This is an optimization exercise on Yosys and OpenROAD, whose aim is small area, a short achievable clock period and few clock cycles, not a production implementation. RTL that was checked went through simulation tests only; none was proved equivalent to the original. The series may have gaps, and a smaller design here may also do less where the tests do not look. The RTL of runs 4 to 8 was laid out without a check of its function.

**constraint.sdc**
```tcl
create_clock -name core_clock -period 16.0 [get_ports {Clock_50}]
set_input_delay 3.2000 -clock core_clock [delete_from_list [all_inputs] [get_ports {Clock_50}]]
set_output_delay 3.2000 -clock core_clock [all_outputs]
set_load 0.01 [all_outputs]
```
**standard.sh**
```bash
#!/bin/bash
# synth_recipe.tcl (not shown) runs the flow's synth.tcl, then flattens the netlist and writes it again
# the make line also repeats each setting of config.mk as NAME=value (left out here)
make -C /OpenROAD-flow-scripts/flow DESIGN_CONFIG=/design/flow/config.mk WORK_HOME=/design/flow/orfs CLKGATE_MAP_FILE= SYNTH_SCRIPT=/design/flow/synth_recipe.tcl "${@:-finish}"
```
**flow/run.sh**
```bash
#!/bin/bash
set -euo pipefail
cat >> config.mk <<'EOC'
export SETUP_SLACK_MARGIN = 12.2
EOC
bash standard.sh > standard.log 2>&1
```
**config.mk**
```make
export PLATFORM = sky130hd
export DESIGN_NAME = fundamental_milestone
export DESIGN_NICKNAME = fundamental_milestone
export VERILOG_FILES = /design/flow/design.v
export SDC_FILE = /design/flow/constraint.sdc
export NUM_CORES = 4
export LEC_CHECK = 0
export CAP_MARGIN = 20
export CORE_MARGIN = 2
export CORE_UTILIZATION = 40
export PLACE_DENSITY = 0.6
export SLEW_MARGIN = 20
export SYNTH_HIERARCHICAL = 1
export SYNTH_MINIMUM_KEEP_SIZE = 0
export SETUP_SLACK_MARGIN = 12.2
```
**design.v**
```verilog
typedef enum logic [2:0] {
	S_IDLE,
	S_ENABLE_UART_RX,
	S_WAIT_UART_RX,
	S_M1,
	S_M2
} top_state_type;
typedef enum logic [1:0] {
	S_RXC_IDLE,
	S_RXC_SYNC,
	S_RXC_ASSEMBLE_DATA,
	S_RXC_STOP_BIT
} RX_Controller_state_type;
typedef enum logic [2:0] {
	S_US_IDLE,
	S_US_STRIP_FILE_HEADER_1,
	S_US_STRIP_FILE_HEADER_2,
	S_US_START_FIRST_BYTE_RECEIVE,
	S_US_WRITE_FIRST_BYTE,
	S_US_START_SECOND_BYTE_RECEIVE,
	S_US_WRITE_SECOND_BYTE
} UART_SRAM_state_type;
typedef enum logic [3:0] {
	S_VS_WAIT_NEW_PIXEL_ROW,
	S_VS_NEW_PIXEL_ROW_DELAY_1,
	S_VS_NEW_PIXEL_ROW_DELAY_2,
	S_VS_NEW_PIXEL_ROW_DELAY_3,
	S_VS_NEW_PIXEL_ROW_DELAY_4,
	S_VS_NEW_PIXEL_ROW_DELAY_5,
	S_VS_FETCH_PIXEL_DATA_0,
	S_VS_FETCH_PIXEL_DATA_1,
	S_VS_FETCH_PIXEL_DATA_2,
	S_VS_FETCH_PIXEL_DATA_3
} VGA_SRAM_state_type;
typedef enum logic [5:0] {
	STATE_IDLE,
	STATE_00,
	STATE_01,
	STATE_02,
	STATE_03,
	STATE_04,
	STATE_05,
	STATE_06,
	STATE_07,
	STATE_08,
	STATE_09,
	STATE_10,
	STATE_11,
	STATE_12,
	STATE_13,
	STATE_14,
	STATE_15,
	STATE_16,
	STATE_17,
	STATE_18,
	STATE_19,
	STATE_20,
	STATE_21,
	STATE_22
} M1_STATE_type;
typedef enum logic [5:0] {
	STATE_2_IDLE,
	S_INIT_00,
	S_INIT_01,
	S_INIT_02,
	S_FETCH_S,
	S_COMPUTE_T,
	S_COMMON_1,
	S_COMMON_2,
	S_COMPUTE_S,
	S_WRITE_S,
	S_PRE_IDLE,
	STATE_PRE_IDLE
} M2_STATE_type;
`timescale 1ns/100ps
`default_nettype none
module fundamental_milestone (
		input logic Clock_50,
		input logic Resetn,
		input logic m1_enable,
		input logic [15:0] SRAM_read_data,
		output logic [15:0] SRAM_write_data,
		output logic SRAM_we_n,
		output logic [17:0] SRAM_address,
		output logic m1_disable
		);
logic        running;
logic [3:0]  ph;         
logic [1:0]  warm;       
logic [6:0]  col;        
logic        wr_en;
assign wr_en = (warm == 2'd3);
logic [15:0] yp;
logic [16:0] up;
logic [17:0] wp;
logic [17:0] inc;
logic [7:0]  us0, us1, us2, us3, us4, us5, us6;    
logic [7:0]  vs0, vs1, vs2, vs3, vs4, vs5, vs6;    
logic [15:0] ybuf;
logic [9:0]  fu, fv;            
logic [7:0]  px_y;
logic [9:0]  px_u, px_v;        
logic [10:0] r_a, r_b, g_a, g_b, b_a, b_b;
logic        r_c, g_c, b_c;
logic [8:0]  p1, p2, p3;        
logic [7:0]  hold;
logic [17:0] icy;
always_comb begin
	icy[0] = 1'b1;
	for (int i = 1; i < 18; i++) icy[i] = icy[i-1] & SRAM_address[i-1];
	inc = SRAM_address ^ icy;
end
logic        f_isv, f_pre;
logic        c01, c02, c12, c32, c43, c42, c54, c53, c52;    
logic [3:0]  nph;
logic        n_isv, n_pre, n_first, n_78, n_last;
logic [7:0]  t0, t1, t2, t3, t4, t5;
logic [7:0]  s0, s1, s2, s3, s4, s5;
always_comb begin
	nph = ph + 4'd1;
	n_isv = (nph == 4'd1) || (nph == 4'd7);
	n_pre = (nph == 4'd5) || (nph == 4'd7);
	if (n_pre) begin
		n_first = (col == 7'd79);
		n_78    = 1'b0;
		n_last  = (col == 7'd78);
	end else begin
		n_first = (col == 7'd0);
		n_78    = (col == 7'd78);
		n_last  = (col == 7'd79);
	end
	if (f_isv) begin s0 = vs0; s1 = vs1; s2 = vs2; s3 = vs3; s4 = vs4; s5 = vs5; end
	else       begin s0 = us0; s1 = us1; s2 = us2; s3 = us3; s4 = us4; s5 = us5; end
	t0 = c02 ? s2 : c01 ? s1 : s0;
	t1 = c12 ? s2 : s1;
	t2 = s2;
	t3 = c32 ? s2 : s3;
	t4 = c42 ? s2 : c43 ? s3 : s4;
	t5 = c52 ? s2 : c53 ? s3 : c54 ? s4 : s5;
end
always_ff @(posedge Clock_50) begin
	f_isv <= n_isv;
	f_pre <= n_pre;
	c02 <= n_pre & n_first;
	c12 <= n_pre & n_first;
	c01 <= ~n_pre & n_first;
	c43 <= n_pre & n_last;
	c53 <= n_pre & n_last;
	c54 <= ~n_pre & n_78;
	c32 <= ~n_pre & n_last;
	c42 <= ~n_pre & n_last;
	c52 <= ~n_pre & n_last;
end
logic [8:0] p1_d, p2_d, p3_d;
wire fp_0 = t0[0] ^ t5[0];
wire fp_1 = t0[0] & t5[0];
wire fp_2 = t0[0] | t5[0];
wire fp_3 = t0[1] ^ t5[1];
wire fp_4 = t0[1] & t5[1];
wire fp_5 = t0[1] | t5[1];
wire fp_6 = t0[2] ^ t5[2];
wire fp_7 = t0[2] & t5[2];
wire fp_8 = t0[2] | t5[2];
wire fp_9 = t0[3] ^ t5[3];
wire fp_10 = t0[3] & t5[3];
wire fp_11 = t0[3] | t5[3];
wire fp_12 = t0[4] ^ t5[4];
wire fp_13 = t0[4] & t5[4];
wire fp_14 = t0[4] | t5[4];
wire fp_15 = t0[5] ^ t5[5];
wire fp_16 = t0[5] & t5[5];
wire fp_17 = t0[5] | t5[5];
wire fp_18 = t0[6] ^ t5[6];
wire fp_19 = t0[6] & t5[6];
wire fp_20 = t0[6] | t5[6];
wire fp_21 = t0[7] ^ t5[7];
wire fp_22 = t0[7] & t5[7];
wire fp_23 = t0[7] | t5[7];
wire fp_24 = fp_7 | (fp_8 & fp_4);
wire fp_25 = fp_8 & fp_5;
wire fp_26 = fp_13 | (fp_14 & fp_10);
wire fp_27 = fp_14 & fp_11;
wire fp_28 = fp_19 | (fp_20 & fp_16);
wire fp_29 = fp_20 & fp_17;
wire fp_30 = fp_4 | (fp_5 & fp_1);
wire fp_31 = fp_24 | (fp_25 & fp_1);
wire fp_32 = fp_16 | (fp_17 & fp_26);
wire fp_33 = fp_17 & fp_27;
wire fp_34 = fp_28 | (fp_29 & fp_26);
wire fp_35 = fp_29 & fp_27;
wire fp_36 = fp_10 | (fp_11 & fp_31);
wire fp_37 = fp_26 | (fp_27 & fp_31);
wire fp_38 = fp_32 | (fp_33 & fp_31);
wire fp_39 = fp_34 | (fp_35 & fp_31);
wire fp_40 = fp_22 | (fp_23 & fp_39);
wire fp_41 = fp_3 ^ fp_1;
wire fp_42 = fp_6 ^ fp_30;
wire fp_43 = fp_9 ^ fp_31;
wire fp_44 = fp_12 ^ fp_36;
wire fp_45 = fp_15 ^ fp_37;
wire fp_46 = fp_18 ^ fp_38;
wire fp_47 = fp_21 ^ fp_39;
wire fp_48 = 1'b0 ^ fp_40;
assign p1_d = {fp_48, fp_47, fp_46, fp_45, fp_44, fp_43, fp_42, fp_41, fp_0};
wire fp_49 = t1[0] ^ t4[0];
wire fp_50 = t1[0] & t4[0];
wire fp_51 = t1[0] | t4[0];
wire fp_52 = t1[1] ^ t4[1];
wire fp_53 = t1[1] & t4[1];
wire fp_54 = t1[1] | t4[1];
wire fp_55 = t1[2] ^ t4[2];
wire fp_56 = t1[2] & t4[2];
wire fp_57 = t1[2] | t4[2];
wire fp_58 = t1[3] ^ t4[3];
wire fp_59 = t1[3] & t4[3];
wire fp_60 = t1[3] | t4[3];
wire fp_61 = t1[4] ^ t4[4];
wire fp_62 = t1[4] & t4[4];
wire fp_63 = t1[4] | t4[4];
wire fp_64 = t1[5] ^ t4[5];
wire fp_65 = t1[5] & t4[5];
wire fp_66 = t1[5] | t4[5];
wire fp_67 = t1[6] ^ t4[6];
wire fp_68 = t1[6] & t4[6];
wire fp_69 = t1[6] | t4[6];
wire fp_70 = t1[7] ^ t4[7];
wire fp_71 = t1[7] & t4[7];
wire fp_72 = t1[7] | t4[7];
wire fp_73 = fp_56 | (fp_57 & fp_53);
wire fp_74 = fp_57 & fp_54;
wire fp_75 = fp_62 | (fp_63 & fp_59);
wire fp_76 = fp_63 & fp_60;
wire fp_77 = fp_68 | (fp_69 & fp_65);
wire fp_78 = fp_69 & fp_66;
wire fp_79 = fp_53 | (fp_54 & fp_50);
wire fp_80 = fp_73 | (fp_74 & fp_50);
wire fp_81 = fp_65 | (fp_66 & fp_75);
wire fp_82 = fp_66 & fp_76;
wire fp_83 = fp_77 | (fp_78 & fp_75);
wire fp_84 = fp_78 & fp_76;
wire fp_85 = fp_59 | (fp_60 & fp_80);
wire fp_86 = fp_75 | (fp_76 & fp_80);
wire fp_87 = fp_81 | (fp_82 & fp_80);
wire fp_88 = fp_83 | (fp_84 & fp_80);
wire fp_89 = fp_71 | (fp_72 & fp_88);
wire fp_90 = fp_52 ^ fp_50;
wire fp_91 = fp_55 ^ fp_79;
wire fp_92 = fp_58 ^ fp_80;
wire fp_93 = fp_61 ^ fp_85;
wire fp_94 = fp_64 ^ fp_86;
wire fp_95 = fp_67 ^ fp_87;
wire fp_96 = fp_70 ^ fp_88;
wire fp_97 = 1'b0 ^ fp_89;
assign p2_d = {fp_97, fp_96, fp_95, fp_94, fp_93, fp_92, fp_91, fp_90, fp_49};
wire fp_98 = t2[0] ^ t3[0];
wire fp_99 = t2[0] & t3[0];
wire fp_100 = t2[0] | t3[0];
wire fp_101 = t2[1] ^ t3[1];
wire fp_102 = t2[1] & t3[1];
wire fp_103 = t2[1] | t3[1];
wire fp_104 = t2[2] ^ t3[2];
wire fp_105 = t2[2] & t3[2];
wire fp_106 = t2[2] | t3[2];
wire fp_107 = t2[3] ^ t3[3];
wire fp_108 = t2[3] & t3[3];
wire fp_109 = t2[3] | t3[3];
wire fp_110 = t2[4] ^ t3[4];
wire fp_111 = t2[4] & t3[4];
wire fp_112 = t2[4] | t3[4];
wire fp_113 = t2[5] ^ t3[5];
wire fp_114 = t2[5] & t3[5];
wire fp_115 = t2[5] | t3[5];
wire fp_116 = t2[6] ^ t3[6];
wire fp_117 = t2[6] & t3[6];
wire fp_118 = t2[6] | t3[6];
wire fp_119 = t2[7] ^ t3[7];
wire fp_120 = t2[7] & t3[7];
wire fp_121 = t2[7] | t3[7];
wire fp_122 = fp_105 | (fp_106 & fp_102);
wire fp_123 = fp_106 & fp_103;
wire fp_124 = fp_111 | (fp_112 & fp_108);
wire fp_125 = fp_112 & fp_109;
wire fp_126 = fp_117 | (fp_118 & fp_114);
wire fp_127 = fp_118 & fp_115;
wire fp_128 = fp_102 | (fp_103 & fp_99);
wire fp_129 = fp_122 | (fp_123 & fp_99);
wire fp_130 = fp_114 | (fp_115 & fp_124);
wire fp_131 = fp_115 & fp_125;
wire fp_132 = fp_126 | (fp_127 & fp_124);
wire fp_133 = fp_127 & fp_125;
wire fp_134 = fp_108 | (fp_109 & fp_129);
wire fp_135 = fp_124 | (fp_125 & fp_129);
wire fp_136 = fp_130 | (fp_131 & fp_129);
wire fp_137 = fp_132 | (fp_133 & fp_129);
wire fp_138 = fp_120 | (fp_121 & fp_137);
wire fp_139 = fp_101 ^ fp_99;
wire fp_140 = fp_104 ^ fp_128;
wire fp_141 = fp_107 ^ fp_129;
wire fp_142 = fp_110 ^ fp_134;
wire fp_143 = fp_113 ^ fp_135;
wire fp_144 = fp_116 ^ fp_136;
wire fp_145 = fp_119 ^ fp_137;
wire fp_146 = 1'b0 ^ fp_138;
assign p3_d = {fp_146, fp_145, fp_144, fp_143, fp_142, fp_141, fp_140, fp_139, fp_98};
logic [9:0] fout;
wire fi_0, fi_1;
m1_ha u_fi_0 (.a(p1[7]), .b(p1[5]), .s(fi_0), .co(fi_1));
wire fi_2, fi_3;
m1_ha u_fi_2 (.a(p1[8]), .b(p1[6]), .s(fi_2), .co(fi_3));
wire fi_4, fi_5;
m1_ha u_fi_4 (.a(p1[5]), .b(p1[3]), .s(fi_4), .co(fi_5));
wire fi_6, fi_7;
m1_fa u_fi_6 (.a(p1[6]), .b(p1[4]), .c(p1[2]), .s(fi_6), .co(fi_7));
wire fi_8, fi_9;
m1_fa u_fi_8 (.a(p2[2]), .b(p3[1]), .c(~p2[4]), .s(fi_8), .co(fi_9));
wire fi_10, fi_11;
m1_fa u_fi_10 (.a(fi_0), .b(p1[3]), .c(p2[3]), .s(fi_10), .co(fi_11));
wire fi_12, fi_13;
m1_fa u_fi_12 (.a(p3[2]), .b(p3[0]), .c(~p2[5]), .s(fi_12), .co(fi_13));
wire fi_14 = p2[1] ^ p3[7];
wire fi_15 = p2[1] | p3[7];
wire fi_16, fi_17;
m1_fa u_fi_16 (.a(fi_1), .b(fi_2), .c(p1[4]), .s(fi_16), .co(fi_17));
wire fi_18, fi_19;
m1_fa u_fi_18 (.a(p2[4]), .b(p3[3]), .c(p3[1]), .s(fi_18), .co(fi_19));
wire fi_20, fi_21;
m1_fa u_fi_20 (.a(p2[6]), .b(p2[2]), .c(p3[8]), .s(fi_20), .co(fi_21));
wire fi_22, fi_23;
m1_fa u_fi_22 (.a(fi_3), .b(p1[7]), .c(p1[5]), .s(fi_22), .co(fi_23));
wire fi_24, fi_25;
m1_fa u_fi_24 (.a(p2[5]), .b(p3[4]), .c(p3[2]), .s(fi_24), .co(fi_25));
wire fi_26 = p2[7] ^ p2[3];
wire fi_27 = ~p2[7] | ~p2[3];
wire fi_28, fi_29;
m1_fa u_fi_28 (.a(p1[8]), .b(p1[6]), .c(p2[6]), .s(fi_28), .co(fi_29));
wire fi_30, fi_31;
m1_fa u_fi_30 (.a(p3[5]), .b(p3[3]), .c(~p2[8]), .s(fi_30), .co(fi_31));
wire fi_32, fi_33;
m1_fa u_fi_32 (.a(p1[7]), .b(p2[7]), .c(p3[6]), .s(fi_32), .co(fi_33));
wire fi_34, fi_35;
m1_ha u_fi_34 (.a(p1[8]), .b(p2[8]), .s(fi_34), .co(fi_35));
wire fi_36, fi_37;
m1_ha u_fi_36 (.a(p1[2]), .b(p1[0]), .s(fi_36), .co(fi_37));
wire fi_38, fi_39;
m1_ha u_fi_38 (.a(p1[3]), .b(p1[1]), .s(fi_38), .co(fi_39));
wire fi_40, fi_41;
m1_fa u_fi_40 (.a(p1[4]), .b(p1[2]), .c(p1[0]), .s(fi_40), .co(fi_41));
wire fi_42 = p2[0] ^ p2[2];
wire fi_43 = p2[0] & ~p2[2];
wire fi_44, fi_45;
m1_fa u_fi_44 (.a(fi_4), .b(p1[1]), .c(p2[1]), .s(fi_44), .co(fi_45));
wire fi_46, fi_47;
m1_fa u_fi_46 (.a(~p3[0]), .b(p2[3]), .c(p3[5]), .s(fi_46), .co(fi_47));
wire fi_48, fi_49;
m1_fa u_fi_48 (.a(fi_5), .b(fi_6), .c(fi_8), .s(fi_48), .co(fi_49));
wire fi_50 = p2[0] ^ p3[6];
wire fi_51 = ~p2[0] | ~p3[6];
wire fi_52, fi_53;
m1_fa u_fi_52 (.a(fi_7), .b(fi_9), .c(fi_10), .s(fi_52), .co(fi_53));
wire fi_54 = fi_12 ^ fi_14;
wire fi_55 = fi_12 | fi_14;
wire fi_56, fi_57;
m1_fa u_fi_56 (.a(fi_11), .b(fi_13), .c(fi_16), .s(fi_56), .co(fi_57));
wire fi_58, fi_59;
m1_fa u_fi_58 (.a(~fi_18), .b(fi_15), .c(fi_20), .s(fi_58), .co(fi_59));
wire fi_60, fi_61;
m1_fa u_fi_60 (.a(fi_17), .b(fi_19), .c(fi_22), .s(fi_60), .co(fi_61));
wire fi_62, fi_63;
m1_fa u_fi_62 (.a(~fi_24), .b(fi_21), .c(fi_26), .s(fi_62), .co(fi_63));
wire fi_64, fi_65;
m1_fa u_fi_64 (.a(fi_23), .b(fi_25), .c(fi_27), .s(fi_64), .co(fi_65));
wire fi_66, fi_67;
m1_fa u_fi_66 (.a(fi_28), .b(fi_30), .c(p2[4]), .s(fi_66), .co(fi_67));
wire fi_68, fi_69;
m1_fa u_fi_68 (.a(fi_29), .b(fi_31), .c(fi_32), .s(fi_68), .co(fi_69));
wire fi_70, fi_71;
m1_fa u_fi_70 (.a(~p3[4]), .b(p2[4]), .c(p2[5]), .s(fi_70), .co(fi_71));
wire fi_72, fi_73;
m1_fa u_fi_72 (.a(fi_33), .b(fi_34), .c(p3[7]), .s(fi_72), .co(fi_73));
wire fi_74 = p3[5] ^ p2[6];
wire fi_75 = p3[5] | ~p2[6];
wire fi_76, fi_77;
m1_fa u_fi_76 (.a(fi_35), .b(p3[8]), .c(p3[6]), .s(fi_76), .co(fi_77));
wire fi_78 = p3[7] ^ p2[8];
wire fi_79 = p3[7] & ~p2[8];
wire fi_80 = fi_36 ^ p2[0];
wire fi_81 = fi_36 & ~p2[0];
wire fi_82, fi_83;
m1_fa u_fi_82 (.a(fi_37), .b(fi_38), .c(~p2[1]), .s(fi_82), .co(fi_83));
wire fi_84, fi_85;
m1_fa u_fi_84 (.a(fi_39), .b(fi_40), .c(~fi_42), .s(fi_84), .co(fi_85));
wire fi_86, fi_87;
m1_fa u_fi_86 (.a(fi_41), .b(fi_43), .c(fi_44), .s(fi_86), .co(fi_87));
wire fi_88, fi_89;
m1_fa u_fi_88 (.a(fi_45), .b(fi_48), .c(~fi_47), .s(fi_88), .co(fi_89));
wire fi_90, fi_91;
m1_fa u_fi_90 (.a(fi_49), .b(fi_51), .c(fi_52), .s(fi_90), .co(fi_91));
wire fi_92, fi_93;
m1_fa u_fi_92 (.a(fi_53), .b(fi_55), .c(fi_56), .s(fi_92), .co(fi_93));
wire fi_94, fi_95;
m1_fa u_fi_94 (.a(fi_57), .b(fi_60), .c(~fi_59), .s(fi_94), .co(fi_95));
wire fi_96, fi_97;
m1_fa u_fi_96 (.a(fi_61), .b(fi_64), .c(fi_66), .s(fi_96), .co(fi_97));
wire fi_98, fi_99;
m1_fa u_fi_98 (.a(fi_65), .b(fi_67), .c(fi_68), .s(fi_98), .co(fi_99));
wire fi_100, fi_101;
m1_fa u_fi_100 (.a(fi_69), .b(fi_72), .c(fi_74), .s(fi_100), .co(fi_101));
wire fi_102, fi_103;
m1_fa u_fi_102 (.a(fi_73), .b(fi_75), .c(fi_76), .s(fi_102), .co(fi_103));
wire fi_104, fi_105;
m1_fa u_fi_104 (.a(~fi_77), .b(p2[7]), .c(fi_78), .s(fi_104), .co(fi_105));
wire fi_106 = p1[0] ^ p3[0];
wire fi_107 = p1[0] & ~p3[0];
wire fi_108 = p1[1] ^ p3[1];
wire fi_109 = p1[1] & ~p3[1];
wire fi_110 = fi_80 ^ p3[2];
wire fi_111 = ~fi_80 | ~p3[2];
wire fi_112, fi_113;
m1_fa u_fi_112 (.a(fi_81), .b(fi_82), .c(~p3[3]), .s(fi_112), .co(fi_113));
wire fi_114, fi_115;
m1_fa u_fi_114 (.a(fi_83), .b(fi_84), .c(~p3[4]), .s(fi_114), .co(fi_115));
wire fi_116, fi_117;
m1_fa u_fi_116 (.a(fi_85), .b(fi_86), .c(~fi_46), .s(fi_116), .co(fi_117));
wire fi_118, fi_119;
m1_fa u_fi_118 (.a(fi_87), .b(fi_88), .c(~fi_50), .s(fi_118), .co(fi_119));
wire fi_120, fi_121;
m1_fa u_fi_120 (.a(fi_89), .b(fi_90), .c(~fi_54), .s(fi_120), .co(fi_121));
wire fi_122, fi_123;
m1_fa u_fi_122 (.a(fi_91), .b(fi_92), .c(~fi_58), .s(fi_122), .co(fi_123));
wire fi_124, fi_125;
m1_fa u_fi_124 (.a(fi_93), .b(fi_94), .c(~fi_62), .s(fi_124), .co(fi_125));
wire fi_126, fi_127;
m1_fa u_fi_126 (.a(fi_95), .b(fi_96), .c(~fi_63), .s(fi_126), .co(fi_127));
wire fi_128, fi_129;
m1_fa u_fi_128 (.a(fi_97), .b(fi_98), .c(~fi_70), .s(fi_128), .co(fi_129));
wire fi_130, fi_131;
m1_fa u_fi_130 (.a(fi_99), .b(fi_100), .c(~fi_71), .s(fi_130), .co(fi_131));
wire fi_132, fi_133;
m1_fa u_fi_132 (.a(fi_101), .b(fi_102), .c(p2[7]), .s(fi_132), .co(fi_133));
wire fi_134 = fi_103 ^ fi_104;
wire fi_135 = fi_103 | ~fi_104;
wire fi_136, fi_137;
m1_fa u_fi_136 (.a(fi_79), .b(p3[8]), .c(~fi_105), .s(fi_136), .co(fi_137));
wire fi_138 = ~fi_106 & 1'b1;
wire fi_139 = ~fi_106 | 1'b1;
wire fi_140 = fi_107 & ~fi_108;
wire fi_141 = fi_107 | ~fi_108;
wire fi_142 = fi_109 & ~fi_110;
wire fi_143 = fi_109 | ~fi_110;
wire fi_144 = fi_111 & fi_112;
wire fi_145 = fi_111 | fi_112;
wire fi_146 = fi_113 & fi_114;
wire fi_147 = fi_113 | fi_114;
wire fi_148 = fi_115 & fi_116;
wire fi_149 = fi_115 | fi_116;
wire fi_150 = fi_117 & fi_118;
wire fi_151 = fi_117 | fi_118;
wire fi_152 = fi_119 & fi_120;
wire fi_153 = fi_119 | fi_120;
wire fi_154 = fi_140 | (fi_141 & fi_138);
wire fi_155 = fi_141 & fi_139;
wire fi_156 = fi_144 | (fi_145 & fi_142);
wire fi_157 = fi_145 & fi_143;
wire fi_158 = fi_156 | (fi_157 & fi_154);
wire fi_159 = fi_157 & fi_155;
wire fi_160 = fi_148 | (fi_149 & fi_146);
wire fi_161 = fi_149 & fi_147;
wire fi_162 = fi_152 | (fi_153 & fi_150);
wire fi_163 = fi_153 & fi_151;
wire fi_164 = fi_162 | (fi_163 & fi_160);
wire fi_165 = fi_163 & fi_161;
wire fi_166 = fi_164 | (fi_165 & fi_158);
wire fi_167 = fi_165 & fi_159;
wire fi_168 = fi_121 ^ fi_122;
wire fi_169 = fi_121 & fi_122;
wire fi_170 = fi_121 | fi_122;
wire fi_171 = fi_123 ^ fi_124;
wire fi_172 = fi_123 & fi_124;
wire fi_173 = fi_123 | fi_124;
wire fi_174 = fi_125 ^ fi_126;
wire fi_175 = fi_125 & fi_126;
wire fi_176 = fi_125 | fi_126;
wire fi_177 = fi_127 ^ fi_128;
wire fi_178 = fi_127 & fi_128;
wire fi_179 = fi_127 | fi_128;
wire fi_180 = fi_129 ^ fi_130;
wire fi_181 = fi_129 & fi_130;
wire fi_182 = fi_129 | fi_130;
wire fi_183 = fi_131 ^ fi_132;
wire fi_184 = fi_131 & fi_132;
wire fi_185 = fi_131 | fi_132;
wire fi_186 = fi_133 ^ fi_134;
wire fi_187 = fi_133 & fi_134;
wire fi_188 = fi_133 | fi_134;
wire fi_189 = fi_135 ^ fi_136;
wire fi_190 = fi_135 & fi_136;
wire fi_191 = fi_135 | fi_136;
wire fi_192 = fi_137 ^ 1'b1;
wire fi_193 = fi_137 & 1'b1;
wire fi_194 = fi_137 | 1'b1;
wire fi_195 = fi_172 | (fi_173 & fi_169);
wire fi_196 = fi_173 & fi_170;
wire fi_197 = fi_178 | (fi_179 & fi_175);
wire fi_198 = fi_179 & fi_176;
wire fi_199 = fi_184 | (fi_185 & fi_181);
wire fi_200 = fi_185 & fi_182;
wire fi_201 = fi_190 | (fi_191 & fi_187);
wire fi_202 = fi_191 & fi_188;
wire fi_203 = 1'b1 & fi_193;
wire fi_204 = 1'b1 & fi_194;
wire fi_205 = fi_175 | (fi_176 & fi_195);
wire fi_206 = fi_176 & fi_196;
wire fi_207 = fi_197 | (fi_198 & fi_195);
wire fi_208 = fi_198 & fi_196;
wire fi_209 = fi_187 | (fi_188 & fi_199);
wire fi_210 = fi_188 & fi_200;
wire fi_211 = fi_201 | (fi_202 & fi_199);
wire fi_212 = fi_202 & fi_200;
wire fi_213 = fi_181 | (fi_182 & fi_207);
wire fi_214 = fi_182 & fi_208;
wire fi_215 = fi_199 | (fi_200 & fi_207);
wire fi_216 = fi_200 & fi_208;
wire fi_217 = fi_209 | (fi_210 & fi_207);
wire fi_218 = fi_210 & fi_208;
wire fi_219 = fi_211 | (fi_212 & fi_207);
wire fi_220 = fi_212 & fi_208;
wire fi_221 = fi_193 | (fi_194 & fi_219);
wire fi_222 = fi_194 & fi_220;
wire fi_223 = fi_203 | (fi_204 & fi_219);
wire fi_224 = fi_204 & fi_220;
wire fi_225 = fi_168 ^ fi_166;
wire fi_226 = fi_169 | (fi_170 & fi_166);
wire fi_227 = fi_171 ^ fi_226;
wire fi_228 = fi_195 | (fi_196 & fi_166);
wire fi_229 = fi_174 ^ fi_228;
wire fi_230 = fi_205 | (fi_206 & fi_166);
wire fi_231 = fi_177 ^ fi_230;
wire fi_232 = fi_207 | (fi_208 & fi_166);
wire fi_233 = fi_180 ^ fi_232;
wire fi_234 = fi_213 | (fi_214 & fi_166);
wire fi_235 = fi_183 ^ fi_234;
wire fi_236 = fi_215 | (fi_216 & fi_166);
wire fi_237 = fi_186 ^ fi_236;
wire fi_238 = fi_217 | (fi_218 & fi_166);
wire fi_239 = fi_189 ^ fi_238;
wire fi_240 = fi_219 | (fi_220 & fi_166);
wire fi_241 = fi_192 ^ fi_240;
wire fi_242 = fi_221 | (fi_222 & fi_166);
wire fi_243 = 1'b1 ^ fi_242;
assign fout = {fi_243, fi_241, fi_239, fi_237, fi_235, fi_233, fi_231, fi_229, fi_227, fi_225};
logic [10:0] r_a_d, r_b_d, g_a_d, g_b_d, b_a_d, b_b_d;
logic        r_c_d, g_c_d, b_c_d;
wire cr_0, cr_1;
m1_fa u_cr_0 (.a(px_y[4]), .b(px_y[2]), .c(px_y[0]), .s(cr_0), .co(cr_1));
wire cr_2, cr_3;
m1_fa u_cr_2 (.a(px_y[5]), .b(px_y[3]), .c(px_y[1]), .s(cr_2), .co(cr_3));
wire cr_4, cr_5;
m1_fa u_cr_4 (.a(px_y[6]), .b(px_y[4]), .c(px_y[2]), .s(cr_4), .co(cr_5));
wire cr_6, cr_7;
m1_fa u_cr_6 (.a(px_y[7]), .b(px_y[5]), .c(px_y[3]), .s(cr_6), .co(cr_7));
wire cr_8, cr_9;
m1_ha u_cr_8 (.a(px_y[0]), .b(px_v[3]), .s(cr_8), .co(cr_9));
wire cr_10, cr_11;
m1_fa u_cr_10 (.a(px_y[6]), .b(px_y[4]), .c(px_y[1]), .s(cr_10), .co(cr_11));
wire cr_12, cr_13;
m1_ha u_cr_12 (.a(px_v[4]), .b(px_v[0]), .s(cr_12), .co(cr_13));
wire cr_14, cr_15;
m1_fa u_cr_14 (.a(px_y[7]), .b(px_y[5]), .c(px_y[2]), .s(cr_14), .co(cr_15));
wire cr_16, cr_17;
m1_ha u_cr_16 (.a(px_v[5]), .b(px_v[1]), .s(cr_16), .co(cr_17));
wire cr_18, cr_19;
m1_fa u_cr_18 (.a(px_y[6]), .b(px_y[3]), .c(px_v[6]), .s(cr_18), .co(cr_19));
wire cr_20, cr_21;
m1_fa u_cr_20 (.a(px_y[7]), .b(px_y[4]), .c(px_v[9]), .s(cr_20), .co(cr_21));
wire cr_22, cr_23;
m1_ha u_cr_22 (.a(px_v[4]), .b(px_v[2]), .s(cr_22), .co(cr_23));
wire cr_24, cr_25;
m1_fa u_cr_24 (.a(px_v[5]), .b(px_v[3]), .c(px_v[0]), .s(cr_24), .co(cr_25));
wire cr_26 = px_y[5] ^ px_v[7];
wire cr_27 = px_y[5] | px_v[7];
wire cr_28, cr_29;
m1_fa u_cr_28 (.a(px_v[6]), .b(px_v[4]), .c(px_v[1]), .s(cr_28), .co(cr_29));
wire cr_30 = px_y[6] ^ px_v[8];
wire cr_31 = px_y[6] | px_v[8];
wire cr_32, cr_33;
m1_fa u_cr_32 (.a(px_y[0]), .b(px_v[9]), .c(px_v[7]), .s(cr_32), .co(cr_33));
wire cr_34, cr_35;
m1_fa u_cr_34 (.a(px_v[5]), .b(px_v[2]), .c(~px_y[7]), .s(cr_34), .co(cr_35));
wire cr_36, cr_37;
m1_fa u_cr_36 (.a(px_y[1]), .b(px_v[8]), .c(px_v[6]), .s(cr_36), .co(cr_37));
wire cr_38, cr_39;
m1_fa u_cr_38 (.a(px_y[2]), .b(px_y[0]), .c(px_v[7]), .s(cr_38), .co(cr_39));
wire cr_40 = px_v[4] ^ px_v[9];
wire cr_41 = px_v[4] & ~px_v[9];
wire cr_42, cr_43;
m1_fa u_cr_42 (.a(px_y[3]), .b(px_y[1]), .c(px_v[8]), .s(cr_42), .co(cr_43));
wire cr_44 = px_v[5] ^ px_v[1];
wire cr_45 = px_v[5] | ~px_v[1];
wire cr_46, cr_47;
m1_fa u_cr_46 (.a(cr_0), .b(px_v[6]), .c(px_v[0]), .s(cr_46), .co(cr_47));
wire cr_48 = px_v[9] ^ px_v[2];
wire cr_49 = ~px_v[9] | ~px_v[2];
wire cr_50, cr_51;
m1_fa u_cr_50 (.a(cr_1), .b(cr_2), .c(px_v[7]), .s(cr_50), .co(cr_51));
wire cr_52 = px_v[1] ^ px_v[3];
wire cr_53 = px_v[1] | ~px_v[3];
wire cr_54, cr_55;
m1_fa u_cr_54 (.a(cr_3), .b(cr_4), .c(px_v[8]), .s(cr_54), .co(cr_55));
wire cr_56, cr_57;
m1_fa u_cr_56 (.a(~px_v[2]), .b(px_v[4]), .c(px_v[0]), .s(cr_56), .co(cr_57));
wire cr_58, cr_59;
m1_fa u_cr_58 (.a(cr_5), .b(cr_6), .c(cr_8), .s(cr_58), .co(cr_59));
wire cr_60, cr_61;
m1_fa u_cr_60 (.a(px_v[9]), .b(px_v[5]), .c(px_v[1]), .s(cr_60), .co(cr_61));
wire cr_62, cr_63;
m1_fa u_cr_62 (.a(cr_7), .b(cr_9), .c(cr_10), .s(cr_62), .co(cr_63));
wire cr_64, cr_65;
m1_fa u_cr_64 (.a(~cr_12), .b(px_v[6]), .c(px_v[2]), .s(cr_64), .co(cr_65));
wire cr_66, cr_67;
m1_fa u_cr_66 (.a(cr_11), .b(cr_13), .c(cr_14), .s(cr_66), .co(cr_67));
wire cr_68, cr_69;
m1_fa u_cr_68 (.a(~cr_16), .b(px_v[7]), .c(px_v[3]), .s(cr_68), .co(cr_69));
wire cr_70, cr_71;
m1_fa u_cr_70 (.a(cr_15), .b(cr_17), .c(cr_18), .s(cr_70), .co(cr_71));
wire cr_72, cr_73;
m1_fa u_cr_72 (.a(~px_v[2]), .b(px_v[8]), .c(px_v[4]), .s(cr_72), .co(cr_73));
wire cr_74, cr_75;
m1_fa u_cr_74 (.a(cr_19), .b(cr_20), .c(px_v[7]), .s(cr_74), .co(cr_75));
wire cr_76 = px_v[3] ^ px_v[5];
wire cr_77 = px_v[3] | ~px_v[5];
wire cr_78, cr_79;
m1_fa u_cr_78 (.a(cr_21), .b(px_y[5]), .c(px_v[8]), .s(cr_78), .co(cr_79));
wire cr_80 = px_v[4] ^ px_v[6];
wire cr_81 = px_v[4] & ~px_v[6];
wire cr_82, cr_83;
m1_fa u_cr_82 (.a(px_y[6]), .b(px_v[5]), .c(~px_v[9]), .s(cr_82), .co(cr_83));
wire cr_84, cr_85;
m1_fa u_cr_84 (.a(px_y[7]), .b(px_v[6]), .c(~px_v[8]), .s(cr_84), .co(cr_85));
wire cr_86 = px_v[0] ^ px_y[0];
wire cr_87 = px_v[0] & ~px_y[0];
wire cr_88 = px_v[1] ^ px_y[1];
wire cr_89 = px_v[1] & ~px_y[1];
wire cr_90, cr_91;
m1_fa u_cr_90 (.a(px_v[2]), .b(px_v[0]), .c(~px_y[2]), .s(cr_90), .co(cr_91));
wire cr_92, cr_93;
m1_fa u_cr_92 (.a(px_v[3]), .b(px_v[1]), .c(~px_y[3]), .s(cr_92), .co(cr_93));
wire cr_94, cr_95;
m1_fa u_cr_94 (.a(~cr_22), .b(px_y[4]), .c(px_v[6]), .s(cr_94), .co(cr_95));
wire cr_96, cr_97;
m1_fa u_cr_96 (.a(cr_23), .b(cr_24), .c(cr_26), .s(cr_96), .co(cr_97));
wire cr_98, cr_99;
m1_fa u_cr_98 (.a(cr_25), .b(cr_28), .c(cr_30), .s(cr_98), .co(cr_99));
wire cr_100, cr_101;
m1_fa u_cr_100 (.a(cr_29), .b(cr_32), .c(cr_34), .s(cr_100), .co(cr_101));
wire cr_102, cr_103;
m1_fa u_cr_102 (.a(cr_33), .b(cr_35), .c(cr_36), .s(cr_102), .co(cr_103));
wire cr_104, cr_105;
m1_fa u_cr_104 (.a(cr_37), .b(cr_38), .c(~cr_40), .s(cr_104), .co(cr_105));
wire cr_106, cr_107;
m1_fa u_cr_106 (.a(cr_39), .b(cr_41), .c(cr_42), .s(cr_106), .co(cr_107));
wire cr_108, cr_109;
m1_fa u_cr_108 (.a(cr_43), .b(cr_45), .c(cr_46), .s(cr_108), .co(cr_109));
wire cr_110, cr_111;
m1_fa u_cr_110 (.a(cr_47), .b(cr_49), .c(cr_50), .s(cr_110), .co(cr_111));
wire cr_112, cr_113;
m1_fa u_cr_112 (.a(cr_51), .b(cr_53), .c(cr_54), .s(cr_112), .co(cr_113));
wire cr_114, cr_115;
m1_fa u_cr_114 (.a(cr_55), .b(cr_58), .c(~cr_57), .s(cr_114), .co(cr_115));
wire cr_116, cr_117;
m1_fa u_cr_116 (.a(cr_59), .b(cr_62), .c(~cr_61), .s(cr_116), .co(cr_117));
wire cr_118, cr_119;
m1_fa u_cr_118 (.a(cr_63), .b(cr_66), .c(~cr_65), .s(cr_118), .co(cr_119));
wire cr_120, cr_121;
m1_fa u_cr_120 (.a(cr_67), .b(cr_70), .c(~cr_69), .s(cr_120), .co(cr_121));
wire cr_122, cr_123;
m1_fa u_cr_122 (.a(cr_71), .b(cr_74), .c(cr_76), .s(cr_122), .co(cr_123));
wire cr_124, cr_125;
m1_fa u_cr_124 (.a(cr_75), .b(cr_77), .c(cr_78), .s(cr_124), .co(cr_125));
wire cr_126, cr_127;
m1_fa u_cr_126 (.a(cr_79), .b(cr_81), .c(cr_82), .s(cr_126), .co(cr_127));
wire cr_128, cr_129;
m1_fa u_cr_128 (.a(cr_83), .b(cr_84), .c(~px_v[7]), .s(cr_128), .co(cr_129));
wire cr_130, cr_131;
m1_fa u_cr_130 (.a(cr_85), .b(px_v[9]), .c(px_v[7]), .s(cr_130), .co(cr_131));
wire cr_132 = cr_86 ^ px_v[2];
wire cr_133 = cr_86 | px_v[2];
wire cr_134, cr_135;
m1_fa u_cr_134 (.a(~cr_87), .b(cr_88), .c(px_v[3]), .s(cr_134), .co(cr_135));
wire cr_136, cr_137;
m1_fa u_cr_136 (.a(cr_89), .b(cr_90), .c(~px_v[4]), .s(cr_136), .co(cr_137));
wire cr_138, cr_139;
m1_fa u_cr_138 (.a(cr_91), .b(cr_92), .c(~px_v[5]), .s(cr_138), .co(cr_139));
wire cr_140 = cr_93 ^ cr_94;
wire cr_141 = cr_93 | ~cr_94;
wire cr_142 = cr_96 ^ cr_95;
wire cr_143 = cr_96 | ~cr_95;
wire cr_144, cr_145;
m1_fa u_cr_144 (.a(cr_97), .b(cr_98), .c(~cr_27), .s(cr_144), .co(cr_145));
wire cr_146, cr_147;
m1_fa u_cr_146 (.a(cr_99), .b(cr_100), .c(~cr_31), .s(cr_146), .co(cr_147));
wire cr_148, cr_149;
m1_fa u_cr_148 (.a(cr_101), .b(cr_102), .c(px_v[3]), .s(cr_148), .co(cr_149));
wire cr_150, cr_151;
m1_fa u_cr_150 (.a(cr_103), .b(cr_104), .c(~px_v[0]), .s(cr_150), .co(cr_151));
wire cr_152, cr_153;
m1_fa u_cr_152 (.a(cr_105), .b(cr_106), .c(cr_44), .s(cr_152), .co(cr_153));
wire cr_154, cr_155;
m1_fa u_cr_154 (.a(cr_107), .b(cr_108), .c(~cr_48), .s(cr_154), .co(cr_155));
wire cr_156, cr_157;
m1_fa u_cr_156 (.a(cr_109), .b(cr_110), .c(cr_52), .s(cr_156), .co(cr_157));
wire cr_158, cr_159;
m1_fa u_cr_158 (.a(cr_111), .b(cr_112), .c(~cr_56), .s(cr_158), .co(cr_159));
wire cr_160, cr_161;
m1_fa u_cr_160 (.a(cr_113), .b(cr_114), .c(~cr_60), .s(cr_160), .co(cr_161));
wire cr_162, cr_163;
m1_fa u_cr_162 (.a(cr_115), .b(cr_116), .c(~cr_64), .s(cr_162), .co(cr_163));
wire cr_164, cr_165;
m1_fa u_cr_164 (.a(cr_117), .b(cr_118), .c(~cr_68), .s(cr_164), .co(cr_165));
wire cr_166, cr_167;
m1_fa u_cr_166 (.a(cr_119), .b(cr_120), .c(~cr_72), .s(cr_166), .co(cr_167));
wire cr_168, cr_169;
m1_fa u_cr_168 (.a(cr_121), .b(cr_122), .c(~cr_73), .s(cr_168), .co(cr_169));
wire cr_170, cr_171;
m1_fa u_cr_170 (.a(cr_123), .b(cr_124), .c(~cr_80), .s(cr_170), .co(cr_171));
wire cr_172, cr_173;
m1_fa u_cr_172 (.a(cr_125), .b(cr_126), .c(px_v[7]), .s(cr_172), .co(cr_173));
wire cr_174 = cr_127 ^ cr_128;
wire cr_175 = cr_127 | cr_128;
wire cr_176 = cr_129 ^ cr_130;
wire cr_177 = cr_129 | cr_130;
wire cr_178, cr_179;
m1_ha u_cr_178 (.a(cr_131), .b(px_v[8]), .s(cr_178), .co(cr_179));
wire cr_180 = ~px_v[0] & 1'b1;
wire cr_181 = ~px_v[0] | 1'b1;
wire cr_182 = cr_132 & 1'b1;
wire cr_183 = cr_132 | 1'b1;
wire cr_184 = ~cr_133 & ~cr_134;
wire cr_185 = ~cr_133 | ~cr_134;
wire cr_186 = ~cr_135 & cr_136;
wire cr_187 = ~cr_135 | cr_136;
wire cr_188 = cr_137 & cr_138;
wire cr_189 = cr_137 | cr_138;
wire cr_190 = cr_139 & cr_140;
wire cr_191 = cr_139 | cr_140;
wire cr_192 = cr_141 & cr_142;
wire cr_193 = cr_141 | cr_142;
wire cr_194 = cr_143 & cr_144;
wire cr_195 = cr_143 | cr_144;
wire cr_196 = cr_145 & cr_146;
wire cr_197 = cr_145 | cr_146;
wire cr_198 = cr_147 & cr_148;
wire cr_199 = cr_147 | cr_148;
wire cr_200 = cr_149 & cr_150;
wire cr_201 = cr_149 | cr_150;
wire cr_202 = cr_151 & cr_152;
wire cr_203 = cr_151 | cr_152;
wire cr_204 = cr_153 & cr_154;
wire cr_205 = cr_153 | cr_154;
wire cr_206 = cr_155 & cr_156;
wire cr_207 = cr_155 | cr_156;
wire cr_208 = cr_157 & cr_158;
wire cr_209 = cr_157 | cr_158;
wire cr_210 = ~px_v[1] & cr_180;
wire cr_211 = ~px_v[1] & cr_181;
wire cr_212 = cr_184 | (cr_185 & cr_182);
wire cr_213 = cr_185 & cr_183;
wire cr_214 = cr_212 | (cr_213 & cr_210);
wire cr_215 = cr_213 & cr_211;
wire cr_216 = cr_188 | (cr_189 & cr_186);
wire cr_217 = cr_189 & cr_187;
wire cr_218 = cr_192 | (cr_193 & cr_190);
wire cr_219 = cr_193 & cr_191;
wire cr_220 = cr_218 | (cr_219 & cr_216);
wire cr_221 = cr_219 & cr_217;
wire cr_222 = cr_220 | (cr_221 & cr_214);
wire cr_223 = cr_221 & cr_215;
wire cr_224 = cr_196 | (cr_197 & cr_194);
wire cr_225 = cr_197 & cr_195;
wire cr_226 = cr_200 | (cr_201 & cr_198);
wire cr_227 = cr_201 & cr_199;
wire cr_228 = cr_226 | (cr_227 & cr_224);
wire cr_229 = cr_227 & cr_225;
wire cr_230 = cr_204 | (cr_205 & cr_202);
wire cr_231 = cr_205 & cr_203;
wire cr_232 = cr_208 | (cr_209 & cr_206);
wire cr_233 = cr_209 & cr_207;
wire cr_234 = cr_232 | (cr_233 & cr_230);
wire cr_235 = cr_233 & cr_231;
wire cr_236 = cr_234 | (cr_235 & cr_228);
wire cr_237 = cr_235 & cr_229;
wire cr_238 = cr_236 | (cr_237 & cr_222);
wire cr_239 = cr_237 & cr_223;
assign r_a_d = {cr_179, cr_177, cr_175, cr_173, cr_171, cr_169, cr_167, cr_165, cr_163, cr_161, cr_159};
assign r_b_d = {px_v[9], cr_178, cr_176, cr_174, cr_172, cr_170, cr_168, cr_166, cr_164, cr_162, cr_160};
assign r_c_d = cr_238;
wire cg_0, cg_1;
m1_ha u_cg_0 (.a(px_y[5]), .b(px_y[3]), .s(cg_0), .co(cg_1));
wire cg_2, cg_3;
m1_ha u_cg_2 (.a(px_y[7]), .b(px_y[5]), .s(cg_2), .co(cg_3));
wire cg_4, cg_5;
m1_ha u_cg_4 (.a(px_y[6]), .b(px_y[4]), .s(cg_4), .co(cg_5));
wire cg_6, cg_7;
m1_ha u_cg_6 (.a(px_y[7]), .b(px_y[5]), .s(cg_6), .co(cg_7));
wire cg_8, cg_9;
m1_ha u_cg_8 (.a(px_y[0]), .b(px_u[6]), .s(cg_8), .co(cg_9));
wire cg_10, cg_11;
m1_ha u_cg_10 (.a(px_y[2]), .b(px_y[0]), .s(cg_10), .co(cg_11));
wire cg_12, cg_13;
m1_fa u_cg_12 (.a(px_y[3]), .b(px_y[1]), .c(~px_u[9]), .s(cg_12), .co(cg_13));
wire cg_14 = px_u[7] ^ px_u[2];
wire cg_15 = px_u[7] | px_u[2];
wire cg_16, cg_17;
m1_fa u_cg_16 (.a(px_y[4]), .b(px_y[2]), .c(px_y[0]), .s(cg_16), .co(cg_17));
wire cg_18, cg_19;
m1_fa u_cg_18 (.a(~px_u[0]), .b(px_u[8]), .c(px_u[3]), .s(cg_18), .co(cg_19));
wire cg_20 = px_v[8] ^ px_v[1];
wire cg_21 = px_v[8] | px_v[1];
wire cg_22, cg_23;
m1_fa u_cg_22 (.a(cg_0), .b(px_y[1]), .c(px_u[9]), .s(cg_22), .co(cg_23));
wire cg_24, cg_25;
m1_fa u_cg_24 (.a(px_u[1]), .b(px_v[9]), .c(px_v[0]), .s(cg_24), .co(cg_25));
wire cg_26 = px_u[4] ^ px_v[2];
wire cg_27 = ~px_u[4] | ~px_v[2];
wire cg_28, cg_29;
m1_fa u_cg_28 (.a(cg_1), .b(px_y[6]), .c(px_y[4]), .s(cg_28), .co(cg_29));
wire cg_30, cg_31;
m1_fa u_cg_30 (.a(px_y[2]), .b(px_u[2]), .c(px_v[1]), .s(cg_30), .co(cg_31));
wire cg_32, cg_33;
m1_fa u_cg_32 (.a(px_u[5]), .b(px_u[0]), .c(px_v[3]), .s(cg_32), .co(cg_33));
wire cg_34, cg_35;
m1_fa u_cg_34 (.a(cg_2), .b(px_y[3]), .c(px_y[0]), .s(cg_34), .co(cg_35));
wire cg_36, cg_37;
m1_fa u_cg_36 (.a(px_u[3]), .b(px_v[2]), .c(~px_u[6]), .s(cg_36), .co(cg_37));
wire cg_38, cg_39;
m1_fa u_cg_38 (.a(px_u[1]), .b(px_v[4]), .c(px_v[0]), .s(cg_38), .co(cg_39));
wire cg_40, cg_41;
m1_fa u_cg_40 (.a(cg_3), .b(cg_4), .c(px_y[1]), .s(cg_40), .co(cg_41));
wire cg_42, cg_43;
m1_fa u_cg_42 (.a(px_u[4]), .b(px_v[3]), .c(~px_u[7]), .s(cg_42), .co(cg_43));
wire cg_44, cg_45;
m1_fa u_cg_44 (.a(px_u[2]), .b(px_v[5]), .c(px_v[1]), .s(cg_44), .co(cg_45));
wire cg_46, cg_47;
m1_fa u_cg_46 (.a(cg_5), .b(cg_6), .c(px_y[2]), .s(cg_46), .co(cg_47));
wire cg_48, cg_49;
m1_fa u_cg_48 (.a(px_u[5]), .b(px_v[4]), .c(~px_u[8]), .s(cg_48), .co(cg_49));
wire cg_50, cg_51;
m1_fa u_cg_50 (.a(px_u[3]), .b(px_v[6]), .c(px_v[2]), .s(cg_50), .co(cg_51));
wire cg_52, cg_53;
m1_fa u_cg_52 (.a(cg_7), .b(px_y[6]), .c(px_y[3]), .s(cg_52), .co(cg_53));
wire cg_54, cg_55;
m1_fa u_cg_54 (.a(px_u[9]), .b(px_u[6]), .c(px_v[5]), .s(cg_54), .co(cg_55));
wire cg_56, cg_57;
m1_fa u_cg_56 (.a(px_u[4]), .b(px_v[7]), .c(px_v[3]), .s(cg_56), .co(cg_57));
wire cg_58, cg_59;
m1_fa u_cg_58 (.a(px_y[7]), .b(px_y[4]), .c(px_u[7]), .s(cg_58), .co(cg_59));
wire cg_60, cg_61;
m1_fa u_cg_60 (.a(~px_v[6]), .b(px_u[5]), .c(px_v[8]), .s(cg_60), .co(cg_61));
wire cg_62, cg_63;
m1_fa u_cg_62 (.a(px_y[5]), .b(px_u[8]), .c(px_v[9]), .s(cg_62), .co(cg_63));
wire cg_64 = px_v[7] ^ px_u[6];
wire cg_65 = px_v[7] & ~px_u[6];
wire cg_66, cg_67;
m1_ha u_cg_66 (.a(px_y[6]), .b(px_v[8]), .s(cg_66), .co(cg_67));
wire cg_68 = px_u[2] ^ px_y[3];
wire cg_69 = px_u[2] & ~px_y[3];
wire cg_70, cg_71;
m1_fa u_cg_70 (.a(~px_u[3]), .b(px_y[4]), .c(px_u[1]), .s(cg_70), .co(cg_71));
wire cg_72, cg_73;
m1_fa u_cg_72 (.a(~px_u[4]), .b(px_y[5]), .c(px_u[2]), .s(cg_72), .co(cg_73));
wire cg_74, cg_75;
m1_fa u_cg_74 (.a(~px_u[5]), .b(px_y[6]), .c(px_u[3]), .s(cg_74), .co(cg_75));
wire cg_76 = px_v[8] ^ px_v[3];
wire cg_77 = px_v[8] | px_v[3];
wire cg_78, cg_79;
m1_fa u_cg_78 (.a(cg_8), .b(px_v[9]), .c(~px_y[7]), .s(cg_78), .co(cg_79));
wire cg_80 = px_u[4] ^ px_v[4];
wire cg_81 = ~px_u[4] | ~px_v[4];
wire cg_82, cg_83;
m1_fa u_cg_82 (.a(cg_9), .b(px_y[1]), .c(px_u[7]), .s(cg_82), .co(cg_83));
wire cg_84, cg_85;
m1_fa u_cg_84 (.a(px_u[5]), .b(px_u[0]), .c(px_v[5]), .s(cg_84), .co(cg_85));
wire cg_86, cg_87;
m1_fa u_cg_86 (.a(cg_10), .b(px_u[8]), .c(~px_u[6]), .s(cg_86), .co(cg_87));
wire cg_88 = px_u[1] ^ px_v[6];
wire cg_89 = ~px_u[1] | ~px_v[6];
wire cg_90, cg_91;
m1_fa u_cg_90 (.a(cg_11), .b(cg_12), .c(cg_14), .s(cg_90), .co(cg_91));
wire cg_92 = px_v[7] ^ px_v[0];
wire cg_93 = ~px_v[7] | ~px_v[0];
wire cg_94, cg_95;
m1_fa u_cg_94 (.a(cg_13), .b(cg_16), .c(cg_20), .s(cg_94), .co(cg_95));
wire cg_96 = cg_15 ^ cg_18;
wire cg_97 = ~cg_15 | ~cg_18;
wire cg_98, cg_99;
m1_fa u_cg_98 (.a(cg_17), .b(cg_22), .c(cg_24), .s(cg_98), .co(cg_99));
wire cg_100, cg_101;
m1_fa u_cg_100 (.a(cg_19), .b(cg_21), .c(cg_26), .s(cg_100), .co(cg_101));
wire cg_102, cg_103;
m1_fa u_cg_102 (.a(cg_23), .b(cg_25), .c(cg_27), .s(cg_102), .co(cg_103));
wire cg_104, cg_105;
m1_fa u_cg_104 (.a(cg_28), .b(cg_30), .c(~cg_32), .s(cg_104), .co(cg_105));
wire cg_106, cg_107;
m1_fa u_cg_106 (.a(cg_29), .b(cg_31), .c(cg_34), .s(cg_106), .co(cg_107));
wire cg_108, cg_109;
m1_fa u_cg_108 (.a(~cg_36), .b(cg_33), .c(cg_38), .s(cg_108), .co(cg_109));
wire cg_110, cg_111;
m1_fa u_cg_110 (.a(cg_35), .b(cg_37), .c(cg_40), .s(cg_110), .co(cg_111));
wire cg_112, cg_113;
m1_fa u_cg_112 (.a(~cg_42), .b(cg_39), .c(cg_44), .s(cg_112), .co(cg_113));
wire cg_114, cg_115;
m1_fa u_cg_114 (.a(cg_41), .b(cg_43), .c(cg_46), .s(cg_114), .co(cg_115));
wire cg_116, cg_117;
m1_fa u_cg_116 (.a(~cg_48), .b(cg_45), .c(cg_50), .s(cg_116), .co(cg_117));
wire cg_118, cg_119;
m1_fa u_cg_118 (.a(cg_47), .b(cg_49), .c(cg_52), .s(cg_118), .co(cg_119));
wire cg_120, cg_121;
m1_fa u_cg_120 (.a(~cg_54), .b(cg_51), .c(cg_56), .s(cg_120), .co(cg_121));
wire cg_122, cg_123;
m1_fa u_cg_122 (.a(cg_53), .b(cg_55), .c(cg_58), .s(cg_122), .co(cg_123));
wire cg_124, cg_125;
m1_fa u_cg_124 (.a(cg_57), .b(cg_60), .c(px_v[4]), .s(cg_124), .co(cg_125));
wire cg_126, cg_127;
m1_fa u_cg_126 (.a(cg_59), .b(cg_62), .c(~cg_61), .s(cg_126), .co(cg_127));
wire cg_128 = cg_64 ^ px_v[5];
wire cg_129 = ~cg_64 | ~px_v[5];
wire cg_130, cg_131;
m1_fa u_cg_130 (.a(cg_63), .b(cg_65), .c(cg_66), .s(cg_130), .co(cg_131));
wire cg_132, cg_133;
m1_fa u_cg_132 (.a(px_u[9]), .b(px_u[7]), .c(px_v[6]), .s(cg_132), .co(cg_133));
wire cg_134, cg_135;
m1_fa u_cg_134 (.a(cg_67), .b(px_y[7]), .c(~px_u[8]), .s(cg_134), .co(cg_135));
wire cg_136 = px_v[9] ^ px_v[7];
wire cg_137 = ~px_v[9] | ~px_v[7];
wire cg_138 = cg_68 ^ px_u[0];
wire cg_139 = cg_68 | px_u[0];
wire cg_140, cg_141;
m1_fa u_cg_140 (.a(~cg_69), .b(cg_70), .c(px_v[6]), .s(cg_140), .co(cg_141));
wire cg_142, cg_143;
m1_fa u_cg_142 (.a(cg_71), .b(cg_72), .c(px_v[7]), .s(cg_142), .co(cg_143));
wire cg_144, cg_145;
m1_fa u_cg_144 (.a(~cg_76), .b(cg_73), .c(cg_74), .s(cg_144), .co(cg_145));
wire cg_146, cg_147;
m1_fa u_cg_146 (.a(~cg_78), .b(cg_75), .c(cg_77), .s(cg_146), .co(cg_147));
wire cg_148, cg_149;
m1_fa u_cg_148 (.a(cg_79), .b(cg_81), .c(cg_82), .s(cg_148), .co(cg_149));
wire cg_150, cg_151;
m1_fa u_cg_150 (.a(cg_83), .b(cg_86), .c(~cg_85), .s(cg_150), .co(cg_151));
wire cg_152, cg_153;
m1_fa u_cg_152 (.a(cg_87), .b(cg_89), .c(cg_90), .s(cg_152), .co(cg_153));
wire cg_154, cg_155;
m1_fa u_cg_154 (.a(cg_91), .b(cg_93), .c(cg_94), .s(cg_154), .co(cg_155));
wire cg_156, cg_157;
m1_fa u_cg_156 (.a(cg_95), .b(cg_97), .c(cg_98), .s(cg_156), .co(cg_157));
wire cg_158, cg_159;
m1_fa u_cg_158 (.a(cg_99), .b(cg_102), .c(cg_104), .s(cg_158), .co(cg_159));
wire cg_160, cg_161;
m1_fa u_cg_160 (.a(cg_103), .b(cg_105), .c(cg_106), .s(cg_160), .co(cg_161));
wire cg_162, cg_163;
m1_fa u_cg_162 (.a(cg_107), .b(cg_110), .c(~cg_109), .s(cg_162), .co(cg_163));
wire cg_164, cg_165;
m1_fa u_cg_164 (.a(cg_111), .b(cg_114), .c(~cg_113), .s(cg_164), .co(cg_165));
wire cg_166, cg_167;
m1_fa u_cg_166 (.a(cg_115), .b(cg_118), .c(~cg_117), .s(cg_166), .co(cg_167));
wire cg_168, cg_169;
m1_fa u_cg_168 (.a(cg_119), .b(cg_122), .c(~cg_121), .s(cg_168), .co(cg_169));
wire cg_170, cg_171;
m1_fa u_cg_170 (.a(cg_123), .b(cg_126), .c(~cg_125), .s(cg_170), .co(cg_171));
wire cg_172, cg_173;
m1_fa u_cg_172 (.a(cg_127), .b(cg_129), .c(cg_130), .s(cg_172), .co(cg_173));
wire cg_174, cg_175;
m1_fa u_cg_174 (.a(cg_131), .b(cg_134), .c(~cg_133), .s(cg_174), .co(cg_175));
wire cg_176, cg_177;
m1_fa u_cg_176 (.a(cg_135), .b(cg_137), .c(px_u[9]), .s(cg_176), .co(cg_177));
wire cg_178 = px_y[0] ^ px_v[2];
wire cg_179 = px_y[0] | px_v[2];
wire cg_180, cg_181;
m1_fa u_cg_180 (.a(~px_u[0]), .b(px_y[1]), .c(px_v[3]), .s(cg_180), .co(cg_181));
wire cg_182, cg_183;
m1_fa u_cg_182 (.a(~px_u[1]), .b(px_y[2]), .c(px_v[4]), .s(cg_182), .co(cg_183));
wire cg_184, cg_185;
m1_fa u_cg_184 (.a(~cg_138), .b(px_v[5]), .c(px_v[0]), .s(cg_184), .co(cg_185));
wire cg_186, cg_187;
m1_fa u_cg_186 (.a(cg_139), .b(cg_140), .c(px_v[1]), .s(cg_186), .co(cg_187));
wire cg_188, cg_189;
m1_fa u_cg_188 (.a(cg_141), .b(cg_142), .c(px_v[2]), .s(cg_188), .co(cg_189));
wire cg_190 = cg_143 ^ cg_144;
wire cg_191 = ~cg_143 | ~cg_144;
wire cg_192, cg_193;
m1_fa u_cg_192 (.a(cg_145), .b(cg_146), .c(cg_80), .s(cg_192), .co(cg_193));
wire cg_194, cg_195;
m1_fa u_cg_194 (.a(~cg_148), .b(cg_147), .c(cg_84), .s(cg_194), .co(cg_195));
wire cg_196, cg_197;
m1_fa u_cg_196 (.a(cg_149), .b(cg_150), .c(~cg_88), .s(cg_196), .co(cg_197));
wire cg_198, cg_199;
m1_fa u_cg_198 (.a(cg_151), .b(cg_152), .c(~cg_92), .s(cg_198), .co(cg_199));
wire cg_200, cg_201;
m1_fa u_cg_200 (.a(cg_153), .b(cg_154), .c(~cg_96), .s(cg_200), .co(cg_201));
wire cg_202, cg_203;
m1_fa u_cg_202 (.a(cg_155), .b(cg_156), .c(~cg_100), .s(cg_202), .co(cg_203));
wire cg_204, cg_205;
m1_fa u_cg_204 (.a(cg_157), .b(cg_158), .c(~cg_101), .s(cg_204), .co(cg_205));
wire cg_206, cg_207;
m1_fa u_cg_206 (.a(cg_159), .b(cg_160), .c(~cg_108), .s(cg_206), .co(cg_207));
wire cg_208, cg_209;
m1_fa u_cg_208 (.a(cg_161), .b(cg_162), .c(~cg_112), .s(cg_208), .co(cg_209));
wire cg_210, cg_211;
m1_fa u_cg_210 (.a(cg_163), .b(cg_164), .c(~cg_116), .s(cg_210), .co(cg_211));
wire cg_212, cg_213;
m1_fa u_cg_212 (.a(cg_165), .b(cg_166), .c(~cg_120), .s(cg_212), .co(cg_213));
wire cg_214, cg_215;
m1_fa u_cg_214 (.a(cg_167), .b(cg_168), .c(~cg_124), .s(cg_214), .co(cg_215));
wire cg_216, cg_217;
m1_fa u_cg_216 (.a(cg_169), .b(cg_170), .c(~cg_128), .s(cg_216), .co(cg_217));
wire cg_218, cg_219;
m1_fa u_cg_218 (.a(cg_171), .b(cg_172), .c(~cg_132), .s(cg_218), .co(cg_219));
wire cg_220, cg_221;
m1_fa u_cg_220 (.a(cg_173), .b(cg_174), .c(~cg_136), .s(cg_220), .co(cg_221));
wire cg_222, cg_223;
m1_fa u_cg_222 (.a(cg_175), .b(cg_176), .c(~px_v[8]), .s(cg_222), .co(cg_223));
wire cg_224, cg_225;
m1_ha u_cg_224 (.a(cg_177), .b(px_v[9]), .s(cg_224), .co(cg_225));
wire cg_226 = ~px_v[0] & 1'b1;
wire cg_227 = ~px_v[0] | 1'b1;
wire cg_228 = cg_178 & 1'b1;
wire cg_229 = cg_178 | 1'b1;
wire cg_230 = ~cg_179 & ~cg_180;
wire cg_231 = ~cg_179 | ~cg_180;
wire cg_232 = ~cg_181 & ~cg_182;
wire cg_233 = ~cg_181 | ~cg_182;
wire cg_234 = ~cg_183 & ~cg_184;
wire cg_235 = ~cg_183 | ~cg_184;
wire cg_236 = ~cg_185 & ~cg_186;
wire cg_237 = ~cg_185 | ~cg_186;
wire cg_238 = ~cg_187 & ~cg_188;
wire cg_239 = ~cg_187 | ~cg_188;
wire cg_240 = ~cg_189 & ~cg_190;
wire cg_241 = ~cg_189 | ~cg_190;
wire cg_242 = cg_191 & ~cg_192;
wire cg_243 = cg_191 | ~cg_192;
wire cg_244 = ~cg_193 & ~cg_194;
wire cg_245 = ~cg_193 | ~cg_194;
wire cg_246 = ~cg_195 & cg_196;
wire cg_247 = ~cg_195 | cg_196;
wire cg_248 = cg_197 & cg_198;
wire cg_249 = cg_197 | cg_198;
wire cg_250 = cg_199 & cg_200;
wire cg_251 = cg_199 | cg_200;
wire cg_252 = cg_201 & cg_202;
wire cg_253 = cg_201 | cg_202;
wire cg_254 = cg_203 & cg_204;
wire cg_255 = cg_203 | cg_204;
wire cg_256 = ~px_v[1] & cg_226;
wire cg_257 = ~px_v[1] & cg_227;
wire cg_258 = cg_230 | (cg_231 & cg_228);
wire cg_259 = cg_231 & cg_229;
wire cg_260 = cg_258 | (cg_259 & cg_256);
wire cg_261 = cg_259 & cg_257;
wire cg_262 = cg_234 | (cg_235 & cg_232);
wire cg_263 = cg_235 & cg_233;
wire cg_264 = cg_238 | (cg_239 & cg_236);
wire cg_265 = cg_239 & cg_237;
wire cg_266 = cg_264 | (cg_265 & cg_262);
wire cg_267 = cg_265 & cg_263;
wire cg_268 = cg_266 | (cg_267 & cg_260);
wire cg_269 = cg_267 & cg_261;
wire cg_270 = cg_242 | (cg_243 & cg_240);
wire cg_271 = cg_243 & cg_241;
wire cg_272 = cg_246 | (cg_247 & cg_244);
wire cg_273 = cg_247 & cg_245;
wire cg_274 = cg_272 | (cg_273 & cg_270);
wire cg_275 = cg_273 & cg_271;
wire cg_276 = cg_250 | (cg_251 & cg_248);
wire cg_277 = cg_251 & cg_249;
wire cg_278 = cg_254 | (cg_255 & cg_252);
wire cg_279 = cg_255 & cg_253;
wire cg_280 = cg_278 | (cg_279 & cg_276);
wire cg_281 = cg_279 & cg_277;
wire cg_282 = cg_280 | (cg_281 & cg_274);
wire cg_283 = cg_281 & cg_275;
wire cg_284 = cg_282 | (cg_283 & cg_268);
wire cg_285 = cg_283 & cg_269;
assign g_a_d = {cg_225, cg_223, cg_221, cg_219, cg_217, cg_215, cg_213, cg_211, cg_209, cg_207, cg_205};
assign g_b_d = {1'b1, cg_224, cg_222, cg_220, cg_218, cg_216, cg_214, cg_212, cg_210, cg_208, cg_206};
assign g_c_d = cg_284;
wire cb_0, cb_1;
m1_ha u_cb_0 (.a(px_y[5]), .b(px_y[3]), .s(cb_0), .co(cb_1));
wire cb_2, cb_3;
m1_ha u_cb_2 (.a(px_y[6]), .b(px_y[4]), .s(cb_2), .co(cb_3));
wire cb_4, cb_5;
m1_fa u_cb_4 (.a(px_y[7]), .b(px_y[5]), .c(px_y[3]), .s(cb_4), .co(cb_5));
wire cb_6 = px_u[1] ^ px_y[4];
wire cb_7 = px_u[1] & ~px_y[4];
wire cb_8, cb_9;
m1_fa u_cb_8 (.a(px_u[2]), .b(px_u[0]), .c(~px_y[5]), .s(cb_8), .co(cb_9));
wire cb_10 = px_u[7] ^ px_u[5];
wire cb_11 = px_u[7] | px_u[5];
wire cb_12, cb_13;
m1_fa u_cb_12 (.a(px_u[3]), .b(px_u[1]), .c(~px_y[6]), .s(cb_12), .co(cb_13));
wire cb_14 = px_u[8] ^ px_u[6];
wire cb_15 = px_u[8] | px_u[6];
wire cb_16, cb_17;
m1_fa u_cb_16 (.a(px_y[0]), .b(px_u[9]), .c(px_u[4]), .s(cb_16), .co(cb_17));
wire cb_18, cb_19;
m1_fa u_cb_18 (.a(~px_u[2]), .b(px_y[7]), .c(px_u[7]), .s(cb_18), .co(cb_19));
wire cb_20, cb_21;
m1_fa u_cb_20 (.a(px_y[1]), .b(px_u[5]), .c(px_u[3]), .s(cb_20), .co(cb_21));
wire cb_22 = px_u[0] ^ px_u[8];
wire cb_23 = px_u[0] | ~px_u[8];
wire cb_24, cb_25;
m1_fa u_cb_24 (.a(px_y[2]), .b(px_y[0]), .c(px_u[9]), .s(cb_24), .co(cb_25));
wire cb_26, cb_27;
m1_fa u_cb_26 (.a(px_u[6]), .b(px_u[4]), .c(px_u[1]), .s(cb_26), .co(cb_27));
wire cb_28, cb_29;
m1_fa u_cb_28 (.a(px_y[3]), .b(px_y[1]), .c(px_u[7]), .s(cb_28), .co(cb_29));
wire cb_30, cb_31;
m1_ha u_cb_30 (.a(px_u[5]), .b(px_u[2]), .s(cb_30), .co(cb_31));
wire cb_32, cb_33;
m1_fa u_cb_32 (.a(px_y[4]), .b(px_y[2]), .c(px_y[0]), .s(cb_32), .co(cb_33));
wire cb_34, cb_35;
m1_fa u_cb_34 (.a(px_u[8]), .b(px_u[6]), .c(px_u[3]), .s(cb_34), .co(cb_35));
wire cb_36, cb_37;
m1_fa u_cb_36 (.a(cb_0), .b(px_y[1]), .c(px_u[7]), .s(cb_36), .co(cb_37));
wire cb_38 = px_u[4] ^ px_u[9];
wire cb_39 = px_u[4] | ~px_u[9];
wire cb_40, cb_41;
m1_fa u_cb_40 (.a(cb_1), .b(cb_2), .c(px_y[2]), .s(cb_40), .co(cb_41));
wire cb_42 = px_u[8] ^ px_u[5];
wire cb_43 = px_u[8] | px_u[5];
wire cb_44, cb_45;
m1_fa u_cb_44 (.a(cb_3), .b(cb_4), .c(px_y[0]), .s(cb_44), .co(cb_45));
wire cb_46 = px_u[6] ^ px_u[9];
wire cb_47 = px_u[6] | ~px_u[9];
wire cb_48, cb_49;
m1_fa u_cb_48 (.a(cb_5), .b(px_y[6]), .c(px_y[4]), .s(cb_48), .co(cb_49));
wire cb_50, cb_51;
m1_fa u_cb_50 (.a(px_y[1]), .b(px_u[7]), .c(px_u[0]), .s(cb_50), .co(cb_51));
wire cb_52, cb_53;
m1_fa u_cb_52 (.a(px_y[7]), .b(px_y[5]), .c(px_y[2]), .s(cb_52), .co(cb_53));
wire cb_54, cb_55;
m1_ha u_cb_54 (.a(px_u[8]), .b(px_u[1]), .s(cb_54), .co(cb_55));
wire cb_56, cb_57;
m1_fa u_cb_56 (.a(px_y[6]), .b(px_y[3]), .c(px_u[2]), .s(cb_56), .co(cb_57));
wire cb_58 = px_y[1] ^ px_u[3];
wire cb_59 = px_y[1] | px_u[3];
wire cb_60 = px_y[2] ^ px_u[4];
wire cb_61 = px_y[2] | px_u[4];
wire cb_62, cb_63;
m1_fa u_cb_62 (.a(~px_u[0]), .b(px_y[3]), .c(px_u[5]), .s(cb_62), .co(cb_63));
wire cb_64, cb_65;
m1_fa u_cb_64 (.a(cb_6), .b(px_u[6]), .c(px_u[4]), .s(cb_64), .co(cb_65));
wire cb_66, cb_67;
m1_fa u_cb_66 (.a(cb_7), .b(cb_8), .c(cb_10), .s(cb_66), .co(cb_67));
wire cb_68, cb_69;
m1_fa u_cb_68 (.a(cb_9), .b(cb_12), .c(cb_14), .s(cb_68), .co(cb_69));
wire cb_70, cb_71;
m1_fa u_cb_70 (.a(cb_13), .b(cb_16), .c(~cb_15), .s(cb_70), .co(cb_71));
wire cb_72, cb_73;
m1_fa u_cb_72 (.a(cb_17), .b(cb_20), .c(cb_22), .s(cb_72), .co(cb_73));
wire cb_74, cb_75;
m1_fa u_cb_74 (.a(cb_21), .b(cb_23), .c(cb_24), .s(cb_74), .co(cb_75));
wire cb_76, cb_77;
m1_fa u_cb_76 (.a(cb_25), .b(cb_27), .c(cb_28), .s(cb_76), .co(cb_77));
wire cb_78, cb_79;
m1_fa u_cb_78 (.a(cb_29), .b(cb_31), .c(cb_32), .s(cb_78), .co(cb_79));
wire cb_80, cb_81;
m1_fa u_cb_80 (.a(cb_33), .b(cb_35), .c(cb_36), .s(cb_80), .co(cb_81));
wire cb_82, cb_83;
m1_fa u_cb_82 (.a(cb_37), .b(cb_39), .c(cb_40), .s(cb_82), .co(cb_83));
wire cb_84, cb_85;
m1_fa u_cb_84 (.a(cb_41), .b(cb_43), .c(cb_44), .s(cb_84), .co(cb_85));
wire cb_86, cb_87;
m1_fa u_cb_86 (.a(cb_45), .b(cb_47), .c(cb_48), .s(cb_86), .co(cb_87));
wire cb_88, cb_89;
m1_fa u_cb_88 (.a(cb_49), .b(cb_51), .c(cb_52), .s(cb_88), .co(cb_89));
wire cb_90, cb_91;
m1_fa u_cb_90 (.a(cb_53), .b(cb_55), .c(cb_56), .s(cb_90), .co(cb_91));
wire cb_92, cb_93;
m1_fa u_cb_92 (.a(cb_57), .b(px_y[7]), .c(px_y[4]), .s(cb_92), .co(cb_93));
wire cb_94, cb_95;
m1_ha u_cb_94 (.a(px_y[5]), .b(px_u[4]), .s(cb_94), .co(cb_95));
wire cb_96, cb_97;
m1_ha u_cb_96 (.a(px_y[6]), .b(px_u[5]), .s(cb_96), .co(cb_97));
wire cb_98, cb_99;
m1_ha u_cb_98 (.a(px_y[7]), .b(px_u[6]), .s(cb_98), .co(cb_99));
wire cb_100 = px_y[0] ^ px_u[2];
wire cb_101 = px_y[0] | px_u[2];
wire cb_102 = cb_58 ^ px_u[1];
wire cb_103 = cb_58 | ~px_u[1];
wire cb_104, cb_105;
m1_fa u_cb_104 (.a(~cb_60), .b(cb_59), .c(px_u[2]), .s(cb_104), .co(cb_105));
wire cb_106, cb_107;
m1_fa u_cb_106 (.a(cb_61), .b(cb_62), .c(px_u[3]), .s(cb_106), .co(cb_107));
wire cb_108 = cb_63 ^ cb_64;
wire cb_109 = ~cb_63 | ~cb_64;
wire cb_110 = cb_66 ^ cb_65;
wire cb_111 = cb_66 | ~cb_65;
wire cb_112, cb_113;
m1_fa u_cb_112 (.a(cb_67), .b(cb_68), .c(~cb_11), .s(cb_112), .co(cb_113));
wire cb_114, cb_115;
m1_fa u_cb_114 (.a(cb_69), .b(cb_70), .c(~cb_18), .s(cb_114), .co(cb_115));
wire cb_116, cb_117;
m1_fa u_cb_116 (.a(cb_71), .b(cb_72), .c(~cb_19), .s(cb_116), .co(cb_117));
wire cb_118, cb_119;
m1_fa u_cb_118 (.a(cb_73), .b(cb_74), .c(cb_26), .s(cb_118), .co(cb_119));
wire cb_120, cb_121;
m1_fa u_cb_120 (.a(cb_75), .b(cb_76), .c(cb_30), .s(cb_120), .co(cb_121));
wire cb_122, cb_123;
m1_fa u_cb_122 (.a(cb_77), .b(cb_78), .c(cb_34), .s(cb_122), .co(cb_123));
wire cb_124, cb_125;
m1_fa u_cb_124 (.a(cb_79), .b(cb_80), .c(cb_38), .s(cb_124), .co(cb_125));
wire cb_126, cb_127;
m1_fa u_cb_126 (.a(cb_81), .b(cb_82), .c(~cb_42), .s(cb_126), .co(cb_127));
wire cb_128, cb_129;
m1_fa u_cb_128 (.a(cb_83), .b(cb_84), .c(cb_46), .s(cb_128), .co(cb_129));
wire cb_130, cb_131;
m1_fa u_cb_130 (.a(cb_85), .b(cb_86), .c(cb_50), .s(cb_130), .co(cb_131));
wire cb_132, cb_133;
m1_fa u_cb_132 (.a(cb_87), .b(cb_88), .c(cb_54), .s(cb_132), .co(cb_133));
wire cb_134, cb_135;
m1_fa u_cb_134 (.a(cb_89), .b(cb_90), .c(~px_u[9]), .s(cb_134), .co(cb_135));
wire cb_136, cb_137;
m1_fa u_cb_136 (.a(cb_91), .b(cb_92), .c(px_u[3]), .s(cb_136), .co(cb_137));
wire cb_138 = cb_93 ^ cb_94;
wire cb_139 = cb_93 | cb_94;
wire cb_140 = cb_95 ^ cb_96;
wire cb_141 = cb_95 | cb_96;
wire cb_142 = cb_97 ^ cb_98;
wire cb_143 = cb_97 | cb_98;
wire cb_144, cb_145;
m1_ha u_cb_144 (.a(cb_99), .b(px_u[7]), .s(cb_144), .co(cb_145));
wire cb_146 = ~px_u[0] & 1'b1;
wire cb_147 = ~px_u[0] | 1'b1;
wire cb_148 = cb_100 & ~px_u[0];
wire cb_149 = cb_100 | ~px_u[0];
wire cb_150 = ~cb_101 & cb_102;
wire cb_151 = ~cb_101 | cb_102;
wire cb_152 = cb_103 & ~cb_104;
wire cb_153 = cb_103 | ~cb_104;
wire cb_154 = ~cb_105 & ~cb_106;
wire cb_155 = ~cb_105 | ~cb_106;
wire cb_156 = ~cb_107 & ~cb_108;
wire cb_157 = ~cb_107 | ~cb_108;
wire cb_158 = cb_109 & cb_110;
wire cb_159 = cb_109 | cb_110;
wire cb_160 = cb_111 & cb_112;
wire cb_161 = cb_111 | cb_112;
wire cb_162 = cb_113 & cb_114;
wire cb_163 = cb_113 | cb_114;
wire cb_164 = cb_115 & cb_116;
wire cb_165 = cb_115 | cb_116;
wire cb_166 = cb_117 & cb_118;
wire cb_167 = cb_117 | cb_118;
wire cb_168 = cb_119 & cb_120;
wire cb_169 = cb_119 | cb_120;
wire cb_170 = cb_121 & cb_122;
wire cb_171 = cb_121 | cb_122;
wire cb_172 = cb_123 & cb_124;
wire cb_173 = cb_123 | cb_124;
wire cb_174 = cb_125 & cb_126;
wire cb_175 = cb_125 | cb_126;
wire cb_176 = ~px_u[1] & cb_146;
wire cb_177 = ~px_u[1] & cb_147;
wire cb_178 = cb_150 | (cb_151 & cb_148);
wire cb_179 = cb_151 & cb_149;
wire cb_180 = cb_178 | (cb_179 & cb_176);
wire cb_181 = cb_179 & cb_177;
wire cb_182 = cb_154 | (cb_155 & cb_152);
wire cb_183 = cb_155 & cb_153;
wire cb_184 = cb_158 | (cb_159 & cb_156);
wire cb_185 = cb_159 & cb_157;
wire cb_186 = cb_184 | (cb_185 & cb_182);
wire cb_187 = cb_185 & cb_183;
wire cb_188 = cb_186 | (cb_187 & cb_180);
wire cb_189 = cb_187 & cb_181;
wire cb_190 = cb_162 | (cb_163 & cb_160);
wire cb_191 = cb_163 & cb_161;
wire cb_192 = cb_166 | (cb_167 & cb_164);
wire cb_193 = cb_167 & cb_165;
wire cb_194 = cb_192 | (cb_193 & cb_190);
wire cb_195 = cb_193 & cb_191;
wire cb_196 = cb_170 | (cb_171 & cb_168);
wire cb_197 = cb_171 & cb_169;
wire cb_198 = cb_174 | (cb_175 & cb_172);
wire cb_199 = cb_175 & cb_173;
wire cb_200 = cb_198 | (cb_199 & cb_196);
wire cb_201 = cb_199 & cb_197;
wire cb_202 = cb_200 | (cb_201 & cb_194);
wire cb_203 = cb_201 & cb_195;
wire cb_204 = cb_202 | (cb_203 & cb_188);
wire cb_205 = cb_203 & cb_189;
assign b_a_d = {px_u[8], cb_145, cb_143, cb_141, cb_139, cb_137, cb_135, cb_133, cb_131, cb_129, cb_127};
assign b_b_d = {px_u[9], px_u[8], cb_144, cb_142, cb_140, cb_138, cb_136, cb_134, cb_132, cb_130, cb_128};
assign b_c_d = cb_204;
logic [10:0] r_s, g_s, b_s;
wire dr_0 = r_a[0] ^ r_b[0];
wire dr_1 = r_a[0] & r_b[0];
wire dr_2 = r_a[0] | r_b[0];
wire dr_3 = r_a[1] ^ r_b[1];
wire dr_4 = r_a[1] & r_b[1];
wire dr_5 = r_a[1] | r_b[1];
wire dr_6 = r_a[2] ^ r_b[2];
wire dr_7 = r_a[2] & r_b[2];
wire dr_8 = r_a[2] | r_b[2];
wire dr_9 = r_a[3] ^ r_b[3];
wire dr_10 = r_a[3] & r_b[3];
wire dr_11 = r_a[3] | r_b[3];
wire dr_12 = r_a[4] ^ r_b[4];
wire dr_13 = r_a[4] & r_b[4];
wire dr_14 = r_a[4] | r_b[4];
wire dr_15 = r_a[5] ^ r_b[5];
wire dr_16 = r_a[5] & r_b[5];
wire dr_17 = r_a[5] | r_b[5];
wire dr_18 = r_a[6] ^ r_b[6];
wire dr_19 = r_a[6] & r_b[6];
wire dr_20 = r_a[6] | r_b[6];
wire dr_21 = r_a[7] ^ ~r_b[7];
wire dr_22 = r_a[7] & ~r_b[7];
wire dr_23 = r_a[7] | ~r_b[7];
wire dr_24 = r_a[8] ^ ~r_b[8];
wire dr_25 = r_a[8] & ~r_b[8];
wire dr_26 = r_a[8] | ~r_b[8];
wire dr_27 = r_a[9] ^ r_b[9];
wire dr_28 = r_a[9] & r_b[9];
wire dr_29 = r_a[9] | r_b[9];
wire dr_30 = r_a[10] ^ ~r_b[10];
wire dr_31 = r_a[10] & ~r_b[10];
wire dr_32 = r_a[10] | ~r_b[10];
wire dr_33 = dr_1 | (dr_2 & r_c);
wire dr_34 = dr_7 | (dr_8 & dr_4);
wire dr_35 = dr_8 & dr_5;
wire dr_36 = dr_13 | (dr_14 & dr_10);
wire dr_37 = dr_14 & dr_11;
wire dr_38 = dr_19 | (dr_20 & dr_16);
wire dr_39 = dr_20 & dr_17;
wire dr_40 = dr_25 | (dr_26 & dr_22);
wire dr_41 = dr_26 & dr_23;
wire dr_42 = dr_31 | (dr_32 & dr_28);
wire dr_43 = dr_32 & dr_29;
wire dr_44 = dr_4 | (dr_5 & dr_33);
wire dr_45 = dr_34 | (dr_35 & dr_33);
wire dr_46 = dr_16 | (dr_17 & dr_36);
wire dr_47 = dr_17 & dr_37;
wire dr_48 = dr_38 | (dr_39 & dr_36);
wire dr_49 = dr_39 & dr_37;
wire dr_50 = dr_28 | (dr_29 & dr_40);
wire dr_51 = dr_29 & dr_41;
wire dr_52 = dr_42 | (dr_43 & dr_40);
wire dr_53 = dr_43 & dr_41;
wire dr_54 = dr_10 | (dr_11 & dr_45);
wire dr_55 = dr_36 | (dr_37 & dr_45);
wire dr_56 = dr_46 | (dr_47 & dr_45);
wire dr_57 = dr_48 | (dr_49 & dr_45);
wire dr_58 = dr_22 | (dr_23 & dr_57);
wire dr_59 = dr_40 | (dr_41 & dr_57);
wire dr_60 = dr_50 | (dr_51 & dr_57);
wire dr_61 = dr_52 | (dr_53 & dr_57);
wire dr_62 = dr_0 ^ r_c;
wire dr_63 = dr_3 ^ dr_33;
wire dr_64 = dr_6 ^ dr_44;
wire dr_65 = dr_9 ^ dr_45;
wire dr_66 = dr_12 ^ dr_54;
wire dr_67 = dr_15 ^ dr_55;
wire dr_68 = dr_18 ^ dr_56;
wire dr_69 = dr_21 ^ dr_57;
wire dr_70 = dr_24 ^ dr_58;
wire dr_71 = dr_27 ^ dr_59;
wire dr_72 = dr_30 ^ dr_60;
assign r_s = {dr_72, dr_71, dr_70, dr_69, dr_68, dr_67, dr_66, dr_65, dr_64, dr_63, dr_62};
wire dg_0 = g_a[0] ^ g_b[0];
wire dg_1 = g_a[0] & g_b[0];
wire dg_2 = g_a[0] | g_b[0];
wire dg_3 = g_a[1] ^ g_b[1];
wire dg_4 = g_a[1] & g_b[1];
wire dg_5 = g_a[1] | g_b[1];
wire dg_6 = g_a[2] ^ g_b[2];
wire dg_7 = g_a[2] & g_b[2];
wire dg_8 = g_a[2] | g_b[2];
wire dg_9 = g_a[3] ^ g_b[3];
wire dg_10 = g_a[3] & g_b[3];
wire dg_11 = g_a[3] | g_b[3];
wire dg_12 = g_a[4] ^ g_b[4];
wire dg_13 = g_a[4] & g_b[4];
wire dg_14 = g_a[4] | g_b[4];
wire dg_15 = g_a[5] ^ g_b[5];
wire dg_16 = g_a[5] & g_b[5];
wire dg_17 = g_a[5] | g_b[5];
wire dg_18 = g_a[6] ^ g_b[6];
wire dg_19 = g_a[6] & g_b[6];
wire dg_20 = g_a[6] | g_b[6];
wire dg_21 = g_a[7] ^ g_b[7];
wire dg_22 = g_a[7] & g_b[7];
wire dg_23 = g_a[7] | g_b[7];
wire dg_24 = g_a[8] ^ g_b[8];
wire dg_25 = g_a[8] & g_b[8];
wire dg_26 = g_a[8] | g_b[8];
wire dg_27 = g_a[9] ^ g_b[9];
wire dg_28 = g_a[9] & g_b[9];
wire dg_29 = g_a[9] | g_b[9];
wire dg_30 = g_a[10] ^ 1'b1;
wire dg_31 = g_a[10] & 1'b1;
wire dg_32 = g_a[10] | 1'b1;
wire dg_33 = dg_1 | (dg_2 & g_c);
wire dg_34 = dg_7 | (dg_8 & dg_4);
wire dg_35 = dg_8 & dg_5;
wire dg_36 = dg_13 | (dg_14 & dg_10);
wire dg_37 = dg_14 & dg_11;
wire dg_38 = dg_19 | (dg_20 & dg_16);
wire dg_39 = dg_20 & dg_17;
wire dg_40 = dg_25 | (dg_26 & dg_22);
wire dg_41 = dg_26 & dg_23;
wire dg_42 = dg_31 | (dg_32 & dg_28);
wire dg_43 = dg_32 & dg_29;
wire dg_44 = dg_4 | (dg_5 & dg_33);
wire dg_45 = dg_34 | (dg_35 & dg_33);
wire dg_46 = dg_16 | (dg_17 & dg_36);
wire dg_47 = dg_17 & dg_37;
wire dg_48 = dg_38 | (dg_39 & dg_36);
wire dg_49 = dg_39 & dg_37;
wire dg_50 = dg_28 | (dg_29 & dg_40);
wire dg_51 = dg_29 & dg_41;
wire dg_52 = dg_42 | (dg_43 & dg_40);
wire dg_53 = dg_43 & dg_41;
wire dg_54 = dg_10 | (dg_11 & dg_45);
wire dg_55 = dg_36 | (dg_37 & dg_45);
wire dg_56 = dg_46 | (dg_47 & dg_45);
wire dg_57 = dg_48 | (dg_49 & dg_45);
wire dg_58 = dg_22 | (dg_23 & dg_57);
wire dg_59 = dg_40 | (dg_41 & dg_57);
wire dg_60 = dg_50 | (dg_51 & dg_57);
wire dg_61 = dg_52 | (dg_53 & dg_57);
wire dg_62 = dg_0 ^ g_c;
wire dg_63 = dg_3 ^ dg_33;
wire dg_64 = dg_6 ^ dg_44;
wire dg_65 = dg_9 ^ dg_45;
wire dg_66 = dg_12 ^ dg_54;
wire dg_67 = dg_15 ^ dg_55;
wire dg_68 = dg_18 ^ dg_56;
wire dg_69 = dg_21 ^ dg_57;
wire dg_70 = dg_24 ^ dg_58;
wire dg_71 = dg_27 ^ dg_59;
wire dg_72 = dg_30 ^ dg_60;
assign g_s = {dg_72, dg_71, dg_70, dg_69, dg_68, dg_67, dg_66, dg_65, dg_64, dg_63, dg_62};
wire db_0 = b_a[0] ^ b_b[0];
wire db_1 = b_a[0] & b_b[0];
wire db_2 = b_a[0] | b_b[0];
wire db_3 = b_a[1] ^ b_b[1];
wire db_4 = b_a[1] & b_b[1];
wire db_5 = b_a[1] | b_b[1];
wire db_6 = b_a[2] ^ b_b[2];
wire db_7 = b_a[2] & b_b[2];
wire db_8 = b_a[2] | b_b[2];
wire db_9 = b_a[3] ^ b_b[3];
wire db_10 = b_a[3] & b_b[3];
wire db_11 = b_a[3] | b_b[3];
wire db_12 = b_a[4] ^ b_b[4];
wire db_13 = b_a[4] & b_b[4];
wire db_14 = b_a[4] | b_b[4];
wire db_15 = b_a[5] ^ ~b_b[5];
wire db_16 = b_a[5] & ~b_b[5];
wire db_17 = b_a[5] | ~b_b[5];
wire db_18 = b_a[6] ^ ~b_b[6];
wire db_19 = b_a[6] & ~b_b[6];
wire db_20 = b_a[6] | ~b_b[6];
wire db_21 = b_a[7] ^ ~b_b[7];
wire db_22 = b_a[7] & ~b_b[7];
wire db_23 = b_a[7] | ~b_b[7];
wire db_24 = b_a[8] ^ b_b[8];
wire db_25 = b_a[8] & b_b[8];
wire db_26 = b_a[8] | b_b[8];
wire db_27 = b_a[9] ^ ~b_b[9];
wire db_28 = b_a[9] & ~b_b[9];
wire db_29 = b_a[9] | ~b_b[9];
wire db_30 = b_a[10] ^ ~b_b[10];
wire db_31 = b_a[10] & ~b_b[10];
wire db_32 = b_a[10] | ~b_b[10];
wire db_33 = db_1 | (db_2 & b_c);
wire db_34 = db_7 | (db_8 & db_4);
wire db_35 = db_8 & db_5;
wire db_36 = db_13 | (db_14 & db_10);
wire db_37 = db_14 & db_11;
wire db_38 = db_19 | (db_20 & db_16);
wire db_39 = db_20 & db_17;
wire db_40 = db_25 | (db_26 & db_22);
wire db_41 = db_26 & db_23;
wire db_42 = db_31 | (db_32 & db_28);
wire db_43 = db_32 & db_29;
wire db_44 = db_4 | (db_5 & db_33);
wire db_45 = db_34 | (db_35 & db_33);
wire db_46 = db_16 | (db_17 & db_36);
wire db_47 = db_17 & db_37;
wire db_48 = db_38 | (db_39 & db_36);
wire db_49 = db_39 & db_37;
wire db_50 = db_28 | (db_29 & db_40);
wire db_51 = db_29 & db_41;
wire db_52 = db_42 | (db_43 & db_40);
wire db_53 = db_43 & db_41;
wire db_54 = db_10 | (db_11 & db_45);
wire db_55 = db_36 | (db_37 & db_45);
wire db_56 = db_46 | (db_47 & db_45);
wire db_57 = db_48 | (db_49 & db_45);
wire db_58 = db_22 | (db_23 & db_57);
wire db_59 = db_40 | (db_41 & db_57);
wire db_60 = db_50 | (db_51 & db_57);
wire db_61 = db_52 | (db_53 & db_57);
wire db_62 = db_0 ^ b_c;
wire db_63 = db_3 ^ db_33;
wire db_64 = db_6 ^ db_44;
wire db_65 = db_9 ^ db_45;
wire db_66 = db_12 ^ db_54;
wire db_67 = db_15 ^ db_55;
wire db_68 = db_18 ^ db_56;
wire db_69 = db_21 ^ db_57;
wire db_70 = db_24 ^ db_58;
wire db_71 = db_27 ^ db_59;
wire db_72 = db_30 ^ db_60;
assign b_s = {db_72, db_71, db_70, db_69, db_68, db_67, db_66, db_65, db_64, db_63, db_62};
logic [7:0] q_r, q_g, q_b;
assign q_r = r_s[10] ? 8'd0 : (r_s[9] | r_s[8]) ? 8'd255 : r_s[7:0];
assign q_g = g_s[10] ? 8'd0 : (g_s[9] | g_s[8]) ? 8'd255 : g_s[7:0];
assign q_b = b_s[10] ? 8'd0 : (b_s[9] | b_s[8]) ? 8'd255 : b_s[7:0];
always_ff @(posedge Clock_50 or negedge Resetn) begin
	if (!Resetn) begin
		running <= 1'b0;
		SRAM_we_n <= 1'b1;
		m1_disable <= 1'b0;
		ph <= 4'd0;
		warm <= 2'd0;
		col <= 7'd0;
	end else begin
		m1_disable <= 1'b0;
		if (!running) begin
			SRAM_we_n <= 1'b1;
			if (m1_enable) begin
				running <= 1'b1;
				ph <= 4'd6;
				warm <= 2'd0;
				col <= 7'd77;
			end
		end else begin
			ph <= (ph == 4'd9) ? 4'd0 : ph + 4'd1;
			if (ph == 4'd9) begin
				if (!wr_en) warm <= warm + 2'd1;
				col <= (col == 7'd79) ? 7'd0 : col + 7'd1;
			end
			case (ph)
				4'd1, 4'd2, 4'd3, 4'd6, 4'd7, 4'd8: SRAM_we_n <= ~wr_en;
				default: SRAM_we_n <= 1'b1;
			endcase
			if (ph == 4'd8 && wr_en && SRAM_address == 18'h3FFFE) begin
				m1_disable <= 1'b1;
				running <= 1'b0;
			end
		end
	end
end
always_ff @(posedge Clock_50) begin
	if (!running) begin
		yp <= 16'hFFFD;
		up <= 17'd38400;
		wp <= 18'd146944;
		SRAM_address <= 18'd57600;
	end else begin
		case (ph)
			4'd9: SRAM_address <= {1'b0, up};
			4'd0, 4'd4: SRAM_address <= {2'b00, yp};
			4'd5: SRAM_address <= {1'b0, up[16:8] + 9'h4B, up[7:0]};    
			4'd1, 4'd6: SRAM_address <= wp;
			default: SRAM_address <= inc;
		endcase
		if (ph == 4'd0) up <= inc[16:0];
		if (ph == 4'd1 || ph == 4'd5) yp <= inc[15:0];
		if ((ph == 4'd4 || ph == 4'd9) && wr_en) wp <= inc;
	end
	if (ph == 4'd3 || ph == 4'd7) ybuf <= SRAM_read_data;
	if (ph == 4'd2 || ph == 4'd3) begin
		us0 <= us1; us1 <= us2; us2 <= us3; us3 <= us4; us4 <= us5;
		us5 <= (ph == 4'd2) ? SRAM_read_data[15:8] : us6;
		us6 <= SRAM_read_data[7:0];
	end
	if (ph == 4'd1 || ph == 4'd8) begin
		vs0 <= vs1; vs1 <= vs2; vs2 <= vs3; vs3 <= vs4; vs4 <= vs5;
		vs5 <= (ph == 4'd8) ? SRAM_read_data[15:8] : vs6;
		vs6 <= SRAM_read_data[7:0];
	end
	p1 <= p1_d; p2 <= p2_d; p3 <= p3_d;
	if (ph == 4'd4 || ph == 4'd6) fu <= fout;
	if (ph == 4'd2 || ph == 4'd8) fv <= fout;
	case (ph)
		4'd9: begin px_y <= ybuf[15:8]; px_u <= {2'b00, us2}; px_v <= {2'b00, vs1}; end
		4'd4: begin px_y <= ybuf[15:8]; px_u <= {2'b00, us1}; px_v <= {2'b00, vs1}; end
		default: begin px_y <= ybuf[7:0]; px_u <= fu; px_v <= fv; end
	endcase
	r_a <= r_a_d; r_b <= r_b_d; r_c <= r_c_d;
	g_a <= g_a_d; g_b <= g_b_d; g_c <= g_c_d;
	b_a <= b_a_d; b_b <= b_b_d; b_c <= b_c_d;
	case (ph)
		4'd1, 4'd6: begin SRAM_write_data <= {q_r, q_g}; hold <= q_b; end
		4'd2, 4'd7: SRAM_write_data <= {hold, q_r};
		default:    SRAM_write_data <= {q_g, q_b};    
	endcase
end
endmodule
module m1_fa (input logic a, input logic b, input logic c, output logic s, output logic co);
assign s = a ^ b ^ c;
assign co = (a & b) | (a & c) | (b & c);
endmodule
module m1_ha (input logic a, input logic b, output logic s, output logic co);
assign s = a ^ b;
assign co = a & b;
endmodule
```
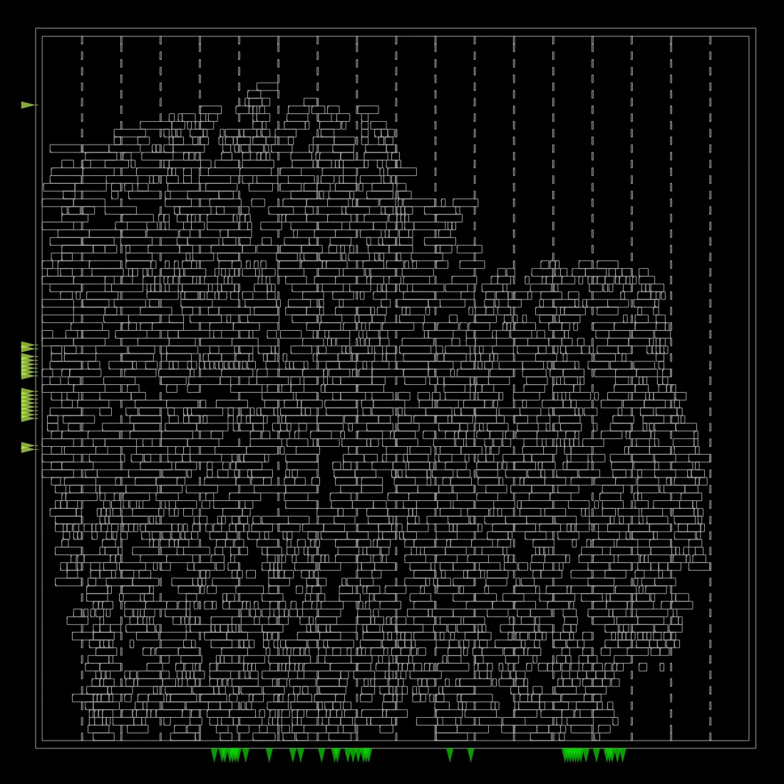
*Placed standard cells, run 1*
fraction of area in registers: 32.8%
core utilization of the finished layout: 47.0%
Layout Cells excl Fill: 3112
# rows: 91

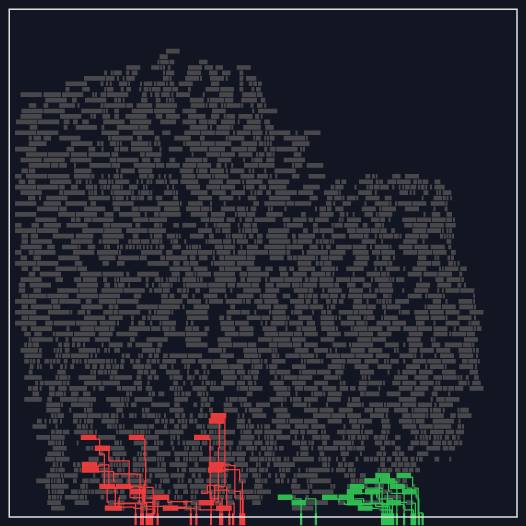
*Port wiring, run 1*
Scale: 2 px per um.
Red is `SRAM_address`, bits 18, direction output, edge bottom, end cells 18, buffers 18, wire 699 um. Green is `SRAM_write_data`, bits 16, direction output, edge bottom, end cells 16, buffers 16, wire 321 um.
number of buffers added on ports: 54
number of placed I/O pins: 55

==> PnR_summary.wiki, run 1 <==
{| class="wikitable"
! Metric !! Value
|-
| Worst slack after detailed placement || 11.43 ns
|-
| Total wire length after detailed routing || 57.6 mm
|-
| Number of warning messages in the yosys log || 7
|-
| Post-route worst hold slack || 0.436 ns
|-
| FF-to-FF Start || p1[5]
|-
| Vias after detailed routing || 16000
|-
| Number of hold violations in the final report || 0
|-
| Global-route usage over all layers || 18.7%
|-
| Clock tree from TritonCTS || yes
|-
| Number of clock sinks || 385
|-
| Pin count of the biggest net entering global routing || 69
|-
| Primary flip-flop cell chosen by synthesis mapping || sky130_fd_sc_hd__dfxtp_1
|-
| Post-CTS Setup Repair Bufs || 56
|-
| Cell count of the worst reg-to-reg path || 14
|-
| Transition time at the pin with the least slew margin || 1.13 ns
|-
| Max stage delay cell, worst path || sky130_fd_sc_hd__dfstp_2
|-
| Placeable core region || 61500 um2
|-
| Placement-stage cell area || 26500 um2
|-
| Hold wc startpoint || fv[9]
|-
| Fraction of layout cells with a size suffix above 1 || 16.8%
|-
| Hold_buf cts || 0
|-
| Most common cell after layout, fill and taps aside || sky130_fd_sc_hd__inv_1
|-
| Post-route DRC || 0
|-
| DR WL/cell || 18.5 um
|-
| Maximum level of the CTS H-tree || 2
|-
| Critical path data required time || 12.80 ns
|-
| Fin Setup TNS || 0 ns
|-
| Cell count after placement || 2965
|-
| Unique cell type count in the Yosys netlist || 67
|-
| Die area || 64100 um2
|-
| Final antenna-violating net count || 0
|-
| Nature of the critical path startpoint || flip-flop
|-
| Global route overflow || 0
|-
| Critical Path Stages || 1
|-
| Delay contributed by the slowest stage of the critical path || 0.57 ns
|-
| Startpoint of the most critical setup path || SRAM_we_n
|-
| Worst min-delay path class || reg2reg
|-
| Max-cap violations || 0
|-
| Endpoint of the worst-slack reg-to-reg timing path || fv[7]
|-
| Final Setup Violations || 0
|-
| Share of the yosys chip area belonging to registers || 37.7%
|-
| Worst clock skew || 0.0420 ns
|-
| Endpoint, Worst Hold || px_v[9]
|-
| Number of instances in the synthesized netlist || 2155
|-
| Dpl hpwl || 41.3 mm
|-
| Placer's final routability congestion estimate || 0.829
|-
| Starting DRC count in detailed routing || 950
|-
| Effective utilization at floorplan || 40.4%
|-
| Relative max-transition margin || 24.2%
|-
| Mean number of vias per cell || 5.16
|-
| Result of the run || timing/DRC/antenna clean
|-
| Cell Chain, Critical Path || buf_6
|-
| Pins Over Slew Limit || 0
|-
| Number of CTS-inserted buffers || 44
|-
| Synthesis-stage register bit count || 385
|-
| Setup repair after global routing missed its margin || yes
|-
| Diode insertion count for antenna repair || 0
|-
| Buffers & Inverters on Critical Path || 1
|-
| CP max FO || 1
|-
| Number of antenna violations at the first check in global routing || 0
|-
| Final period demand of the worst path || 4.47 ns
|-
| PostCTS Resize Cnt || 255
|-
| Vias in the first global route || 17200
|-
| Wire length of the first global-routing pass || 93.6 mm
|-
| Maximum achievable frequency || 0.224 GHz
|-
| Number of flops mapped to enable cells by yosys || 156
|-
| Width of the die || 253 um
|-
| Maximum root-to-sink buffer count || 3
|-
| Die Height || 253 um
|-
| Depth of the worst hold-timing path || 1
|-
| Crit path DAT || 1.27 ns
|-
| Async S/R FF share, synth || 4.16%
|-
| CP endpoint kind || output port
|-
| Worst-Skew Late Latency || 0.59 ns
|-
| Net count of the mapped netlist || 2672
|-
| Post-synthesis area per instance || 11.5 um2
|-
| Commonest cells after routing, fill and taps aside || 343 x sky130_fd_sc_hd__inv_1, 271 x sky130_fd_sc_hd__fa_1, 195 x sky130_fd_sc_hd__ha_1
|-
| CTS Root Cell || sky130_fd_sc_hd__clkbuf_16
|-
| Synth Cell Area || 24800 um2
|-
| Setup slack of the most critical reg-to-reg path || 11.56 ns
|-
| Number of detailed-routing iterations run before antenna repair || 8
|}
Testbench counts for the RTL of run 1, summed over its fixed seeds: cycles 1,536,200.
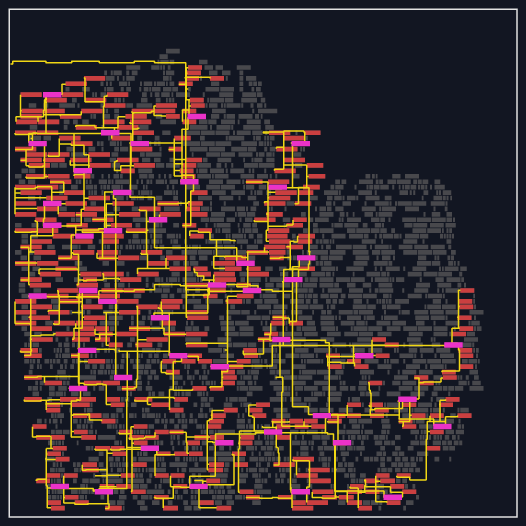
*Routed clock nets over the placement, run 1*
Scale: 2 px per um.
Red is flip-flops, count 385. Magenta is cells driving clock nets, count 44. Yellow is clock wires, length 5190 um.
There are 45 routed clock nets. Position of the flops: widely spread.

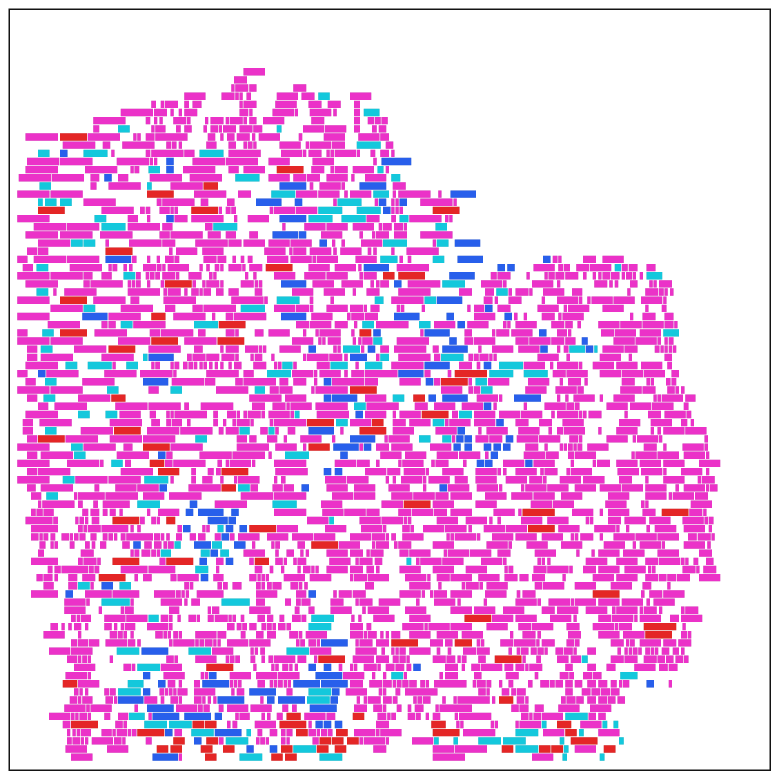
*Sizing map, run 1*
Scale: 3 px per um.
Blue is drive 3 to 4, cells 142, share 6.1%, most used buf_4. Red is drive 6 and up, cells 93, share 4.0%, most used clkbuf_16. Cyan is drive 2, cells 154, share 6.6%, most used mux2_2. Magenta is drive 1 or less, cells 1933, share 83%, most used inv_1.
min setup slack post-route: 11.53 ns
total of plain and repair buffers excluding clock buffers: 145
Area Overhead vs Synth: 16.5%
cell area after layout: 28900 um2

[run 1: layer usage]
metal / global-route usage [%] / wire length, um / up-vias
li1: - / - / 7469
met1: 24.3 / 25000 / 8143
met2: 32.6 / 28800 / 351
met3: 2.66 / 2660 / 85
met4: 5.05 / 1200 / 0
met5: 0 / 0 / -
[run 1: synth_stat cells, drive strengths merged (14+ instances only)]
| master | n | share of area, % |
|---|---|---|
| mux2i | 27 | 1.1 |
| nor2b | 23 | 0.58 |
| nor2 | 82 | 1.2 |
| fa | 282 | 23 |
| o311ai | 20 | 0.71 |
| a22oi | 14 | 0.42 |
| a21oi | 51 | 1.1 |
| o211ai | 23 | 0.70 |
| clkbuf | 51 | 0.77 |
| inv | 348 | 5.3 |
| nand2 | 185 | 2.8 |
| nor3 | 32 | 0.65 |
| o21a | 16 | 0.48 |
| dfrtp | 15 | 1.5 |
| nand2b | 14 | 0.35 |
| mux2 | 43 | 2.0 |
| a21boi | 29 | 0.88 |
| nand3 | 33 | 0.67 |
| xnor2 | 23 | 0.81 |
| dfxtp | 213 | 17 |
| ha | 216 | 11 |
| o21ai | 55 | 1.1 |
| xor2 | 26 | 0.92 |
| edfxtp | 156 | 19 |
[run 1: cell families after synthesis]
kind of cell | Yosys count | synth area share [%]
xor+xnor | 49 | 1.73
simple gates | 413 | 7.44
compound gates | 313 | 8.94
buf+inv | 408 | 6.19
fa+ha+maj | 505 | 33.9
mux | 82 | 4.13
flops | 385 | 37.7
[run 1: modules after synthesis (local to each module, per instance)]
module                 flip-flops and latches  cell area [um2]
m1_fa                                       0             20.0
m1_ha                                       0             12.5
fundamental_milestone                     385            19300
[run 1: layout make-up]
cell class / instances / area [um2]
Tap cell: 790 / 988
Clock inverter: 13 / 156
Sequential cell: 385 / 9480
Fill cell: 5547 / 32600
Timing Repair Buffer: 145 / 1240
Clock buffer: 68 / 1350
Multi-Input combinational cell: 1362 / 14400
Inverter: 349 / 1330
[run 1: worst register-to-register path, delay by kind of cell, from the launching register on]
family,cells,cell delay (ns)
xor gates and xnor gates,1,0.14
DFF,1,0.35
AOI/OAI and AO/OA,6,1.19
buffers and inverters,1,0.15
and+or+nand+nor,1,0.13
adders and majority gates,5,2.23
[run 1: flip-flops by register name, summed over array words and instances, names as in the netlist, 11 cells and up]
signal and flops:
b_b 11, yp 16, r_b 11, wp 18, g_a 11, r_a 11, SRAM_address 18, ybuf 16
SRAM_write_data 16, up 17
==> run 2: changes to the inputs <==
--- a/design.v
+++ b/design.v
@@ -154,154 +154,130 @@
 logic [8:0] p1_d, p2_d, p3_d;
 wire fp_0 = t0[0] ^ t5[0];
 wire fp_1 = t0[0] & t5[0];
-wire fp_2 = t0[0] | t5[0];
-wire fp_3 = t0[1] ^ t5[1];
-wire fp_4 = t0[1] & t5[1];
-wire fp_5 = t0[1] | t5[1];
-wire fp_6 = t0[2] ^ t5[2];
-wire fp_7 = t0[2] & t5[2];
-wire fp_8 = t0[2] | t5[2];
-wire fp_9 = t0[3] ^ t5[3];
-wire fp_10 = t0[3] & t5[3];
-wire fp_11 = t0[3] | t5[3];
-wire fp_12 = t0[4] ^ t5[4];
-wire fp_13 = t0[4] & t5[4];
-wire fp_14 = t0[4] | t5[4];
-wire fp_15 = t0[5] ^ t5[5];
-wire fp_16 = t0[5] & t5[5];
-wire fp_17 = t0[5] | t5[5];
-wire fp_18 = t0[6] ^ t5[6];
-wire fp_19 = t0[6] & t5[6];
-wire fp_20 = t0[6] | t5[6];
-wire fp_21 = t0[7] ^ t5[7];
-wire fp_22 = t0[7] & t5[7];
-wire fp_23 = t0[7] | t5[7];
-wire fp_24 = fp_7 | (fp_8 & fp_4);
-wire fp_25 = fp_8 & fp_5;
-wire fp_26 = fp_13 | (fp_14 & fp_10);
-wire fp_27 = fp_14 & fp_11;
-wire fp_28 = fp_19 | (fp_20 & fp_16);
-wire fp_29 = fp_20 & fp_17;
-wire fp_30 = fp_4 | (fp_5 & fp_1);
-wire fp_31 = fp_24 | (fp_25 & fp_1);
-wire fp_32 = fp_16 | (fp_17 & fp_26);
-wire fp_33 = fp_17 & fp_27;
-wire fp_34 = fp_28 | (fp_29 & fp_26);
-wire fp_35 = fp_29 & fp_27;
-wire fp_36 = fp_10 | (fp_11 & fp_31);
-wire fp_37 = fp_26 | (fp_27 & fp_31);
-wire fp_38 = fp_32 | (fp_33 & fp_31);
-wire fp_39 = fp_34 | (fp_35 & fp_31);
-wire fp_40 = fp_22 | (fp_23 & fp_39);
-wire fp_41 = fp_3 ^ fp_1;
-wire fp_42 = fp_6 ^ fp_30;
-wire fp_43 = fp_9 ^ fp_31;
-wire fp_44 = fp_12 ^ fp_36;
-wire fp_45 = fp_15 ^ fp_37;
-wire fp_46 = fp_18 ^ fp_38;
-wire fp_47 = fp_21 ^ fp_39;
-wire fp_48 = 1'b0 ^ fp_40;
-assign p1_d = {fp_48, fp_47, fp_46, fp_45, fp_44, fp_43, fp_42, fp_41, fp_0};
-wire fp_49 = t1[0] ^ t4[0];
-wire fp_50 = t1[0] & t4[0];
-wire fp_51 = t1[0] | t4[0];
-wire fp_52 = t1[1] ^ t4[1];
-wire fp_53 = t1[1] & t4[1];
-wire fp_54 = t1[1] | t4[1];
-wire fp_55 = t1[2] ^ t4[2];
-wire fp_56 = t1[2] & t4[2];
-wire fp_57 = t1[2] | t4[2];
-wire fp_58 = t1[3] ^ t4[3];
-wire fp_59 = t1[3] & t4[3];
-wire fp_60 = t1[3] | t4[3];
-wire fp_61 = t1[4] ^ t4[4];
-wire fp_62 = t1[4] & t4[4];
-wire fp_63 = t1[4] | t4[4];
-wire fp_64 = t1[5] ^ t4[5];
-wire fp_65 = t1[5] & t4[5];
-wire fp_66 = t1[5] | t4[5];
-wire fp_67 = t1[6] ^ t4[6];
-wire fp_68 = t1[6] & t4[6];
-wire fp_69 = t1[6] | t4[6];
-wire fp_70 = t1[7] ^ t4[7];
-wire fp_71 = t1[7] & t4[7];
-wire fp_72 = t1[7] | t4[7];
-wire fp_73 = fp_56 | (fp_57 & fp_53);
-wire fp_74 = fp_57 & fp_54;
-wire fp_75 = fp_62 | (fp_63 & fp_59);
-wire fp_76 = fp_63 & fp_60;
-wire fp_77 = fp_68 | (fp_69 & fp_65);
-wire fp_78 = fp_69 & fp_66;
-wire fp_79 = fp_53 | (fp_54 & fp_50);
-wire fp_80 = fp_73 | (fp_74 & fp_50);
-wire fp_81 = fp_65 | (fp_66 & fp_75);
-wire fp_82 = fp_66 & fp_76;
-wire fp_83 = fp_77 | (fp_78 & fp_75);
-wire fp_84 = fp_78 & fp_76;
-wire fp_85 = fp_59 | (fp_60 & fp_80);
-wire fp_86 = fp_75 | (fp_76 & fp_80);
-wire fp_87 = fp_81 | (fp_82 & fp_80);
-wire fp_88 = fp_83 | (fp_84 & fp_80);
-wire fp_89 = fp_71 | (fp_72 & fp_88);
-wire fp_90 = fp_52 ^ fp_50;
-wire fp_91 = fp_55 ^ fp_79;
-wire fp_92 = fp_58 ^ fp_80;
-wire fp_93 = fp_61 ^ fp_85;
-wire fp_94 = fp_64 ^ fp_86;
-wire fp_95 = fp_67 ^ fp_87;
-wire fp_96 = fp_70 ^ fp_88;
-wire fp_97 = 1'b0 ^ fp_89;
-assign p2_d = {fp_97, fp_96, fp_95, fp_94, fp_93, fp_92, fp_91, fp_90, fp_49};
-wire fp_98 = t2[0] ^ t3[0];
-wire fp_99 = t2[0] & t3[0];
-wire fp_100 = t2[0] | t3[0];
-wire fp_101 = t2[1] ^ t3[1];
-wire fp_102 = t2[1] & t3[1];
-wire fp_103 = t2[1] | t3[1];
-wire fp_104 = t2[2] ^ t3[2];
-wire fp_105 = t2[2] & t3[2];
-wire fp_106 = t2[2] | t3[2];
-wire fp_107 = t2[3] ^ t3[3];
-wire fp_108 = t2[3] & t3[3];
-wire fp_109 = t2[3] | t3[3];
-wire fp_110 = t2[4] ^ t3[4];
-wire fp_111 = t2[4] & t3[4];
-wire fp_112 = t2[4] | t3[4];
-wire fp_113 = t2[5] ^ t3[5];
-wire fp_114 = t2[5] & t3[5];
-wire fp_115 = t2[5] | t3[5];
-wire fp_116 = t2[6] ^ t3[6];
-wire fp_117 = t2[6] & t3[6];
-wire fp_118 = t2[6] | t3[6];
-wire fp_119 = t2[7] ^ t3[7];
-wire fp_120 = t2[7] & t3[7];
-wire fp_121 = t2[7] | t3[7];
-wire fp_122 = fp_105 | (fp_106 & fp_102);
-wire fp_123 = fp_106 & fp_103;
-wire fp_124 = fp_111 | (fp_112 & fp_108);
-wire fp_125 = fp_112 & fp_109;
-wire fp_126 = fp_117 | (fp_118 & fp_114);
-wire fp_127 = fp_118 & fp_115;
-wire fp_128 = fp_102 | (fp_103 & fp_99);
-wire fp_129 = fp_122 | (fp_123 & fp_99);
-wire fp_130 = fp_114 | (fp_115 & fp_124);
-wire fp_131 = fp_115 & fp_125;
-wire fp_132 = fp_126 | (fp_127 & fp_124);
-wire fp_133 = fp_127 & fp_125;
-wire fp_134 = fp_108 | (fp_109 & fp_129);
-wire fp_135 = fp_124 | (fp_125 & fp_129);
-wire fp_136 = fp_130 | (fp_131 & fp_129);
-wire fp_137 = fp_132 | (fp_133 & fp_129);
-wire fp_138 = fp_120 | (fp_121 & fp_137);
-wire fp_139 = fp_101 ^ fp_99;
-wire fp_140 = fp_104 ^ fp_128;
-wire fp_141 = fp_107 ^ fp_129;
-wire fp_142 = fp_110 ^ fp_134;
-wire fp_143 = fp_113 ^ fp_135;
-wire fp_144 = fp_116 ^ fp_136;
-wire fp_145 = fp_119 ^ fp_137;
-wire fp_146 = 1'b0 ^ fp_138;
-assign p3_d = {fp_146, fp_145, fp_144, fp_143, fp_142, fp_141, fp_140, fp_139, fp_98};
+wire fp_2 = t0[1] ^ t5[1];
+wire fp_3 = t0[1] & t5[1];
+wire fp_4 = t0[2] ^ t5[2];
+wire fp_5 = t0[2] & t5[2];
+wire fp_6 = t0[3] ^ t5[3];
+wire fp_7 = t0[3] & t5[3];
+wire fp_8 = t0[4] ^ t5[4];
+wire fp_9 = t0[4] & t5[4];
+wire fp_10 = t0[5] ^ t5[5];
+wire fp_11 = t0[5] & t5[5];
+wire fp_12 = t0[6] ^ t5[6];
+wire fp_13 = t0[6] & t5[6];
+wire fp_14 = t0[7] ^ t5[7];
+wire fp_15 = t0[7] & t5[7];
+wire fp_16 = fp_5 | (fp_4 & fp_3);
+wire fp_17 = fp_4 & fp_2;
+wire fp_18 = fp_9 | (fp_8 & fp_7);
+wire fp_19 = fp_8 & fp_6;
+wire fp_20 = fp_13 | (fp_12 & fp_11);
+wire fp_21 = fp_12 & fp_10;
+wire fp_22 = fp_3 | (fp_2 & fp_1);
+wire fp_23 = fp_16 | (fp_17 & fp_1);
+wire fp_24 = fp_11 | (fp_10 & fp_18);
+wire fp_25 = fp_10 & fp_19;
+wire fp_26 = fp_20 | (fp_21 & fp_18);
+wire fp_27 = fp_21 & fp_19;
+wire fp_28 = fp_7 | (fp_6 & fp_23);
+wire fp_29 = fp_18 | (fp_19 & fp_23);
+wire fp_30 = fp_24 | (fp_25 & fp_23);
+wire fp_31 = fp_26 | (fp_27 & fp_23);
+wire fp_32 = fp_15 | (fp_14 & fp_31);
+wire fp_33 = fp_2 ^ fp_1;
+wire fp_34 = fp_4 ^ fp_22;
+wire fp_35 = fp_6 ^ fp_23;
+wire fp_36 = fp_8 ^ fp_28;
+wire fp_37 = fp_10 ^ fp_29;
+wire fp_38 = fp_12 ^ fp_30;
+wire fp_39 = fp_14 ^ fp_31;
+wire fp_40 = 1'b0 ^ fp_32;
+assign p1_d = {fp_40, fp_39, fp_38, fp_37, fp_36, fp_35, fp_34, fp_33, fp_0};
+wire fp_41 = t1[0] ^ t4[0];
+wire fp_42 = t1[0] & t4[0];
+wire fp_43 = t1[1] ^ t4[1];
+wire fp_44 = t1[1] & t4[1];
+wire fp_45 = t1[2] ^ t4[2];
+wire fp_46 = t1[2] & t4[2];
+wire fp_47 = t1[3] ^ t4[3];
+wire fp_48 = t1[3] & t4[3];
+wire fp_49 = t1[4] ^ t4[4];
+wire fp_50 = t1[4] & t4[4];
+wire fp_51 = t1[5] ^ t4[5];
+wire fp_52 = t1[5] & t4[5];
+wire fp_53 = t1[6] ^ t4[6];
+wire fp_54 = t1[6] & t4[6];
+wire fp_55 = t1[7] ^ t4[7];
+wire fp_56 = t1[7] & t4[7];
+wire fp_57 = fp_46 | (fp_45 & fp_44);
+wire fp_58 = fp_45 & fp_43;
+wire fp_59 = fp_50 | (fp_49 & fp_48);
+wire fp_60 = fp_49 & fp_47;
+wire fp_61 = fp_54 | (fp_53 & fp_52);
+wire fp_62 = fp_53 & fp_51;
+wire fp_63 = fp_44 | (fp_43 & fp_42);
+wire fp_64 = fp_57 | (fp_58 & fp_42);
+wire fp_65 = fp_52 | (fp_51 & fp_59);
+wire fp_66 = fp_51 & fp_60;
+wire fp_67 = fp_61 | (fp_62 & fp_59);
+wire fp_68 = fp_62 & fp_60;
+wire fp_69 = fp_48 | (fp_47 & fp_64);
+wire fp_70 = fp_59 | (fp_60 & fp_64);
+wire fp_71 = fp_65 | (fp_66 & fp_64);
+wire fp_72 = fp_67 | (fp_68 & fp_64);
+wire fp_73 = fp_56 | (fp_55 & fp_72);
+wire fp_74 = fp_43 ^ fp_42;
+wire fp_75 = fp_45 ^ fp_63;
+wire fp_76 = fp_47 ^ fp_64;
+wire fp_77 = fp_49 ^ fp_69;
+wire fp_78 = fp_51 ^ fp_70;
+wire fp_79 = fp_53 ^ fp_71;
+wire fp_80 = fp_55 ^ fp_72;
+wire fp_81 = 1'b0 ^ fp_73;
+assign p2_d = {fp_81, fp_80, fp_79, fp_78, fp_77, fp_76, fp_75, fp_74, fp_41};
+wire fp_82 = t2[0] ^ t3[0];
+wire fp_83 = t2[0] & t3[0];
+wire fp_84 = t2[1] ^ t3[1];
+wire fp_85 = t2[1] & t3[1];
+wire fp_86 = t2[2] ^ t3[2];
+wire fp_87 = t2[2] & t3[2];
+wire fp_88 = t2[3] ^ t3[3];
+wire fp_89 = t2[3] & t3[3];
+wire fp_90 = t2[4] ^ t3[4];
+wire fp_91 = t2[4] & t3[4];
+wire fp_92 = t2[5] ^ t3[5];
+wire fp_93 = t2[5] & t3[5];
+wire fp_94 = t2[6] ^ t3[6];
+wire fp_95 = t2[6] & t3[6];
+wire fp_96 = t2[7] ^ t3[7];
+wire fp_97 = t2[7] & t3[7];
+wire fp_98 = fp_87 | (fp_86 & fp_85);
+wire fp_99 = fp_86 & fp_84;
+wire fp_100 = fp_91 | (fp_90 & fp_89);
+wire fp_101 = fp_90 & fp_88;
+wire fp_102 = fp_95 | (fp_94 & fp_93);
+wire fp_103 = fp_94 & fp_92;
+wire fp_104 = fp_85 | (fp_84 & fp_83);
+wire fp_105 = fp_98 | (fp_99 & fp_83);
+wire fp_106 = fp_93 | (fp_92 & fp_100);
+wire fp_107 = fp_92 & fp_101;
+wire fp_108 = fp_102 | (fp_103 & fp_100);
+wire fp_109 = fp_103 & fp_101;
+wire fp_110 = fp_89 | (fp_88 & fp_105);
+wire fp_111 = fp_100 | (fp_101 & fp_105);
+wire fp_112 = fp_106 | (fp_107 & fp_105);
+wire fp_113 = fp_108 | (fp_109 & fp_105);
+wire fp_114 = fp_97 | (fp_96 & fp_113);
+wire fp_115 = fp_84 ^ fp_83;
+wire fp_116 = fp_86 ^ fp_104;
+wire fp_117 = fp_88 ^ fp_105;
+wire fp_118 = fp_90 ^ fp_110;
+wire fp_119 = fp_92 ^ fp_111;
+wire fp_120 = fp_94 ^ fp_112;
+wire fp_121 = fp_96 ^ fp_113;
+wire fp_122 = 1'b0 ^ fp_114;
+assign p3_d = {fp_122, fp_121, fp_120, fp_119, fp_118, fp_117, fp_116, fp_115, fp_82};
 logic [9:0] fout;
 wire fi_0, fi_1;
 m1_ha u_fi_0 (.a(p1[7]), .b(p1[5]), .s(fi_0), .co(fi_1));
@@ -1294,226 +1270,193 @@
 logic [10:0] r_s, g_s, b_s;
 wire dr_0 = r_a[0] ^ r_b[0];
 wire dr_1 = r_a[0] & r_b[0];
-wire dr_2 = r_a[0] | r_b[0];
-wire dr_3 = r_a[1] ^ r_b[1];
-wire dr_4 = r_a[1] & r_b[1];
-wire dr_5 = r_a[1] | r_b[1];
-wire dr_6 = r_a[2] ^ r_b[2];
-wire dr_7 = r_a[2] & r_b[2];
-wire dr_8 = r_a[2] | r_b[2];
-wire dr_9 = r_a[3] ^ r_b[3];
-wire dr_10 = r_a[3] & r_b[3];
-wire dr_11 = r_a[3] | r_b[3];
-wire dr_12 = r_a[4] ^ r_b[4];
-wire dr_13 = r_a[4] & r_b[4];
-wire dr_14 = r_a[4] | r_b[4];
-wire dr_15 = r_a[5] ^ r_b[5];
-wire dr_16 = r_a[5] & r_b[5];
-wire dr_17 = r_a[5] | r_b[5];
-wire dr_18 = r_a[6] ^ r_b[6];
-wire dr_19 = r_a[6] & r_b[6];
-wire dr_20 = r_a[6] | r_b[6];
-wire dr_21 = r_a[7] ^ ~r_b[7];
-wire dr_22 = r_a[7] & ~r_b[7];
-wire dr_23 = r_a[7] | ~r_b[7];
-wire dr_24 = r_a[8] ^ ~r_b[8];
-wire dr_25 = r_a[8] & ~r_b[8];
-wire dr_26 = r_a[8] | ~r_b[8];
-wire dr_27 = r_a[9] ^ r_b[9];
-wire dr_28 = r_a[9] & r_b[9];
-wire dr_29 = r_a[9] | r_b[9];
-wire dr_30 = r_a[10] ^ ~r_b[10];
-wire dr_31 = r_a[10] & ~r_b[10];
-wire dr_32 = r_a[10] | ~r_b[10];
-wire dr_33 = dr_1 | (dr_2 & r_c);
-wire dr_34 = dr_7 | (dr_8 & dr_4);
-wire dr_35 = dr_8 & dr_5;
-wire dr_36 = dr_13 | (dr_14 & dr_10);
-wire dr_37 = dr_14 & dr_11;
-wire dr_38 = dr_19 | (dr_20 & dr_16);
-wire dr_39 = dr_20 & dr_17;
-wire dr_40 = dr_25 | (dr_26 & dr_22);
-wire dr_41 = dr_26 & dr_23;
-wire dr_42 = dr_31 | (dr_32 & dr_28);
-wire dr_43 = dr_32 & dr_29;
-wire dr_44 = dr_4 | (dr_5 & dr_33);
-wire dr_45 = dr_34 | (dr_35 & dr_33);
-wire dr_46 = dr_16 | (dr_17 & dr_36);
-wire dr_47 = dr_17 & dr_37;
-wire dr_48 = dr_38 | (dr_39 & dr_36);
-wire dr_49 = dr_39 & dr_37;
-wire dr_50 = dr_28 | (dr_29 & dr_40);
-wire dr_51 = dr_29 & dr_41;
-wire dr_52 = dr_42 | (dr_43 & dr_40);
-wire dr_53 = dr_43 & dr_41;
-wire dr_54 = dr_10 | (dr_11 & dr_45);
-wire dr_55 = dr_36 | (dr_37 & dr_45);
-wire dr_56 = dr_46 | (dr_47 & dr_45);
-wire dr_57 = dr_48 | (dr_49 & dr_45);
-wire dr_58 = dr_22 | (dr_23 & dr_57);
-wire dr_59 = dr_40 | (dr_41 & dr_57);
-wire dr_60 = dr_50 | (dr_51 & dr_57);
-wire dr_61 = dr_52 | (dr_53 & dr_57);
-wire dr_62 = dr_0 ^ r_c;
-wire dr_63 = dr_3 ^ dr_33;
-wire dr_64 = dr_6 ^ dr_44;
-wire dr_65 = dr_9 ^ dr_45;
-wire dr_66 = dr_12 ^ dr_54;
-wire dr_67 = dr_15 ^ dr_55;
-wire dr_68 = dr_18 ^ dr_56;
-wire dr_69 = dr_21 ^ dr_57;
-wire dr_70 = dr_24 ^ dr_58;
-wire dr_71 = dr_27 ^ dr_59;
-wire dr_72 = dr_30 ^ dr_60;
-assign r_s = {dr_72, dr_71, dr_70, dr_69, dr_68, dr_67, dr_66, dr_65, dr_64, dr_63, dr_62};
+wire dr_2 = r_a[1] ^ r_b[1];
+wire dr_3 = r_a[1] & r_b[1];
+wire dr_4 = r_a[2] ^ r_b[2];
+wire dr_5 = r_a[2] & r_b[2];
+wire dr_6 = r_a[3] ^ r_b[3];
+wire dr_7 = r_a[3] & r_b[3];
+wire dr_8 = r_a[4] ^ r_b[4];
+wire dr_9 = r_a[4] & r_b[4];
+wire dr_10 = r_a[5] ^ r_b[5];
+wire dr_11 = r_a[5] & r_b[5];
+wire dr_12 = r_a[6] ^ r_b[6];
+wire dr_13 = r_a[6] & r_b[6];
+wire dr_14 = r_a[7] ^ ~r_b[7];
+wire dr_15 = r_a[7] & ~r_b[7];
+wire dr_16 = r_a[8] ^ ~r_b[8];
+wire dr_17 = r_a[8] & ~r_b[8];
+wire dr_18 = r_a[9] ^ r_b[9];
+wire dr_19 = r_a[9] & r_b[9];
+wire dr_20 = r_a[10] ^ ~r_b[10];
+wire dr_21 = r_a[10] & ~r_b[10];
+wire dr_22 = dr_1 | (dr_0 & r_c);
+wire dr_23 = dr_5 | (dr_4 & dr_3);
+wire dr_24 = dr_4 & dr_2;
+wire dr_25 = dr_9 | (dr_8 & dr_7);
+wire dr_26 = dr_8 & dr_6;
+wire dr_27 = dr_13 | (dr_12 & dr_11);
+wire dr_28 = dr_12 & dr_10;
+wire dr_29 = dr_17 | (dr_16 & dr_15);
+wire dr_30 = dr_16 & dr_14;
+wire dr_31 = dr_21 | (dr_20 & dr_19);
+wire dr_32 = dr_20 & dr_18;
+wire dr_33 = dr_3 | (dr_2 & dr_22);
+wire dr_34 = dr_23 | (dr_24 & dr_22);
+wire dr_35 = dr_11 | (dr_10 & dr_25);
+wire dr_36 = dr_10 & dr_26;
+wire dr_37 = dr_27 | (dr_28 & dr_25);
+wire dr_38 = dr_28 & dr_26;
+wire dr_39 = dr_19 | (dr_18 & dr_29);
+wire dr_40 = dr_18 & dr_30;
+wire dr_41 = dr_31 | (dr_32 & dr_29);
+wire dr_42 = dr_32 & dr_30;
+wire dr_43 = dr_7 | (dr_6 & dr_34);
+wire dr_44 = dr_25 | (dr_26 & dr_34);
+wire dr_45 = dr_35 | (dr_36 & dr_34);
+wire dr_46 = dr_37 | (dr_38 & dr_34);
+wire dr_47 = dr_15 | (dr_14 & dr_46);
+wire dr_48 = dr_29 | (dr_30 & dr_46);
+wire dr_49 = dr_39 | (dr_40 & dr_46);
+wire dr_50 = dr_41 | (dr_42 & dr_46);
+wire dr_51 = dr_0 ^ r_c;
+wire dr_52 = dr_2 ^ dr_22;
+wire dr_53 = dr_4 ^ dr_33;
+wire dr_54 = dr_6 ^ dr_34;
+wire dr_55 = dr_8 ^ dr_43;
+wire dr_56 = dr_10 ^ dr_44;
+wire dr_57 = dr_12 ^ dr_45;
+wire dr_58 = dr_14 ^ dr_46;
+wire dr_59 = dr_16 ^ dr_47;
+wire dr_60 = dr_18 ^ dr_48;
+wire dr_61 = dr_20 ^ dr_49;
+assign r_s = {dr_61, dr_60, dr_59, dr_58, dr_57, dr_56, dr_55, dr_54, dr_53, dr_52, dr_51};
 wire dg_0 = g_a[0] ^ g_b[0];
 wire dg_1 = g_a[0] & g_b[0];
-wire dg_2 = g_a[0] | g_b[0];
-wire dg_3 = g_a[1] ^ g_b[1];
-wire dg_4 = g_a[1] & g_b[1];
-wire dg_5 = g_a[1] | g_b[1];
-wire dg_6 = g_a[2] ^ g_b[2];
-wire dg_7 = g_a[2] & g_b[2];
-wire dg_8 = g_a[2] | g_b[2];
-wire dg_9 = g_a[3] ^ g_b[3];
-wire dg_10 = g_a[3] & g_b[3];
-wire dg_11 = g_a[3] | g_b[3];
-wire dg_12 = g_a[4] ^ g_b[4];
-wire dg_13 = g_a[4] & g_b[4];
-wire dg_14 = g_a[4] | g_b[4];
-wire dg_15 = g_a[5] ^ g_b[5];
-wire dg_16 = g_a[5] & g_b[5];
-wire dg_17 = g_a[5] | g_b[5];
-wire dg_18 = g_a[6] ^ g_b[6];
-wire dg_19 = g_a[6] & g_b[6];
-wire dg_20 = g_a[6] | g_b[6];
-wire dg_21 = g_a[7] ^ g_b[7];
-wire dg_22 = g_a[7] & g_b[7];
-wire dg_23 = g_a[7] | g_b[7];
-wire dg_24 = g_a[8] ^ g_b[8];
-wire dg_25 = g_a[8] & g_b[8];
-wire dg_26 = g_a[8] | g_b[8];
-wire dg_27 = g_a[9] ^ g_b[9];
-wire dg_28 = g_a[9] & g_b[9];
-wire dg_29 = g_a[9] | g_b[9];
-wire dg_30 = g_a[10] ^ 1'b1;
-wire dg_31 = g_a[10] & 1'b1;
-wire dg_32 = g_a[10] | 1'b1;
-wire dg_33 = dg_1 | (dg_2 & g_c);
-wire dg_34 = dg_7 | (dg_8 & dg_4);
-wire dg_35 = dg_8 & dg_5;
-wire dg_36 = dg_13 | (dg_14 & dg_10);
-wire dg_37 = dg_14 & dg_11;
-wire dg_38 = dg_19 | (dg_20 & dg_16);
-wire dg_39 = dg_20 & dg_17;
-wire dg_40 = dg_25 | (dg_26 & dg_22);
-wire dg_41 = dg_26 & dg_23;
-wire dg_42 = dg_31 | (dg_32 & dg_28);
-wire dg_43 = dg_32 & dg_29;
-wire dg_44 = dg_4 | (dg_5 & dg_33);
-wire dg_45 = dg_34 | (dg_35 & dg_33);
-wire dg_46 = dg_16 | (dg_17 & dg_36);
-wire dg_47 = dg_17 & dg_37;
-wire dg_48 = dg_38 | (dg_39 & dg_36);
-wire dg_49 = dg_39 & dg_37;
-wire dg_50 = dg_28 | (dg_29 & dg_40);
-wire dg_51 = dg_29 & dg_41;
-wire dg_52 = dg_42 | (dg_43 & dg_40);
-wire dg_53 = dg_43 & dg_41;
-wire dg_54 = dg_10 | (dg_11 & dg_45);
-wire dg_55 = dg_36 | (dg_37 & dg_45);
-wire dg_56 = dg_46 | (dg_47 & dg_45);
-wire dg_57 = dg_48 | (dg_49 & dg_45);
-wire dg_58 = dg_22 | (dg_23 & dg_57);
-wire dg_59 = dg_40 | (dg_41 & dg_57);
-wire dg_60 = dg_50 | (dg_51 & dg_57);
-wire dg_61 = dg_52 | (dg_53 & dg_57);
-wire dg_62 = dg_0 ^ g_c;
-wire dg_63 = dg_3 ^ dg_33;
-wire dg_64 = dg_6 ^ dg_44;
-wire dg_65 = dg_9 ^ dg_45;
-wire dg_66 = dg_12 ^ dg_54;
-wire dg_67 = dg_15 ^ dg_55;
-wire dg_68 = dg_18 ^ dg_56;
-wire dg_69 = dg_21 ^ dg_57;
-wire dg_70 = dg_24 ^ dg_58;
-wire dg_71 = dg_27 ^ dg_59;
-wire dg_72 = dg_30 ^ dg_60;
-assign g_s = {dg_72, dg_71, dg_70, dg_69, dg_68, dg_67, dg_66, dg_65, dg_64, dg_63, dg_62};
+wire dg_2 = g_a[1] ^ g_b[1];
+wire dg_3 = g_a[1] & g_b[1];
+wire dg_4 = g_a[2] ^ g_b[2];
+wire dg_5 = g_a[2] & g_b[2];
+wire dg_6 = g_a[3] ^ g_b[3];
+wire dg_7 = g_a[3] & g_b[3];
+wire dg_8 = g_a[4] ^ g_b[4];
+wire dg_9 = g_a[4] & g_b[4];
+wire dg_10 = g_a[5] ^ g_b[5];
+wire dg_11 = g_a[5] & g_b[5];
+wire dg_12 = g_a[6] ^ g_b[6];
+wire dg_13 = g_a[6] & g_b[6];
+wire dg_14 = g_a[7] ^ g_b[7];
+wire dg_15 = g_a[7] & g_b[7];
+wire dg_16 = g_a[8] ^ g_b[8];
+wire dg_17 = g_a[8] & g_b[8];
+wire dg_18 = g_a[9] ^ g_b[9];
+wire dg_19 = g_a[9] & g_b[9];
+wire dg_20 = g_a[10] ^ 1'b1;
+wire dg_21 = g_a[10] & 1'b1;
+wire dg_22 = dg_1 | (dg_0 & g_c);
+wire dg_23 = dg_5 | (dg_4 & dg_3);
+wire dg_24 = dg_4 & dg_2;
+wire dg_25 = dg_9 | (dg_8 & dg_7);
+wire dg_26 = dg_8 & dg_6;
+wire dg_27 = dg_13 | (dg_12 & dg_11);
+wire dg_28 = dg_12 & dg_10;
+wire dg_29 = dg_17 | (dg_16 & dg_15);
+wire dg_30 = dg_16 & dg_14;
+wire dg_31 = dg_21 | (dg_20 & dg_19);
+wire dg_32 = dg_20 & dg_18;
+wire dg_33 = dg_3 | (dg_2 & dg_22);
+wire dg_34 = dg_23 | (dg_24 & dg_22);
+wire dg_35 = dg_11 | (dg_10 & dg_25);
+wire dg_36 = dg_10 & dg_26;
+wire dg_37 = dg_27 | (dg_28 & dg_25);
+wire dg_38 = dg_28 & dg_26;
+wire dg_39 = dg_19 | (dg_18 & dg_29);
+wire dg_40 = dg_18 & dg_30;
+wire dg_41 = dg_31 | (dg_32 & dg_29);
+wire dg_42 = dg_32 & dg_30;
+wire dg_43 = dg_7 | (dg_6 & dg_34);
+wire dg_44 = dg_25 | (dg_26 & dg_34);
+wire dg_45 = dg_35 | (dg_36 & dg_34);
+wire dg_46 = dg_37 | (dg_38 & dg_34);
+wire dg_47 = dg_15 | (dg_14 & dg_46);
+wire dg_48 = dg_29 | (dg_30 & dg_46);
+wire dg_49 = dg_39 | (dg_40 & dg_46);
+wire dg_50 = dg_41 | (dg_42 & dg_46);
+wire dg_51 = dg_0 ^ g_c;
+wire dg_52 = dg_2 ^ dg_22;
+wire dg_53 = dg_4 ^ dg_33;
+wire dg_54 = dg_6 ^ dg_34;
+wire dg_55 = dg_8 ^ dg_43;
+wire dg_56 = dg_10 ^ dg_44;
+wire dg_57 = dg_12 ^ dg_45;
+wire dg_58 = dg_14 ^ dg_46;
+wire dg_59 = dg_16 ^ dg_47;
+wire dg_60 = dg_18 ^ dg_48;
+wire dg_61 = dg_20 ^ dg_49;
+assign g_s = {dg_61, dg_60, dg_59, dg_58, dg_57, dg_56, dg_55, dg_54, dg_53, dg_52, dg_51};
 wire db_0 = b_a[0] ^ b_b[0];
 wire db_1 = b_a[0] & b_b[0];
-wire db_2 = b_a[0] | b_b[0];
-wire db_3 = b_a[1] ^ b_b[1];
-wire db_4 = b_a[1] & b_b[1];
-wire db_5 = b_a[1] | b_b[1];
-wire db_6 = b_a[2] ^ b_b[2];
-wire db_7 = b_a[2] & b_b[2];
-wire db_8 = b_a[2] | b_b[2];
-wire db_9 = b_a[3] ^ b_b[3];
-wire db_10 = b_a[3] & b_b[3];
-wire db_11 = b_a[3] | b_b[3];
-wire db_12 = b_a[4] ^ b_b[4];
-wire db_13 = b_a[4] & b_b[4];
-wire db_14 = b_a[4] | b_b[4];
-wire db_15 = b_a[5] ^ ~b_b[5];
-wire db_16 = b_a[5] & ~b_b[5];
-wire db_17 = b_a[5] | ~b_b[5];
-wire db_18 = b_a[6] ^ ~b_b[6];
-wire db_19 = b_a[6] & ~b_b[6];
-wire db_20 = b_a[6] | ~b_b[6];
-wire db_21 = b_a[7] ^ ~b_b[7];
-wire db_22 = b_a[7] & ~b_b[7];
-wire db_23 = b_a[7] | ~b_b[7];
-wire db_24 = b_a[8] ^ b_b[8];
-wire db_25 = b_a[8] & b_b[8];
-wire db_26 = b_a[8] | b_b[8];
-wire db_27 = b_a[9] ^ ~b_b[9];
-wire db_28 = b_a[9] & ~b_b[9];
-wire db_29 = b_a[9] | ~b_b[9];
-wire db_30 = b_a[10] ^ ~b_b[10];
-wire db_31 = b_a[10] & ~b_b[10];
-wire db_32 = b_a[10] | ~b_b[10];
-wire db_33 = db_1 | (db_2 & b_c);
-wire db_34 = db_7 | (db_8 & db_4);
-wire db_35 = db_8 & db_5;
-wire db_36 = db_13 | (db_14 & db_10);
-wire db_37 = db_14 & db_11;
-wire db_38 = db_19 | (db_20 & db_16);
-wire db_39 = db_20 & db_17;
-wire db_40 = db_25 | (db_26 & db_22);
-wire db_41 = db_26 & db_23;
-wire db_42 = db_31 | (db_32 & db_28);
-wire db_43 = db_32 & db_29;
-wire db_44 = db_4 | (db_5 & db_33);
-wire db_45 = db_34 | (db_35 & db_33);
-wire db_46 = db_16 | (db_17 & db_36);
-wire db_47 = db_17 & db_37;
-wire db_48 = db_38 | (db_39 & db_36);
-wire db_49 = db_39 & db_37;
-wire db_50 = db_28 | (db_29 & db_40);
-wire db_51 = db_29 & db_41;
-wire db_52 = db_42 | (db_43 & db_40);
-wire db_53 = db_43 & db_41;
-wire db_54 = db_10 | (db_11 & db_45);
-wire db_55 = db_36 | (db_37 & db_45);
-wire db_56 = db_46 | (db_47 & db_45);
-wire db_57 = db_48 | (db_49 & db_45);
-wire db_58 = db_22 | (db_23 & db_57);
-wire db_59 = db_40 | (db_41 & db_57);
-wire db_60 = db_50 | (db_51 & db_57);
-wire db_61 = db_52 | (db_53 & db_57);
-wire db_62 = db_0 ^ b_c;
-wire db_63 = db_3 ^ db_33;
-wire db_64 = db_6 ^ db_44;
-wire db_65 = db_9 ^ db_45;
-wire db_66 = db_12 ^ db_54;
-wire db_67 = db_15 ^ db_55;
-wire db_68 = db_18 ^ db_56;
-wire db_69 = db_21 ^ db_57;
-wire db_70 = db_24 ^ db_58;
-wire db_71 = db_27 ^ db_59;
-wire db_72 = db_30 ^ db_60;
-assign b_s = {db_72, db_71, db_70, db_69, db_68, db_67, db_66, db_65, db_64, db_63, db_62};
+wire db_2 = b_a[1] ^ b_b[1];
+wire db_3 = b_a[1] & b_b[1];
+wire db_4 = b_a[2] ^ b_b[2];
+wire db_5 = b_a[2] & b_b[2];
+wire db_6 = b_a[3] ^ b_b[3];
+wire db_7 = b_a[3] & b_b[3];
+wire db_8 = b_a[4] ^ b_b[4];
+wire db_9 = b_a[4] & b_b[4];
+wire db_10 = b_a[5] ^ ~b_b[5];
+wire db_11 = b_a[5] & ~b_b[5];
+wire db_12 = b_a[6] ^ ~b_b[6];
+wire db_13 = b_a[6] & ~b_b[6];
+wire db_14 = b_a[7] ^ ~b_b[7];
+wire db_15 = b_a[7] & ~b_b[7];
+wire db_16 = b_a[8] ^ b_b[8];
+wire db_17 = b_a[8] & b_b[8];
+wire db_18 = b_a[9] ^ ~b_b[9];
+wire db_19 = b_a[9] & ~b_b[9];
+wire db_20 = b_a[10] ^ ~b_b[10];
+wire db_21 = b_a[10] & ~b_b[10];
+wire db_22 = db_1 | (db_0 & b_c);
+wire db_23 = db_5 | (db_4 & db_3);
+wire db_24 = db_4 & db_2;
+wire db_25 = db_9 | (db_8 & db_7);
+wire db_26 = db_8 & db_6;
+wire db_27 = db_13 | (db_12 & db_11);
+wire db_28 = db_12 & db_10;
+wire db_29 = db_17 | (db_16 & db_15);
+wire db_30 = db_16 & db_14;
+wire db_31 = db_21 | (db_20 & db_19);
+wire db_32 = db_20 & db_18;
+wire db_33 = db_3 | (db_2 & db_22);
+wire db_34 = db_23 | (db_24 & db_22);
+wire db_35 = db_11 | (db_10 & db_25);
+wire db_36 = db_10 & db_26;
+wire db_37 = db_27 | (db_28 & db_25);
+wire db_38 = db_28 & db_26;
+wire db_39 = db_19 | (db_18 & db_29);
+wire db_40 = db_18 & db_30;
+wire db_41 = db_31 | (db_32 & db_29);
+wire db_42 = db_32 & db_30;
+wire db_43 = db_7 | (db_6 & db_34);
+wire db_44 = db_25 | (db_26 & db_34);
+wire db_45 = db_35 | (db_36 & db_34);
+wire db_46 = db_37 | (db_38 & db_34);
+wire db_47 = db_15 | (db_14 & db_46);
+wire db_48 = db_29 | (db_30 & db_46);
+wire db_49 = db_39 | (db_40 & db_46);
+wire db_50 = db_41 | (db_42 & db_46);
+wire db_51 = db_0 ^ b_c;
+wire db_52 = db_2 ^ db_22;
+wire db_53 = db_4 ^ db_33;
+wire db_54 = db_6 ^ db_34;
+wire db_55 = db_8 ^ db_43;
+wire db_56 = db_10 ^ db_44;
+wire db_57 = db_12 ^ db_45;
+wire db_58 = db_14 ^ db_46;
+wire db_59 = db_16 ^ db_47;
+wire db_60 = db_18 ^ db_48;
+wire db_61 = db_20 ^ db_49;
+assign b_s = {db_61, db_60, db_59, db_58, db_57, db_56, db_55, db_54, db_53, db_52, db_51};
 logic [7:0] q_r, q_g, q_b;
 assign q_r = r_s[10] ? 8'd0 : (r_s[9] | r_s[8]) ? 8'd255 : r_s[7:0];
 assign q_g = g_s[10] ? 8'd0 : (g_s[9] | g_s[8]) ? 8'd255 : g_s[7:0];
==> flow/run.sh (replaced) <==
#!/bin/bash
set -euo pipefail
cat >> config.mk <<'EOC'
export SETUP_SLACK_MARGIN = 11.8
EOC
bash standard.sh > standard.log 2>&1
--- a/config.mk
+++ b/config.mk
@@ -7,9 +7,9 @@
 export LEC_CHECK = 0
 export CAP_MARGIN = 20
 export CORE_MARGIN = 2
-export CORE_UTILIZATION = 40
-export PLACE_DENSITY = 0.6
+export CORE_UTILIZATION = 55
+export PLACE_DENSITY = 0.75
 export SLEW_MARGIN = 20
 export SYNTH_HIERARCHICAL = 1
 export SYNTH_MINIMUM_KEEP_SIZE = 0
-export SETUP_SLACK_MARGIN = 12.2
+export SETUP_SLACK_MARGIN = 11.8
==> run 2 against run 1 <==
Compared with the run above: still clean on timing, DRC and antenna; core utilization rose by 16 points; final cell count fell by 9.8%; first-iteration DRC count rose by 19%; die area fell by 28%; clock skew fell by 0.024 ns; synthesized area fell by 1.8%; synthesized cell count fell by 2.9%; clock-buffer cell count fell by 8.
==> PnR_summary.wiki, run 2 <==
{| class="wikitable"
! Metric !! Value
|-
| Result of the run || timing/DRC/antenna clean
|-
| Critical path data required time || 12.80 ns (about the same)
|-
| Number of hold violations in the final report || 0 (unchanged)
|-
| Fraction of layout cells with a size suffix above 1 || 14.7% (-2.0 points)
|-
| Final antenna-violating net count || 0 (unchanged)
|-
| Dpl hpwl || 40.2 mm (-2.7%)
|-
| Nature of the critical path startpoint || flip-flop
|-
| Post-synthesis area per instance || 11.7 um2 (+1.1%)
|-
| Relative max-transition margin || 31.9% (+7.7 points)
|-
| Max stage delay cell, worst path || sky130_fd_sc_hd__dfstp_2
|-
| Area Overhead vs Synth || 13.4%
|-
| CTS Root Cell || sky130_fd_sc_hd__clkbuf_16
|-
| Depth of the worst hold-timing path || 1 (unchanged)
|-
| Final period demand of the worst path || 4.44 ns (-0.0243 ns)
|-
| Endpoint of the worst-slack reg-to-reg timing path || fu[8]
|-
| Pins Over Slew Limit || 0 (unchanged)
|-
| Commonest cells in the netlist || 282 x sky130_fd_sc_hd__fa_1, 272 x sky130_fd_sc_hd__inv_1, 213 x sky130_fd_sc_hd__dfxtp_1, 188 x sky130_fd_sc_hd__nand2_1, 171 x sky130_fd_sc_hd__ha_1
|-
| Cell count of the worst reg-to-reg path || 14 (unchanged)
|-
| Number of warning messages in the yosys log || 7 (unchanged)
|-
| Number of instances in the synthesized netlist || 2092 (-2.9%)
|-
| FF-to-FF Start || p1[6]
|-
| Leading cell type by number of instances after synthesis || sky130_fd_sc_hd__fa_1
|-
| Layout Cells excl Fill || 2808 (-9.8%)
|-
| Worst-Skew Late Latency || 0.58 ns (about the same)
|-
| Most common cell after layout, fill and taps aside || sky130_fd_sc_hd__fa_1
|-
| Unique cell type count in the Yosys netlist || 70 (+4.5%)
|-
| Hold_buf cts || 0 (unchanged)
|-
| Crit path DAT || 1.24 ns (-0.03 ns)
|-
| Endpoint, Worst Hold || px_u[9]
|-
| Net count of the mapped netlist || 2564 (-4.0%)
|-
| Cell Chain, Critical Path || buf_6
|-
| Mean number of vias per cell || 5.74 (+11%)
|-
| CP endpoint kind || output port
|-
| Die Height || 215 um (-15%)
|-
| Pin count of the biggest net entering global routing || 57 (-17%)
|-
| Clock tree from TritonCTS || yes
|-
| Number of detailed-routing iterations run before antenna repair || 5 (-3)
|-
| Buffers & Inverters on Critical Path || 1 (unchanged)
|-
| Placer's final routability congestion estimate || 0.889 (+7.3%)
|-
| Global route overflow || 0 (unchanged)
|-
| Global-route usage over all layers || 24.9% (+6.2 points)
|-
| Number of buffers added on ports || 54 (unchanged)
|-
| Wire length of the first global-routing pass || 90.2 mm (-3.6%)
|-
| Number of antenna violations at the first check in global routing || 0 (unchanged)
|-
| Max-cap violations || 0 (unchanged)
|-
| Placeable core region || 44000 um2 (-28%)
|-
| Core utilization of the finished layout || 62.8% (+16 points)
|-
| Commonest cells after routing, fill and taps aside || 275 x sky130_fd_sc_hd__fa_1, 271 x sky130_fd_sc_hd__inv_1, 187 x sky130_fd_sc_hd__nand2_1
|-
| Yosys top cell by area || sky130_fd_sc_hd__fa_1
|-
| Synth Cell Area || 24400 um2 (-1.8%)
|-
| Starting DRC count in detailed routing || 1129 (+19%)
|-
| Worst min-delay path class || reg2reg
|-
| CP max FO || 1 (unchanged)
|-
| DR WL/cell || 20.0 um (+7.9%)
|-
| Primary flip-flop cell chosen by synthesis mapping || sky130_fd_sc_hd__dfxtp_1
|-
| Die area || 46000 um2 (-28%)
|-
| Diode insertion count for antenna repair || 0 (unchanged)
|-
| Synth top area share || 23.2% (+0.42 points)
|}
Testbench counts for the RTL of run 2, summed over its fixed seeds: cycles 1,536,200.
-- run 2: how the worst max path moves through the flow --
stage | from | to | slack (ns) | depth (start not counted)
after global placement | m1_enable | ph[2] | 11.51 | 4
after global routing | SRAM_we_n | SRAM_we_n | 11.55 | 1
final | SRAM_we_n | SRAM_we_n | 11.56 | 1
after CTS | SRAM_we_n | SRAM_we_n | 11.54 | 1
after detailed placement | p1[6] | fu[8] | 11.44 | 14
after floorplan | px_y[6] | b_c | 11.81 | 10
-- run 2: repair_timing --
action / 4_1_cts / 5_1_grt
cloned: 0 / 0
endpoints found under the setup margin: 54 / 60
setup buffers: 20 / 3
pin swaps: 5 / 11
gates resized for setup: 226 / 50
-- run 2: through the flow --
stage / area (um2) / worst slack [ns]
floorplan: 24400 / 11.81
global placement: 25700 / 11.51
detailed placement: 25700 / 11.44
CTS: 27400 / 11.54
global route: 27600 / 11.55
finish: 27600 / 11.56
-- run 2: modules after synthesis, one instance, submodules excluded --
module	area, um2	times used	cells inside
fundamental_milestone	18800	1	1805
m1_fa	20.0	260	1
m1_ha	12.5	27	1
-- run 2: metal layers --
metal	up-vias	wire, um	global-route usage, %
met5	-	0	0
met4	0	1380	7.94
met2	500	27800	41.7
li1	7366	-	-
met1	8158	23800	34.1
met3	85	3190	2.94
-- run 2: logic make-up after synthesis --
kind of cell	after synthesis	synth area share [%]
compound gates	355	9.95
xor+xnor	43	1.54
fa+ha+maj	462	32.3
buf+inv	331	5.14
flops	385	38.4
mux	97	4.92
simple gates	419	7.76
-- run 2: final cells by class --
type                       instances  area (um2)
fill                            3305       16400
multi-input combinational       1376       14000
sequential                       385        9430
clock buffer                      60        1220
inverter                         272        1020
timing repair buffer             103         923
tap                              592         741
clock inverter                    20         269
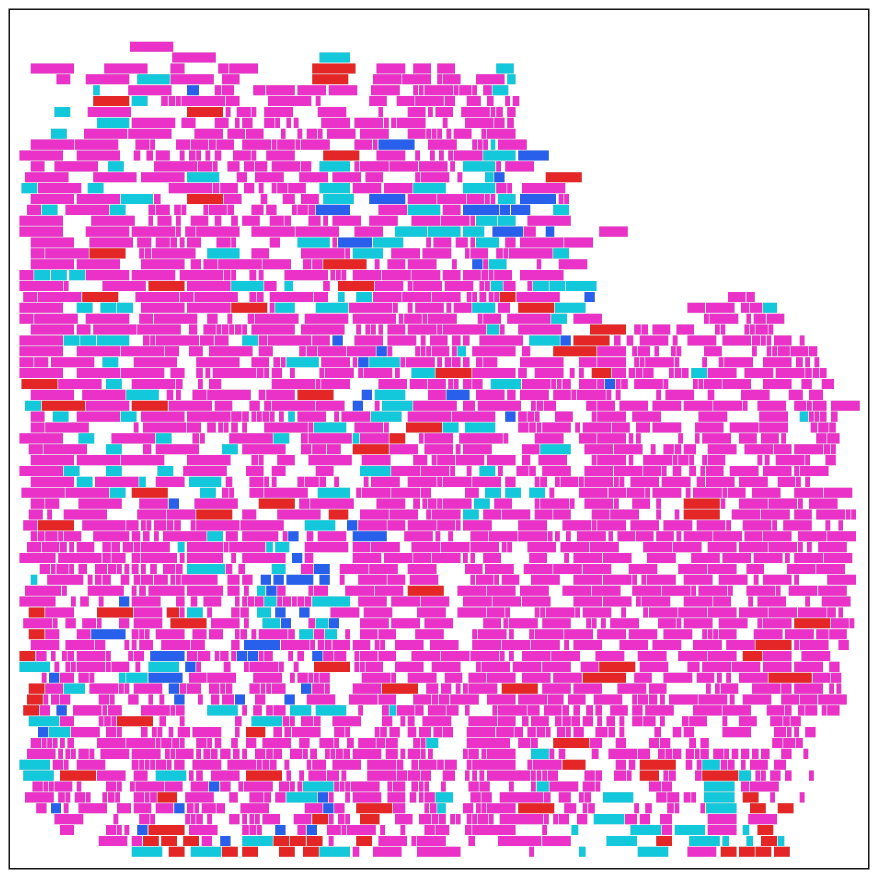
*Sizing map, run 2*
Scale: 4 px per um.
Red is drive 6 and up, cells 90, share 4.1%, most used clkbuf_16. Blue is drive 3 to 4, cells 65, share 2.9%, most used buf_4. Cyan is drive 2, cells 171, share 7.7%. Magenta is drive 1 or less, cells 1890, share 85%, most used fa_1.

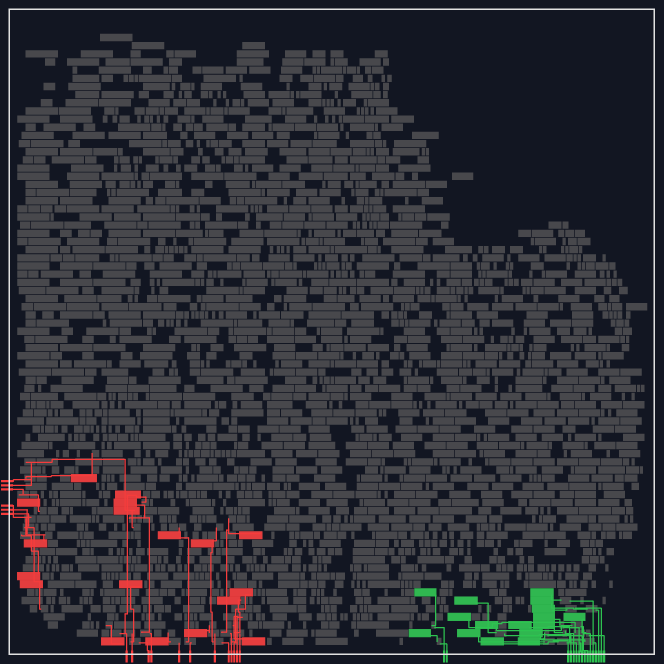
*Port wiring, run 2*
Scale: 3 px per um.
Green is `SRAM_write_data`, bits 16, direction output, edge bottom, end cells 16, buffers 16, wire 432 um. Red is `SRAM_address`, bits 18, direction output, edge 12 bottom, 6 left, end cells 18, buffers 18, wire 649 um.

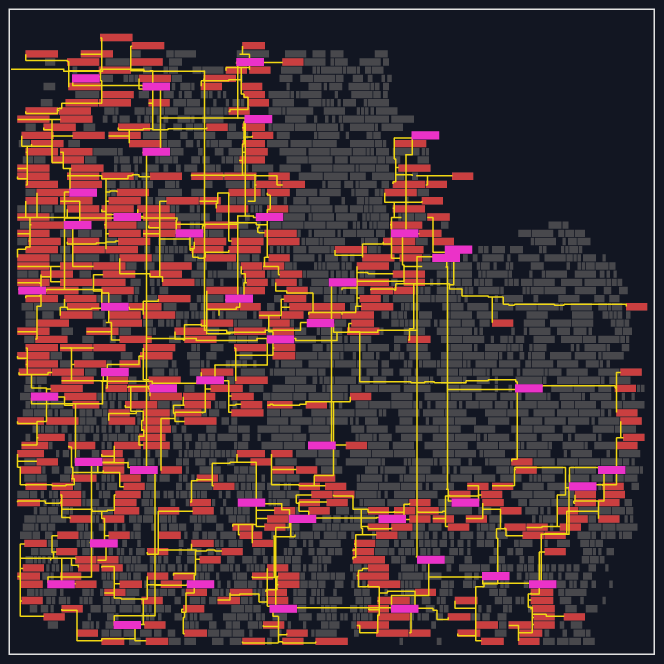
*Routed clock nets over the placement, run 2*
Scale: 3 px per um.
Magenta is cells driving clock nets, count 43. Red is flip-flops, count 385. Yellow is clock wires, length 4910 um.
Position of the flops: widely spread.

==> run 3: changes to the inputs <==
--- a/config.mk
+++ b/config.mk
@@ -7,8 +7,8 @@
 export LEC_CHECK = 0
 export CAP_MARGIN = 20
 export CORE_MARGIN = 2
-export CORE_UTILIZATION = 55
-export PLACE_DENSITY = 0.75
+export CORE_UTILIZATION = 40
+export PLACE_DENSITY = 0.6
 export SLEW_MARGIN = 20
 export SYNTH_HIERARCHICAL = 1
 export SYNTH_MINIMUM_KEEP_SIZE = 0
==> run 3 against run 2 <==
Compared with the run above: highest routed layer unchanged; first-iteration DRC count down 19%; still clean; worst hold slack about the same; register-to-register slack improved by 0.02 ns; global-route usage decreased by 6.5 points; synthesized area unchanged; clock-buffer cell count shrank 3; final cell count up 6.9%.
==> PnR_summary.wiki, run 3 <==
{| class="wikitable"
! Metric !! Value
|-
| Area Overhead vs Synth || 14.2%
|-
| Area share of and/or/nand/nor cells after synthesis || 7.76% (unchanged)
|-
| Dpl hpwl || 42.0 mm (+4.3%)
|-
| Clock tree from TritonCTS || yes
|-
| Critical path data required time || 12.80 ns (about the same)
|-
| Post-route DRC || 0
|-
| Primary flip-flop cell chosen by synthesis mapping || sky130_fd_sc_hd__dfxtp_1
|-
| Pin count of the biggest net entering global routing || 57 (unchanged)
|-
| Mean number of vias per cell || 5.26 (-8.3%)
|-
| Share of the yosys chip area belonging to registers || 38.4%
|-
| CP max FO || 1 (unchanged)
|-
| Post-synthesis xor/xnor area fraction || 1.54% (unchanged)
|-
| Global-route usage over all layers || 18.4% (-6.5 points)
|-
| Transition time at the pin with the least slew margin || 1.04 ns
|-
| Starting DRC count in detailed routing || 915 (-19%)
|-
| CP endpoint kind || output port
|-
| Placer's final routability congestion estimate || 0.867 (-2.4%)
|-
| Crit path kind || reg2out
|-
| Die Height || 251 um (+17%)
|-
| Number of flops mapped to enable cells by yosys || 156
|-
| Yosys top cell by area || sky130_fd_sc_hd__fa_1
|-
| Placement-stage cell area || 25900 um2 (+1.0%)
|-
| Most common cell after layout, fill and taps aside || sky130_fd_sc_hd__fa_1
|-
| DR WL/cell || 19.0 um (-5.2%)
|-
| Post-synthesis area per instance || 11.7 um2 (unchanged)
|-
| Area of the multi-input gates || 14000 um2 (about the same)
|-
| Global route overflow || 0 (unchanged)
|-
| Depth of the worst hold-timing path || 2 (+1)
|-
| Final Setup Violations || 0
|-
| Adder-cell share of the synthesized area || 32.3% (unchanged)
|-
| Nature of the critical path startpoint || flip-flop
|-
| Number of antenna violations at the first check in global routing || 0 (unchanged)
|-
| Relative max-transition margin || 30.5% (-1.4 points)
|-
| Final layout net count || 2657
|-
| Unique cell type count in the Yosys netlist || 70 (unchanged)
|-
| Synth top area share || 23.2% (unchanged)
|-
| Maximum root-to-sink buffer count || 3
|-
| Async S/R FF share, synth || 4.16%
|-
| Total wire length after detailed routing || 56.9 mm
|-
| Combinational family with the most area after synthesis || adder cells
|-
| Cell area after layout || 27800 um2 (+0.72%)
|-
| Max stage delay cell, worst path || sky130_fd_sc_hd__dfstp_2
|-
| CTS Root Cell || sky130_fd_sc_hd__clkbuf_16
|-
| Max-cap violations || 0 (unchanged)
|-
| Number of placed I/O pins || 55
|-
| Die area || 62900 um2 (+37%)
|-
| Proportion of synthesized area in mux cells || 4.92% (unchanged)
|-
| Commonest cells after routing, fill and taps aside || 275 x sky130_fd_sc_hd__fa_1, 272 x sky130_fd_sc_hd__inv_1, 187 x sky130_fd_sc_hd__nand2_1
|-
| Diode insertion count for antenna repair || 0 (unchanged)
|-
| Number of hold violations in the final report || 0 (unchanged)
|-
| Wire length of the first global-routing pass || 91.2 mm (+1.1%)
|-
| Area of all sequential standard cells || 9420 um2 (about the same)
|-
| Layout Cells excl Fill || 3002 (+6.9%)
|-
| FF-to-FF Start || p1[6]
|-
| Pins Over Slew Limit || 0 (unchanged)
|-
| Cell Chain, Critical Path || buf_6
|-
| Placeable core region || 60400 um2 (+37%)
|-
| Final period demand of the worst path || 4.42 ns (-0.0234 ns)
|-
| Maximum achievable frequency || 0.226 GHz
|-
| Result of the run || timing/DRC/antenna clean
|-
| Cell count of the worst reg-to-reg path || 14 (unchanged)
|-
| Buffers & Inverters on Critical Path || 1 (unchanged)
|-
| Largest registers ranked by flip-flop count || SRAM_address (18), wp (18), up (17)
|-
| Net count of the mapped netlist || 2564 (unchanged)
|-
| Endpoint of the worst-slack reg-to-reg timing path || fv[8]
|-
| Number of detailed-routing iterations run before antenna repair || 5 (unchanged)
|-
| Crit path DAT || 1.22 ns (-0.02 ns)
|-
| Synthesized-area fraction occupied by ao, oa, aoi and oai cells || 9.95% (unchanged)
|-
| Worst min-delay path class || reg2reg
|-
| Number of instances in the synthesized netlist || 2092 (unchanged)
|-
| Number of warning messages in the yosys log || 7 (unchanged)
|-
| Endpoint, Worst Hold || px_u[4]
|-
| Vias in the first global route || 16700
|-
| Delay contributed by the slowest stage of the critical path || 0.54 ns
|-
| Number of CTS-inserted buffers || 43
|-
| Main area contributors after synthesis || sky130_fd_sc_hd__fa_1 23%, sky130_fd_sc_hd__edfxtp_1 19%, sky130_fd_sc_hd__dfxtp_1 17%
|-
| Final antenna-violating net count || 0 (unchanged)
|-
| Commonest cells in the netlist || 282 x sky130_fd_sc_hd__fa_1, 272 x sky130_fd_sc_hd__inv_1, 213 x sky130_fd_sc_hd__dfxtp_1, 188 x sky130_fd_sc_hd__nand2_1, 171 x sky130_fd_sc_hd__ha_1
|-
| Startpoint of the most critical setup path || SRAM_we_n
|-
| Synth Cell Area || 24400 um2 (unchanged)
|-
| Leading cell type by number of instances after synthesis || sky130_fd_sc_hd__fa_1
|-
| Number of buffers added on ports || 54 (unchanged)
|-
| Fraction of layout cells with a size suffix above 1 || 14.5% (-0.25 points)
|}
-- run 3: cell counts after synthesis --
Identical to the previous run, type by type.
-- run 3: routing by layer --
layer  track usage [%]  part of all wire (%)
met2              31.5                    50
met5                 0                     0
met4              5.07                   2.1
met1              24.7                    44
met3              2.23                   3.9
-- run 3: Yosys stat by module, one instance, submodules excluded --
module / flip-flops and latches / cells inside
m1_ha: 0 / 1
m1_fa: 0 / 1
fundamental_milestone: 385 / 1805
-- run 3: through the flow --
stage	utilization (%)	worst slack (ns)	hold slack [ns]
floorplan	-	11.81	0.416
global placement	43.0	11.48	0.428
detailed placement	43.0	11.41	0.427
CTS	45.8	11.54	0.439
global route	46.1	11.54	0.452
finish	46.1	11.58	0.441
-- run 3: worst max path at each step --
stage | slack, ns | endpoint | depth (start not counted)
floorplan | 11.81 | b_c | 10
global placement | 11.48 | fu[7] | 14
detailed placement | 11.41 | fv[7] | 13
CTS | 11.54 | SRAM_we_n | 1
global route | 11.54 | SRAM_we_n | 1
finish | 11.58 | SRAM_we_n | 1
-- run 3: cells by family (layout without fill, tap and decap cells) --
logic type,Yosys count,count (layout)
xor gates and xnor gates,43,43
AOI/OAI and AO/OA,355,355
adders and majority gates,462,462
buffers and inverters,331,459
muxes,97,97
DFF,385,385
and+or+nand+nor,419,419
-- run 3: final cells by class --
cell class / instances / share of cell area [%]
multi-input cells: 1376 / 50.4
flip-flops and latches: 385 / 33.9
clock buffers: 57 / 4.31
inverters: 272 / 3.67
well taps: 782 / 3.52
repair buffers: 107 / 3.49
clock inverters: 23 / 0.737
-- run 3: timing repair --
action                                  4_1_cts  5_1_grt
setup buffers                                21        4
endpoints found under the setup margin       56       56
gates resized for setup                     227       46
hold buffers                                  0        0
gates cloned                                  0        0
pin swaps                                     5        8
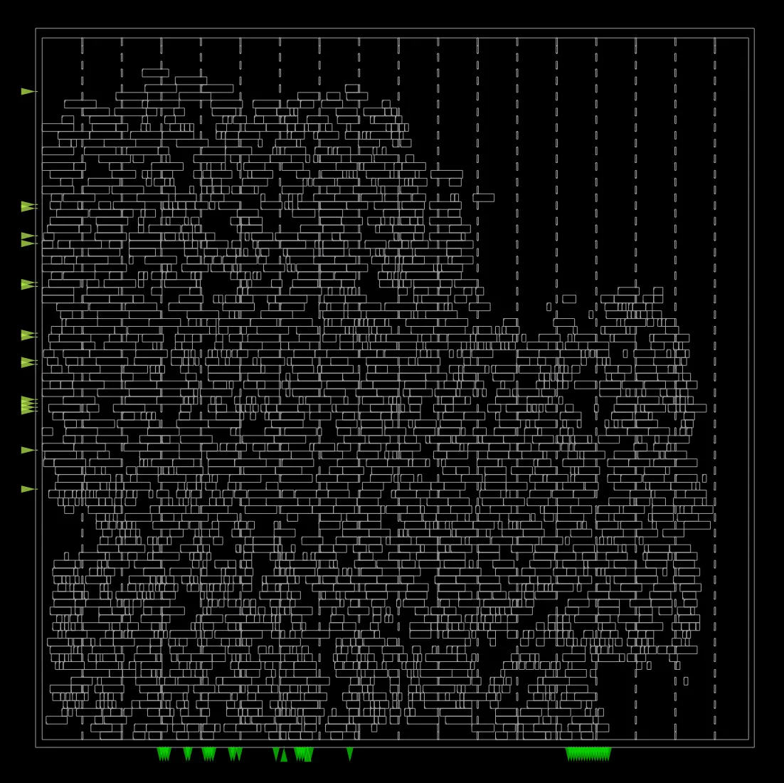
*Placed standard cells, run 3*
filler instances: 5476
count of flip-flops and latches: 385

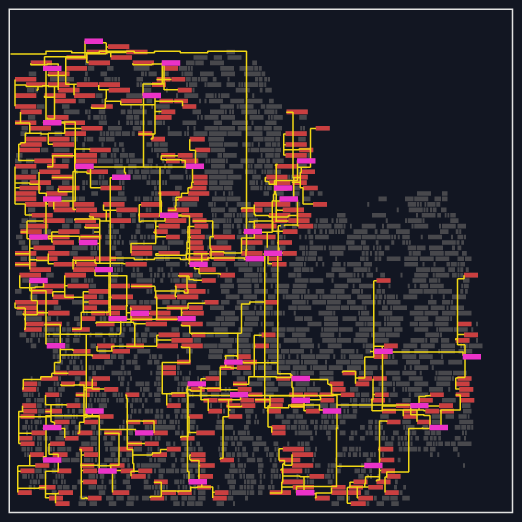
*Routed clock nets over the placement, run 3*
Scale: 2 px per um.
Red is flip-flops, count 385. Magenta is cells driving clock nets, count 43. Yellow is clock wires, length 5090 um.
Position of the flops: widely spread. There are 44 routed clock nets.
Worst-Skew Late Latency: 0.58 ns

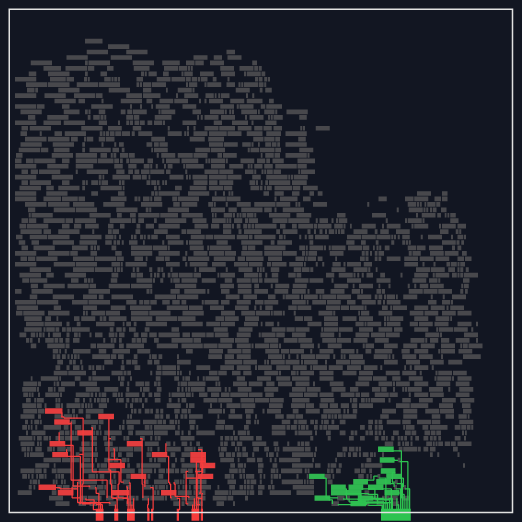
*Port wiring, run 3*
Scale: 2 px per um.
Red is `SRAM_address`, bits 18, direction output, edge bottom, end cells 18, buffers 18, wire 719 um. Green is `SRAM_write_data`, bits 16, direction output, edge bottom, end cells 16, buffers 16, wire 395 um.

==> run 4: changes to the inputs <==
--- a/design.v
+++ b/design.v
@@ -449,81 +449,72 @@
 wire fi_167 = fi_165 & fi_159;
 wire fi_168 = fi_121 ^ fi_122;
 wire fi_169 = fi_121 & fi_122;
-wire fi_170 = fi_121 | fi_122;
-wire fi_171 = fi_123 ^ fi_124;
-wire fi_172 = fi_123 & fi_124;
-wire fi_173 = fi_123 | fi_124;
-wire fi_174 = fi_125 ^ fi_126;
-wire fi_175 = fi_125 & fi_126;
-wire fi_176 = fi_125 | fi_126;
-wire fi_177 = fi_127 ^ fi_128;
-wire fi_178 = fi_127 & fi_128;
-wire fi_179 = fi_127 | fi_128;
-wire fi_180 = fi_129 ^ fi_130;
-wire fi_181 = fi_129 & fi_130;
-wire fi_182 = fi_129 | fi_130;
-wire fi_183 = fi_131 ^ fi_132;
-wire fi_184 = fi_131 & fi_132;
-wire fi_185 = fi_131 | fi_132;
-wire fi_186 = fi_133 ^ fi_134;
-wire fi_187 = fi_133 & fi_134;
-wire fi_188 = fi_133 | fi_134;
-wire fi_189 = fi_135 ^ fi_136;
-wire fi_190 = fi_135 & fi_136;
-wire fi_191 = fi_135 | fi_136;
-wire fi_192 = fi_137 ^ 1'b1;
-wire fi_193 = fi_137 & 1'b1;
-wire fi_194 = fi_137 | 1'b1;
-wire fi_195 = fi_172 | (fi_173 & fi_169);
-wire fi_196 = fi_173 & fi_170;
-wire fi_197 = fi_178 | (fi_179 & fi_175);
-wire fi_198 = fi_179 & fi_176;
-wire fi_199 = fi_184 | (fi_185 & fi_181);
-wire fi_200 = fi_185 & fi_182;
-wire fi_201 = fi_190 | (fi_191 & fi_187);
-wire fi_202 = fi_191 & fi_188;
-wire fi_203 = 1'b1 & fi_193;
-wire fi_204 = 1'b1 & fi_194;
-wire fi_205 = fi_175 | (fi_176 & fi_195);
-wire fi_206 = fi_176 & fi_196;
-wire fi_207 = fi_197 | (fi_198 & fi_195);
-wire fi_208 = fi_198 & fi_196;
-wire fi_209 = fi_187 | (fi_188 & fi_199);
-wire fi_210 = fi_188 & fi_200;
-wire fi_211 = fi_201 | (fi_202 & fi_199);
-wire fi_212 = fi_202 & fi_200;
-wire fi_213 = fi_181 | (fi_182 & fi_207);
-wire fi_214 = fi_182 & fi_208;
-wire fi_215 = fi_199 | (fi_200 & fi_207);
-wire fi_216 = fi_200 & fi_208;
-wire fi_217 = fi_209 | (fi_210 & fi_207);
-wire fi_218 = fi_210 & fi_208;
-wire fi_219 = fi_211 | (fi_212 & fi_207);
-wire fi_220 = fi_212 & fi_208;
-wire fi_221 = fi_193 | (fi_194 & fi_219);
-wire fi_222 = fi_194 & fi_220;
-wire fi_223 = fi_203 | (fi_204 & fi_219);
-wire fi_224 = fi_204 & fi_220;
-wire fi_225 = fi_168 ^ fi_166;
-wire fi_226 = fi_169 | (fi_170 & fi_166);
-wire fi_227 = fi_171 ^ fi_226;
-wire fi_228 = fi_195 | (fi_196 & fi_166);
-wire fi_229 = fi_174 ^ fi_228;
-wire fi_230 = fi_205 | (fi_206 & fi_166);
-wire fi_231 = fi_177 ^ fi_230;
-wire fi_232 = fi_207 | (fi_208 & fi_166);
-wire fi_233 = fi_180 ^ fi_232;
-wire fi_234 = fi_213 | (fi_214 & fi_166);
-wire fi_235 = fi_183 ^ fi_234;
-wire fi_236 = fi_215 | (fi_216 & fi_166);
-wire fi_237 = fi_186 ^ fi_236;
-wire fi_238 = fi_217 | (fi_218 & fi_166);
-wire fi_239 = fi_189 ^ fi_238;
-wire fi_240 = fi_219 | (fi_220 & fi_166);
-wire fi_241 = fi_192 ^ fi_240;
-wire fi_242 = fi_221 | (fi_222 & fi_166);
-wire fi_243 = 1'b1 ^ fi_242;
-assign fout = {fi_243, fi_241, fi_239, fi_237, fi_235, fi_233, fi_231, fi_229, fi_227, fi_225};
+wire fi_170 = fi_123 ^ fi_124;
+wire fi_171 = fi_123 & fi_124;
+wire fi_172 = fi_125 ^ fi_126;
+wire fi_173 = fi_125 & fi_126;
+wire fi_174 = fi_127 ^ fi_128;
+wire fi_175 = fi_127 & fi_128;
+wire fi_176 = fi_129 ^ fi_130;
+wire fi_177 = fi_129 & fi_130;
+wire fi_178 = fi_131 ^ fi_132;
+wire fi_179 = fi_131 & fi_132;
+wire fi_180 = fi_133 ^ fi_134;
+wire fi_181 = fi_133 & fi_134;
+wire fi_182 = fi_135 ^ fi_136;
+wire fi_183 = fi_135 & fi_136;
+wire fi_184 = fi_137 ^ 1'b1;
+wire fi_185 = fi_137 & 1'b1;
+wire fi_186 = fi_171 | (fi_170 & fi_169);
+wire fi_187 = fi_170 & fi_168;
+wire fi_188 = fi_175 | (fi_174 & fi_173);
+wire fi_189 = fi_174 & fi_172;
+wire fi_190 = fi_179 | (fi_178 & fi_177);
+wire fi_191 = fi_178 & fi_176;
+wire fi_192 = fi_183 | (fi_182 & fi_181);
+wire fi_193 = fi_182 & fi_180;
+wire fi_194 = 1'b1 & fi_185;
+wire fi_195 = 1'b1 & fi_184;
+wire fi_196 = fi_173 | (fi_172 & fi_186);
+wire fi_197 = fi_172 & fi_187;
+wire fi_198 = fi_188 | (fi_189 & fi_186);
+wire fi_199 = fi_189 & fi_187;
+wire fi_200 = fi_181 | (fi_180 & fi_190);
+wire fi_201 = fi_180 & fi_191;
+wire fi_202 = fi_192 | (fi_193 & fi_190);
+wire fi_203 = fi_193 & fi_191;
+wire fi_204 = fi_177 | (fi_176 & fi_198);
+wire fi_205 = fi_176 & fi_199;
+wire fi_206 = fi_190 | (fi_191 & fi_198);
+wire fi_207 = fi_191 & fi_199;
+wire fi_208 = fi_200 | (fi_201 & fi_198);
+wire fi_209 = fi_201 & fi_199;
+wire fi_210 = fi_202 | (fi_203 & fi_198);
+wire fi_211 = fi_203 & fi_199;
+wire fi_212 = fi_185 | (fi_184 & fi_210);
+wire fi_213 = fi_184 & fi_211;
+wire fi_214 = fi_194 | (fi_195 & fi_210);
+wire fi_215 = fi_195 & fi_211;
+wire fi_216 = fi_168 ^ fi_166;
+wire fi_217 = fi_169 | (fi_168 & fi_166);
+wire fi_218 = fi_170 ^ fi_217;
+wire fi_219 = fi_186 | (fi_187 & fi_166);
+wire fi_220 = fi_172 ^ fi_219;
+wire fi_221 = fi_196 | (fi_197 & fi_166);
+wire fi_222 = fi_174 ^ fi_221;
+wire fi_223 = fi_198 | (fi_199 & fi_166);
+wire fi_224 = fi_176 ^ fi_223;
+wire fi_225 = fi_204 | (fi_205 & fi_166);
+wire fi_226 = fi_178 ^ fi_225;
+wire fi_227 = fi_206 | (fi_207 & fi_166);
+wire fi_228 = fi_180 ^ fi_227;
+wire fi_229 = fi_208 | (fi_209 & fi_166);
+wire fi_230 = fi_182 ^ fi_229;
+wire fi_231 = fi_210 | (fi_211 & fi_166);
+wire fi_232 = fi_184 ^ fi_231;
+wire fi_233 = fi_212 | (fi_213 & fi_166);
+wire fi_234 = 1'b1 ^ fi_233;
+assign fout = {fi_234, fi_232, fi_230, fi_228, fi_226, fi_224, fi_222, fi_220, fi_218, fi_216};
 logic [10:0] r_a_d, r_b_d, g_a_d, g_b_d, b_a_d, b_b_d;
 logic        r_c_d, g_c_d, b_c_d;
 wire cr_0, cr_1;
==> run 4 against run 3 <==
Compared with the run above: non-clock buffer count up 9; critical path type is now reg2reg; wire length is 3.3% lower; still clean; die area decreased by 1.8%; global-route usage decreased by 0.071 points; register-to-register slack lost 0.23 ns; synthesized cell count is 3.5% lower.
==> PnR_summary.wiki, run 4 <==
{| class="wikitable"
! Metric !! Value
|-
| Relative max-transition margin || 27.8% (-2.7 points)
|-
| Global-route usage over all layers || 18.3% (-0.071 points)
|-
| Commonest cells after routing, fill and taps aside || 275 x sky130_fd_sc_hd__fa_1, 254 x sky130_fd_sc_hd__inv_1, 183 x sky130_fd_sc_hd__nand2_1
|-
| CP max FO || 4 (+3)
|-
| Maximum achievable frequency || 0.224 GHz (-0.83%)
|-
| Worst slack after detailed placement || 11.39 ns (-0.0185 ns)
|-
| Final Setup Violations || 0 (unchanged)
|-
| Diode insertion count for antenna repair || 0 (unchanged)
|-
| Synthesis-stage register bit count || 385
|-
| Pins Over Slew Limit || 0 (unchanged)
|-
| CTS Root Cell || sky130_fd_sc_hd__clkbuf_16
|-
| Largest registers ranked by flip-flop count || SRAM_address (18), wp (18), up (17)
|-
| DR WL/cell || 18.8 um (-0.97%)
|-
| Fraction of layout cells with a size suffix above 1 || 13.7% (-0.76 points)
|-
| Critical path data required time || 16.32 ns (+3.52 ns)
|-
| Commonest cells in the netlist || 282 x sky130_fd_sc_hd__fa_1, 254 x sky130_fd_sc_hd__inv_1, 213 x sky130_fd_sc_hd__dfxtp_1, 183 x sky130_fd_sc_hd__nand2_1, 163 x sky130_fd_sc_hd__ha_1
|-
| Number of buffers added on ports || 54 (unchanged)
|-
| Number of instances in the synthesized netlist || 2019 (-3.5%)
|-
| Die Height || 249 um (-0.89%)
|-
| Async S/R FF share, synth || 4.16% (unchanged)
|-
| Share of the yosys chip area belonging to registers || 39.1% (+0.70 points)
|-
| Min setup slack post-route || 11.55 ns (-0.0371 ns)
|-
| CP endpoint kind || flip-flop
|-
| Number of detailed-routing iterations run before antenna repair || 17 (+12)
|-
| Pin count of the biggest net entering global routing || 57 (unchanged)
|-
| Core utilization of the finished layout || 46.3% (+0.15 points)
|-
| Maximum root-to-sink buffer count || 3 (unchanged)
|-
| Crit path kind || reg2reg
|-
| Number of warning messages in the yosys log || 7 (unchanged)
|-
| Result of the run || timing/DRC/antenna clean
|-
| Nature of the critical path startpoint || flip-flop
|-
| Net count of the mapped netlist || 2483 (-3.2%)
|-
| Number of placed I/O pins || 55 (unchanged)
|-
| Post-route DRC || 0 (unchanged)
|-
| Crit path DAT || 4.78 ns (+3.56 ns)
|-
| Final antenna-violating net count || 0 (unchanged)
|-
| Delay contributed by the slowest stage of the critical path || 0.54 ns (about the same)
|-
| Clock tree from TritonCTS || yes
|-
| Most common cell after layout, fill and taps aside || sky130_fd_sc_hd__fa_1
|-
| Number of flops mapped to enable cells by yosys || 156 (unchanged)
|-
| Vias in the first global route || 16600 (-0.22%)
|-
| Number of hold violations in the final report || 0 (unchanged)
|-
| Number of antenna violations at the first check in global routing || 1 (+1)
|-
| Max stage delay cell, worst path || sky130_fd_sc_hd__fa_2
|-
| Total wire length after detailed routing || 55.1 mm (-3.3%)
|-
| Global route overflow || 0 (unchanged)
|-
| Leading cell type by number of instances after synthesis || sky130_fd_sc_hd__fa_1
|-
| Dpl hpwl || 39.9 mm (-4.9%)
|-
| Yosys top cell by area || sky130_fd_sc_hd__fa_1
|-
| Worst-Skew Late Latency || 0.58 ns (about the same)
|-
| Die area || 61800 um2 (-1.8%)
|-
| Startpoint of the most critical setup path || p1[6]
|-
| Area Overhead vs Synth || 14.3% (about the same)
|-
| Synth Cell Area || 23900 um2 (-1.8%)
|-
| Hold_buf cts || 0 (unchanged)
|-
| Number of clock sinks || 385
|-
| Final layout net count || 2589 (-2.6%)
|-
| Main area contributors after synthesis || sky130_fd_sc_hd__fa_1 24%, sky130_fd_sc_hd__edfxtp_1 20%, sky130_fd_sc_hd__dfxtp_1 18%
|-
| Placer's final routability congestion estimate || 0.844 (-2.7%)
|-
| Buffers & Inverters on Critical Path || 0 (-1)
|-
| Synth top area share || 23.6% (+0.42 points)
|-
| Wire length of the first global-routing pass || 89.6 mm (-1.8%)
|-
| Final period demand of the worst path || 4.45 ns (+0.0371 ns)
|-
| FF-to-FF Start || p1[6]
|-
| Max-cap violations || 0 (unchanged)
|-
| Mean number of vias per cell || 5.25 (-0.22%)
|-
| Post-synthesis area per instance || 11.9 um2 (+1.7%)
|-
| Placeable core region || 59100 um2 (-2.0%)
|}
==> run 4: cell types whose count changed in the layout (fill, tap and decap cells not counted), moves of 14 or more <==
cell,before,now
sky130_fd_sc_hd__mux2_2,43,24
sky130_fd_sc_hd__ha_1,165,151
sky130_fd_sc_hd__a21boi_0,36,1
sky130_fd_sc_hd__a21oi_1,54,68
sky130_fd_sc_hd__mux2_1,0,16
sky130_fd_sc_hd__inv_1,272,254
==> run 4: cell type report <==
class                   count  area (um2)  share of cell area [%]
clock buffers              65        1200                    4.38
clock inverters            15         165                   0.604
inverters                 256         961                    3.51
multi-input cells        1323       13700                    49.9
flip-flops and latches    385        9410                    34.4
well taps                 773         967                    3.54
repair buffers            116         987                    3.61
==> run 4: per-module statistics from Yosys, one instance, submodules excluded <==
module	flops+latches	times used
fundamental_milestone	385	1
m1_fa	0	260
m1_ha	0	27
==> run 4: tightest hold or removal path, delay by kind of cell, from the launching register on <==
kind,cells,cell delay (ns)
and+or+nand+nor,2,0.09
DFF,1,0.32
==> run 4: kinds of logic after synthesis <==
group | after synthesis | share of synthesized area, %
xor+xnor | 42 | 1.54
fa+ha+maj | 456 | 32.6
flops | 385 | 39.1
buf+inv | 311 | 4.93
simple gates | 413 | 7.86
compound gates | 319 | 9.14
mux | 93 | 4.88
==> run 4: final timing paths <==
kind	slack, ns	endpoint	cells past startpoint
max	11.55	fu[8]	14
min	0.43	px_u[5]	2
max reg2reg	11.55	fu[8]	14
min reg2reg	0.43	px_u[5]	2
max in group asynchronous	12.48	warm[1]	1
min in group asynchronous	3.05	ph[0]	1
==> run 4: routing by layer <==
layer / part of all wire (%) / wire length [um] / vias to the layer above / track usage (%)
met4: 2.5 / 1380 / 0 / 5.63
met3: 4.2 / 2300 / 96 / 2.56
met2: 50 / 27600 / 362 / 31.9
li1: - / - / 7116 / -
met1: 43 / 23800 / 7819 / 23.7
met5: 0 / 0 / - / 0
==> run 4: through the flow <==
| step | cells | instance area [um2] | hold WS (ns) |
|---|---|---|---|
| after floorplan | 2019 | 24000 | 0.416 |
| after global placement | 2820 | 25500 | 0.427 |
| after detailed placement | 2820 | 25500 | 0.424 |
| after CTS | 2927 | 27200 | 0.426 |
| after global routing | 2933 | 27400 | 0.440 |
| final | 2933 | 27400 | 0.428 |
==> run 4: repair_timing <==
item	4_1_cts	5_1_grt
buffers inserted	27	6
resized for setup	209	39
endpoints found under the setup margin	54	62
pin swaps	15	8
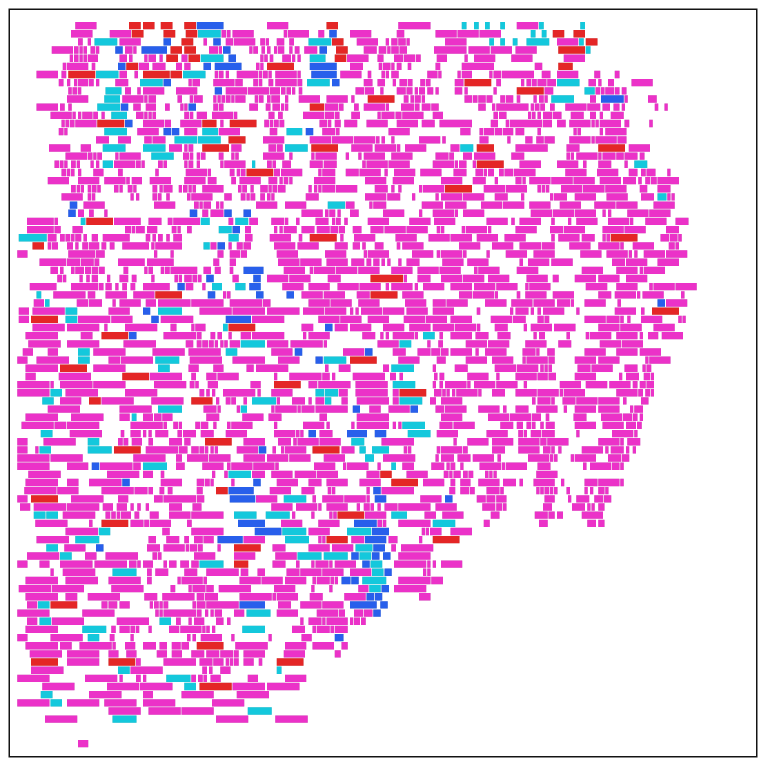
*Sizing map, run 4*
Scale: 3 px per um.
Blue is drive 3 to 4, cells 85, share 3.9%, most used buf_4. Red is drive 6 and up, cells 78, share 3.6%, most used clkbuf_16. Cyan is drive 2, cells 133, share 6.2%, most used dfxtp_2. Magenta is drive 1 or less, cells 1864, share 86%, most used fa_1.

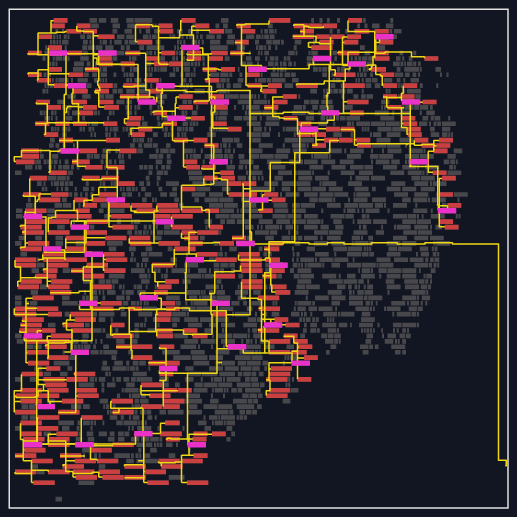
*Routed clock nets over the placement, run 4*
Scale: 2 px per um.
Yellow is clock wires, length 5030 um. Magenta is cells driving clock nets, count 43. Red is flip-flops, count 385.
There are 44 routed clock nets.
worst clock skew: 0.0186 ns

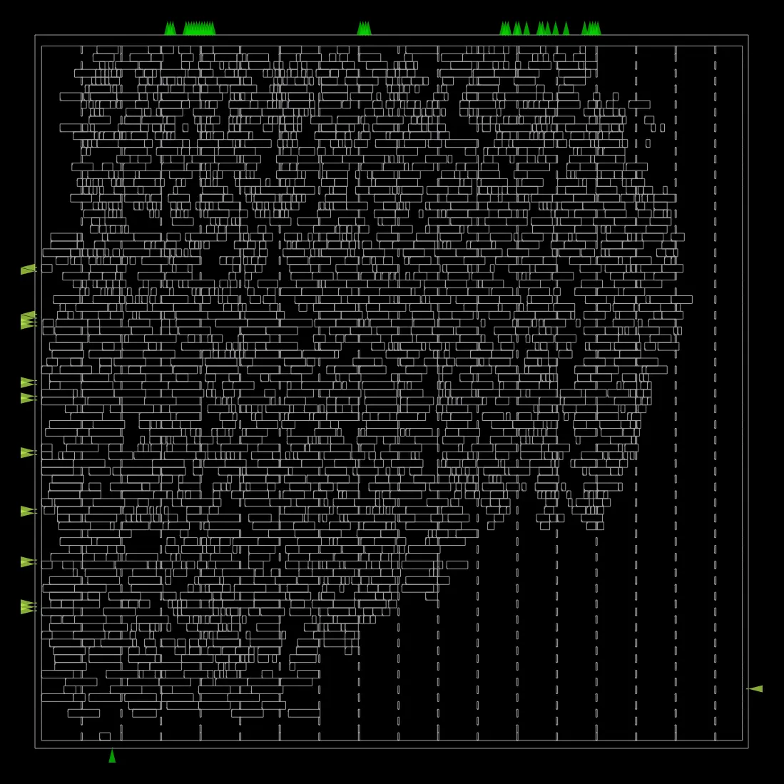
*Placed standard cells, run 4*
fraction of area in registers: 34.4%
Layout Cells excl Fill: 2933
# rows: 89
filler instances: 5338

## Run 5: large edit since run 4, in outline
design.v: 1544 -> 1557 lines; modules unchanged: 2
  fundamental_milestone: edited, 1460 -> 1473 lines
==> run 5 against run 4 <==
Compared with the run above: final area shrank 0.23%; final cell count shrank 1.3%; critical path type is now reg2out; global-route usage is essentially flat; first-iteration DRC count shrank 15%; wire length shrank 0.66%; non-clock buffer count grew 14; critical path depth shrank 13; synthesized cell count shrank 2.4%.
==> PnR_summary.wiki, run 5 <==
{| class="wikitable"
! Metric !! Value
|-
| Yosys top cell by area || sky130_fd_sc_hd__fa_1
|-
| Number of buffers added on ports || 54 (unchanged)
|-
| Commonest cells in the netlist || 282 x sky130_fd_sc_hd__fa_1, 217 x sky130_fd_sc_hd__inv_1, 214 x sky130_fd_sc_hd__dfxtp_1, 189 x sky130_fd_sc_hd__nand2_1, 170 x sky130_fd_sc_hd__ha_1
|-
| Area of all sequential standard cells || 9460 um2 (+0.52%)
|-
| Critical path data required time || 12.80 ns (-3.52 ns)
|-
| Placement-stage cell area || 25200 um2 (-1.2%)
|-
| Post-route DRC || 0 (unchanged)
|-
| Number of antenna violations at the first check in global routing || 0 (-1)
|-
| Max-cap violations || 0 (unchanged)
|-
| Buffers & Inverters on Critical Path || 1 (+1)
|-
| Main area contributors after synthesis || sky130_fd_sc_hd__fa_1 24%, sky130_fd_sc_hd__edfxtp_1 20%, sky130_fd_sc_hd__dfxtp_1 18%
|-
| Max stage delay cell, worst path || sky130_fd_sc_hd__dfstp_2
|-
| Global-route usage over all layers || 18.4% (+0.049 points)
|-
| Global route overflow || 0 (unchanged)
|-
| Final Setup Violations || 0 (unchanged)
|-
| Number of instances in the synthesized netlist || 1970 (-2.4%)
|-
| Async S/R FF share, synth || 4.15% (-0.011 points)
|-
| Number of warning messages in the yosys log || 7 (unchanged)
|-
| Placeable core region || 58900 um2 (-0.38%)
|-
| Most common cell after layout, fill and taps aside || sky130_fd_sc_hd__fa_1
|-
| Crit path DAT || 1.23 ns (-3.55 ns)
|-
| Global routing usage on met2 || 31.8% (-0.051 points)
|-
| Fraction of layout cells with a size suffix above 1 || 16.7% (+3.0 points)
|-
| Pin count of the biggest net entering global routing || 57 (unchanged)
|-
| Die area || 61400 um2 (-0.75%)
|-
| Delay contributed by the slowest stage of the critical path || 0.54 ns (about the same)
|-
| Clock tree from TritonCTS || yes
|-
| Filler instances || 5232 (-2.0%)
|-
| CP endpoint kind || output port
|-
| Post-synthesis area per instance || 12.1 um2 (+1.7%)
|-
| Final period demand of the worst path || 4.43 ns (-0.0208 ns)
|-
| Maximum achievable frequency || 0.226 GHz (+0.47%)
|-
| Number of hold violations in the final report || 0 (unchanged)
|-
| Met1 track utilization from global routing || 24.4% (+0.72 points)
|-
| Maximum root-to-sink buffer count || 3 (unchanged)
|-
| Dpl hpwl || 40.7 mm (+1.9%)
|-
| Result of the run || timing/DRC/antenna clean
|-
| Most congested layer reported by global routing || met2
|-
| Commonest cells after routing, fill and taps aside || 279 x sky130_fd_sc_hd__fa_1, 206 x sky130_fd_sc_hd__inv_1, 189 x sky130_fd_sc_hd__nand2_1
|-
| Worst clock skew || 0.0370 ns (+0.0184 ns)
|-
| Share of the yosys chip area belonging to registers || 39.4% (+0.39 points)
|-
| Largest registers ranked by flip-flop count || SRAM_address (18), wp (18), up (17)
|-
| CTS Root Cell || sky130_fd_sc_hd__clkbuf_16
|-
| Diode insertion count for antenna repair || 0 (unchanged)
|-
| Net count of the mapped netlist || 2441 (-1.7%)
|-
| Cell area after layout || 27300 um2 (-0.23%)
|-
| Synthesis-stage register bit count || 386 (+0.26%)
|-
| Mean number of vias per cell || 5.19 (-1.2%)
|-
| Worst-Skew Late Latency || 0.59 ns (about the same)
|-
| Nature of the critical path startpoint || flip-flop
|-
| Number of flops mapped to enable cells by yosys || 156 (unchanged)
|-
| # rows || 89 (unchanged)
|-
| CP max FO || 1 (-3)
|-
| Leading cell type by number of instances after synthesis || sky130_fd_sc_hd__fa_1
|-
| Global-route track usage on met3 || 2.38% (-0.19 points)
|-
| Placer's final routability congestion estimate || 0.880 (+4.3%)
|-
| Wire length of the first global-routing pass || 87.6 mm (-2.2%)
|}
## run 5: per-layer routing
| layer | vias up | part of all wire (%) |
|---|---|---|
| li1 | 6978 | - |
| met1 | 7654 | 44 |
| met2 | 303 | 50 |
| met3 | 83 | 3.5 |
| met4 | 0 | 2.1 |
| met5 | - | 0 |
## run 5: path summary, 6_finish.rpt
kind,start,depth (start not counted),end,slack (ns)
min,fv[9],1,px_v[9],0.41
min reg2reg,fv[9],1,px_v[9],0.41
max in group asynchronous,Resetn,1,m1_disable,12.43
min in group asynchronous,Resetn,1,col[6],3.07
max,SRAM_we_n,1,SRAM_we_n,11.57
max reg2reg,p1[5],12,fv[8],11.66
## run 5: area by class of cell
cell class | instances | share of cell area, %
Sequential cell | 386 | 34.7
Clock inverter | 11 | 0.399
Clock buffer | 71 | 4.63
Tap cell | 773 | 3.54
Inverter | 219 | 3.15
Timing Repair Buffer | 130 | 4.06
Multi-Input combinational cell | 1305 | 49.5
## run 5: per-module statistics from Yosys (local to each module, per instance)
module,flops+latches,copies in the design,cell area [um2],cells
fundamental_milestone,386,1,17900,1657
m1_fa,0,260,20.0,1
m1_ha,0,53,12.5,1
## run 5: stage by stage
step	util [%]	instances	setup WS, ns	hold slack (ns)
after floorplan	-	1970	11.80	0.416
after global placement	42.8	2757	11.47	0.424
after detailed placement	42.8	2757	11.42	0.426
after CTS	45.6	2862	11.52	0.412
after global routing	46.3	2895	11.52	0.421
final	46.3	2895	11.57	0.408
## run 5: kinds of logic after synthesis
kind of cell | after synthesis | share of synthesized area [%]
xor+xnor | 45 | 1.69
fa+ha+maj | 467 | 33.4
compound gates | 302 | 8.67
buf+inv | 279 | 4.48
simple gates | 397 | 7.41
flops | 386 | 39.4
mux | 94 | 4.91
## run 5: repair_timing
item,in CTS,in global routing
endpoints found under the setup margin,53,55
endpoints found under the hold margin,0,0
setup buffers,23,33
resized for setup,226,52
pin swaps,19,10
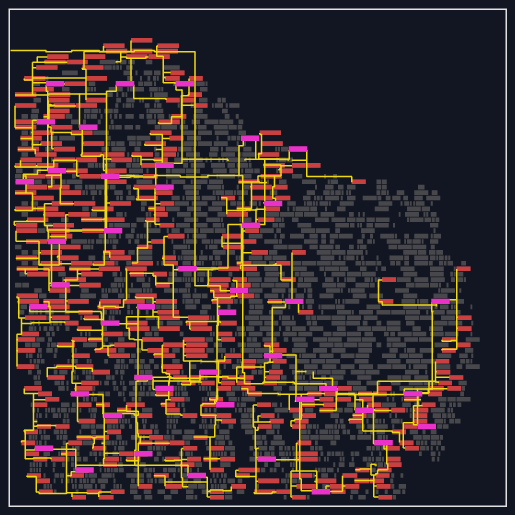
*Routed clock nets over the placement, run 5*
Scale: 2 px per um.
Yellow is clock wires, length 5190 um. Magenta is cells driving clock nets, count 44. Red is flip-flops, count 386.
There are 45 routed clock nets. Position of the flops: widely spread.

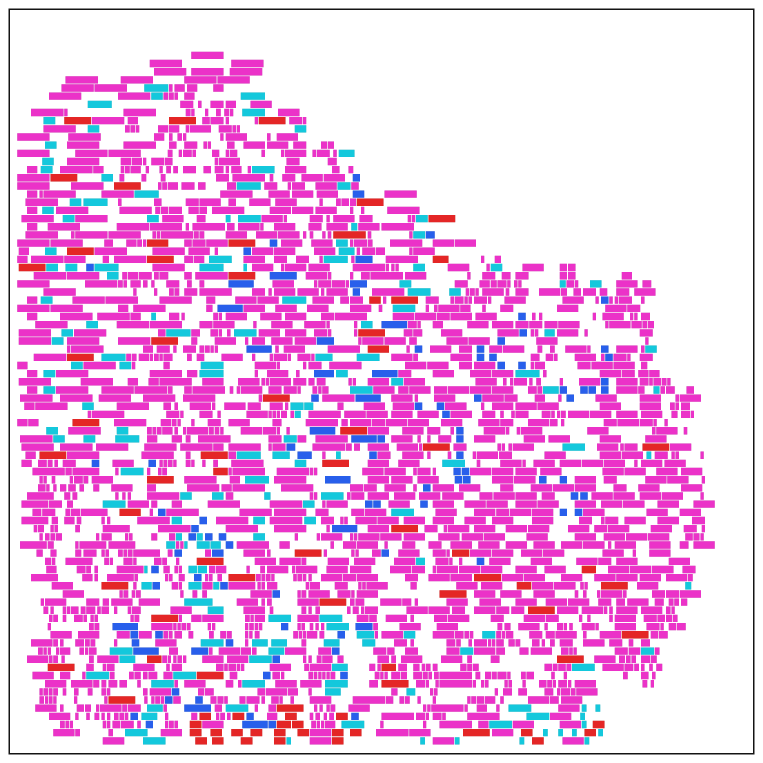
*Sizing map, run 5*
Scale: 3 px per um.
Red is drive 6 and up, cells 80, share 3.8%, most used clkbuf_16. Cyan is drive 2, cells 166, share 7.8%, most used mux2_2. Magenta is drive 1 or less, cells 1768, share 83%, most used fa_1. Blue is drive 3 to 4, cells 108, share 5.1%, most used buf_4.
Area Overhead vs Synth: 14.9%
total of plain and repair buffers excluding clock buffers: 130

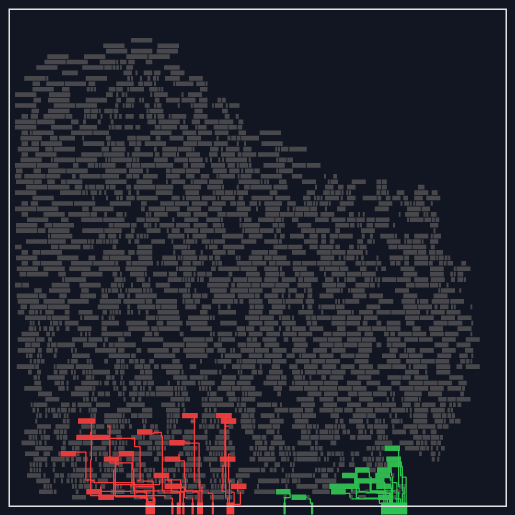
*Port wiring, run 5*
Scale: 2 px per um.
Green is `SRAM_write_data`, bits 16, direction output, edge bottom, end cells 16, buffers 16, wire 293 um. Red is `SRAM_address`, bits 18, direction output, edge bottom, end cells 18, buffers 18, wire 808 um.

==> run 6: changes to the inputs <==
--- a/design.v
+++ b/design.v
@@ -90,13 +90,14 @@
 logic [6:0]  col;        
 logic        wr_en;
 assign wr_en = (warm == 2'd3);
-logic [15:0] yp;
 logic [16:0] up;
+logic [16:0] ya;       
 logic [17:0] wp;
 logic [17:0] inc;
 logic [7:0]  us0, us1, us2, us3, us4, us5, us6;    
 logic [7:0]  vs0, vs1, vs2, vs3, vs4, vs5, vs6;    
 logic [15:0] ybuf;
+logic        u_en, u_ld, v_en, v_ld;    
 logic [9:0]  fu, fv;            
 logic [7:0]  px_y;
 logic [9:0]  px_u, px_v;        
@@ -104,6 +105,94 @@
 logic        r_c, g_c, b_c;
 logic [8:0]  p1, p2, p3;        
 logic [7:0]  hold;
+wire ya_0 = up[1] ^ 1'b1;
+wire ya_1 = up[1] & 1'b1;
+wire ya_2 = up[2] ^ 1'b1;
+wire ya_3 = up[2] & 1'b1;
+wire ya_4 = up[3] ^ 1'b1;
+wire ya_5 = up[3] & 1'b1;
+wire ya_6 = up[4] ^ 1'b1;
+wire ya_7 = up[4] & 1'b1;
+wire ya_8 = up[5] ^ 1'b1;
+wire ya_9 = up[5] & 1'b1;
+wire ya_10 = up[6] ^ 1'b1;
+wire ya_11 = up[6] & 1'b1;
+wire ya_12 = up[7] ^ 1'b1;
+wire ya_13 = up[7] & 1'b1;
+wire ya_14 = up[8] ^ 1'b1;
+wire ya_15 = up[8] & 1'b1;
+wire ya_16 = up[11] ^ 1'b1;
+wire ya_17 = up[11] & 1'b1;
+wire ya_18 = up[13] ^ 1'b1;
+wire ya_19 = up[13] & 1'b1;
+wire ya_20 = up[14] ^ 1'b1;
+wire ya_21 = up[14] & 1'b1;
+wire ya_22 = up[16] ^ 1'b1;
+wire ya_23 = up[16] & 1'b1;
+wire ya_24 = ya_3 | (ya_2 & ya_1);
+wire ya_25 = ya_2 & ya_0;
+wire ya_26 = ya_7 | (ya_6 & ya_5);
+wire ya_27 = ya_6 & ya_4;
+wire ya_28 = ya_11 | (ya_10 & ya_9);
+wire ya_29 = ya_10 & ya_8;
+wire ya_30 = ya_15 | (ya_14 & ya_13);
+wire ya_31 = ya_14 & ya_12;
+wire ya_32 = up[10] & up[9];
+wire ya_33 = up[12] & ya_17;
+wire ya_34 = up[12] & ya_16;
+wire ya_35 = ya_21 | (ya_20 & ya_19);
+wire ya_36 = ya_20 & ya_18;
+wire ya_37 = ya_22 & up[15];
+wire ya_38 = ya_9 | (ya_8 & ya_26);
+wire ya_39 = ya_8 & ya_27;
+wire ya_40 = ya_28 | (ya_29 & ya_26);
+wire ya_41 = ya_29 & ya_27;
+wire ya_42 = up[9] & ya_30;
+wire ya_43 = up[9] & ya_31;
+wire ya_44 = ya_32 & ya_30;
+wire ya_45 = ya_32 & ya_31;
+wire ya_46 = ya_19 | (ya_18 & ya_33);
+wire ya_47 = ya_18 & ya_34;
+wire ya_48 = ya_35 | (ya_36 & ya_33);
+wire ya_49 = ya_36 & ya_34;
+wire ya_50 = ya_5 | (ya_4 & ya_24);
+wire ya_51 = ya_26 | (ya_27 & ya_24);
+wire ya_52 = ya_38 | (ya_39 & ya_24);
+wire ya_53 = ya_40 | (ya_41 & ya_24);
+wire ya_54 = ya_17 | (ya_16 & ya_44);
+wire ya_55 = ya_16 & ya_45;
+wire ya_56 = ya_33 | (ya_34 & ya_44);
+wire ya_57 = ya_34 & ya_45;
+wire ya_58 = ya_46 | (ya_47 & ya_44);
+wire ya_59 = ya_47 & ya_45;
+wire ya_60 = ya_48 | (ya_49 & ya_44);
+wire ya_61 = ya_49 & ya_45;
+wire ya_62 = ya_13 | (ya_12 & ya_53);
+wire ya_63 = ya_30 | (ya_31 & ya_53);
+wire ya_64 = ya_42 | (ya_43 & ya_53);
+wire ya_65 = ya_44 | (ya_45 & ya_53);
+wire ya_66 = ya_54 | (ya_55 & ya_53);
+wire ya_67 = ya_56 | (ya_57 & ya_53);
+wire ya_68 = ya_58 | (ya_59 & ya_53);
+wire ya_69 = ya_60 | (ya_61 & ya_53);
+wire ya_70 = up[15] & ya_69;
+wire ya_71 = ya_23 | (ya_37 & ya_69);
+wire ya_72 = ya_2 ^ ya_1;
+wire ya_73 = ya_4 ^ ya_24;
+wire ya_74 = ya_6 ^ ya_50;
+wire ya_75 = ya_8 ^ ya_51;
+wire ya_76 = ya_10 ^ ya_52;
+wire ya_77 = ya_12 ^ ya_53;
+wire ya_78 = ya_14 ^ ya_62;
+wire ya_79 = up[9] ^ ya_63;
+wire ya_80 = up[10] ^ ya_64;
+wire ya_81 = ya_16 ^ ya_65;
+wire ya_82 = up[12] ^ ya_66;
+wire ya_83 = ya_18 ^ ya_67;
+wire ya_84 = ya_20 ^ ya_68;
+wire ya_85 = up[15] ^ ya_69;
+wire ya_86 = ya_22 ^ ya_70;
+assign ya = {ya_86, ya_85, ya_84, ya_83, ya_82, ya_81, ya_80, ya_79, ya_78, ya_77, ya_76, ya_75, ya_74, ya_73, ya_72, ya_0, up[0]};
 logic [17:0] icy;
 always_comb begin
 	icy[0] = 1'b1;
@@ -1502,31 +1591,33 @@
 end
 always_ff @(posedge Clock_50) begin
 	if (!running) begin
-		yp <= 16'hFFFD;
 		up <= 17'd38400;
 		wp <= 18'd146944;
 		SRAM_address <= 18'd57600;
 	end else begin
 		case (ph)
 			4'd9: SRAM_address <= {1'b0, up};
-			4'd0, 4'd4: SRAM_address <= {2'b00, yp};
+			4'd0, 4'd4: SRAM_address <= {ya, (ph == 4'd0)};    
 			4'd5: SRAM_address <= {1'b0, up[16:8] + 9'h4B, up[7:0]};    
 			4'd1, 4'd6: SRAM_address <= wp;
 			default: SRAM_address <= inc;
 		endcase
 		if (ph == 4'd0) up <= inc[16:0];
-		if (ph == 4'd1 || ph == 4'd5) yp <= inc[15:0];
 		if ((ph == 4'd4 || ph == 4'd9) && wr_en) wp <= inc;
 	end
 	if (ph == 4'd3 || ph == 4'd7) ybuf <= SRAM_read_data;
-	if (ph == 4'd2 || ph == 4'd3) begin
+	u_en <= (ph == 4'd1) || (ph == 4'd2);
+	u_ld <= (ph == 4'd1);
+	v_en <= (ph == 4'd0) || (ph == 4'd7);
+	v_ld <= (ph == 4'd7);
+	if (u_en) begin
 		us0 <= us1; us1 <= us2; us2 <= us3; us3 <= us4; us4 <= us5;
-		us5 <= (ph == 4'd2) ? SRAM_read_data[15:8] : us6;
+		us5 <= u_ld ? SRAM_read_data[15:8] : us6;
 		us6 <= SRAM_read_data[7:0];
 	end
-	if (ph == 4'd1 || ph == 4'd8) begin
+	if (v_en) begin
 		vs0 <= vs1; vs1 <= vs2; vs2 <= vs3; vs3 <= vs4; vs4 <= vs5;
-		vs5 <= (ph == 4'd8) ? SRAM_read_data[15:8] : vs6;
+		vs5 <= v_ld ? SRAM_read_data[15:8] : vs6;
 		vs6 <= SRAM_read_data[7:0];
 	end
 	p1 <= p1_d; p2 <= p2_d; p3 <= p3_d;
==> run 6 against run 5 <==
Compared with the run above: still clean on timing, DRC and antenna; non-clock buffer count increased by 12; fmax increased by 0.40%; setup slack improved by 0.018 ns.
==> PnR_summary.wiki, run 6 <==
{| class="wikitable"
! Metric !! Value
|-
| Setup repair after global routing missed its margin || yes
|-
| Number of flops mapped to enable cells by yosys || 156 (unchanged)
|-
| DR WL/cell || 19.1 um
|-
| Synthesis-stage register bit count || 374 (-3.1%)
|-
| Global-route track usage on met3 || 3.02% (+0.64 points)
|-
| Cell Chain, Critical Path || buf_6
|-
| Max-cap violations || 0 (unchanged)
|-
| Transition time at the pin with the least slew margin || 1.04 ns
|-
| Met1 track utilization from global routing || 23.9% (-0.50 points)
|-
| Total wire length after detailed routing || 55.4 mm
|-
| Global-route usage over all layers || 18.4% (+0.071 points)
|-
| Vias after detailed routing || 15100
|-
| CP max FO || 1 (unchanged)
|-
| Number of antenna violations at the first check in global routing || 0 (unchanged)
|-
| Async S/R FF share, synth || 4.28% (+0.13 points)
|-
| Leading cell type by number of instances after synthesis || sky130_fd_sc_hd__fa_1
|-
| Max stage delay cell, worst path || sky130_fd_sc_hd__dfstp_2
|-
| Pin count of the biggest net entering global routing || 57 (unchanged)
|-
| Post-synthesis xor/xnor area fraction || 2.01% (+0.32 points)
|-
| Final layout net count || 2581
|-
| Clock tree from TritonCTS || yes
|-
| Most congested layer reported by global routing || met2
|-
| Synthesized-area fraction occupied by ao, oa, aoi and oai cells || 8.72% (+0.052 points)
|-
| Placement-stage cell area || 25000 um2 (-0.88%)
|-
| Cell area after layout || 27200 um2 (-0.35%)
|-
| Result of the run || timing/DRC/antenna clean
|-
| Share of the yosys chip area belonging to registers || 38.8% (-0.69 points)
|-
| Setup slack of the most critical reg-to-reg path || 11.78 ns (+0.12 ns)
|-
| Maximum level of the CTS H-tree || 2
|-
| Most common cell after layout, fill and taps aside || sky130_fd_sc_hd__fa_1
|-
| CTS Root Cell || sky130_fd_sc_hd__clkbuf_16
|-
| Nature of the critical path startpoint || flip-flop
|-
| Main area contributors after synthesis || sky130_fd_sc_hd__fa_1 24%, sky130_fd_sc_hd__edfxtp_1 20%, sky130_fd_sc_hd__dfxtp_1 17%
|-
| Net count of the mapped netlist || 2450 (+0.37%)
|-
| Endpoint, Worst Hold || px_v[9]
|-
| Final period demand of the worst path || 4.42 ns (-0.0176 ns)
|-
| Worst-Skew Late Latency || 0.58 ns (about the same)
|-
| Largest registers ranked by flip-flop count || SRAM_address (18), wp (18), up (17)
|-
| Number of clock sinks || 374
|-
| Placer's final routability congestion estimate || 0.871 (-1.1%)
|-
| Yosys top cell by area || sky130_fd_sc_hd__fa_1
|-
| Crit path kind || reg2out
|-
| Delay contributed by the slowest stage of the critical path || 0.53 ns (about the same)
|-
| Area Overhead vs Synth || 15.4%
|-
| Die area || 60800 um2 (-0.82%)
|-
| Starting DRC count in detailed routing || 1052
|-
| Adder-cell share of the synthesized area || 34.0% (+0.57 points)
|-
| Area share of and/or/nand/nor cells after synthesis || 7.03% (-0.38 points)
|-
| Critical path data required time || 12.80 ns (about the same)
|-
| Worst slack after detailed placement || 11.39 ns (-0.0264 ns)
|-
| Hold_buf cts || 0
|-
| Number of CTS-inserted buffers || 44
|-
| Endpoint of the worst-slack reg-to-reg timing path || fu[8]
|-
| Fraction of layout cells with a size suffix above 1 || 17.0% (+0.28 points)
|-
| Commonest cells after routing, fill and taps aside || 272 x sky130_fd_sc_hd__fa_1, 218 x sky130_fd_sc_hd__inv_1, 167 x sky130_fd_sc_hd__ha_1
|-
| Post-route DRC || 0 (unchanged)
|-
| Worst clock skew || 0.0253 ns (-0.0117 ns)
|-
| Min setup slack post-route || 11.58 ns (+0.0176 ns)
|-
| Number of instances in the synthesized netlist || 1975 (+0.25%)
|-
| Final Setup Violations || 0 (unchanged)
|-
| Final cycle utilization of the critical path || 27.6%
|-
| Wire length of the first global-routing pass || 87.4 mm (-0.28%)
|-
| Worst min-delay path class || reg2reg
|-
| FF-to-FF Start || p1[7]
|-
| Global route overflow || 0 (unchanged)
|-
| Clock input transition at the sequential cells of the worst setup and hold paths || 0.06 ns
|-
| Global routing usage on met2 || 32.0% (+0.24 points)
|-
| Post-synthesis area per instance || 11.9 um2 (-1.1%)
|-
| Hold wc startpoint || fv[9]
|-
| Relative max-transition margin || 30.4%
|-
| Combinational family with the most area after synthesis || adder cells
|-
| Primary flip-flop cell chosen by synthesis mapping || sky130_fd_sc_hd__dfxtp_1
|-
| Mean number of vias per cell || 5.21 (+0.49%)
|-
| Number of buffers added on ports || 54 (unchanged)
|-
| Cell count of the worst reg-to-reg path || 13 (+1)
|-
| Synth Cell Area || 23600 um2
|-
| Maximum root-to-sink buffer count || 3 (unchanged)
|-
| Effective utilization at floorplan || 40.7%
|-
| Width of the die || 247 um
|-
| Vias in the first global route || 16000
|-
| Maximum achievable frequency || 0.226 GHz (+0.40%)
|-
| Buffers & Inverters on Critical Path || 1 (unchanged)
|-
| Depth of the worst hold-timing path || 1 (unchanged)
|-
| Commonest cells in the netlist || 282 x sky130_fd_sc_hd__fa_1, 226 x sky130_fd_sc_hd__inv_1, 202 x sky130_fd_sc_hd__dfxtp_1, 174 x sky130_fd_sc_hd__ha_1, 165 x sky130_fd_sc_hd__nand2_1
|-
| Number of placed I/O pins || 55
|-
| Startpoint of the most critical setup path || SRAM_we_n
|-
| Proportion of synthesized area in mux cells || 4.96% (+0.041 points)
|-
| Number of hold violations in the final report || 0 (unchanged)
|-
| Crit path DAT || 1.22 ns (about the same)
|-
| Synth top area share || 24.0%
|-
| CP endpoint kind || output port
|-
| Critical path's top delay family || flip-flops
|-
| Number of warning messages in the yosys log || 7 (unchanged)
|-
| Dpl hpwl || 40.9 mm (+0.59%)
|-
| Pins Over Slew Limit || 0
|}
==> run 6: final cells by class <==
cell class,instances,area (um2)
fillers,5271,30700
clock buffers,50,1140
diodes,1,2.50
well taps,765,957
repair buffers,142,1210
flip-flops and latches,374,9250
clock inverters,30,223
inverters,228,878
multi-input cells,1316,13500
==> run 6: metrics by stage <==
step / hold slack (ns) / instances / utilization (%)
floorplan: 0.416 / 1975 / -
global route: 0.434 / 2905 / 46.9
global placement: 0.424 / 2755 / 43.2
finish: 0.417 / 2906 / 47.0
detailed placement: 0.425 / 2755 / 43.2
CTS: 0.421 / 2864 / 46.0
==> run 6: logic make-up (layout without fill, tap and decap cells) <==
family / Yosys count / in the layout
adder cells (fa/ha/maj): 473 / 473
flip-flops: 374 / 374
AND/OR/NAND/NOR: 371 / 371
AO/OA/AOI/OAI: 324 / 324
buffers and inverters: 285 / 450
multiplexers: 94 / 94
XOR/XNOR: 54 / 54
other: 0 / 1
==> run 6: worst max-delay path by stage <==
stage / end / slack (ns) / cells after the start
floorplan: r_c / 11.82 / 9
global placement: r_c / 11.45 / 9
detailed placement: r_c / 11.39 / 9
CTS: SRAM_we_n / 11.55 / 1
global route: SRAM_we_n / 11.55 / 1
finish: SRAM_we_n / 11.58 / 1
==> run 6: Yosys stat by module (local to each module, per instance) <==
module / copies in the design / area, um2 / flip-flops and latches
fundamental_milestone: 1 / 17700 / 374
m1_ha: 53 / 12.5 / 0
m1_fa: 260 / 20.0 / 0
==> run 6: timing repair <==
action	4_1_cts	5_1_grt
setup buffers	29	41
endpoints found under the setup margin	53	64
hold endpoints to repair	0	0
resized for setup	219	64
pin swaps	4	33
==> run 6: routing by layer <==
| layer | up-vias | share of wire, % |
|---|---|---|
| met5 | - | 0 |
| met4 | 0 | 2.1 |
| met3 | 87 | 4.3 |
| li1 | 7034 | - |
| met2 | 355 | 50 |
| met1 | 7673 | 43 |
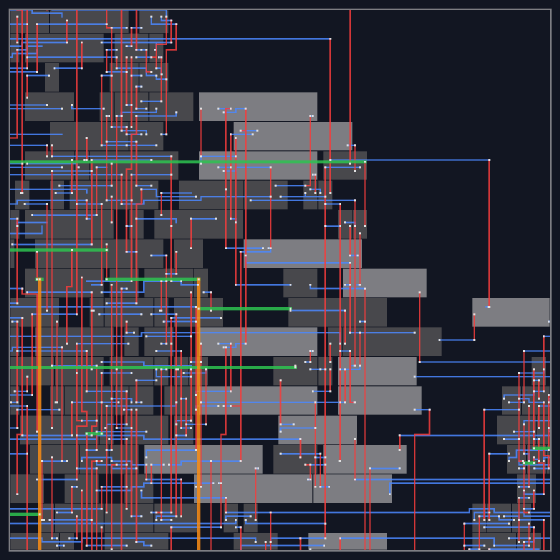
*A small window of the routed layout, run 6*
Window x 98 to 148, y 148 to 198 um. Cells in grey, sequential cells in the stronger grey; small squares are vias.
Red is met2. Blue is met1. Orange is met4. Green is met3.
Sequential cells in the window: 16. Netlist names of flops here include `px_v` (5), `fu` (4), `fv` (4). 111 logic cells have their middle in the window. Most frequent: inv_1 (17), ha_1 (11), nand2_1 (9).

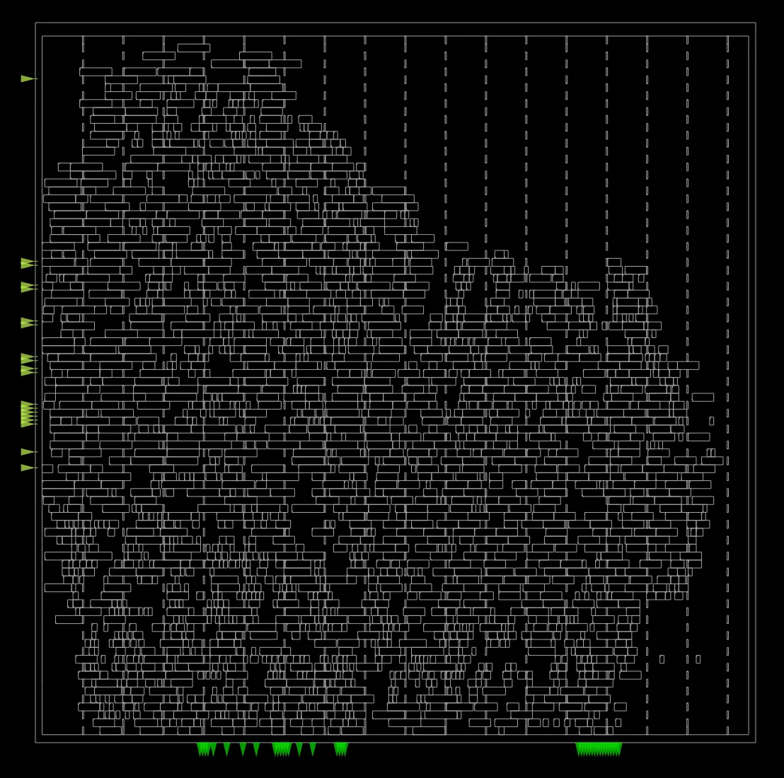
*Placed standard cells, run 6*
number of well taps: 765
Layout Cells excl Fill: 2906
placeable core region: 57900 um2
# rows: 88

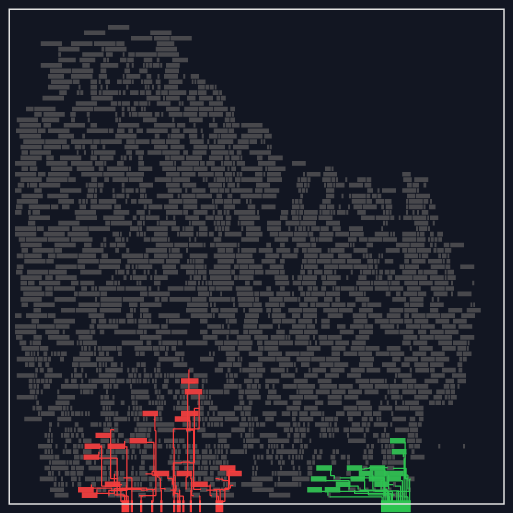
*Port wiring, run 6*
Scale: 2 px per um.
Green is `SRAM_write_data`, bits 16, direction output, edge bottom, end cells 16, buffers 16, wire 412 um. Red is `SRAM_address`, bits 18, direction output, edge bottom, end cells 18, buffers 18, wire 729 um.

==> run 7: changes to the inputs <==
--- a/config.mk
+++ b/config.mk
@@ -8,6 +8,8 @@
 export CAP_MARGIN = 20
 export CORE_MARGIN = 2
 export CORE_UTILIZATION = 40
+export CTS_CLUSTER_DIAMETER = 50
+export CTS_CLUSTER_SIZE = 24
 export PLACE_DENSITY = 0.6
 export SLEW_MARGIN = 20
 export SYNTH_HIERARCHICAL = 1
==> run 7 against run 6 <==
Compared with the run above: fmax decreased by 0.18%; non-clock buffer count decreased by 4; clock skew is 0.021 ns higher; first-iteration DRC count shrank 2.6%; synthesized cell count is the same; setup slack worse by 0.0081 ns; critical path type unchanged; largest cell class unchanged.
==> PnR_summary.wiki, run 7 <==
{| class="wikitable"
! Metric !! Value
|-
| Result of the run || timing/DRC/antenna clean
|-
| Critical path data required time || 12.80 ns (about the same)
|-
| Global-route usage over all layers || 18.4% (about the same)
|-
| Leading cell type by number of instances after synthesis || sky130_fd_sc_hd__fa_1
|-
| Starting DRC count in detailed routing || 1025 (-2.6%)
|-
| Worst min-delay path class || reg2reg
|-
| Nature of the critical path startpoint || flip-flop
|-
| Final cycle utilization of the critical path || 27.7% (+0.051 points)
|-
| Pin count of the biggest net entering global routing || 57 (unchanged)
|-
| Number of placed I/O pins || 55 (unchanged)
|-
| Dpl hpwl || 40.9 mm (unchanged)
|-
| Relative max-transition margin || 33.4% (+3.0 points)
|-
| Share of the yosys chip area belonging to registers || 38.8% (unchanged)
|-
| Number of flops mapped to enable cells by yosys || 156 (unchanged)
|-
| Main area contributors after synthesis || sky130_fd_sc_hd__fa_1 24%, sky130_fd_sc_hd__edfxtp_1 20%, sky130_fd_sc_hd__dfxtp_1 17%
|-
| Maximum level of the CTS H-tree || 2 (unchanged)
|-
| Mean number of vias per cell || 5.20 (-0.29%)
|-
| Number of buffers added on ports || 54 (unchanged)
|-
| Number of hold violations in the final report || 0 (unchanged)
|-
| # rows || 88 (unchanged)
|-
| Effective utilization at floorplan || 40.7% (unchanged)
|-
| Final Setup Violations || 0 (unchanged)
|-
| Maximum achievable frequency || 0.226 GHz (-0.18%)
|-
| Async S/R FF share, synth || 4.28% (unchanged)
|-
| FF-to-FF Start || p1[5]
|-
| Post-route DRC || 0 (unchanged)
|-
| Pins Over Slew Limit || 0 (unchanged)
|-
| Worst-Skew Late Latency || 0.58 ns (about the same)
|-
| Vias in the first global route || 16000 (-0.36%)
|-
| Setup repair after global routing missed its margin || yes
|-
| Net count of the mapped netlist || 2450 (unchanged)
|-
| Max stage delay cell, worst path || sky130_fd_sc_hd__dfstp_2
|-
| Final period demand of the worst path || 4.42 ns (+0.00810 ns)
|-
| Max-cap violations || 0 (unchanged)
|-
| Wire length of the first global-routing pass || 87.5 mm (+0.11%)
|-
| Startpoint of the most critical setup path || SRAM_we_n
|-
| Min setup slack post-route || 11.58 ns (-0.00810 ns)
|-
| Final layout net count || 2574 (-0.27%)
|-
| Area Overhead vs Synth || 15.5% (about the same)
|-
| Number of CTS-inserted buffers || 41 (-6.8%)
|}
## run 7: per-layer routing
metal  GRT usage, %  wire length [um]  vias to the layer above
met5              0                 0                        -
met4           4.82              1160                        0
met3           2.91              2450                       83
met2           32.2             28000                      320
met1           23.9             23400                     7630
li1               -                 -                     7031
## run 7: cell type report
type | count | share of cell area [%]
flip-flops and latches | 374 | 33.9
diodes | 1 | 0.00920
inverters | 228 | 3.23
repair buffers | 138 | 4.30
multi-input cells | 1316 | 49.6
clock inverters | 34 | 1.55
well taps | 765 | 3.52
clock buffers | 42 | 3.86
## run 7: final timing paths
kind                         endpoint  slack (ns)  cells past startpoint
max in group asynchronous       ph[2]       12.39                      1
min in group asynchronous  m1_disable        3.10                      1
setup / recovery            SRAM_we_n       11.58                      1
setup reg to reg                fv[8]       11.79                     13
hold / removal                px_v[9]        0.41                      1
hold reg to reg               px_v[9]        0.41                      1
## run 7: cell families (layout without fill, tap and decap cells)
group                    after synthesis  in the layout  synth area share, %
adder cells (fa/ha/maj)              473            473                 34.0
flip-flops                           374            374                 38.8
AND/OR/NAND/NOR                      371            371                 7.03
AO/OA/AOI/OAI                        324            324                 8.72
buffers and inverters                285            442                 4.57
multiplexers                          94             94                 4.96
XOR/XNOR                              54             54                 2.01
other                                  0              1                    0
## run 7: through the flow
stage	utilization, %	hold WS (ns)	cell area [um2]
2_1_floorplan	-	0.416	23600
3_3_place_gp	43.2	0.424	25000
3_5_place_dp	43.2	0.425	25000
4_1_cts	46.2	0.404	26800
5_1_grt	47.0	0.431	27200
6_report	47.0	0.406	27200
## run 7: timing repair
item | CTS | global route
pin swaps | 10 | 20
setup buffers | 29 | 37
setup endpoints to repair | 51 | 62
gates resized for setup | 221 | 44
hold buffers | 0 | 0
## run 7: Yosys stat by module, one instance, submodules excluded
module,flops+latches,cells
m1_fa,0,1
m1_ha,0,1
fundamental_milestone,374,1662
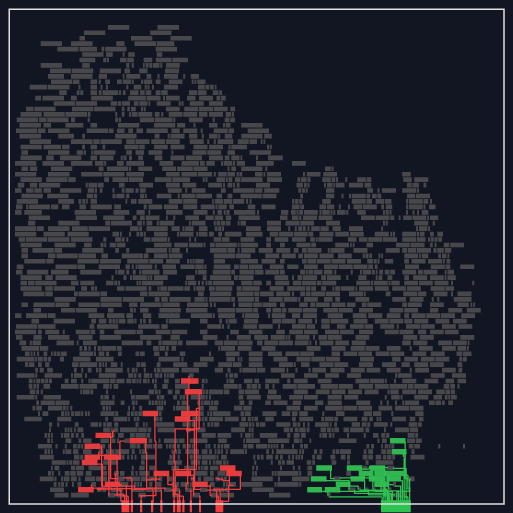
*Port wiring, run 7*
Scale: 2 px per um.
Red is `SRAM_address`, bits 18, direction output, edge bottom, end cells 18, buffers 18, wire 734 um. Green is `SRAM_write_data`, bits 16, direction output, edge bottom, end cells 16, buffers 16, wire 413 um.

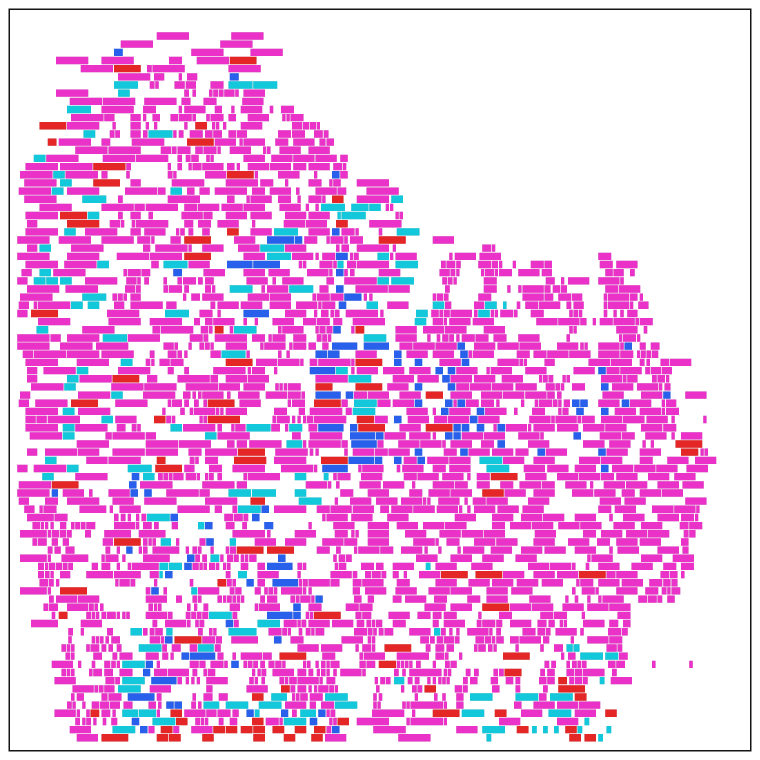
*Sizing map, run 7*
Scale: 3 px per um.
Magenta is drive 1 or less, cells 1779, share 83%, most used fa_1. Red is drive 6 and up, cells 95, share 4.5%, most used clkbuf_16. Blue is drive 3 to 4, cells 116, share 5.4%, most used buf_4. Cyan is drive 2, cells 142, share 6.7%, most used mux2_2.

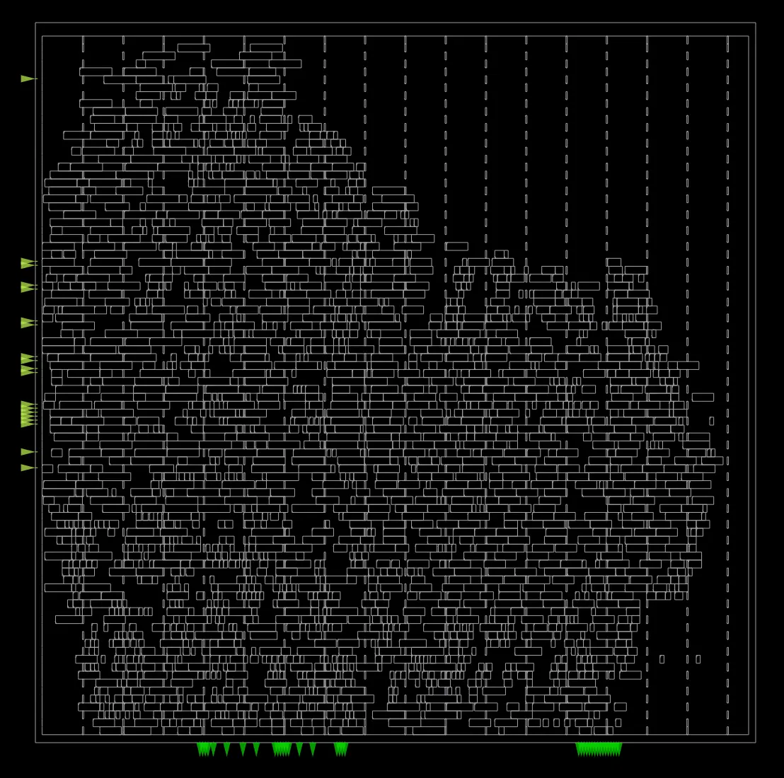
*Placed standard cells, run 7*
filler instances: 5279
fraction of area in registers: 33.9%
Layout Cells excl Fill: 2898

==> run 8: changes to the inputs <==
--- a/config.mk
+++ b/config.mk
@@ -8,8 +8,8 @@
 export CAP_MARGIN = 20
 export CORE_MARGIN = 2
 export CORE_UTILIZATION = 40
-export CTS_CLUSTER_DIAMETER = 50
-export CTS_CLUSTER_SIZE = 24
+export CTS_CLUSTER_DIAMETER = 60
+export CTS_CLUSTER_SIZE = 30
 export PLACE_DENSITY = 0.6
 export SLEW_MARGIN = 20
 export SYNTH_HIERARCHICAL = 1
==> run 8 against run 7 <==
Compared with the run above: still clean on timing, DRC and antenna; register-to-register slack improved by 0.09 ns; non-clock buffer count decreased by 4; sequential share of layout area increased by 0.41 points; critical path type unchanged.
==> PnR_summary.wiki, run 8 <==
{| class="wikitable"
! Metric !! Value
|-
| Global-route usage over all layers || 18.4% (about the same)
|-
| Post-synthesis area per instance || 11.9 um2
|-
| Async S/R FF share, synth || 4.28% (unchanged)
|-
| Critical path's top delay family || flip-flops
|-
| Buffers & Inverters on Critical Path || 1
|-
| Number of buffers added on ports || 54 (unchanged)
|-
| Dpl hpwl || 40.9 mm (unchanged)
|-
| # rows || 88 (unchanged)
|-
| Number of detailed-routing iterations run before antenna repair || 6
|-
| Crit path kind || reg2out
|-
| Max stage delay cell, worst path || sky130_fd_sc_hd__dfstp_2
|-
| Final period demand of the worst path || 4.42 ns (-0.00790 ns)
|-
| Setup slack of the most critical reg-to-reg path || 11.88 ns (+0.09 ns)
|-
| Maximum achievable frequency || 0.226 GHz (+0.18%)
|-
| Area of all sequential standard cells || 9250 um2
|-
| Delay contributed by the slowest stage of the critical path || 0.55 ns
|-
| Endpoint of the worst-slack reg-to-reg timing path || fv[7]
|-
| Result of the run || timing/DRC/antenna clean
|-
| Pin count of the biggest net entering global routing || 57 (unchanged)
|-
| Post-route worst hold slack || 0.441 ns (+0.0353 ns)
|-
| Nature of the critical path startpoint || flip-flop
|-
| Setup repair after global routing missed its margin || yes
|-
| Min setup slack post-route || 11.58 ns (+0.00790 ns)
|-
| FF-to-FF Start || p1[6]
|-
| Final antenna-violating net count || 0
|-
| Worst-Skew Late Latency || 0.57 ns (about the same)
|-
| Area of the multi-input gates || 13500 um2
|-
| Number of warning messages in the yosys log || 7
|-
| Max-cap violations || 0 (unchanged)
|-
| Cell count of the worst reg-to-reg path || 12 (-1)
|-
| Wire length of the first global-routing pass || 87.3 mm (-0.26%)
|-
| Final Setup Violations || 0 (unchanged)
|-
| Critical path data required time || 12.80 ns (about the same)
|-
| Vias in the first global route || 15900 (-0.50%)
|-
| Width of the die || 247 um
|-
| Primary flip-flop cell chosen by synthesis mapping || sky130_fd_sc_hd__dfxtp_1
|-
| Pins Over Slew Limit || 0 (unchanged)
|-
| Yosys top cell by area || sky130_fd_sc_hd__fa_1
|-
| Share of the yosys chip area belonging to registers || 38.8% (unchanged)
|-
| Final layout net count || 2563 (-0.43%)
|-
| Leading cell type by number of instances after synthesis || sky130_fd_sc_hd__fa_1
|-
| Starting DRC count in detailed routing || 1055 (+2.9%)
|-
| Transition time at the pin with the least slew margin || 0.989 ns
|-
| Number of CTS-inserted buffers || 34 (-17%)
|-
| Number of placed I/O pins || 55 (unchanged)
|-
| Relative max-transition margin || 33.8% (+0.36 points)
|-
| Die Height || 247 um
|-
| Critical Path Stages || 1 (unchanged)
|-
| Worst slack after detailed placement || 11.39 ns
|-
| Clock tree from TritonCTS || yes
|-
| Main area contributors after synthesis || sky130_fd_sc_hd__fa_1 24%, sky130_fd_sc_hd__edfxtp_1 20%, sky130_fd_sc_hd__dfxtp_1 17%
|-
| Commonest cells in the netlist || 282 x sky130_fd_sc_hd__fa_1, 226 x sky130_fd_sc_hd__inv_1, 202 x sky130_fd_sc_hd__dfxtp_1, 174 x sky130_fd_sc_hd__ha_1, 165 x sky130_fd_sc_hd__nand2_1
|-
| Worst min-delay path class || reg2reg
|-
| Vias after detailed routing || 15000
|-
| Die area || 60800 um2
|-
| Mean number of vias per cell || 5.21 (+0.26%)
|-
| Effective utilization at floorplan || 40.7% (unchanged)
|-
| Number of flops mapped to enable cells by yosys || 156 (unchanged)
|-
| Synthesis-stage register bit count || 374
|-
| Number of clock sinks || 374
|-
| Post-route DRC || 0 (unchanged)
|-
| Number of hold violations in the final report || 0 (unchanged)
|-
| End of the critical path || SRAM_we_n
|-
| Final cycle utilization of the critical path || 27.6% (-0.049 points)
|-
| Maximum level of the CTS H-tree || 2 (unchanged)
|-
| Net count of the mapped netlist || 2450 (unchanged)
|-
| Area Overhead vs Synth || 14.3%
|-
| Startpoint of the most critical setup path || SRAM_we_n
|}
[run 8: worst min-delay path by stage]
stage | end | cells after the start | startpoint | slack [ns]
detailed placement | px_u[5] | 2 | fu[5] | 0.43
finish | px_u[5] | 2 | fu[5] | 0.44
floorplan | px_u[7] | 2 | fu[7] | 0.42
global route | us2[2] | 0 | us3[2] | 0.45
global placement | vs2[7] | 0 | vs3[7] | 0.42
CTS | px_u[5] | 2 | fu[5] | 0.44
[run 8: cell families (layout without fill, tap and decap cells)]
logic type	Yosys count	in the layout	share of synthesized area (%)
xor gates and xnor gates	54	54	2.01
AOI/OAI and AO/OA	324	324	8.72
buffers and inverters	285	424	4.57
other	0	1	0
and+or+nand+nor	371	371	7.03
DFF	374	374	38.8
adders and majority gates	473	473	34.0
muxes	94	94	4.96
[run 8: layout make-up]
type | count | area share [%]
timing repair buffer | 134 | 4.20
sequential | 374 | 34.3
antenna | 1 | 0.00930
inverter | 228 | 3.26
clock inverter | 25 | 1.11
multi-input combinational | 1316 | 50.2
tap | 765 | 3.56
clock buffer | 37 | 3.32
[run 8: per-stage QoR]
stage | instance area, um2 | cells
5_1_grt | 26900 | 2879
4_1_cts | 26500 | 2846
3_5_place_dp | 25000 | 2755
3_3_place_gp | 25000 | 2755
6_report | 26900 | 2880
2_1_floorplan | 23600 | 1975
[run 8: modules after synthesis (local to each module, per instance)]
module	copies in the design	cells
m1_fa	260	1
m1_ha	53	1
fundamental_milestone	1	1662
[run 8: layer usage]
layer | part of all wire [%] | vias up | global-route usage [%]
met4 | 1.7 | 0 | 4.36
met3 | 4.6 | 64 | 2.81
li1 | - | 6989 | -
met2 | 51 | 343 | 32.3
met5 | 0 | - | 0
met1 | 43 | 7614 | 23.9
[run 8: what timing repair did]
item,in CTS,in global routing
resized for setup,223,47
endpoints found under the setup margin,53,63
pin swaps,4,19
hold buffers,0,0
setup buffers,29,33
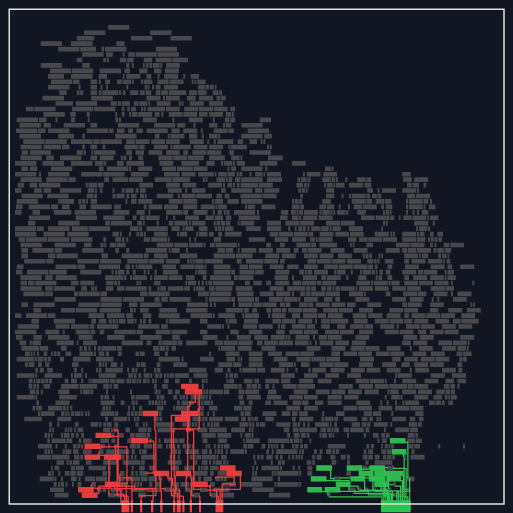
*Port wiring, run 8*
Scale: 2 px per um.
Green is `SRAM_write_data`, bits 16, direction output, edge bottom, end cells 16, buffers 16, wire 413 um. Red is `SRAM_address`, bits 18, direction output, edge bottom, end cells 18, buffers 18, wire 715 um.

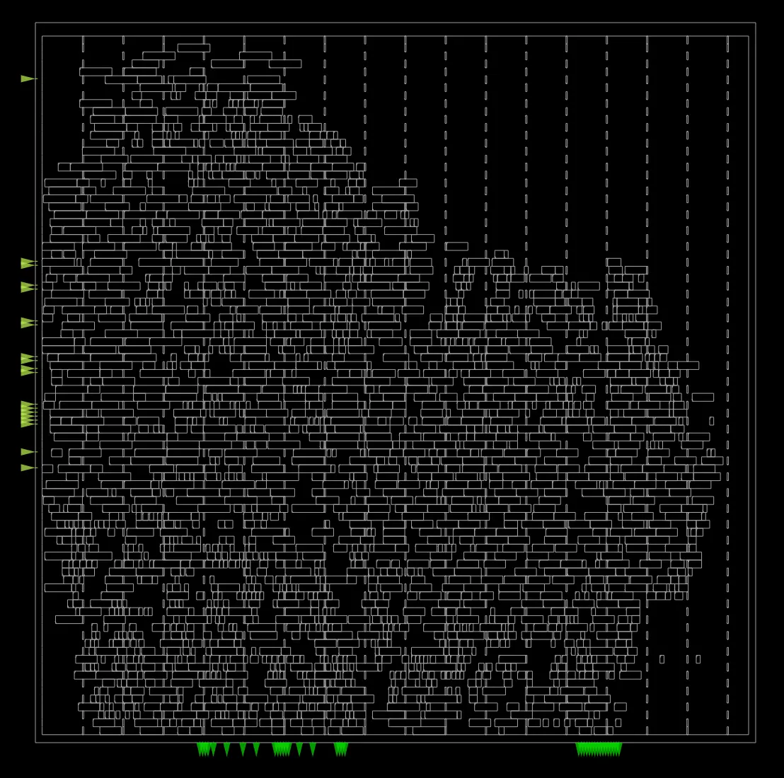
*Placed standard cells, run 8*
core utilization of the finished layout: 46.5%
fraction of area in registers: 34.3%
count of flip-flops and latches: 374
filler instances: 5298

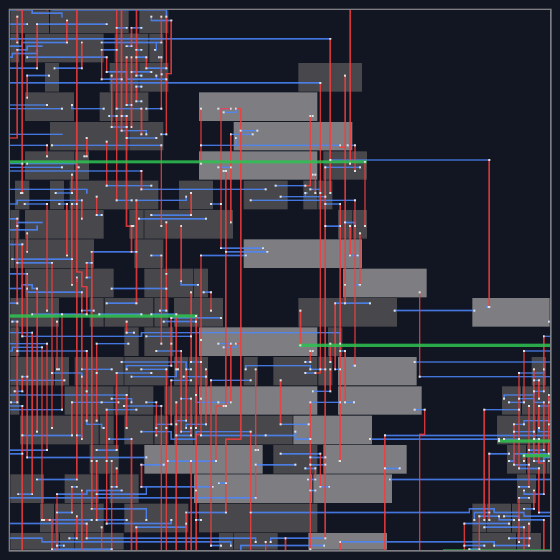
*A small window of the routed layout, run 8*
Window x 98 to 148, y 148 to 198 um. Cells in grey, sequential cells in the stronger grey; small squares are vias.
Blue is met1. Red is met2. Green is met3.
Sequential cells in the window: 16. 104 logic cells have their middle in the window. Netlist names of flops here include `px_v` (5), `fu` (4), `fv` (4). Most frequent: inv_1 (18), ha_1 (10), nand2_1 (9).

==> run 9: changes to the inputs <==
--- a/design.v
+++ b/design.v
@@ -98,7 +98,7 @@
 logic [7:0]  vs0, vs1, vs2, vs3, vs4, vs5, vs6;    
 logic [15:0] ybuf;
 logic        u_en, u_ld, v_en, v_ld;    
-logic [9:0]  fu, fv;            
+logic [9:0]  fv;                
 logic [7:0]  px_y;
 logic [9:0]  px_u, px_v;        
 logic [10:0] r_a, r_b, g_a, g_b, b_a, b_b;
@@ -208,7 +208,7 @@
 always_comb begin
 	nph = ph + 4'd1;
 	n_isv = (nph == 4'd1) || (nph == 4'd7);
-	n_pre = (nph == 4'd5) || (nph == 4'd7);
+	n_pre = (nph == 4'd7) || (nph == 4'd9);
 	if (n_pre) begin
 		n_first = (col == 7'd79);
 		n_78    = 1'b0;
@@ -1554,30 +1554,30 @@
 assign q_r = r_s[10] ? 8'd0 : (r_s[9] | r_s[8]) ? 8'd255 : r_s[7:0];
 assign q_g = g_s[10] ? 8'd0 : (g_s[9] | g_s[8]) ? 8'd255 : g_s[7:0];
 assign q_b = b_s[10] ? 8'd0 : (b_s[9] | b_s[8]) ? 8'd255 : b_s[7:0];
+always_ff @(posedge Clock_50) begin
+	if (!running) begin
+		ph <= 4'd6;
+		warm <= 2'd0;
+		col <= 7'd77;
+	end else begin
+		ph <= (ph == 4'd9) ? 4'd0 : ph + 4'd1;
+		if (ph == 4'd9) begin
+			if (!wr_en) warm <= warm + 2'd1;
+			col <= (col == 7'd79) ? 7'd0 : col + 7'd1;
+		end
+	end
+end
 always_ff @(posedge Clock_50 or negedge Resetn) begin
 	if (!Resetn) begin
 		running <= 1'b0;
 		SRAM_we_n <= 1'b1;
 		m1_disable <= 1'b0;
-		ph <= 4'd0;
-		warm <= 2'd0;
-		col <= 7'd0;
 	end else begin
 		m1_disable <= 1'b0;
 		if (!running) begin
 			SRAM_we_n <= 1'b1;
-			if (m1_enable) begin
-				running <= 1'b1;
-				ph <= 4'd6;
-				warm <= 2'd0;
-				col <= 7'd77;
-			end
+			if (m1_enable) running <= 1'b1;
 		end else begin
-			ph <= (ph == 4'd9) ? 4'd0 : ph + 4'd1;
-			if (ph == 4'd9) begin
-				if (!wr_en) warm <= warm + 2'd1;
-				col <= (col == 7'd79) ? 7'd0 : col + 7'd1;
-			end
 			case (ph)
 				4'd1, 4'd2, 4'd3, 4'd6, 4'd7, 4'd8: SRAM_we_n <= ~wr_en;
 				default: SRAM_we_n <= 1'b1;
@@ -1606,7 +1606,7 @@
 		if ((ph == 4'd4 || ph == 4'd9) && wr_en) wp <= inc;
 	end
 	if (ph == 4'd3 || ph == 4'd7) ybuf <= SRAM_read_data;
-	u_en <= (ph == 4'd1) || (ph == 4'd2);
+	u_en <= (ph == 4'd1) || (ph == 4'd3);
 	u_ld <= (ph == 4'd1);
 	v_en <= (ph == 4'd0) || (ph == 4'd7);
 	v_ld <= (ph == 4'd7);
@@ -1621,12 +1621,11 @@
 		vs6 <= SRAM_read_data[7:0];
 	end
 	p1 <= p1_d; p2 <= p2_d; p3 <= p3_d;
-	if (ph == 4'd4 || ph == 4'd6) fu <= fout;
 	if (ph == 4'd2 || ph == 4'd8) fv <= fout;
 	case (ph)
-		4'd9: begin px_y <= ybuf[15:8]; px_u <= {2'b00, us2}; px_v <= {2'b00, vs1}; end
-		4'd4: begin px_y <= ybuf[15:8]; px_u <= {2'b00, us1}; px_v <= {2'b00, vs1}; end
-		default: begin px_y <= ybuf[7:0]; px_u <= fu; px_v <= fv; end
+		4'd9, 4'd4: begin px_y <= ybuf[15:8]; px_u <= {2'b00, us2}; px_v <= {2'b00, vs1}; end
+		4'd0, 4'd5: begin px_y <= ybuf[7:0];  px_u <= fout;          px_v <= fv; end
+		default:    begin px_y <= ybuf[7:0];                          px_v <= fv; end
 	endcase
 	r_a <= r_a_d; r_b <= r_b_d; r_c <= r_c_d;
 	g_a <= g_a_d; g_b <= g_b_d; g_c <= g_c_d;
==> run 9 against run 8 <==
Compared with the run above: register-to-register slack worse by 0.26 ns; clock skew up 0.020 ns; first-iteration DRC count shrank 13%; wire length is 3.5% higher; synthesized cell count is 1.5% lower; setup slack gained 0.031 ns; flip-flop and latch count is 10 lower; critical path depth did not move; critical endpoint unchanged; non-clock buffer count fell by 11.
==> PnR_summary.wiki, run 9 <==
{| class="wikitable"
! Metric !! Value
|-
| Crit path kind || reg2out
|-
| Maximum level of the CTS H-tree || 2 (unchanged)
|-
| Number of placed I/O pins || 55 (unchanged)
|-
| Final Setup Violations || 0 (unchanged)
|-
| Net count of the mapped netlist || 2420 (-1.2%)
|-
| Wire length of the first global-routing pass || 90.2 mm (+3.4%)
|-
| Die area || 60200 um2 (-0.99%)
|-
| Endpoint of the worst-slack reg-to-reg timing path || px_u[6]
|-
| Worst-Skew Late Latency || 0.58 ns (about the same)
|-
| Commonest cells in the netlist || 282 x sky130_fd_sc_hd__fa_1, 225 x sky130_fd_sc_hd__inv_1, 205 x sky130_fd_sc_hd__dfxtp_1, 174 x sky130_fd_sc_hd__ha_1, 156 x sky130_fd_sc_hd__edfxtp_1
|-
| Effective utilization at floorplan || 40.4% (-0.26 points)
|-
| Maximum achievable frequency || 0.228 GHz (+0.70%)
|-
| End of the critical path || SRAM_we_n
|-
| Critical Path Stages || 1 (unchanged)
|-
| Met2 wirelength from detailed routing || 28.2 mm (+0.25%)
|-
| Synthesized-area fraction occupied by ao, oa, aoi and oai cells || 9.07% (+0.35 points)
|-
| Critical path's top delay family || flip-flops
|-
| Proportion of synthesized area in mux cells || 5.40% (+0.44 points)
|-
| Share of the yosys chip area belonging to registers || 38.0% (-0.74 points)
|-
| Primary flip-flop cell chosen by synthesis mapping || sky130_fd_sc_hd__dfxtp_1
|-
| Width of the die || 245 um (-0.50%)
|-
| DR top layer || met4
|-
| Dpl hpwl || 42.2 mm (+3.0%)
|-
| FF-to-FF Start || p1[5]
|-
| Number of flops mapped to enable cells by yosys || 156 (unchanged)
|-
| Number of buffers added on ports || 54 (unchanged)
|-
| Clock tree from TritonCTS || yes
|-
| Placement-stage cell area || 24800 um2 (-0.81%)
|-
| Async S/R FF share, synth || 0.824% (-3.5 points)
|-
| Cell area after layout || 26700 um2 (-0.95%)
|-
| Number of detailed-routing iterations run before antenna repair || 5 (-1)
|-
| Core utilization of the finished layout || 46.2% (-0.26 points)
|-
| Number of warning messages in the yosys log || 7 (unchanged)
|-
| Metal-1 WL || 25.1 mm (+6.5%)
|-
| Max stage delay cell, worst path || sky130_fd_sc_hd__dfstp_2
|-
| Diode insertion count for antenna repair || 0 (-1)
|-
| Cell count of the worst reg-to-reg path || 14 (+2)
|-
| Hold_buf cts || 0 (unchanged)
|-
| Met3 routed wirelength || 2.19 mm (-14%)
|-
| Delay contributed by the slowest stage of the critical path || 0.53 ns (-0.02 ns)
|-
| Starting DRC count in detailed routing || 914 (-13%)
|-
| Vias after detailed routing || 15000 (-0.30%)
|-
| Nature of the critical path startpoint || flip-flop
|-
| Synthesis-stage register bit count || 364 (-2.7%)
|-
| Number of clock sinks || 364 (-2.7%)
|-
| Relative max-transition margin || 32.1% (-1.6 points)
|-
| Buffers & Inverters on Critical Path || 1 (unchanged)
|-
| Final cycle utilization of the critical path || 27.4% (-0.19 points)
|-
| Result of the run || timing/DRC/antenna clean
|-
| Area share of and/or/nand/nor cells after synthesis || 7.25% (+0.22 points)
|-
| Leading cell type by number of instances after synthesis || sky130_fd_sc_hd__fa_1
|-
| Setup slack of the most critical reg-to-reg path || 11.62 ns (-0.26 ns)
|-
| Vias in the first global route || 15900 (+0.23%)
|-
| Pins Over Slew Limit || 0 (unchanged)
|-
| Post-synthesis area per instance || 12.0 um2 (+0.52%)
|-
| Setup repair after global routing missed its margin || yes
|-
| Post-synthesis xor/xnor area fraction || 1.95% (-0.055 points)
|-
| Max-cap violations || 0 (unchanged)
|-
| Adder-cell share of the synthesized area || 33.8% (-0.19 points)
|-
| Transition time at the pin with the least slew margin || 1.01 ns (+0.0253 ns)
|-
| Number of hold violations in the final report || 0 (unchanged)
|-
| Combinational family with the most area after synthesis || adder cells
|-
| Post-route DRC || 0 (unchanged)
|}
Testbench counts for the RTL of run 9, summed over its fixed seeds: cycles 1,536,200.
run 9: cell type report:
| type | count | area [um2] |
|---|---|---|
| Clock inverter | 24 | 288 |
| Clock buffer | 37 | 915 |
| Tap cell | 765 | 957 |
| Timing Repair Buffer | 123 | 1020 |
| Multi-Input combinational cell | 1300 | 13700 |
| Sequential cell | 364 | 8940 |
| Inverter | 227 | 866 |
| Fill cell | 5251 | 31000 |
run 9: logic make-up after synthesis:
logic type,count (synthesis)
adder cells (fa/ha/maj),461
buffers and inverters,281
multiplexers,102
flip-flops,364
XOR/XNOR,52
AND/OR/NAND/NOR,365
AO/OA/AOI/OAI,320
run 9: per-layer routing:
| layer | up-vias | GRT usage [%] |
|---|---|---|
| li1 | 6897 | - |
| met1 | 7645 | 25.5 |
| met2 | 330 | 33.3 |
| met3 | 93 | 2.55 |
| met4 | 0 | 6.10 |
| met5 | - | 0 |
run 9: Yosys stat by module (local to each module, per instance):
module	cells	area, um2
m1_fa	1	20.0
m1_ha	1	12.5
fundamental_milestone	1632	17500
run 9: worst min-delay path by stage:
stage          startpoint     end  slack [ns]  depth (start not counted)
2_1_floorplan      us5[1]  us4[1]        0.42                          0
3_3_place_gp       vs3[4]  vs2[4]        0.43                          0
3_5_place_dp       vs3[1]  vs2[1]        0.43                          0
4_1_cts            us3[5]  us2[5]        0.44                          0
5_1_grt            vs5[3]  vs4[3]        0.46                          0
6_report           us3[5]  us2[5]        0.45                          0
run 9: through the flow:
| step | setup slack [ns] | hold slack, ns | std cells |
|---|---|---|---|
| after floorplan | 11.72 | 0.418 | 1945 |
| after global placement | 11.52 | 0.433 | 2726 |
| after detailed placement | 11.48 | 0.429 | 2726 |
| after CTS | 11.58 | 0.444 | 2819 |
| after global routing | 11.52 | 0.459 | 2840 |
| final | 11.61 | 0.448 | 2840 |
run 9: what timing repair did:
item,4_1_cts,5_1_grt
pin swaps,15,13
resized for setup,221,38
cloned,0,0
buffers inserted,32,21
endpoints found under the setup margin,50,55
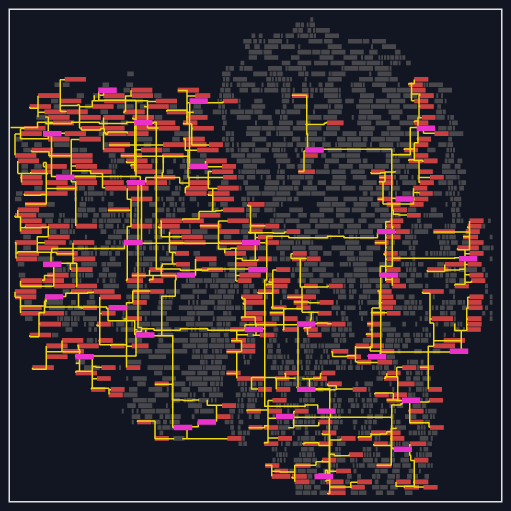
*Routed clock nets over the placement, run 9*
Scale: 2 px per um.
Red is flip-flops, count 364. Magenta is cells driving clock nets, count 34. Yellow is clock wires, length 4580 um.
Position of the flops: widely spread. There are 35 routed clock nets.

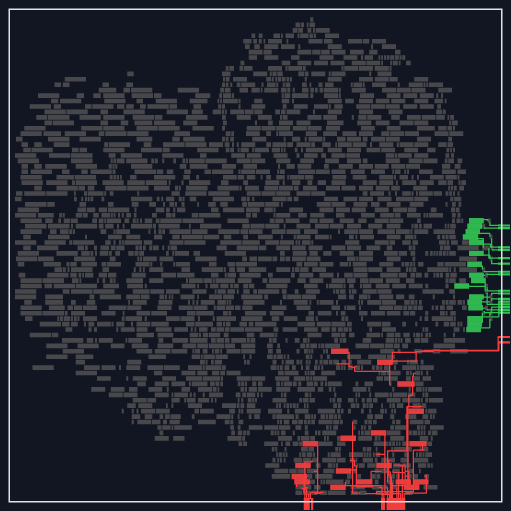
*Port wiring, run 9*
Scale: 2 px per um.
Green is `SRAM_write_data`, bits 16, direction output, edge right, end cells 16, buffers 16, wire 202 um. Red is `SRAM_address`, bits 18, direction output, edge 16 bottom, 2 right, end cells 18, buffers 18, wire 786 um.

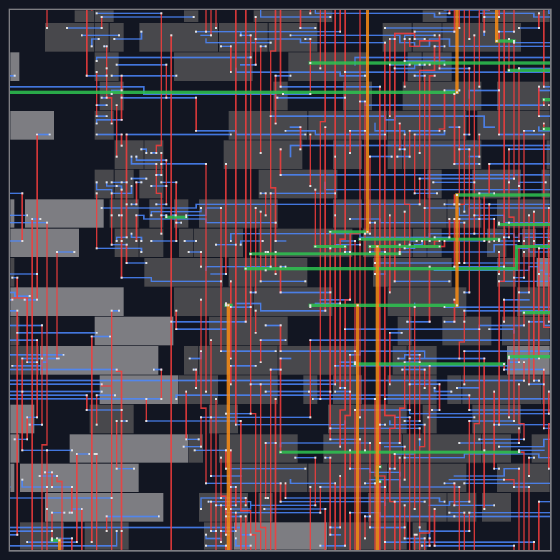
*A small window of the routed layout, run 9*
Window x 98 to 148, y 147 to 197 um. Cells in grey, sequential cells in the stronger grey; small squares are vias.
Orange is met4. Red is met2. Green is met3. Blue is met1.
Sequential cells in the window: 10. 115 logic cells have their middle in the window. Netlist names of flops here include `px_v` (3), `fv` (2). Most frequent: fa_1 (38), inv_1 (18), ha_1 (10).

==> run 10: changes to the inputs <==
--- a/config.mk
+++ b/config.mk
@@ -8,8 +8,8 @@
 export CAP_MARGIN = 20
 export CORE_MARGIN = 2
 export CORE_UTILIZATION = 40
-export CTS_CLUSTER_DIAMETER = 60
-export CTS_CLUSTER_SIZE = 30
+export CTS_CLUSTER_DIAMETER = 70
+export CTS_CLUSTER_SIZE = 36
 export PLACE_DENSITY = 0.6
 export SLEW_MARGIN = 20
 export SYNTH_HIERARCHICAL = 1
==> run 10 against run 9 <==
Compared with the run above: synthesized cell count is the same; fmax shrank 0.34%; critical path depth is the same; synthesized area is the same; still clean; highest routed layer unchanged; flip-flop and latch count is the same; register-to-register slack gained 0.02 ns.
==> PnR_summary.wiki, run 10 <==
{| class="wikitable"
! Metric !! Value
|-
| Met3 routed wirelength || 2.38 mm (+9.0%)
|-
| Net count of the mapped netlist || 2420 (unchanged)
|-
| Final antenna-violating net count || 0
|-
| Global route overflow || 0
|-
| Transition time at the pin with the least slew margin || 1.02 ns (+0.00656 ns)
|-
| Area of all sequential standard cells || 8940 um2 (about the same)
|-
| Maximum achievable frequency || 0.227 GHz (-0.34%)
|-
| CTS Root Cell || sky130_fd_sc_hd__clkbuf_16
|-
| Worst clock skew || 0.0246 ns
|-
| Leading cell type by number of instances after synthesis || sky130_fd_sc_hd__fa_1
|-
| Number of buffers added on ports || 54 (unchanged)
|-
| Largest registers ranked by flip-flop count || SRAM_address (18), wp (18), up (17)
|-
| Setup repair after global routing missed its margin || yes
|-
| Number of detailed-routing iterations run before antenna repair || 7 (+2)
|-
| Yosys top cell by area || sky130_fd_sc_hd__fa_1
|-
| Metal-1 WL || 25.0 mm (-0.34%)
|-
| Maximum level of the CTS H-tree || 1 (-1)
|-
| Post-route DRC || 0 (unchanged)
|-
| Nature of the critical path startpoint || flip-flop
|-
| Main area contributors after synthesis || sky130_fd_sc_hd__fa_1 24%, sky130_fd_sc_hd__edfxtp_1 20%, sky130_fd_sc_hd__dfxtp_1 18%
|-
| Number of instances in the synthesized netlist || 1945
|-
| Final period demand of the worst path || 4.40 ns
|-
| DR top layer || met4
|-
| Placer's final routability congestion estimate || 0.896
|-
| Max-cap violations || 0 (unchanged)
|-
| Number of flops mapped to enable cells by yosys || 156 (unchanged)
|-
| Commonest cells after routing, fill and taps aside || 265 x sky130_fd_sc_hd__fa_1, 219 x sky130_fd_sc_hd__inv_1, 165 x sky130_fd_sc_hd__dfxtp_1
|-
| Wire length of the first global-routing pass || 89.7 mm (-0.58%)
|-
| Number of antenna violations at the first check in global routing || 0
|-
| Vias in the first global route || 15900 (+0.025%)
|-
| Share of the yosys chip area belonging to registers || 38.0% (unchanged)
|-
| Fin Setup TNS || 0 ns
|-
| Cell count after placement || 2726 (unchanged)
|-
| Number of warning messages in the yosys log || 7 (unchanged)
|-
| Critical path's top delay family || flip-flops
|-
| Commonest cells in the netlist || 282 x sky130_fd_sc_hd__fa_1, 225 x sky130_fd_sc_hd__inv_1, 205 x sky130_fd_sc_hd__dfxtp_1, 174 x sky130_fd_sc_hd__ha_1, 156 x sky130_fd_sc_hd__edfxtp_1
|-
| Diode insertion count for antenna repair || 0 (unchanged)
|-
| # rows || 88
|-
| Final cycle utilization of the critical path || 27.5% (+0.094 points)
|-
| Primary flip-flop cell chosen by synthesis mapping || sky130_fd_sc_hd__dfxtp_1
|-
| Critical path data required time || 12.80 ns
|-
| Dpl hpwl || 42.2 mm (unchanged)
|-
| Relative max-transition margin || 31.7% (-0.44 points)
|-
| Width of the die || 245 um (unchanged)
|-
| Post-synthesis area per instance || 12.0 um2 (unchanged)
|-
| Number of placed I/O pins || 55 (unchanged)
|-
| Pin count of the biggest net entering global routing || 57
|-
| Die area || 60200 um2 (unchanged)
|-
| Clock input transition at the sequential cells of the worst setup and hold paths || 0.09 ns
|-
| Synthesis-stage register bit count || 364 (unchanged)
|-
| Crit path kind || reg2out
|-
| Synth Cell Area || 23300 um2
|-
| Number of clock sinks || 364 (unchanged)
|-
| Cell Chain, Critical Path || buf_6
|-
| Hold_buf cts || 0 (unchanged)
|-
| Vias after detailed routing || 14900 (-0.41%)
|-
| Worst min-delay path class || reg2reg
|-
| Mean number of vias per cell || 5.27
|-
| Starting DRC count in detailed routing || 1081 (+18%)
|-
| Synth top area share || 24.2%
|-
| Number of hold violations in the final report || 0 (unchanged)
|-
| Number of CTS-inserted buffers || 28
|-
| Worst-Skew Late Latency || 0.59 ns (about the same)
|-
| Area of the multi-input gates || 13700 um2 (about the same)
|-
| Total wire length after detailed routing || 56.9 mm
|-
| Max stage delay cell, worst path || sky130_fd_sc_hd__dfstp_2
|-
| Die Height || 245 um
|-
| Effective utilization at floorplan || 40.4% (unchanged)
|-
| Final layout net count || 2518
|-
| Async S/R FF share, synth || 0.824% (unchanged)
|-
| CP endpoint kind || output port
|-
| Clock tree from TritonCTS || yes
|-
| Buffers & Inverters on Critical Path || 1 (unchanged)
|-
| Result of the run || timing/DRC/antenna clean
|-
| Final Setup Violations || 0 (unchanged)
|-
| Pins Over Slew Limit || 0 (unchanged)
|-
| Crit path DAT || 1.20 ns
|-
| Fraction of layout cells with a size suffix above 1 || 15.8%
|-
| DR WL/cell || 20.1 um
|-
| Maximum root-to-sink buffer count || 3
|-
| Placement-stage cell area || 24800 um2 (unchanged)
|-
| Most common cell after layout, fill and taps aside || sky130_fd_sc_hd__fa_1
|-
| CP max FO || 1
|-
| Placeable core region || 57700 um2
|-
| Global-route usage over all layers || 19.2%
|-
| Met2 wirelength from detailed routing || 27.6 mm (-1.9%)
|-
| Unique cell type count in the Yosys netlist || 79
|-
| Delay contributed by the slowest stage of the critical path || 0.53 ns (about the same)
|}
[run 10: cell counts after synthesis]
No cell type changed its count.
[run 10: modules after synthesis, one instance, submodules excluded]
module,cells inside,times used
m1_fa,1,260
m1_ha,1,53
fundamental_milestone,1632,1
[run 10: logic make-up after synthesis]
family / synth area share, %
AOI/OAI and AO/OA: 9.07
xor gates and xnor gates: 1.95
adders and majority gates: 33.8
buffers and inverters: 4.54
DFF: 38.0
muxes: 5.40
and+or+nand+nor: 7.25
[run 10: worst paths after layout]
kind                            from   endpoint  slack [ns]  cells past startpoint
min                           vs3[1]     vs2[1]        0.46                      0
min in group asynchronous     Resetn    running        2.81                      1
max in group asynchronous     Resetn  SRAM_we_n       12.96                      1
max                        SRAM_we_n  SRAM_we_n       11.60                      1
min reg2reg                   vs3[1]     vs2[1]        0.46                      0
max reg2reg                    p1[5]    px_u[6]       11.64                     14
[run 10: timing repair]
action / in CTS / in global routing
setup endpoints to repair: 50 / 54
pin swaps: 16 / 10
setup buffers: 33 / 19
gates resized for setup: 215 / 49
[run 10: through the flow]
step	hold WS, ns	setup slack [ns]
2_1_floorplan	0.418	11.72
3_3_place_gp	0.433	11.52
3_5_place_dp	0.429	11.48
4_1_cts	0.451	11.56
5_1_grt	0.466	11.54
6_report	0.456	11.60
[run 10: area by class of cell]
class / count / share of cell area [%]
Tap cell: 765 / 3.61
Multi-Input combinational cell: 1300 / 51.5
Clock buffer: 29 / 2.74
Sequential cell: 364 / 33.7
Timing Repair Buffer: 122 / 3.82
Clock inverter: 23 / 1.36
Inverter: 227 / 3.24
[run 10: metal layers]
metal,GRT usage (%),up-vias
met5,0,-
met4,6.29,0
met3,2.22,103
met2,32.5,365
met1,25.7,7555
li1,-,6880
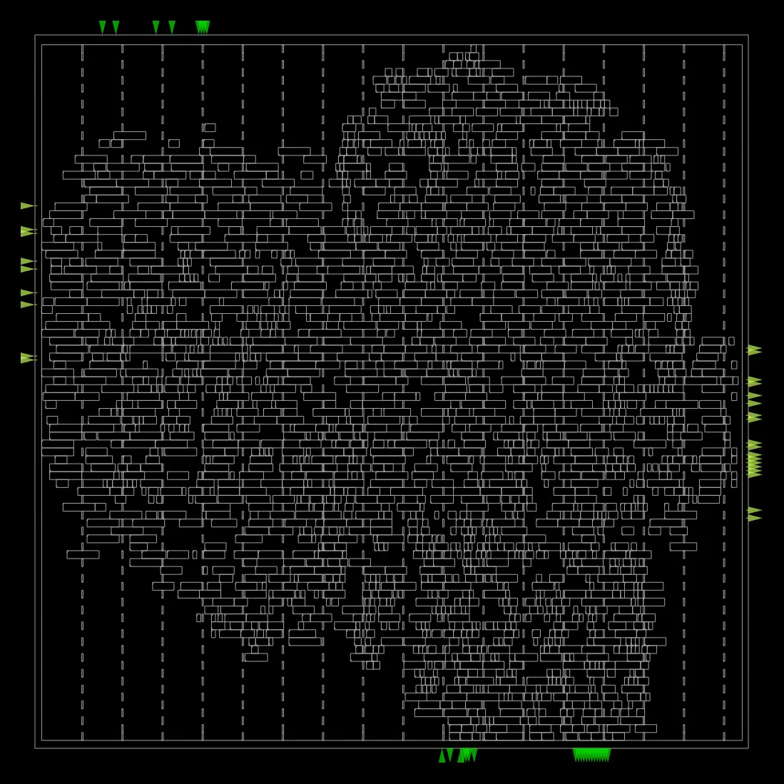
*Placed standard cells, run 10*
core utilization of the finished layout: 46.0%
filler instances: 5259
fraction of area in registers: 33.7%
Layout Cells excl Fill: 2830

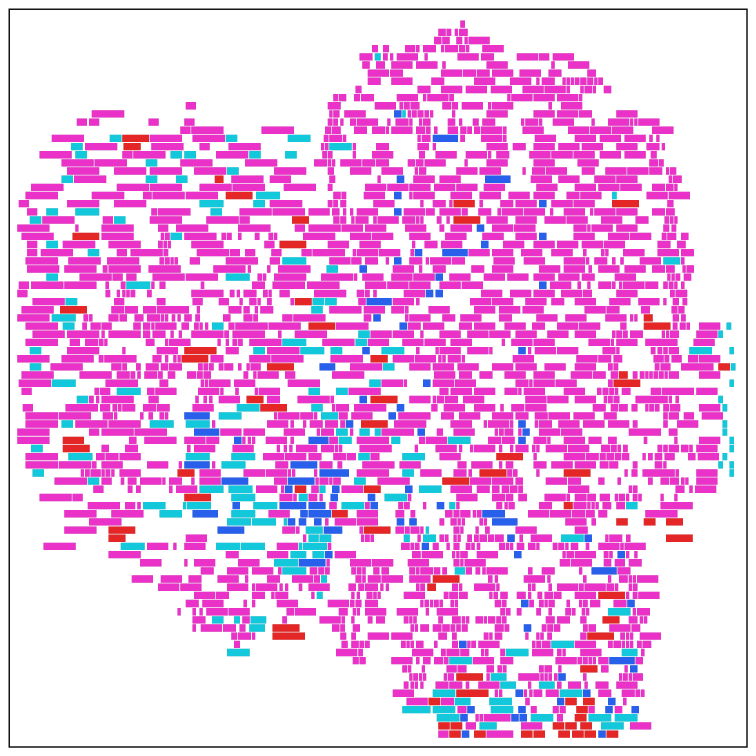
*Sizing map, run 10*
Scale: 3 px per um.
Blue is drive 3 to 4, cells 92, share 4.5%, most used buf_4. Red is drive 6 and up, cells 73, share 3.5%, most used clkbuf_16. Magenta is drive 1 or less, cells 1738, share 84%, most used fa_1. Cyan is drive 2, cells 162, share 7.8%, most used mux2_2.
Area Overhead vs Synth: 13.8%
min setup slack post-route: 11.60 ns
total of plain and repair buffers excluding clock buffers: 122
cell area after layout: 26500 um2

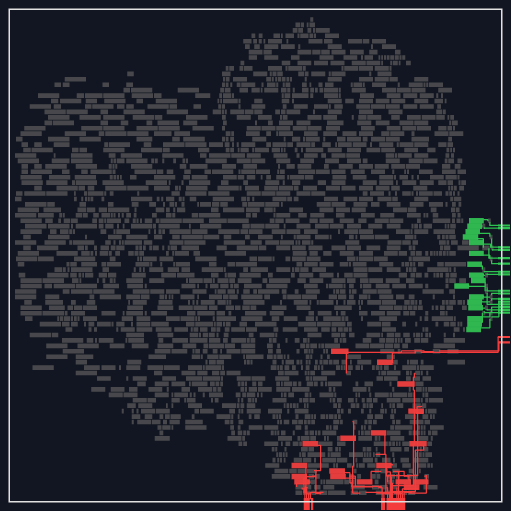
*Port wiring, run 10*
Scale: 2 px per um.
Green is `SRAM_write_data`, bits 16, direction output, edge right, end cells 16, buffers 16, wire 202 um. Red is `SRAM_address`, bits 18, direction output, edge 16 bottom, 2 right, end cells 18, buffers 18, wire 739 um.

==> what the ideal ports hide <==
The results above use ideal ports. As a check the final layouts listed here were re-extracted and re-timed, cells and wires unchanged. Step 1 (the two cells are an assumption about what drives the block):
set clk [get_ports {Clock_50}]
set_driving_cell -lib_cell sky130_fd_sc_hd__clkbuf_16 $clk
set_driving_cell -lib_cell sky130_fd_sc_hd__buf_2 [delete_from_list [all_inputs] $clk]
Step 2 moves the port delays by t, midway between the first and last clock arrival at a register: inputs arrive t later, outputs are due t later. That takes back most of the time a late clock gives input paths. a / b / c = ideal / step 1 / step 2; a / b = the first two.
run | t, ns | setup slack, ns | worst setup path at the end | clock arrival spread, ns | cell pins on the clock port's net
run 1 | 0.626 | 11.535 / 11.475 / 11.560 | register to register | 0.044 / 0.044 | 1
run 2 | 0.633 | 11.559 / 11.503 / 11.420 | input to register | 0.022 / 0.022 | 1
run 3 | 0.619 | 11.582 / 11.528 / 11.446 | input to register | 0.036 / 0.036 | 1
run 4 | 0.632 | 11.545 / 11.545 / 11.430 | input to register | 0.022 / 0.022 | 1
run 5 | 0.630 | 11.566 / 11.508 / 11.430 | input to register | 0.038 / 0.038 | 1
run 6 | 0.634 | 11.584 / 11.522 / 11.431 | input to register | 0.026 / 0.026 | 1
run 7 | 0.620 | 11.576 / 11.516 / 11.429 | input to register | 0.047 / 0.048 | 1
run 8 | 0.617 | 11.584 / 11.521 / 11.449 | input to register | 0.027 / 0.027 | 1
run 9 | 0.615 | 11.614 / 11.556 / 11.619 | register to register | 0.047 / 0.047 | 1
run 10 | 0.633 | 11.599 / 11.543 / 11.638 | register to register | 0.029 / 0.028 | 1
After both steps every run listed still meets setup and hold. For run 6, which loses most, drivers alone change the setup slack by -0.062 ns; drivers and shift together by -0.153 ns.
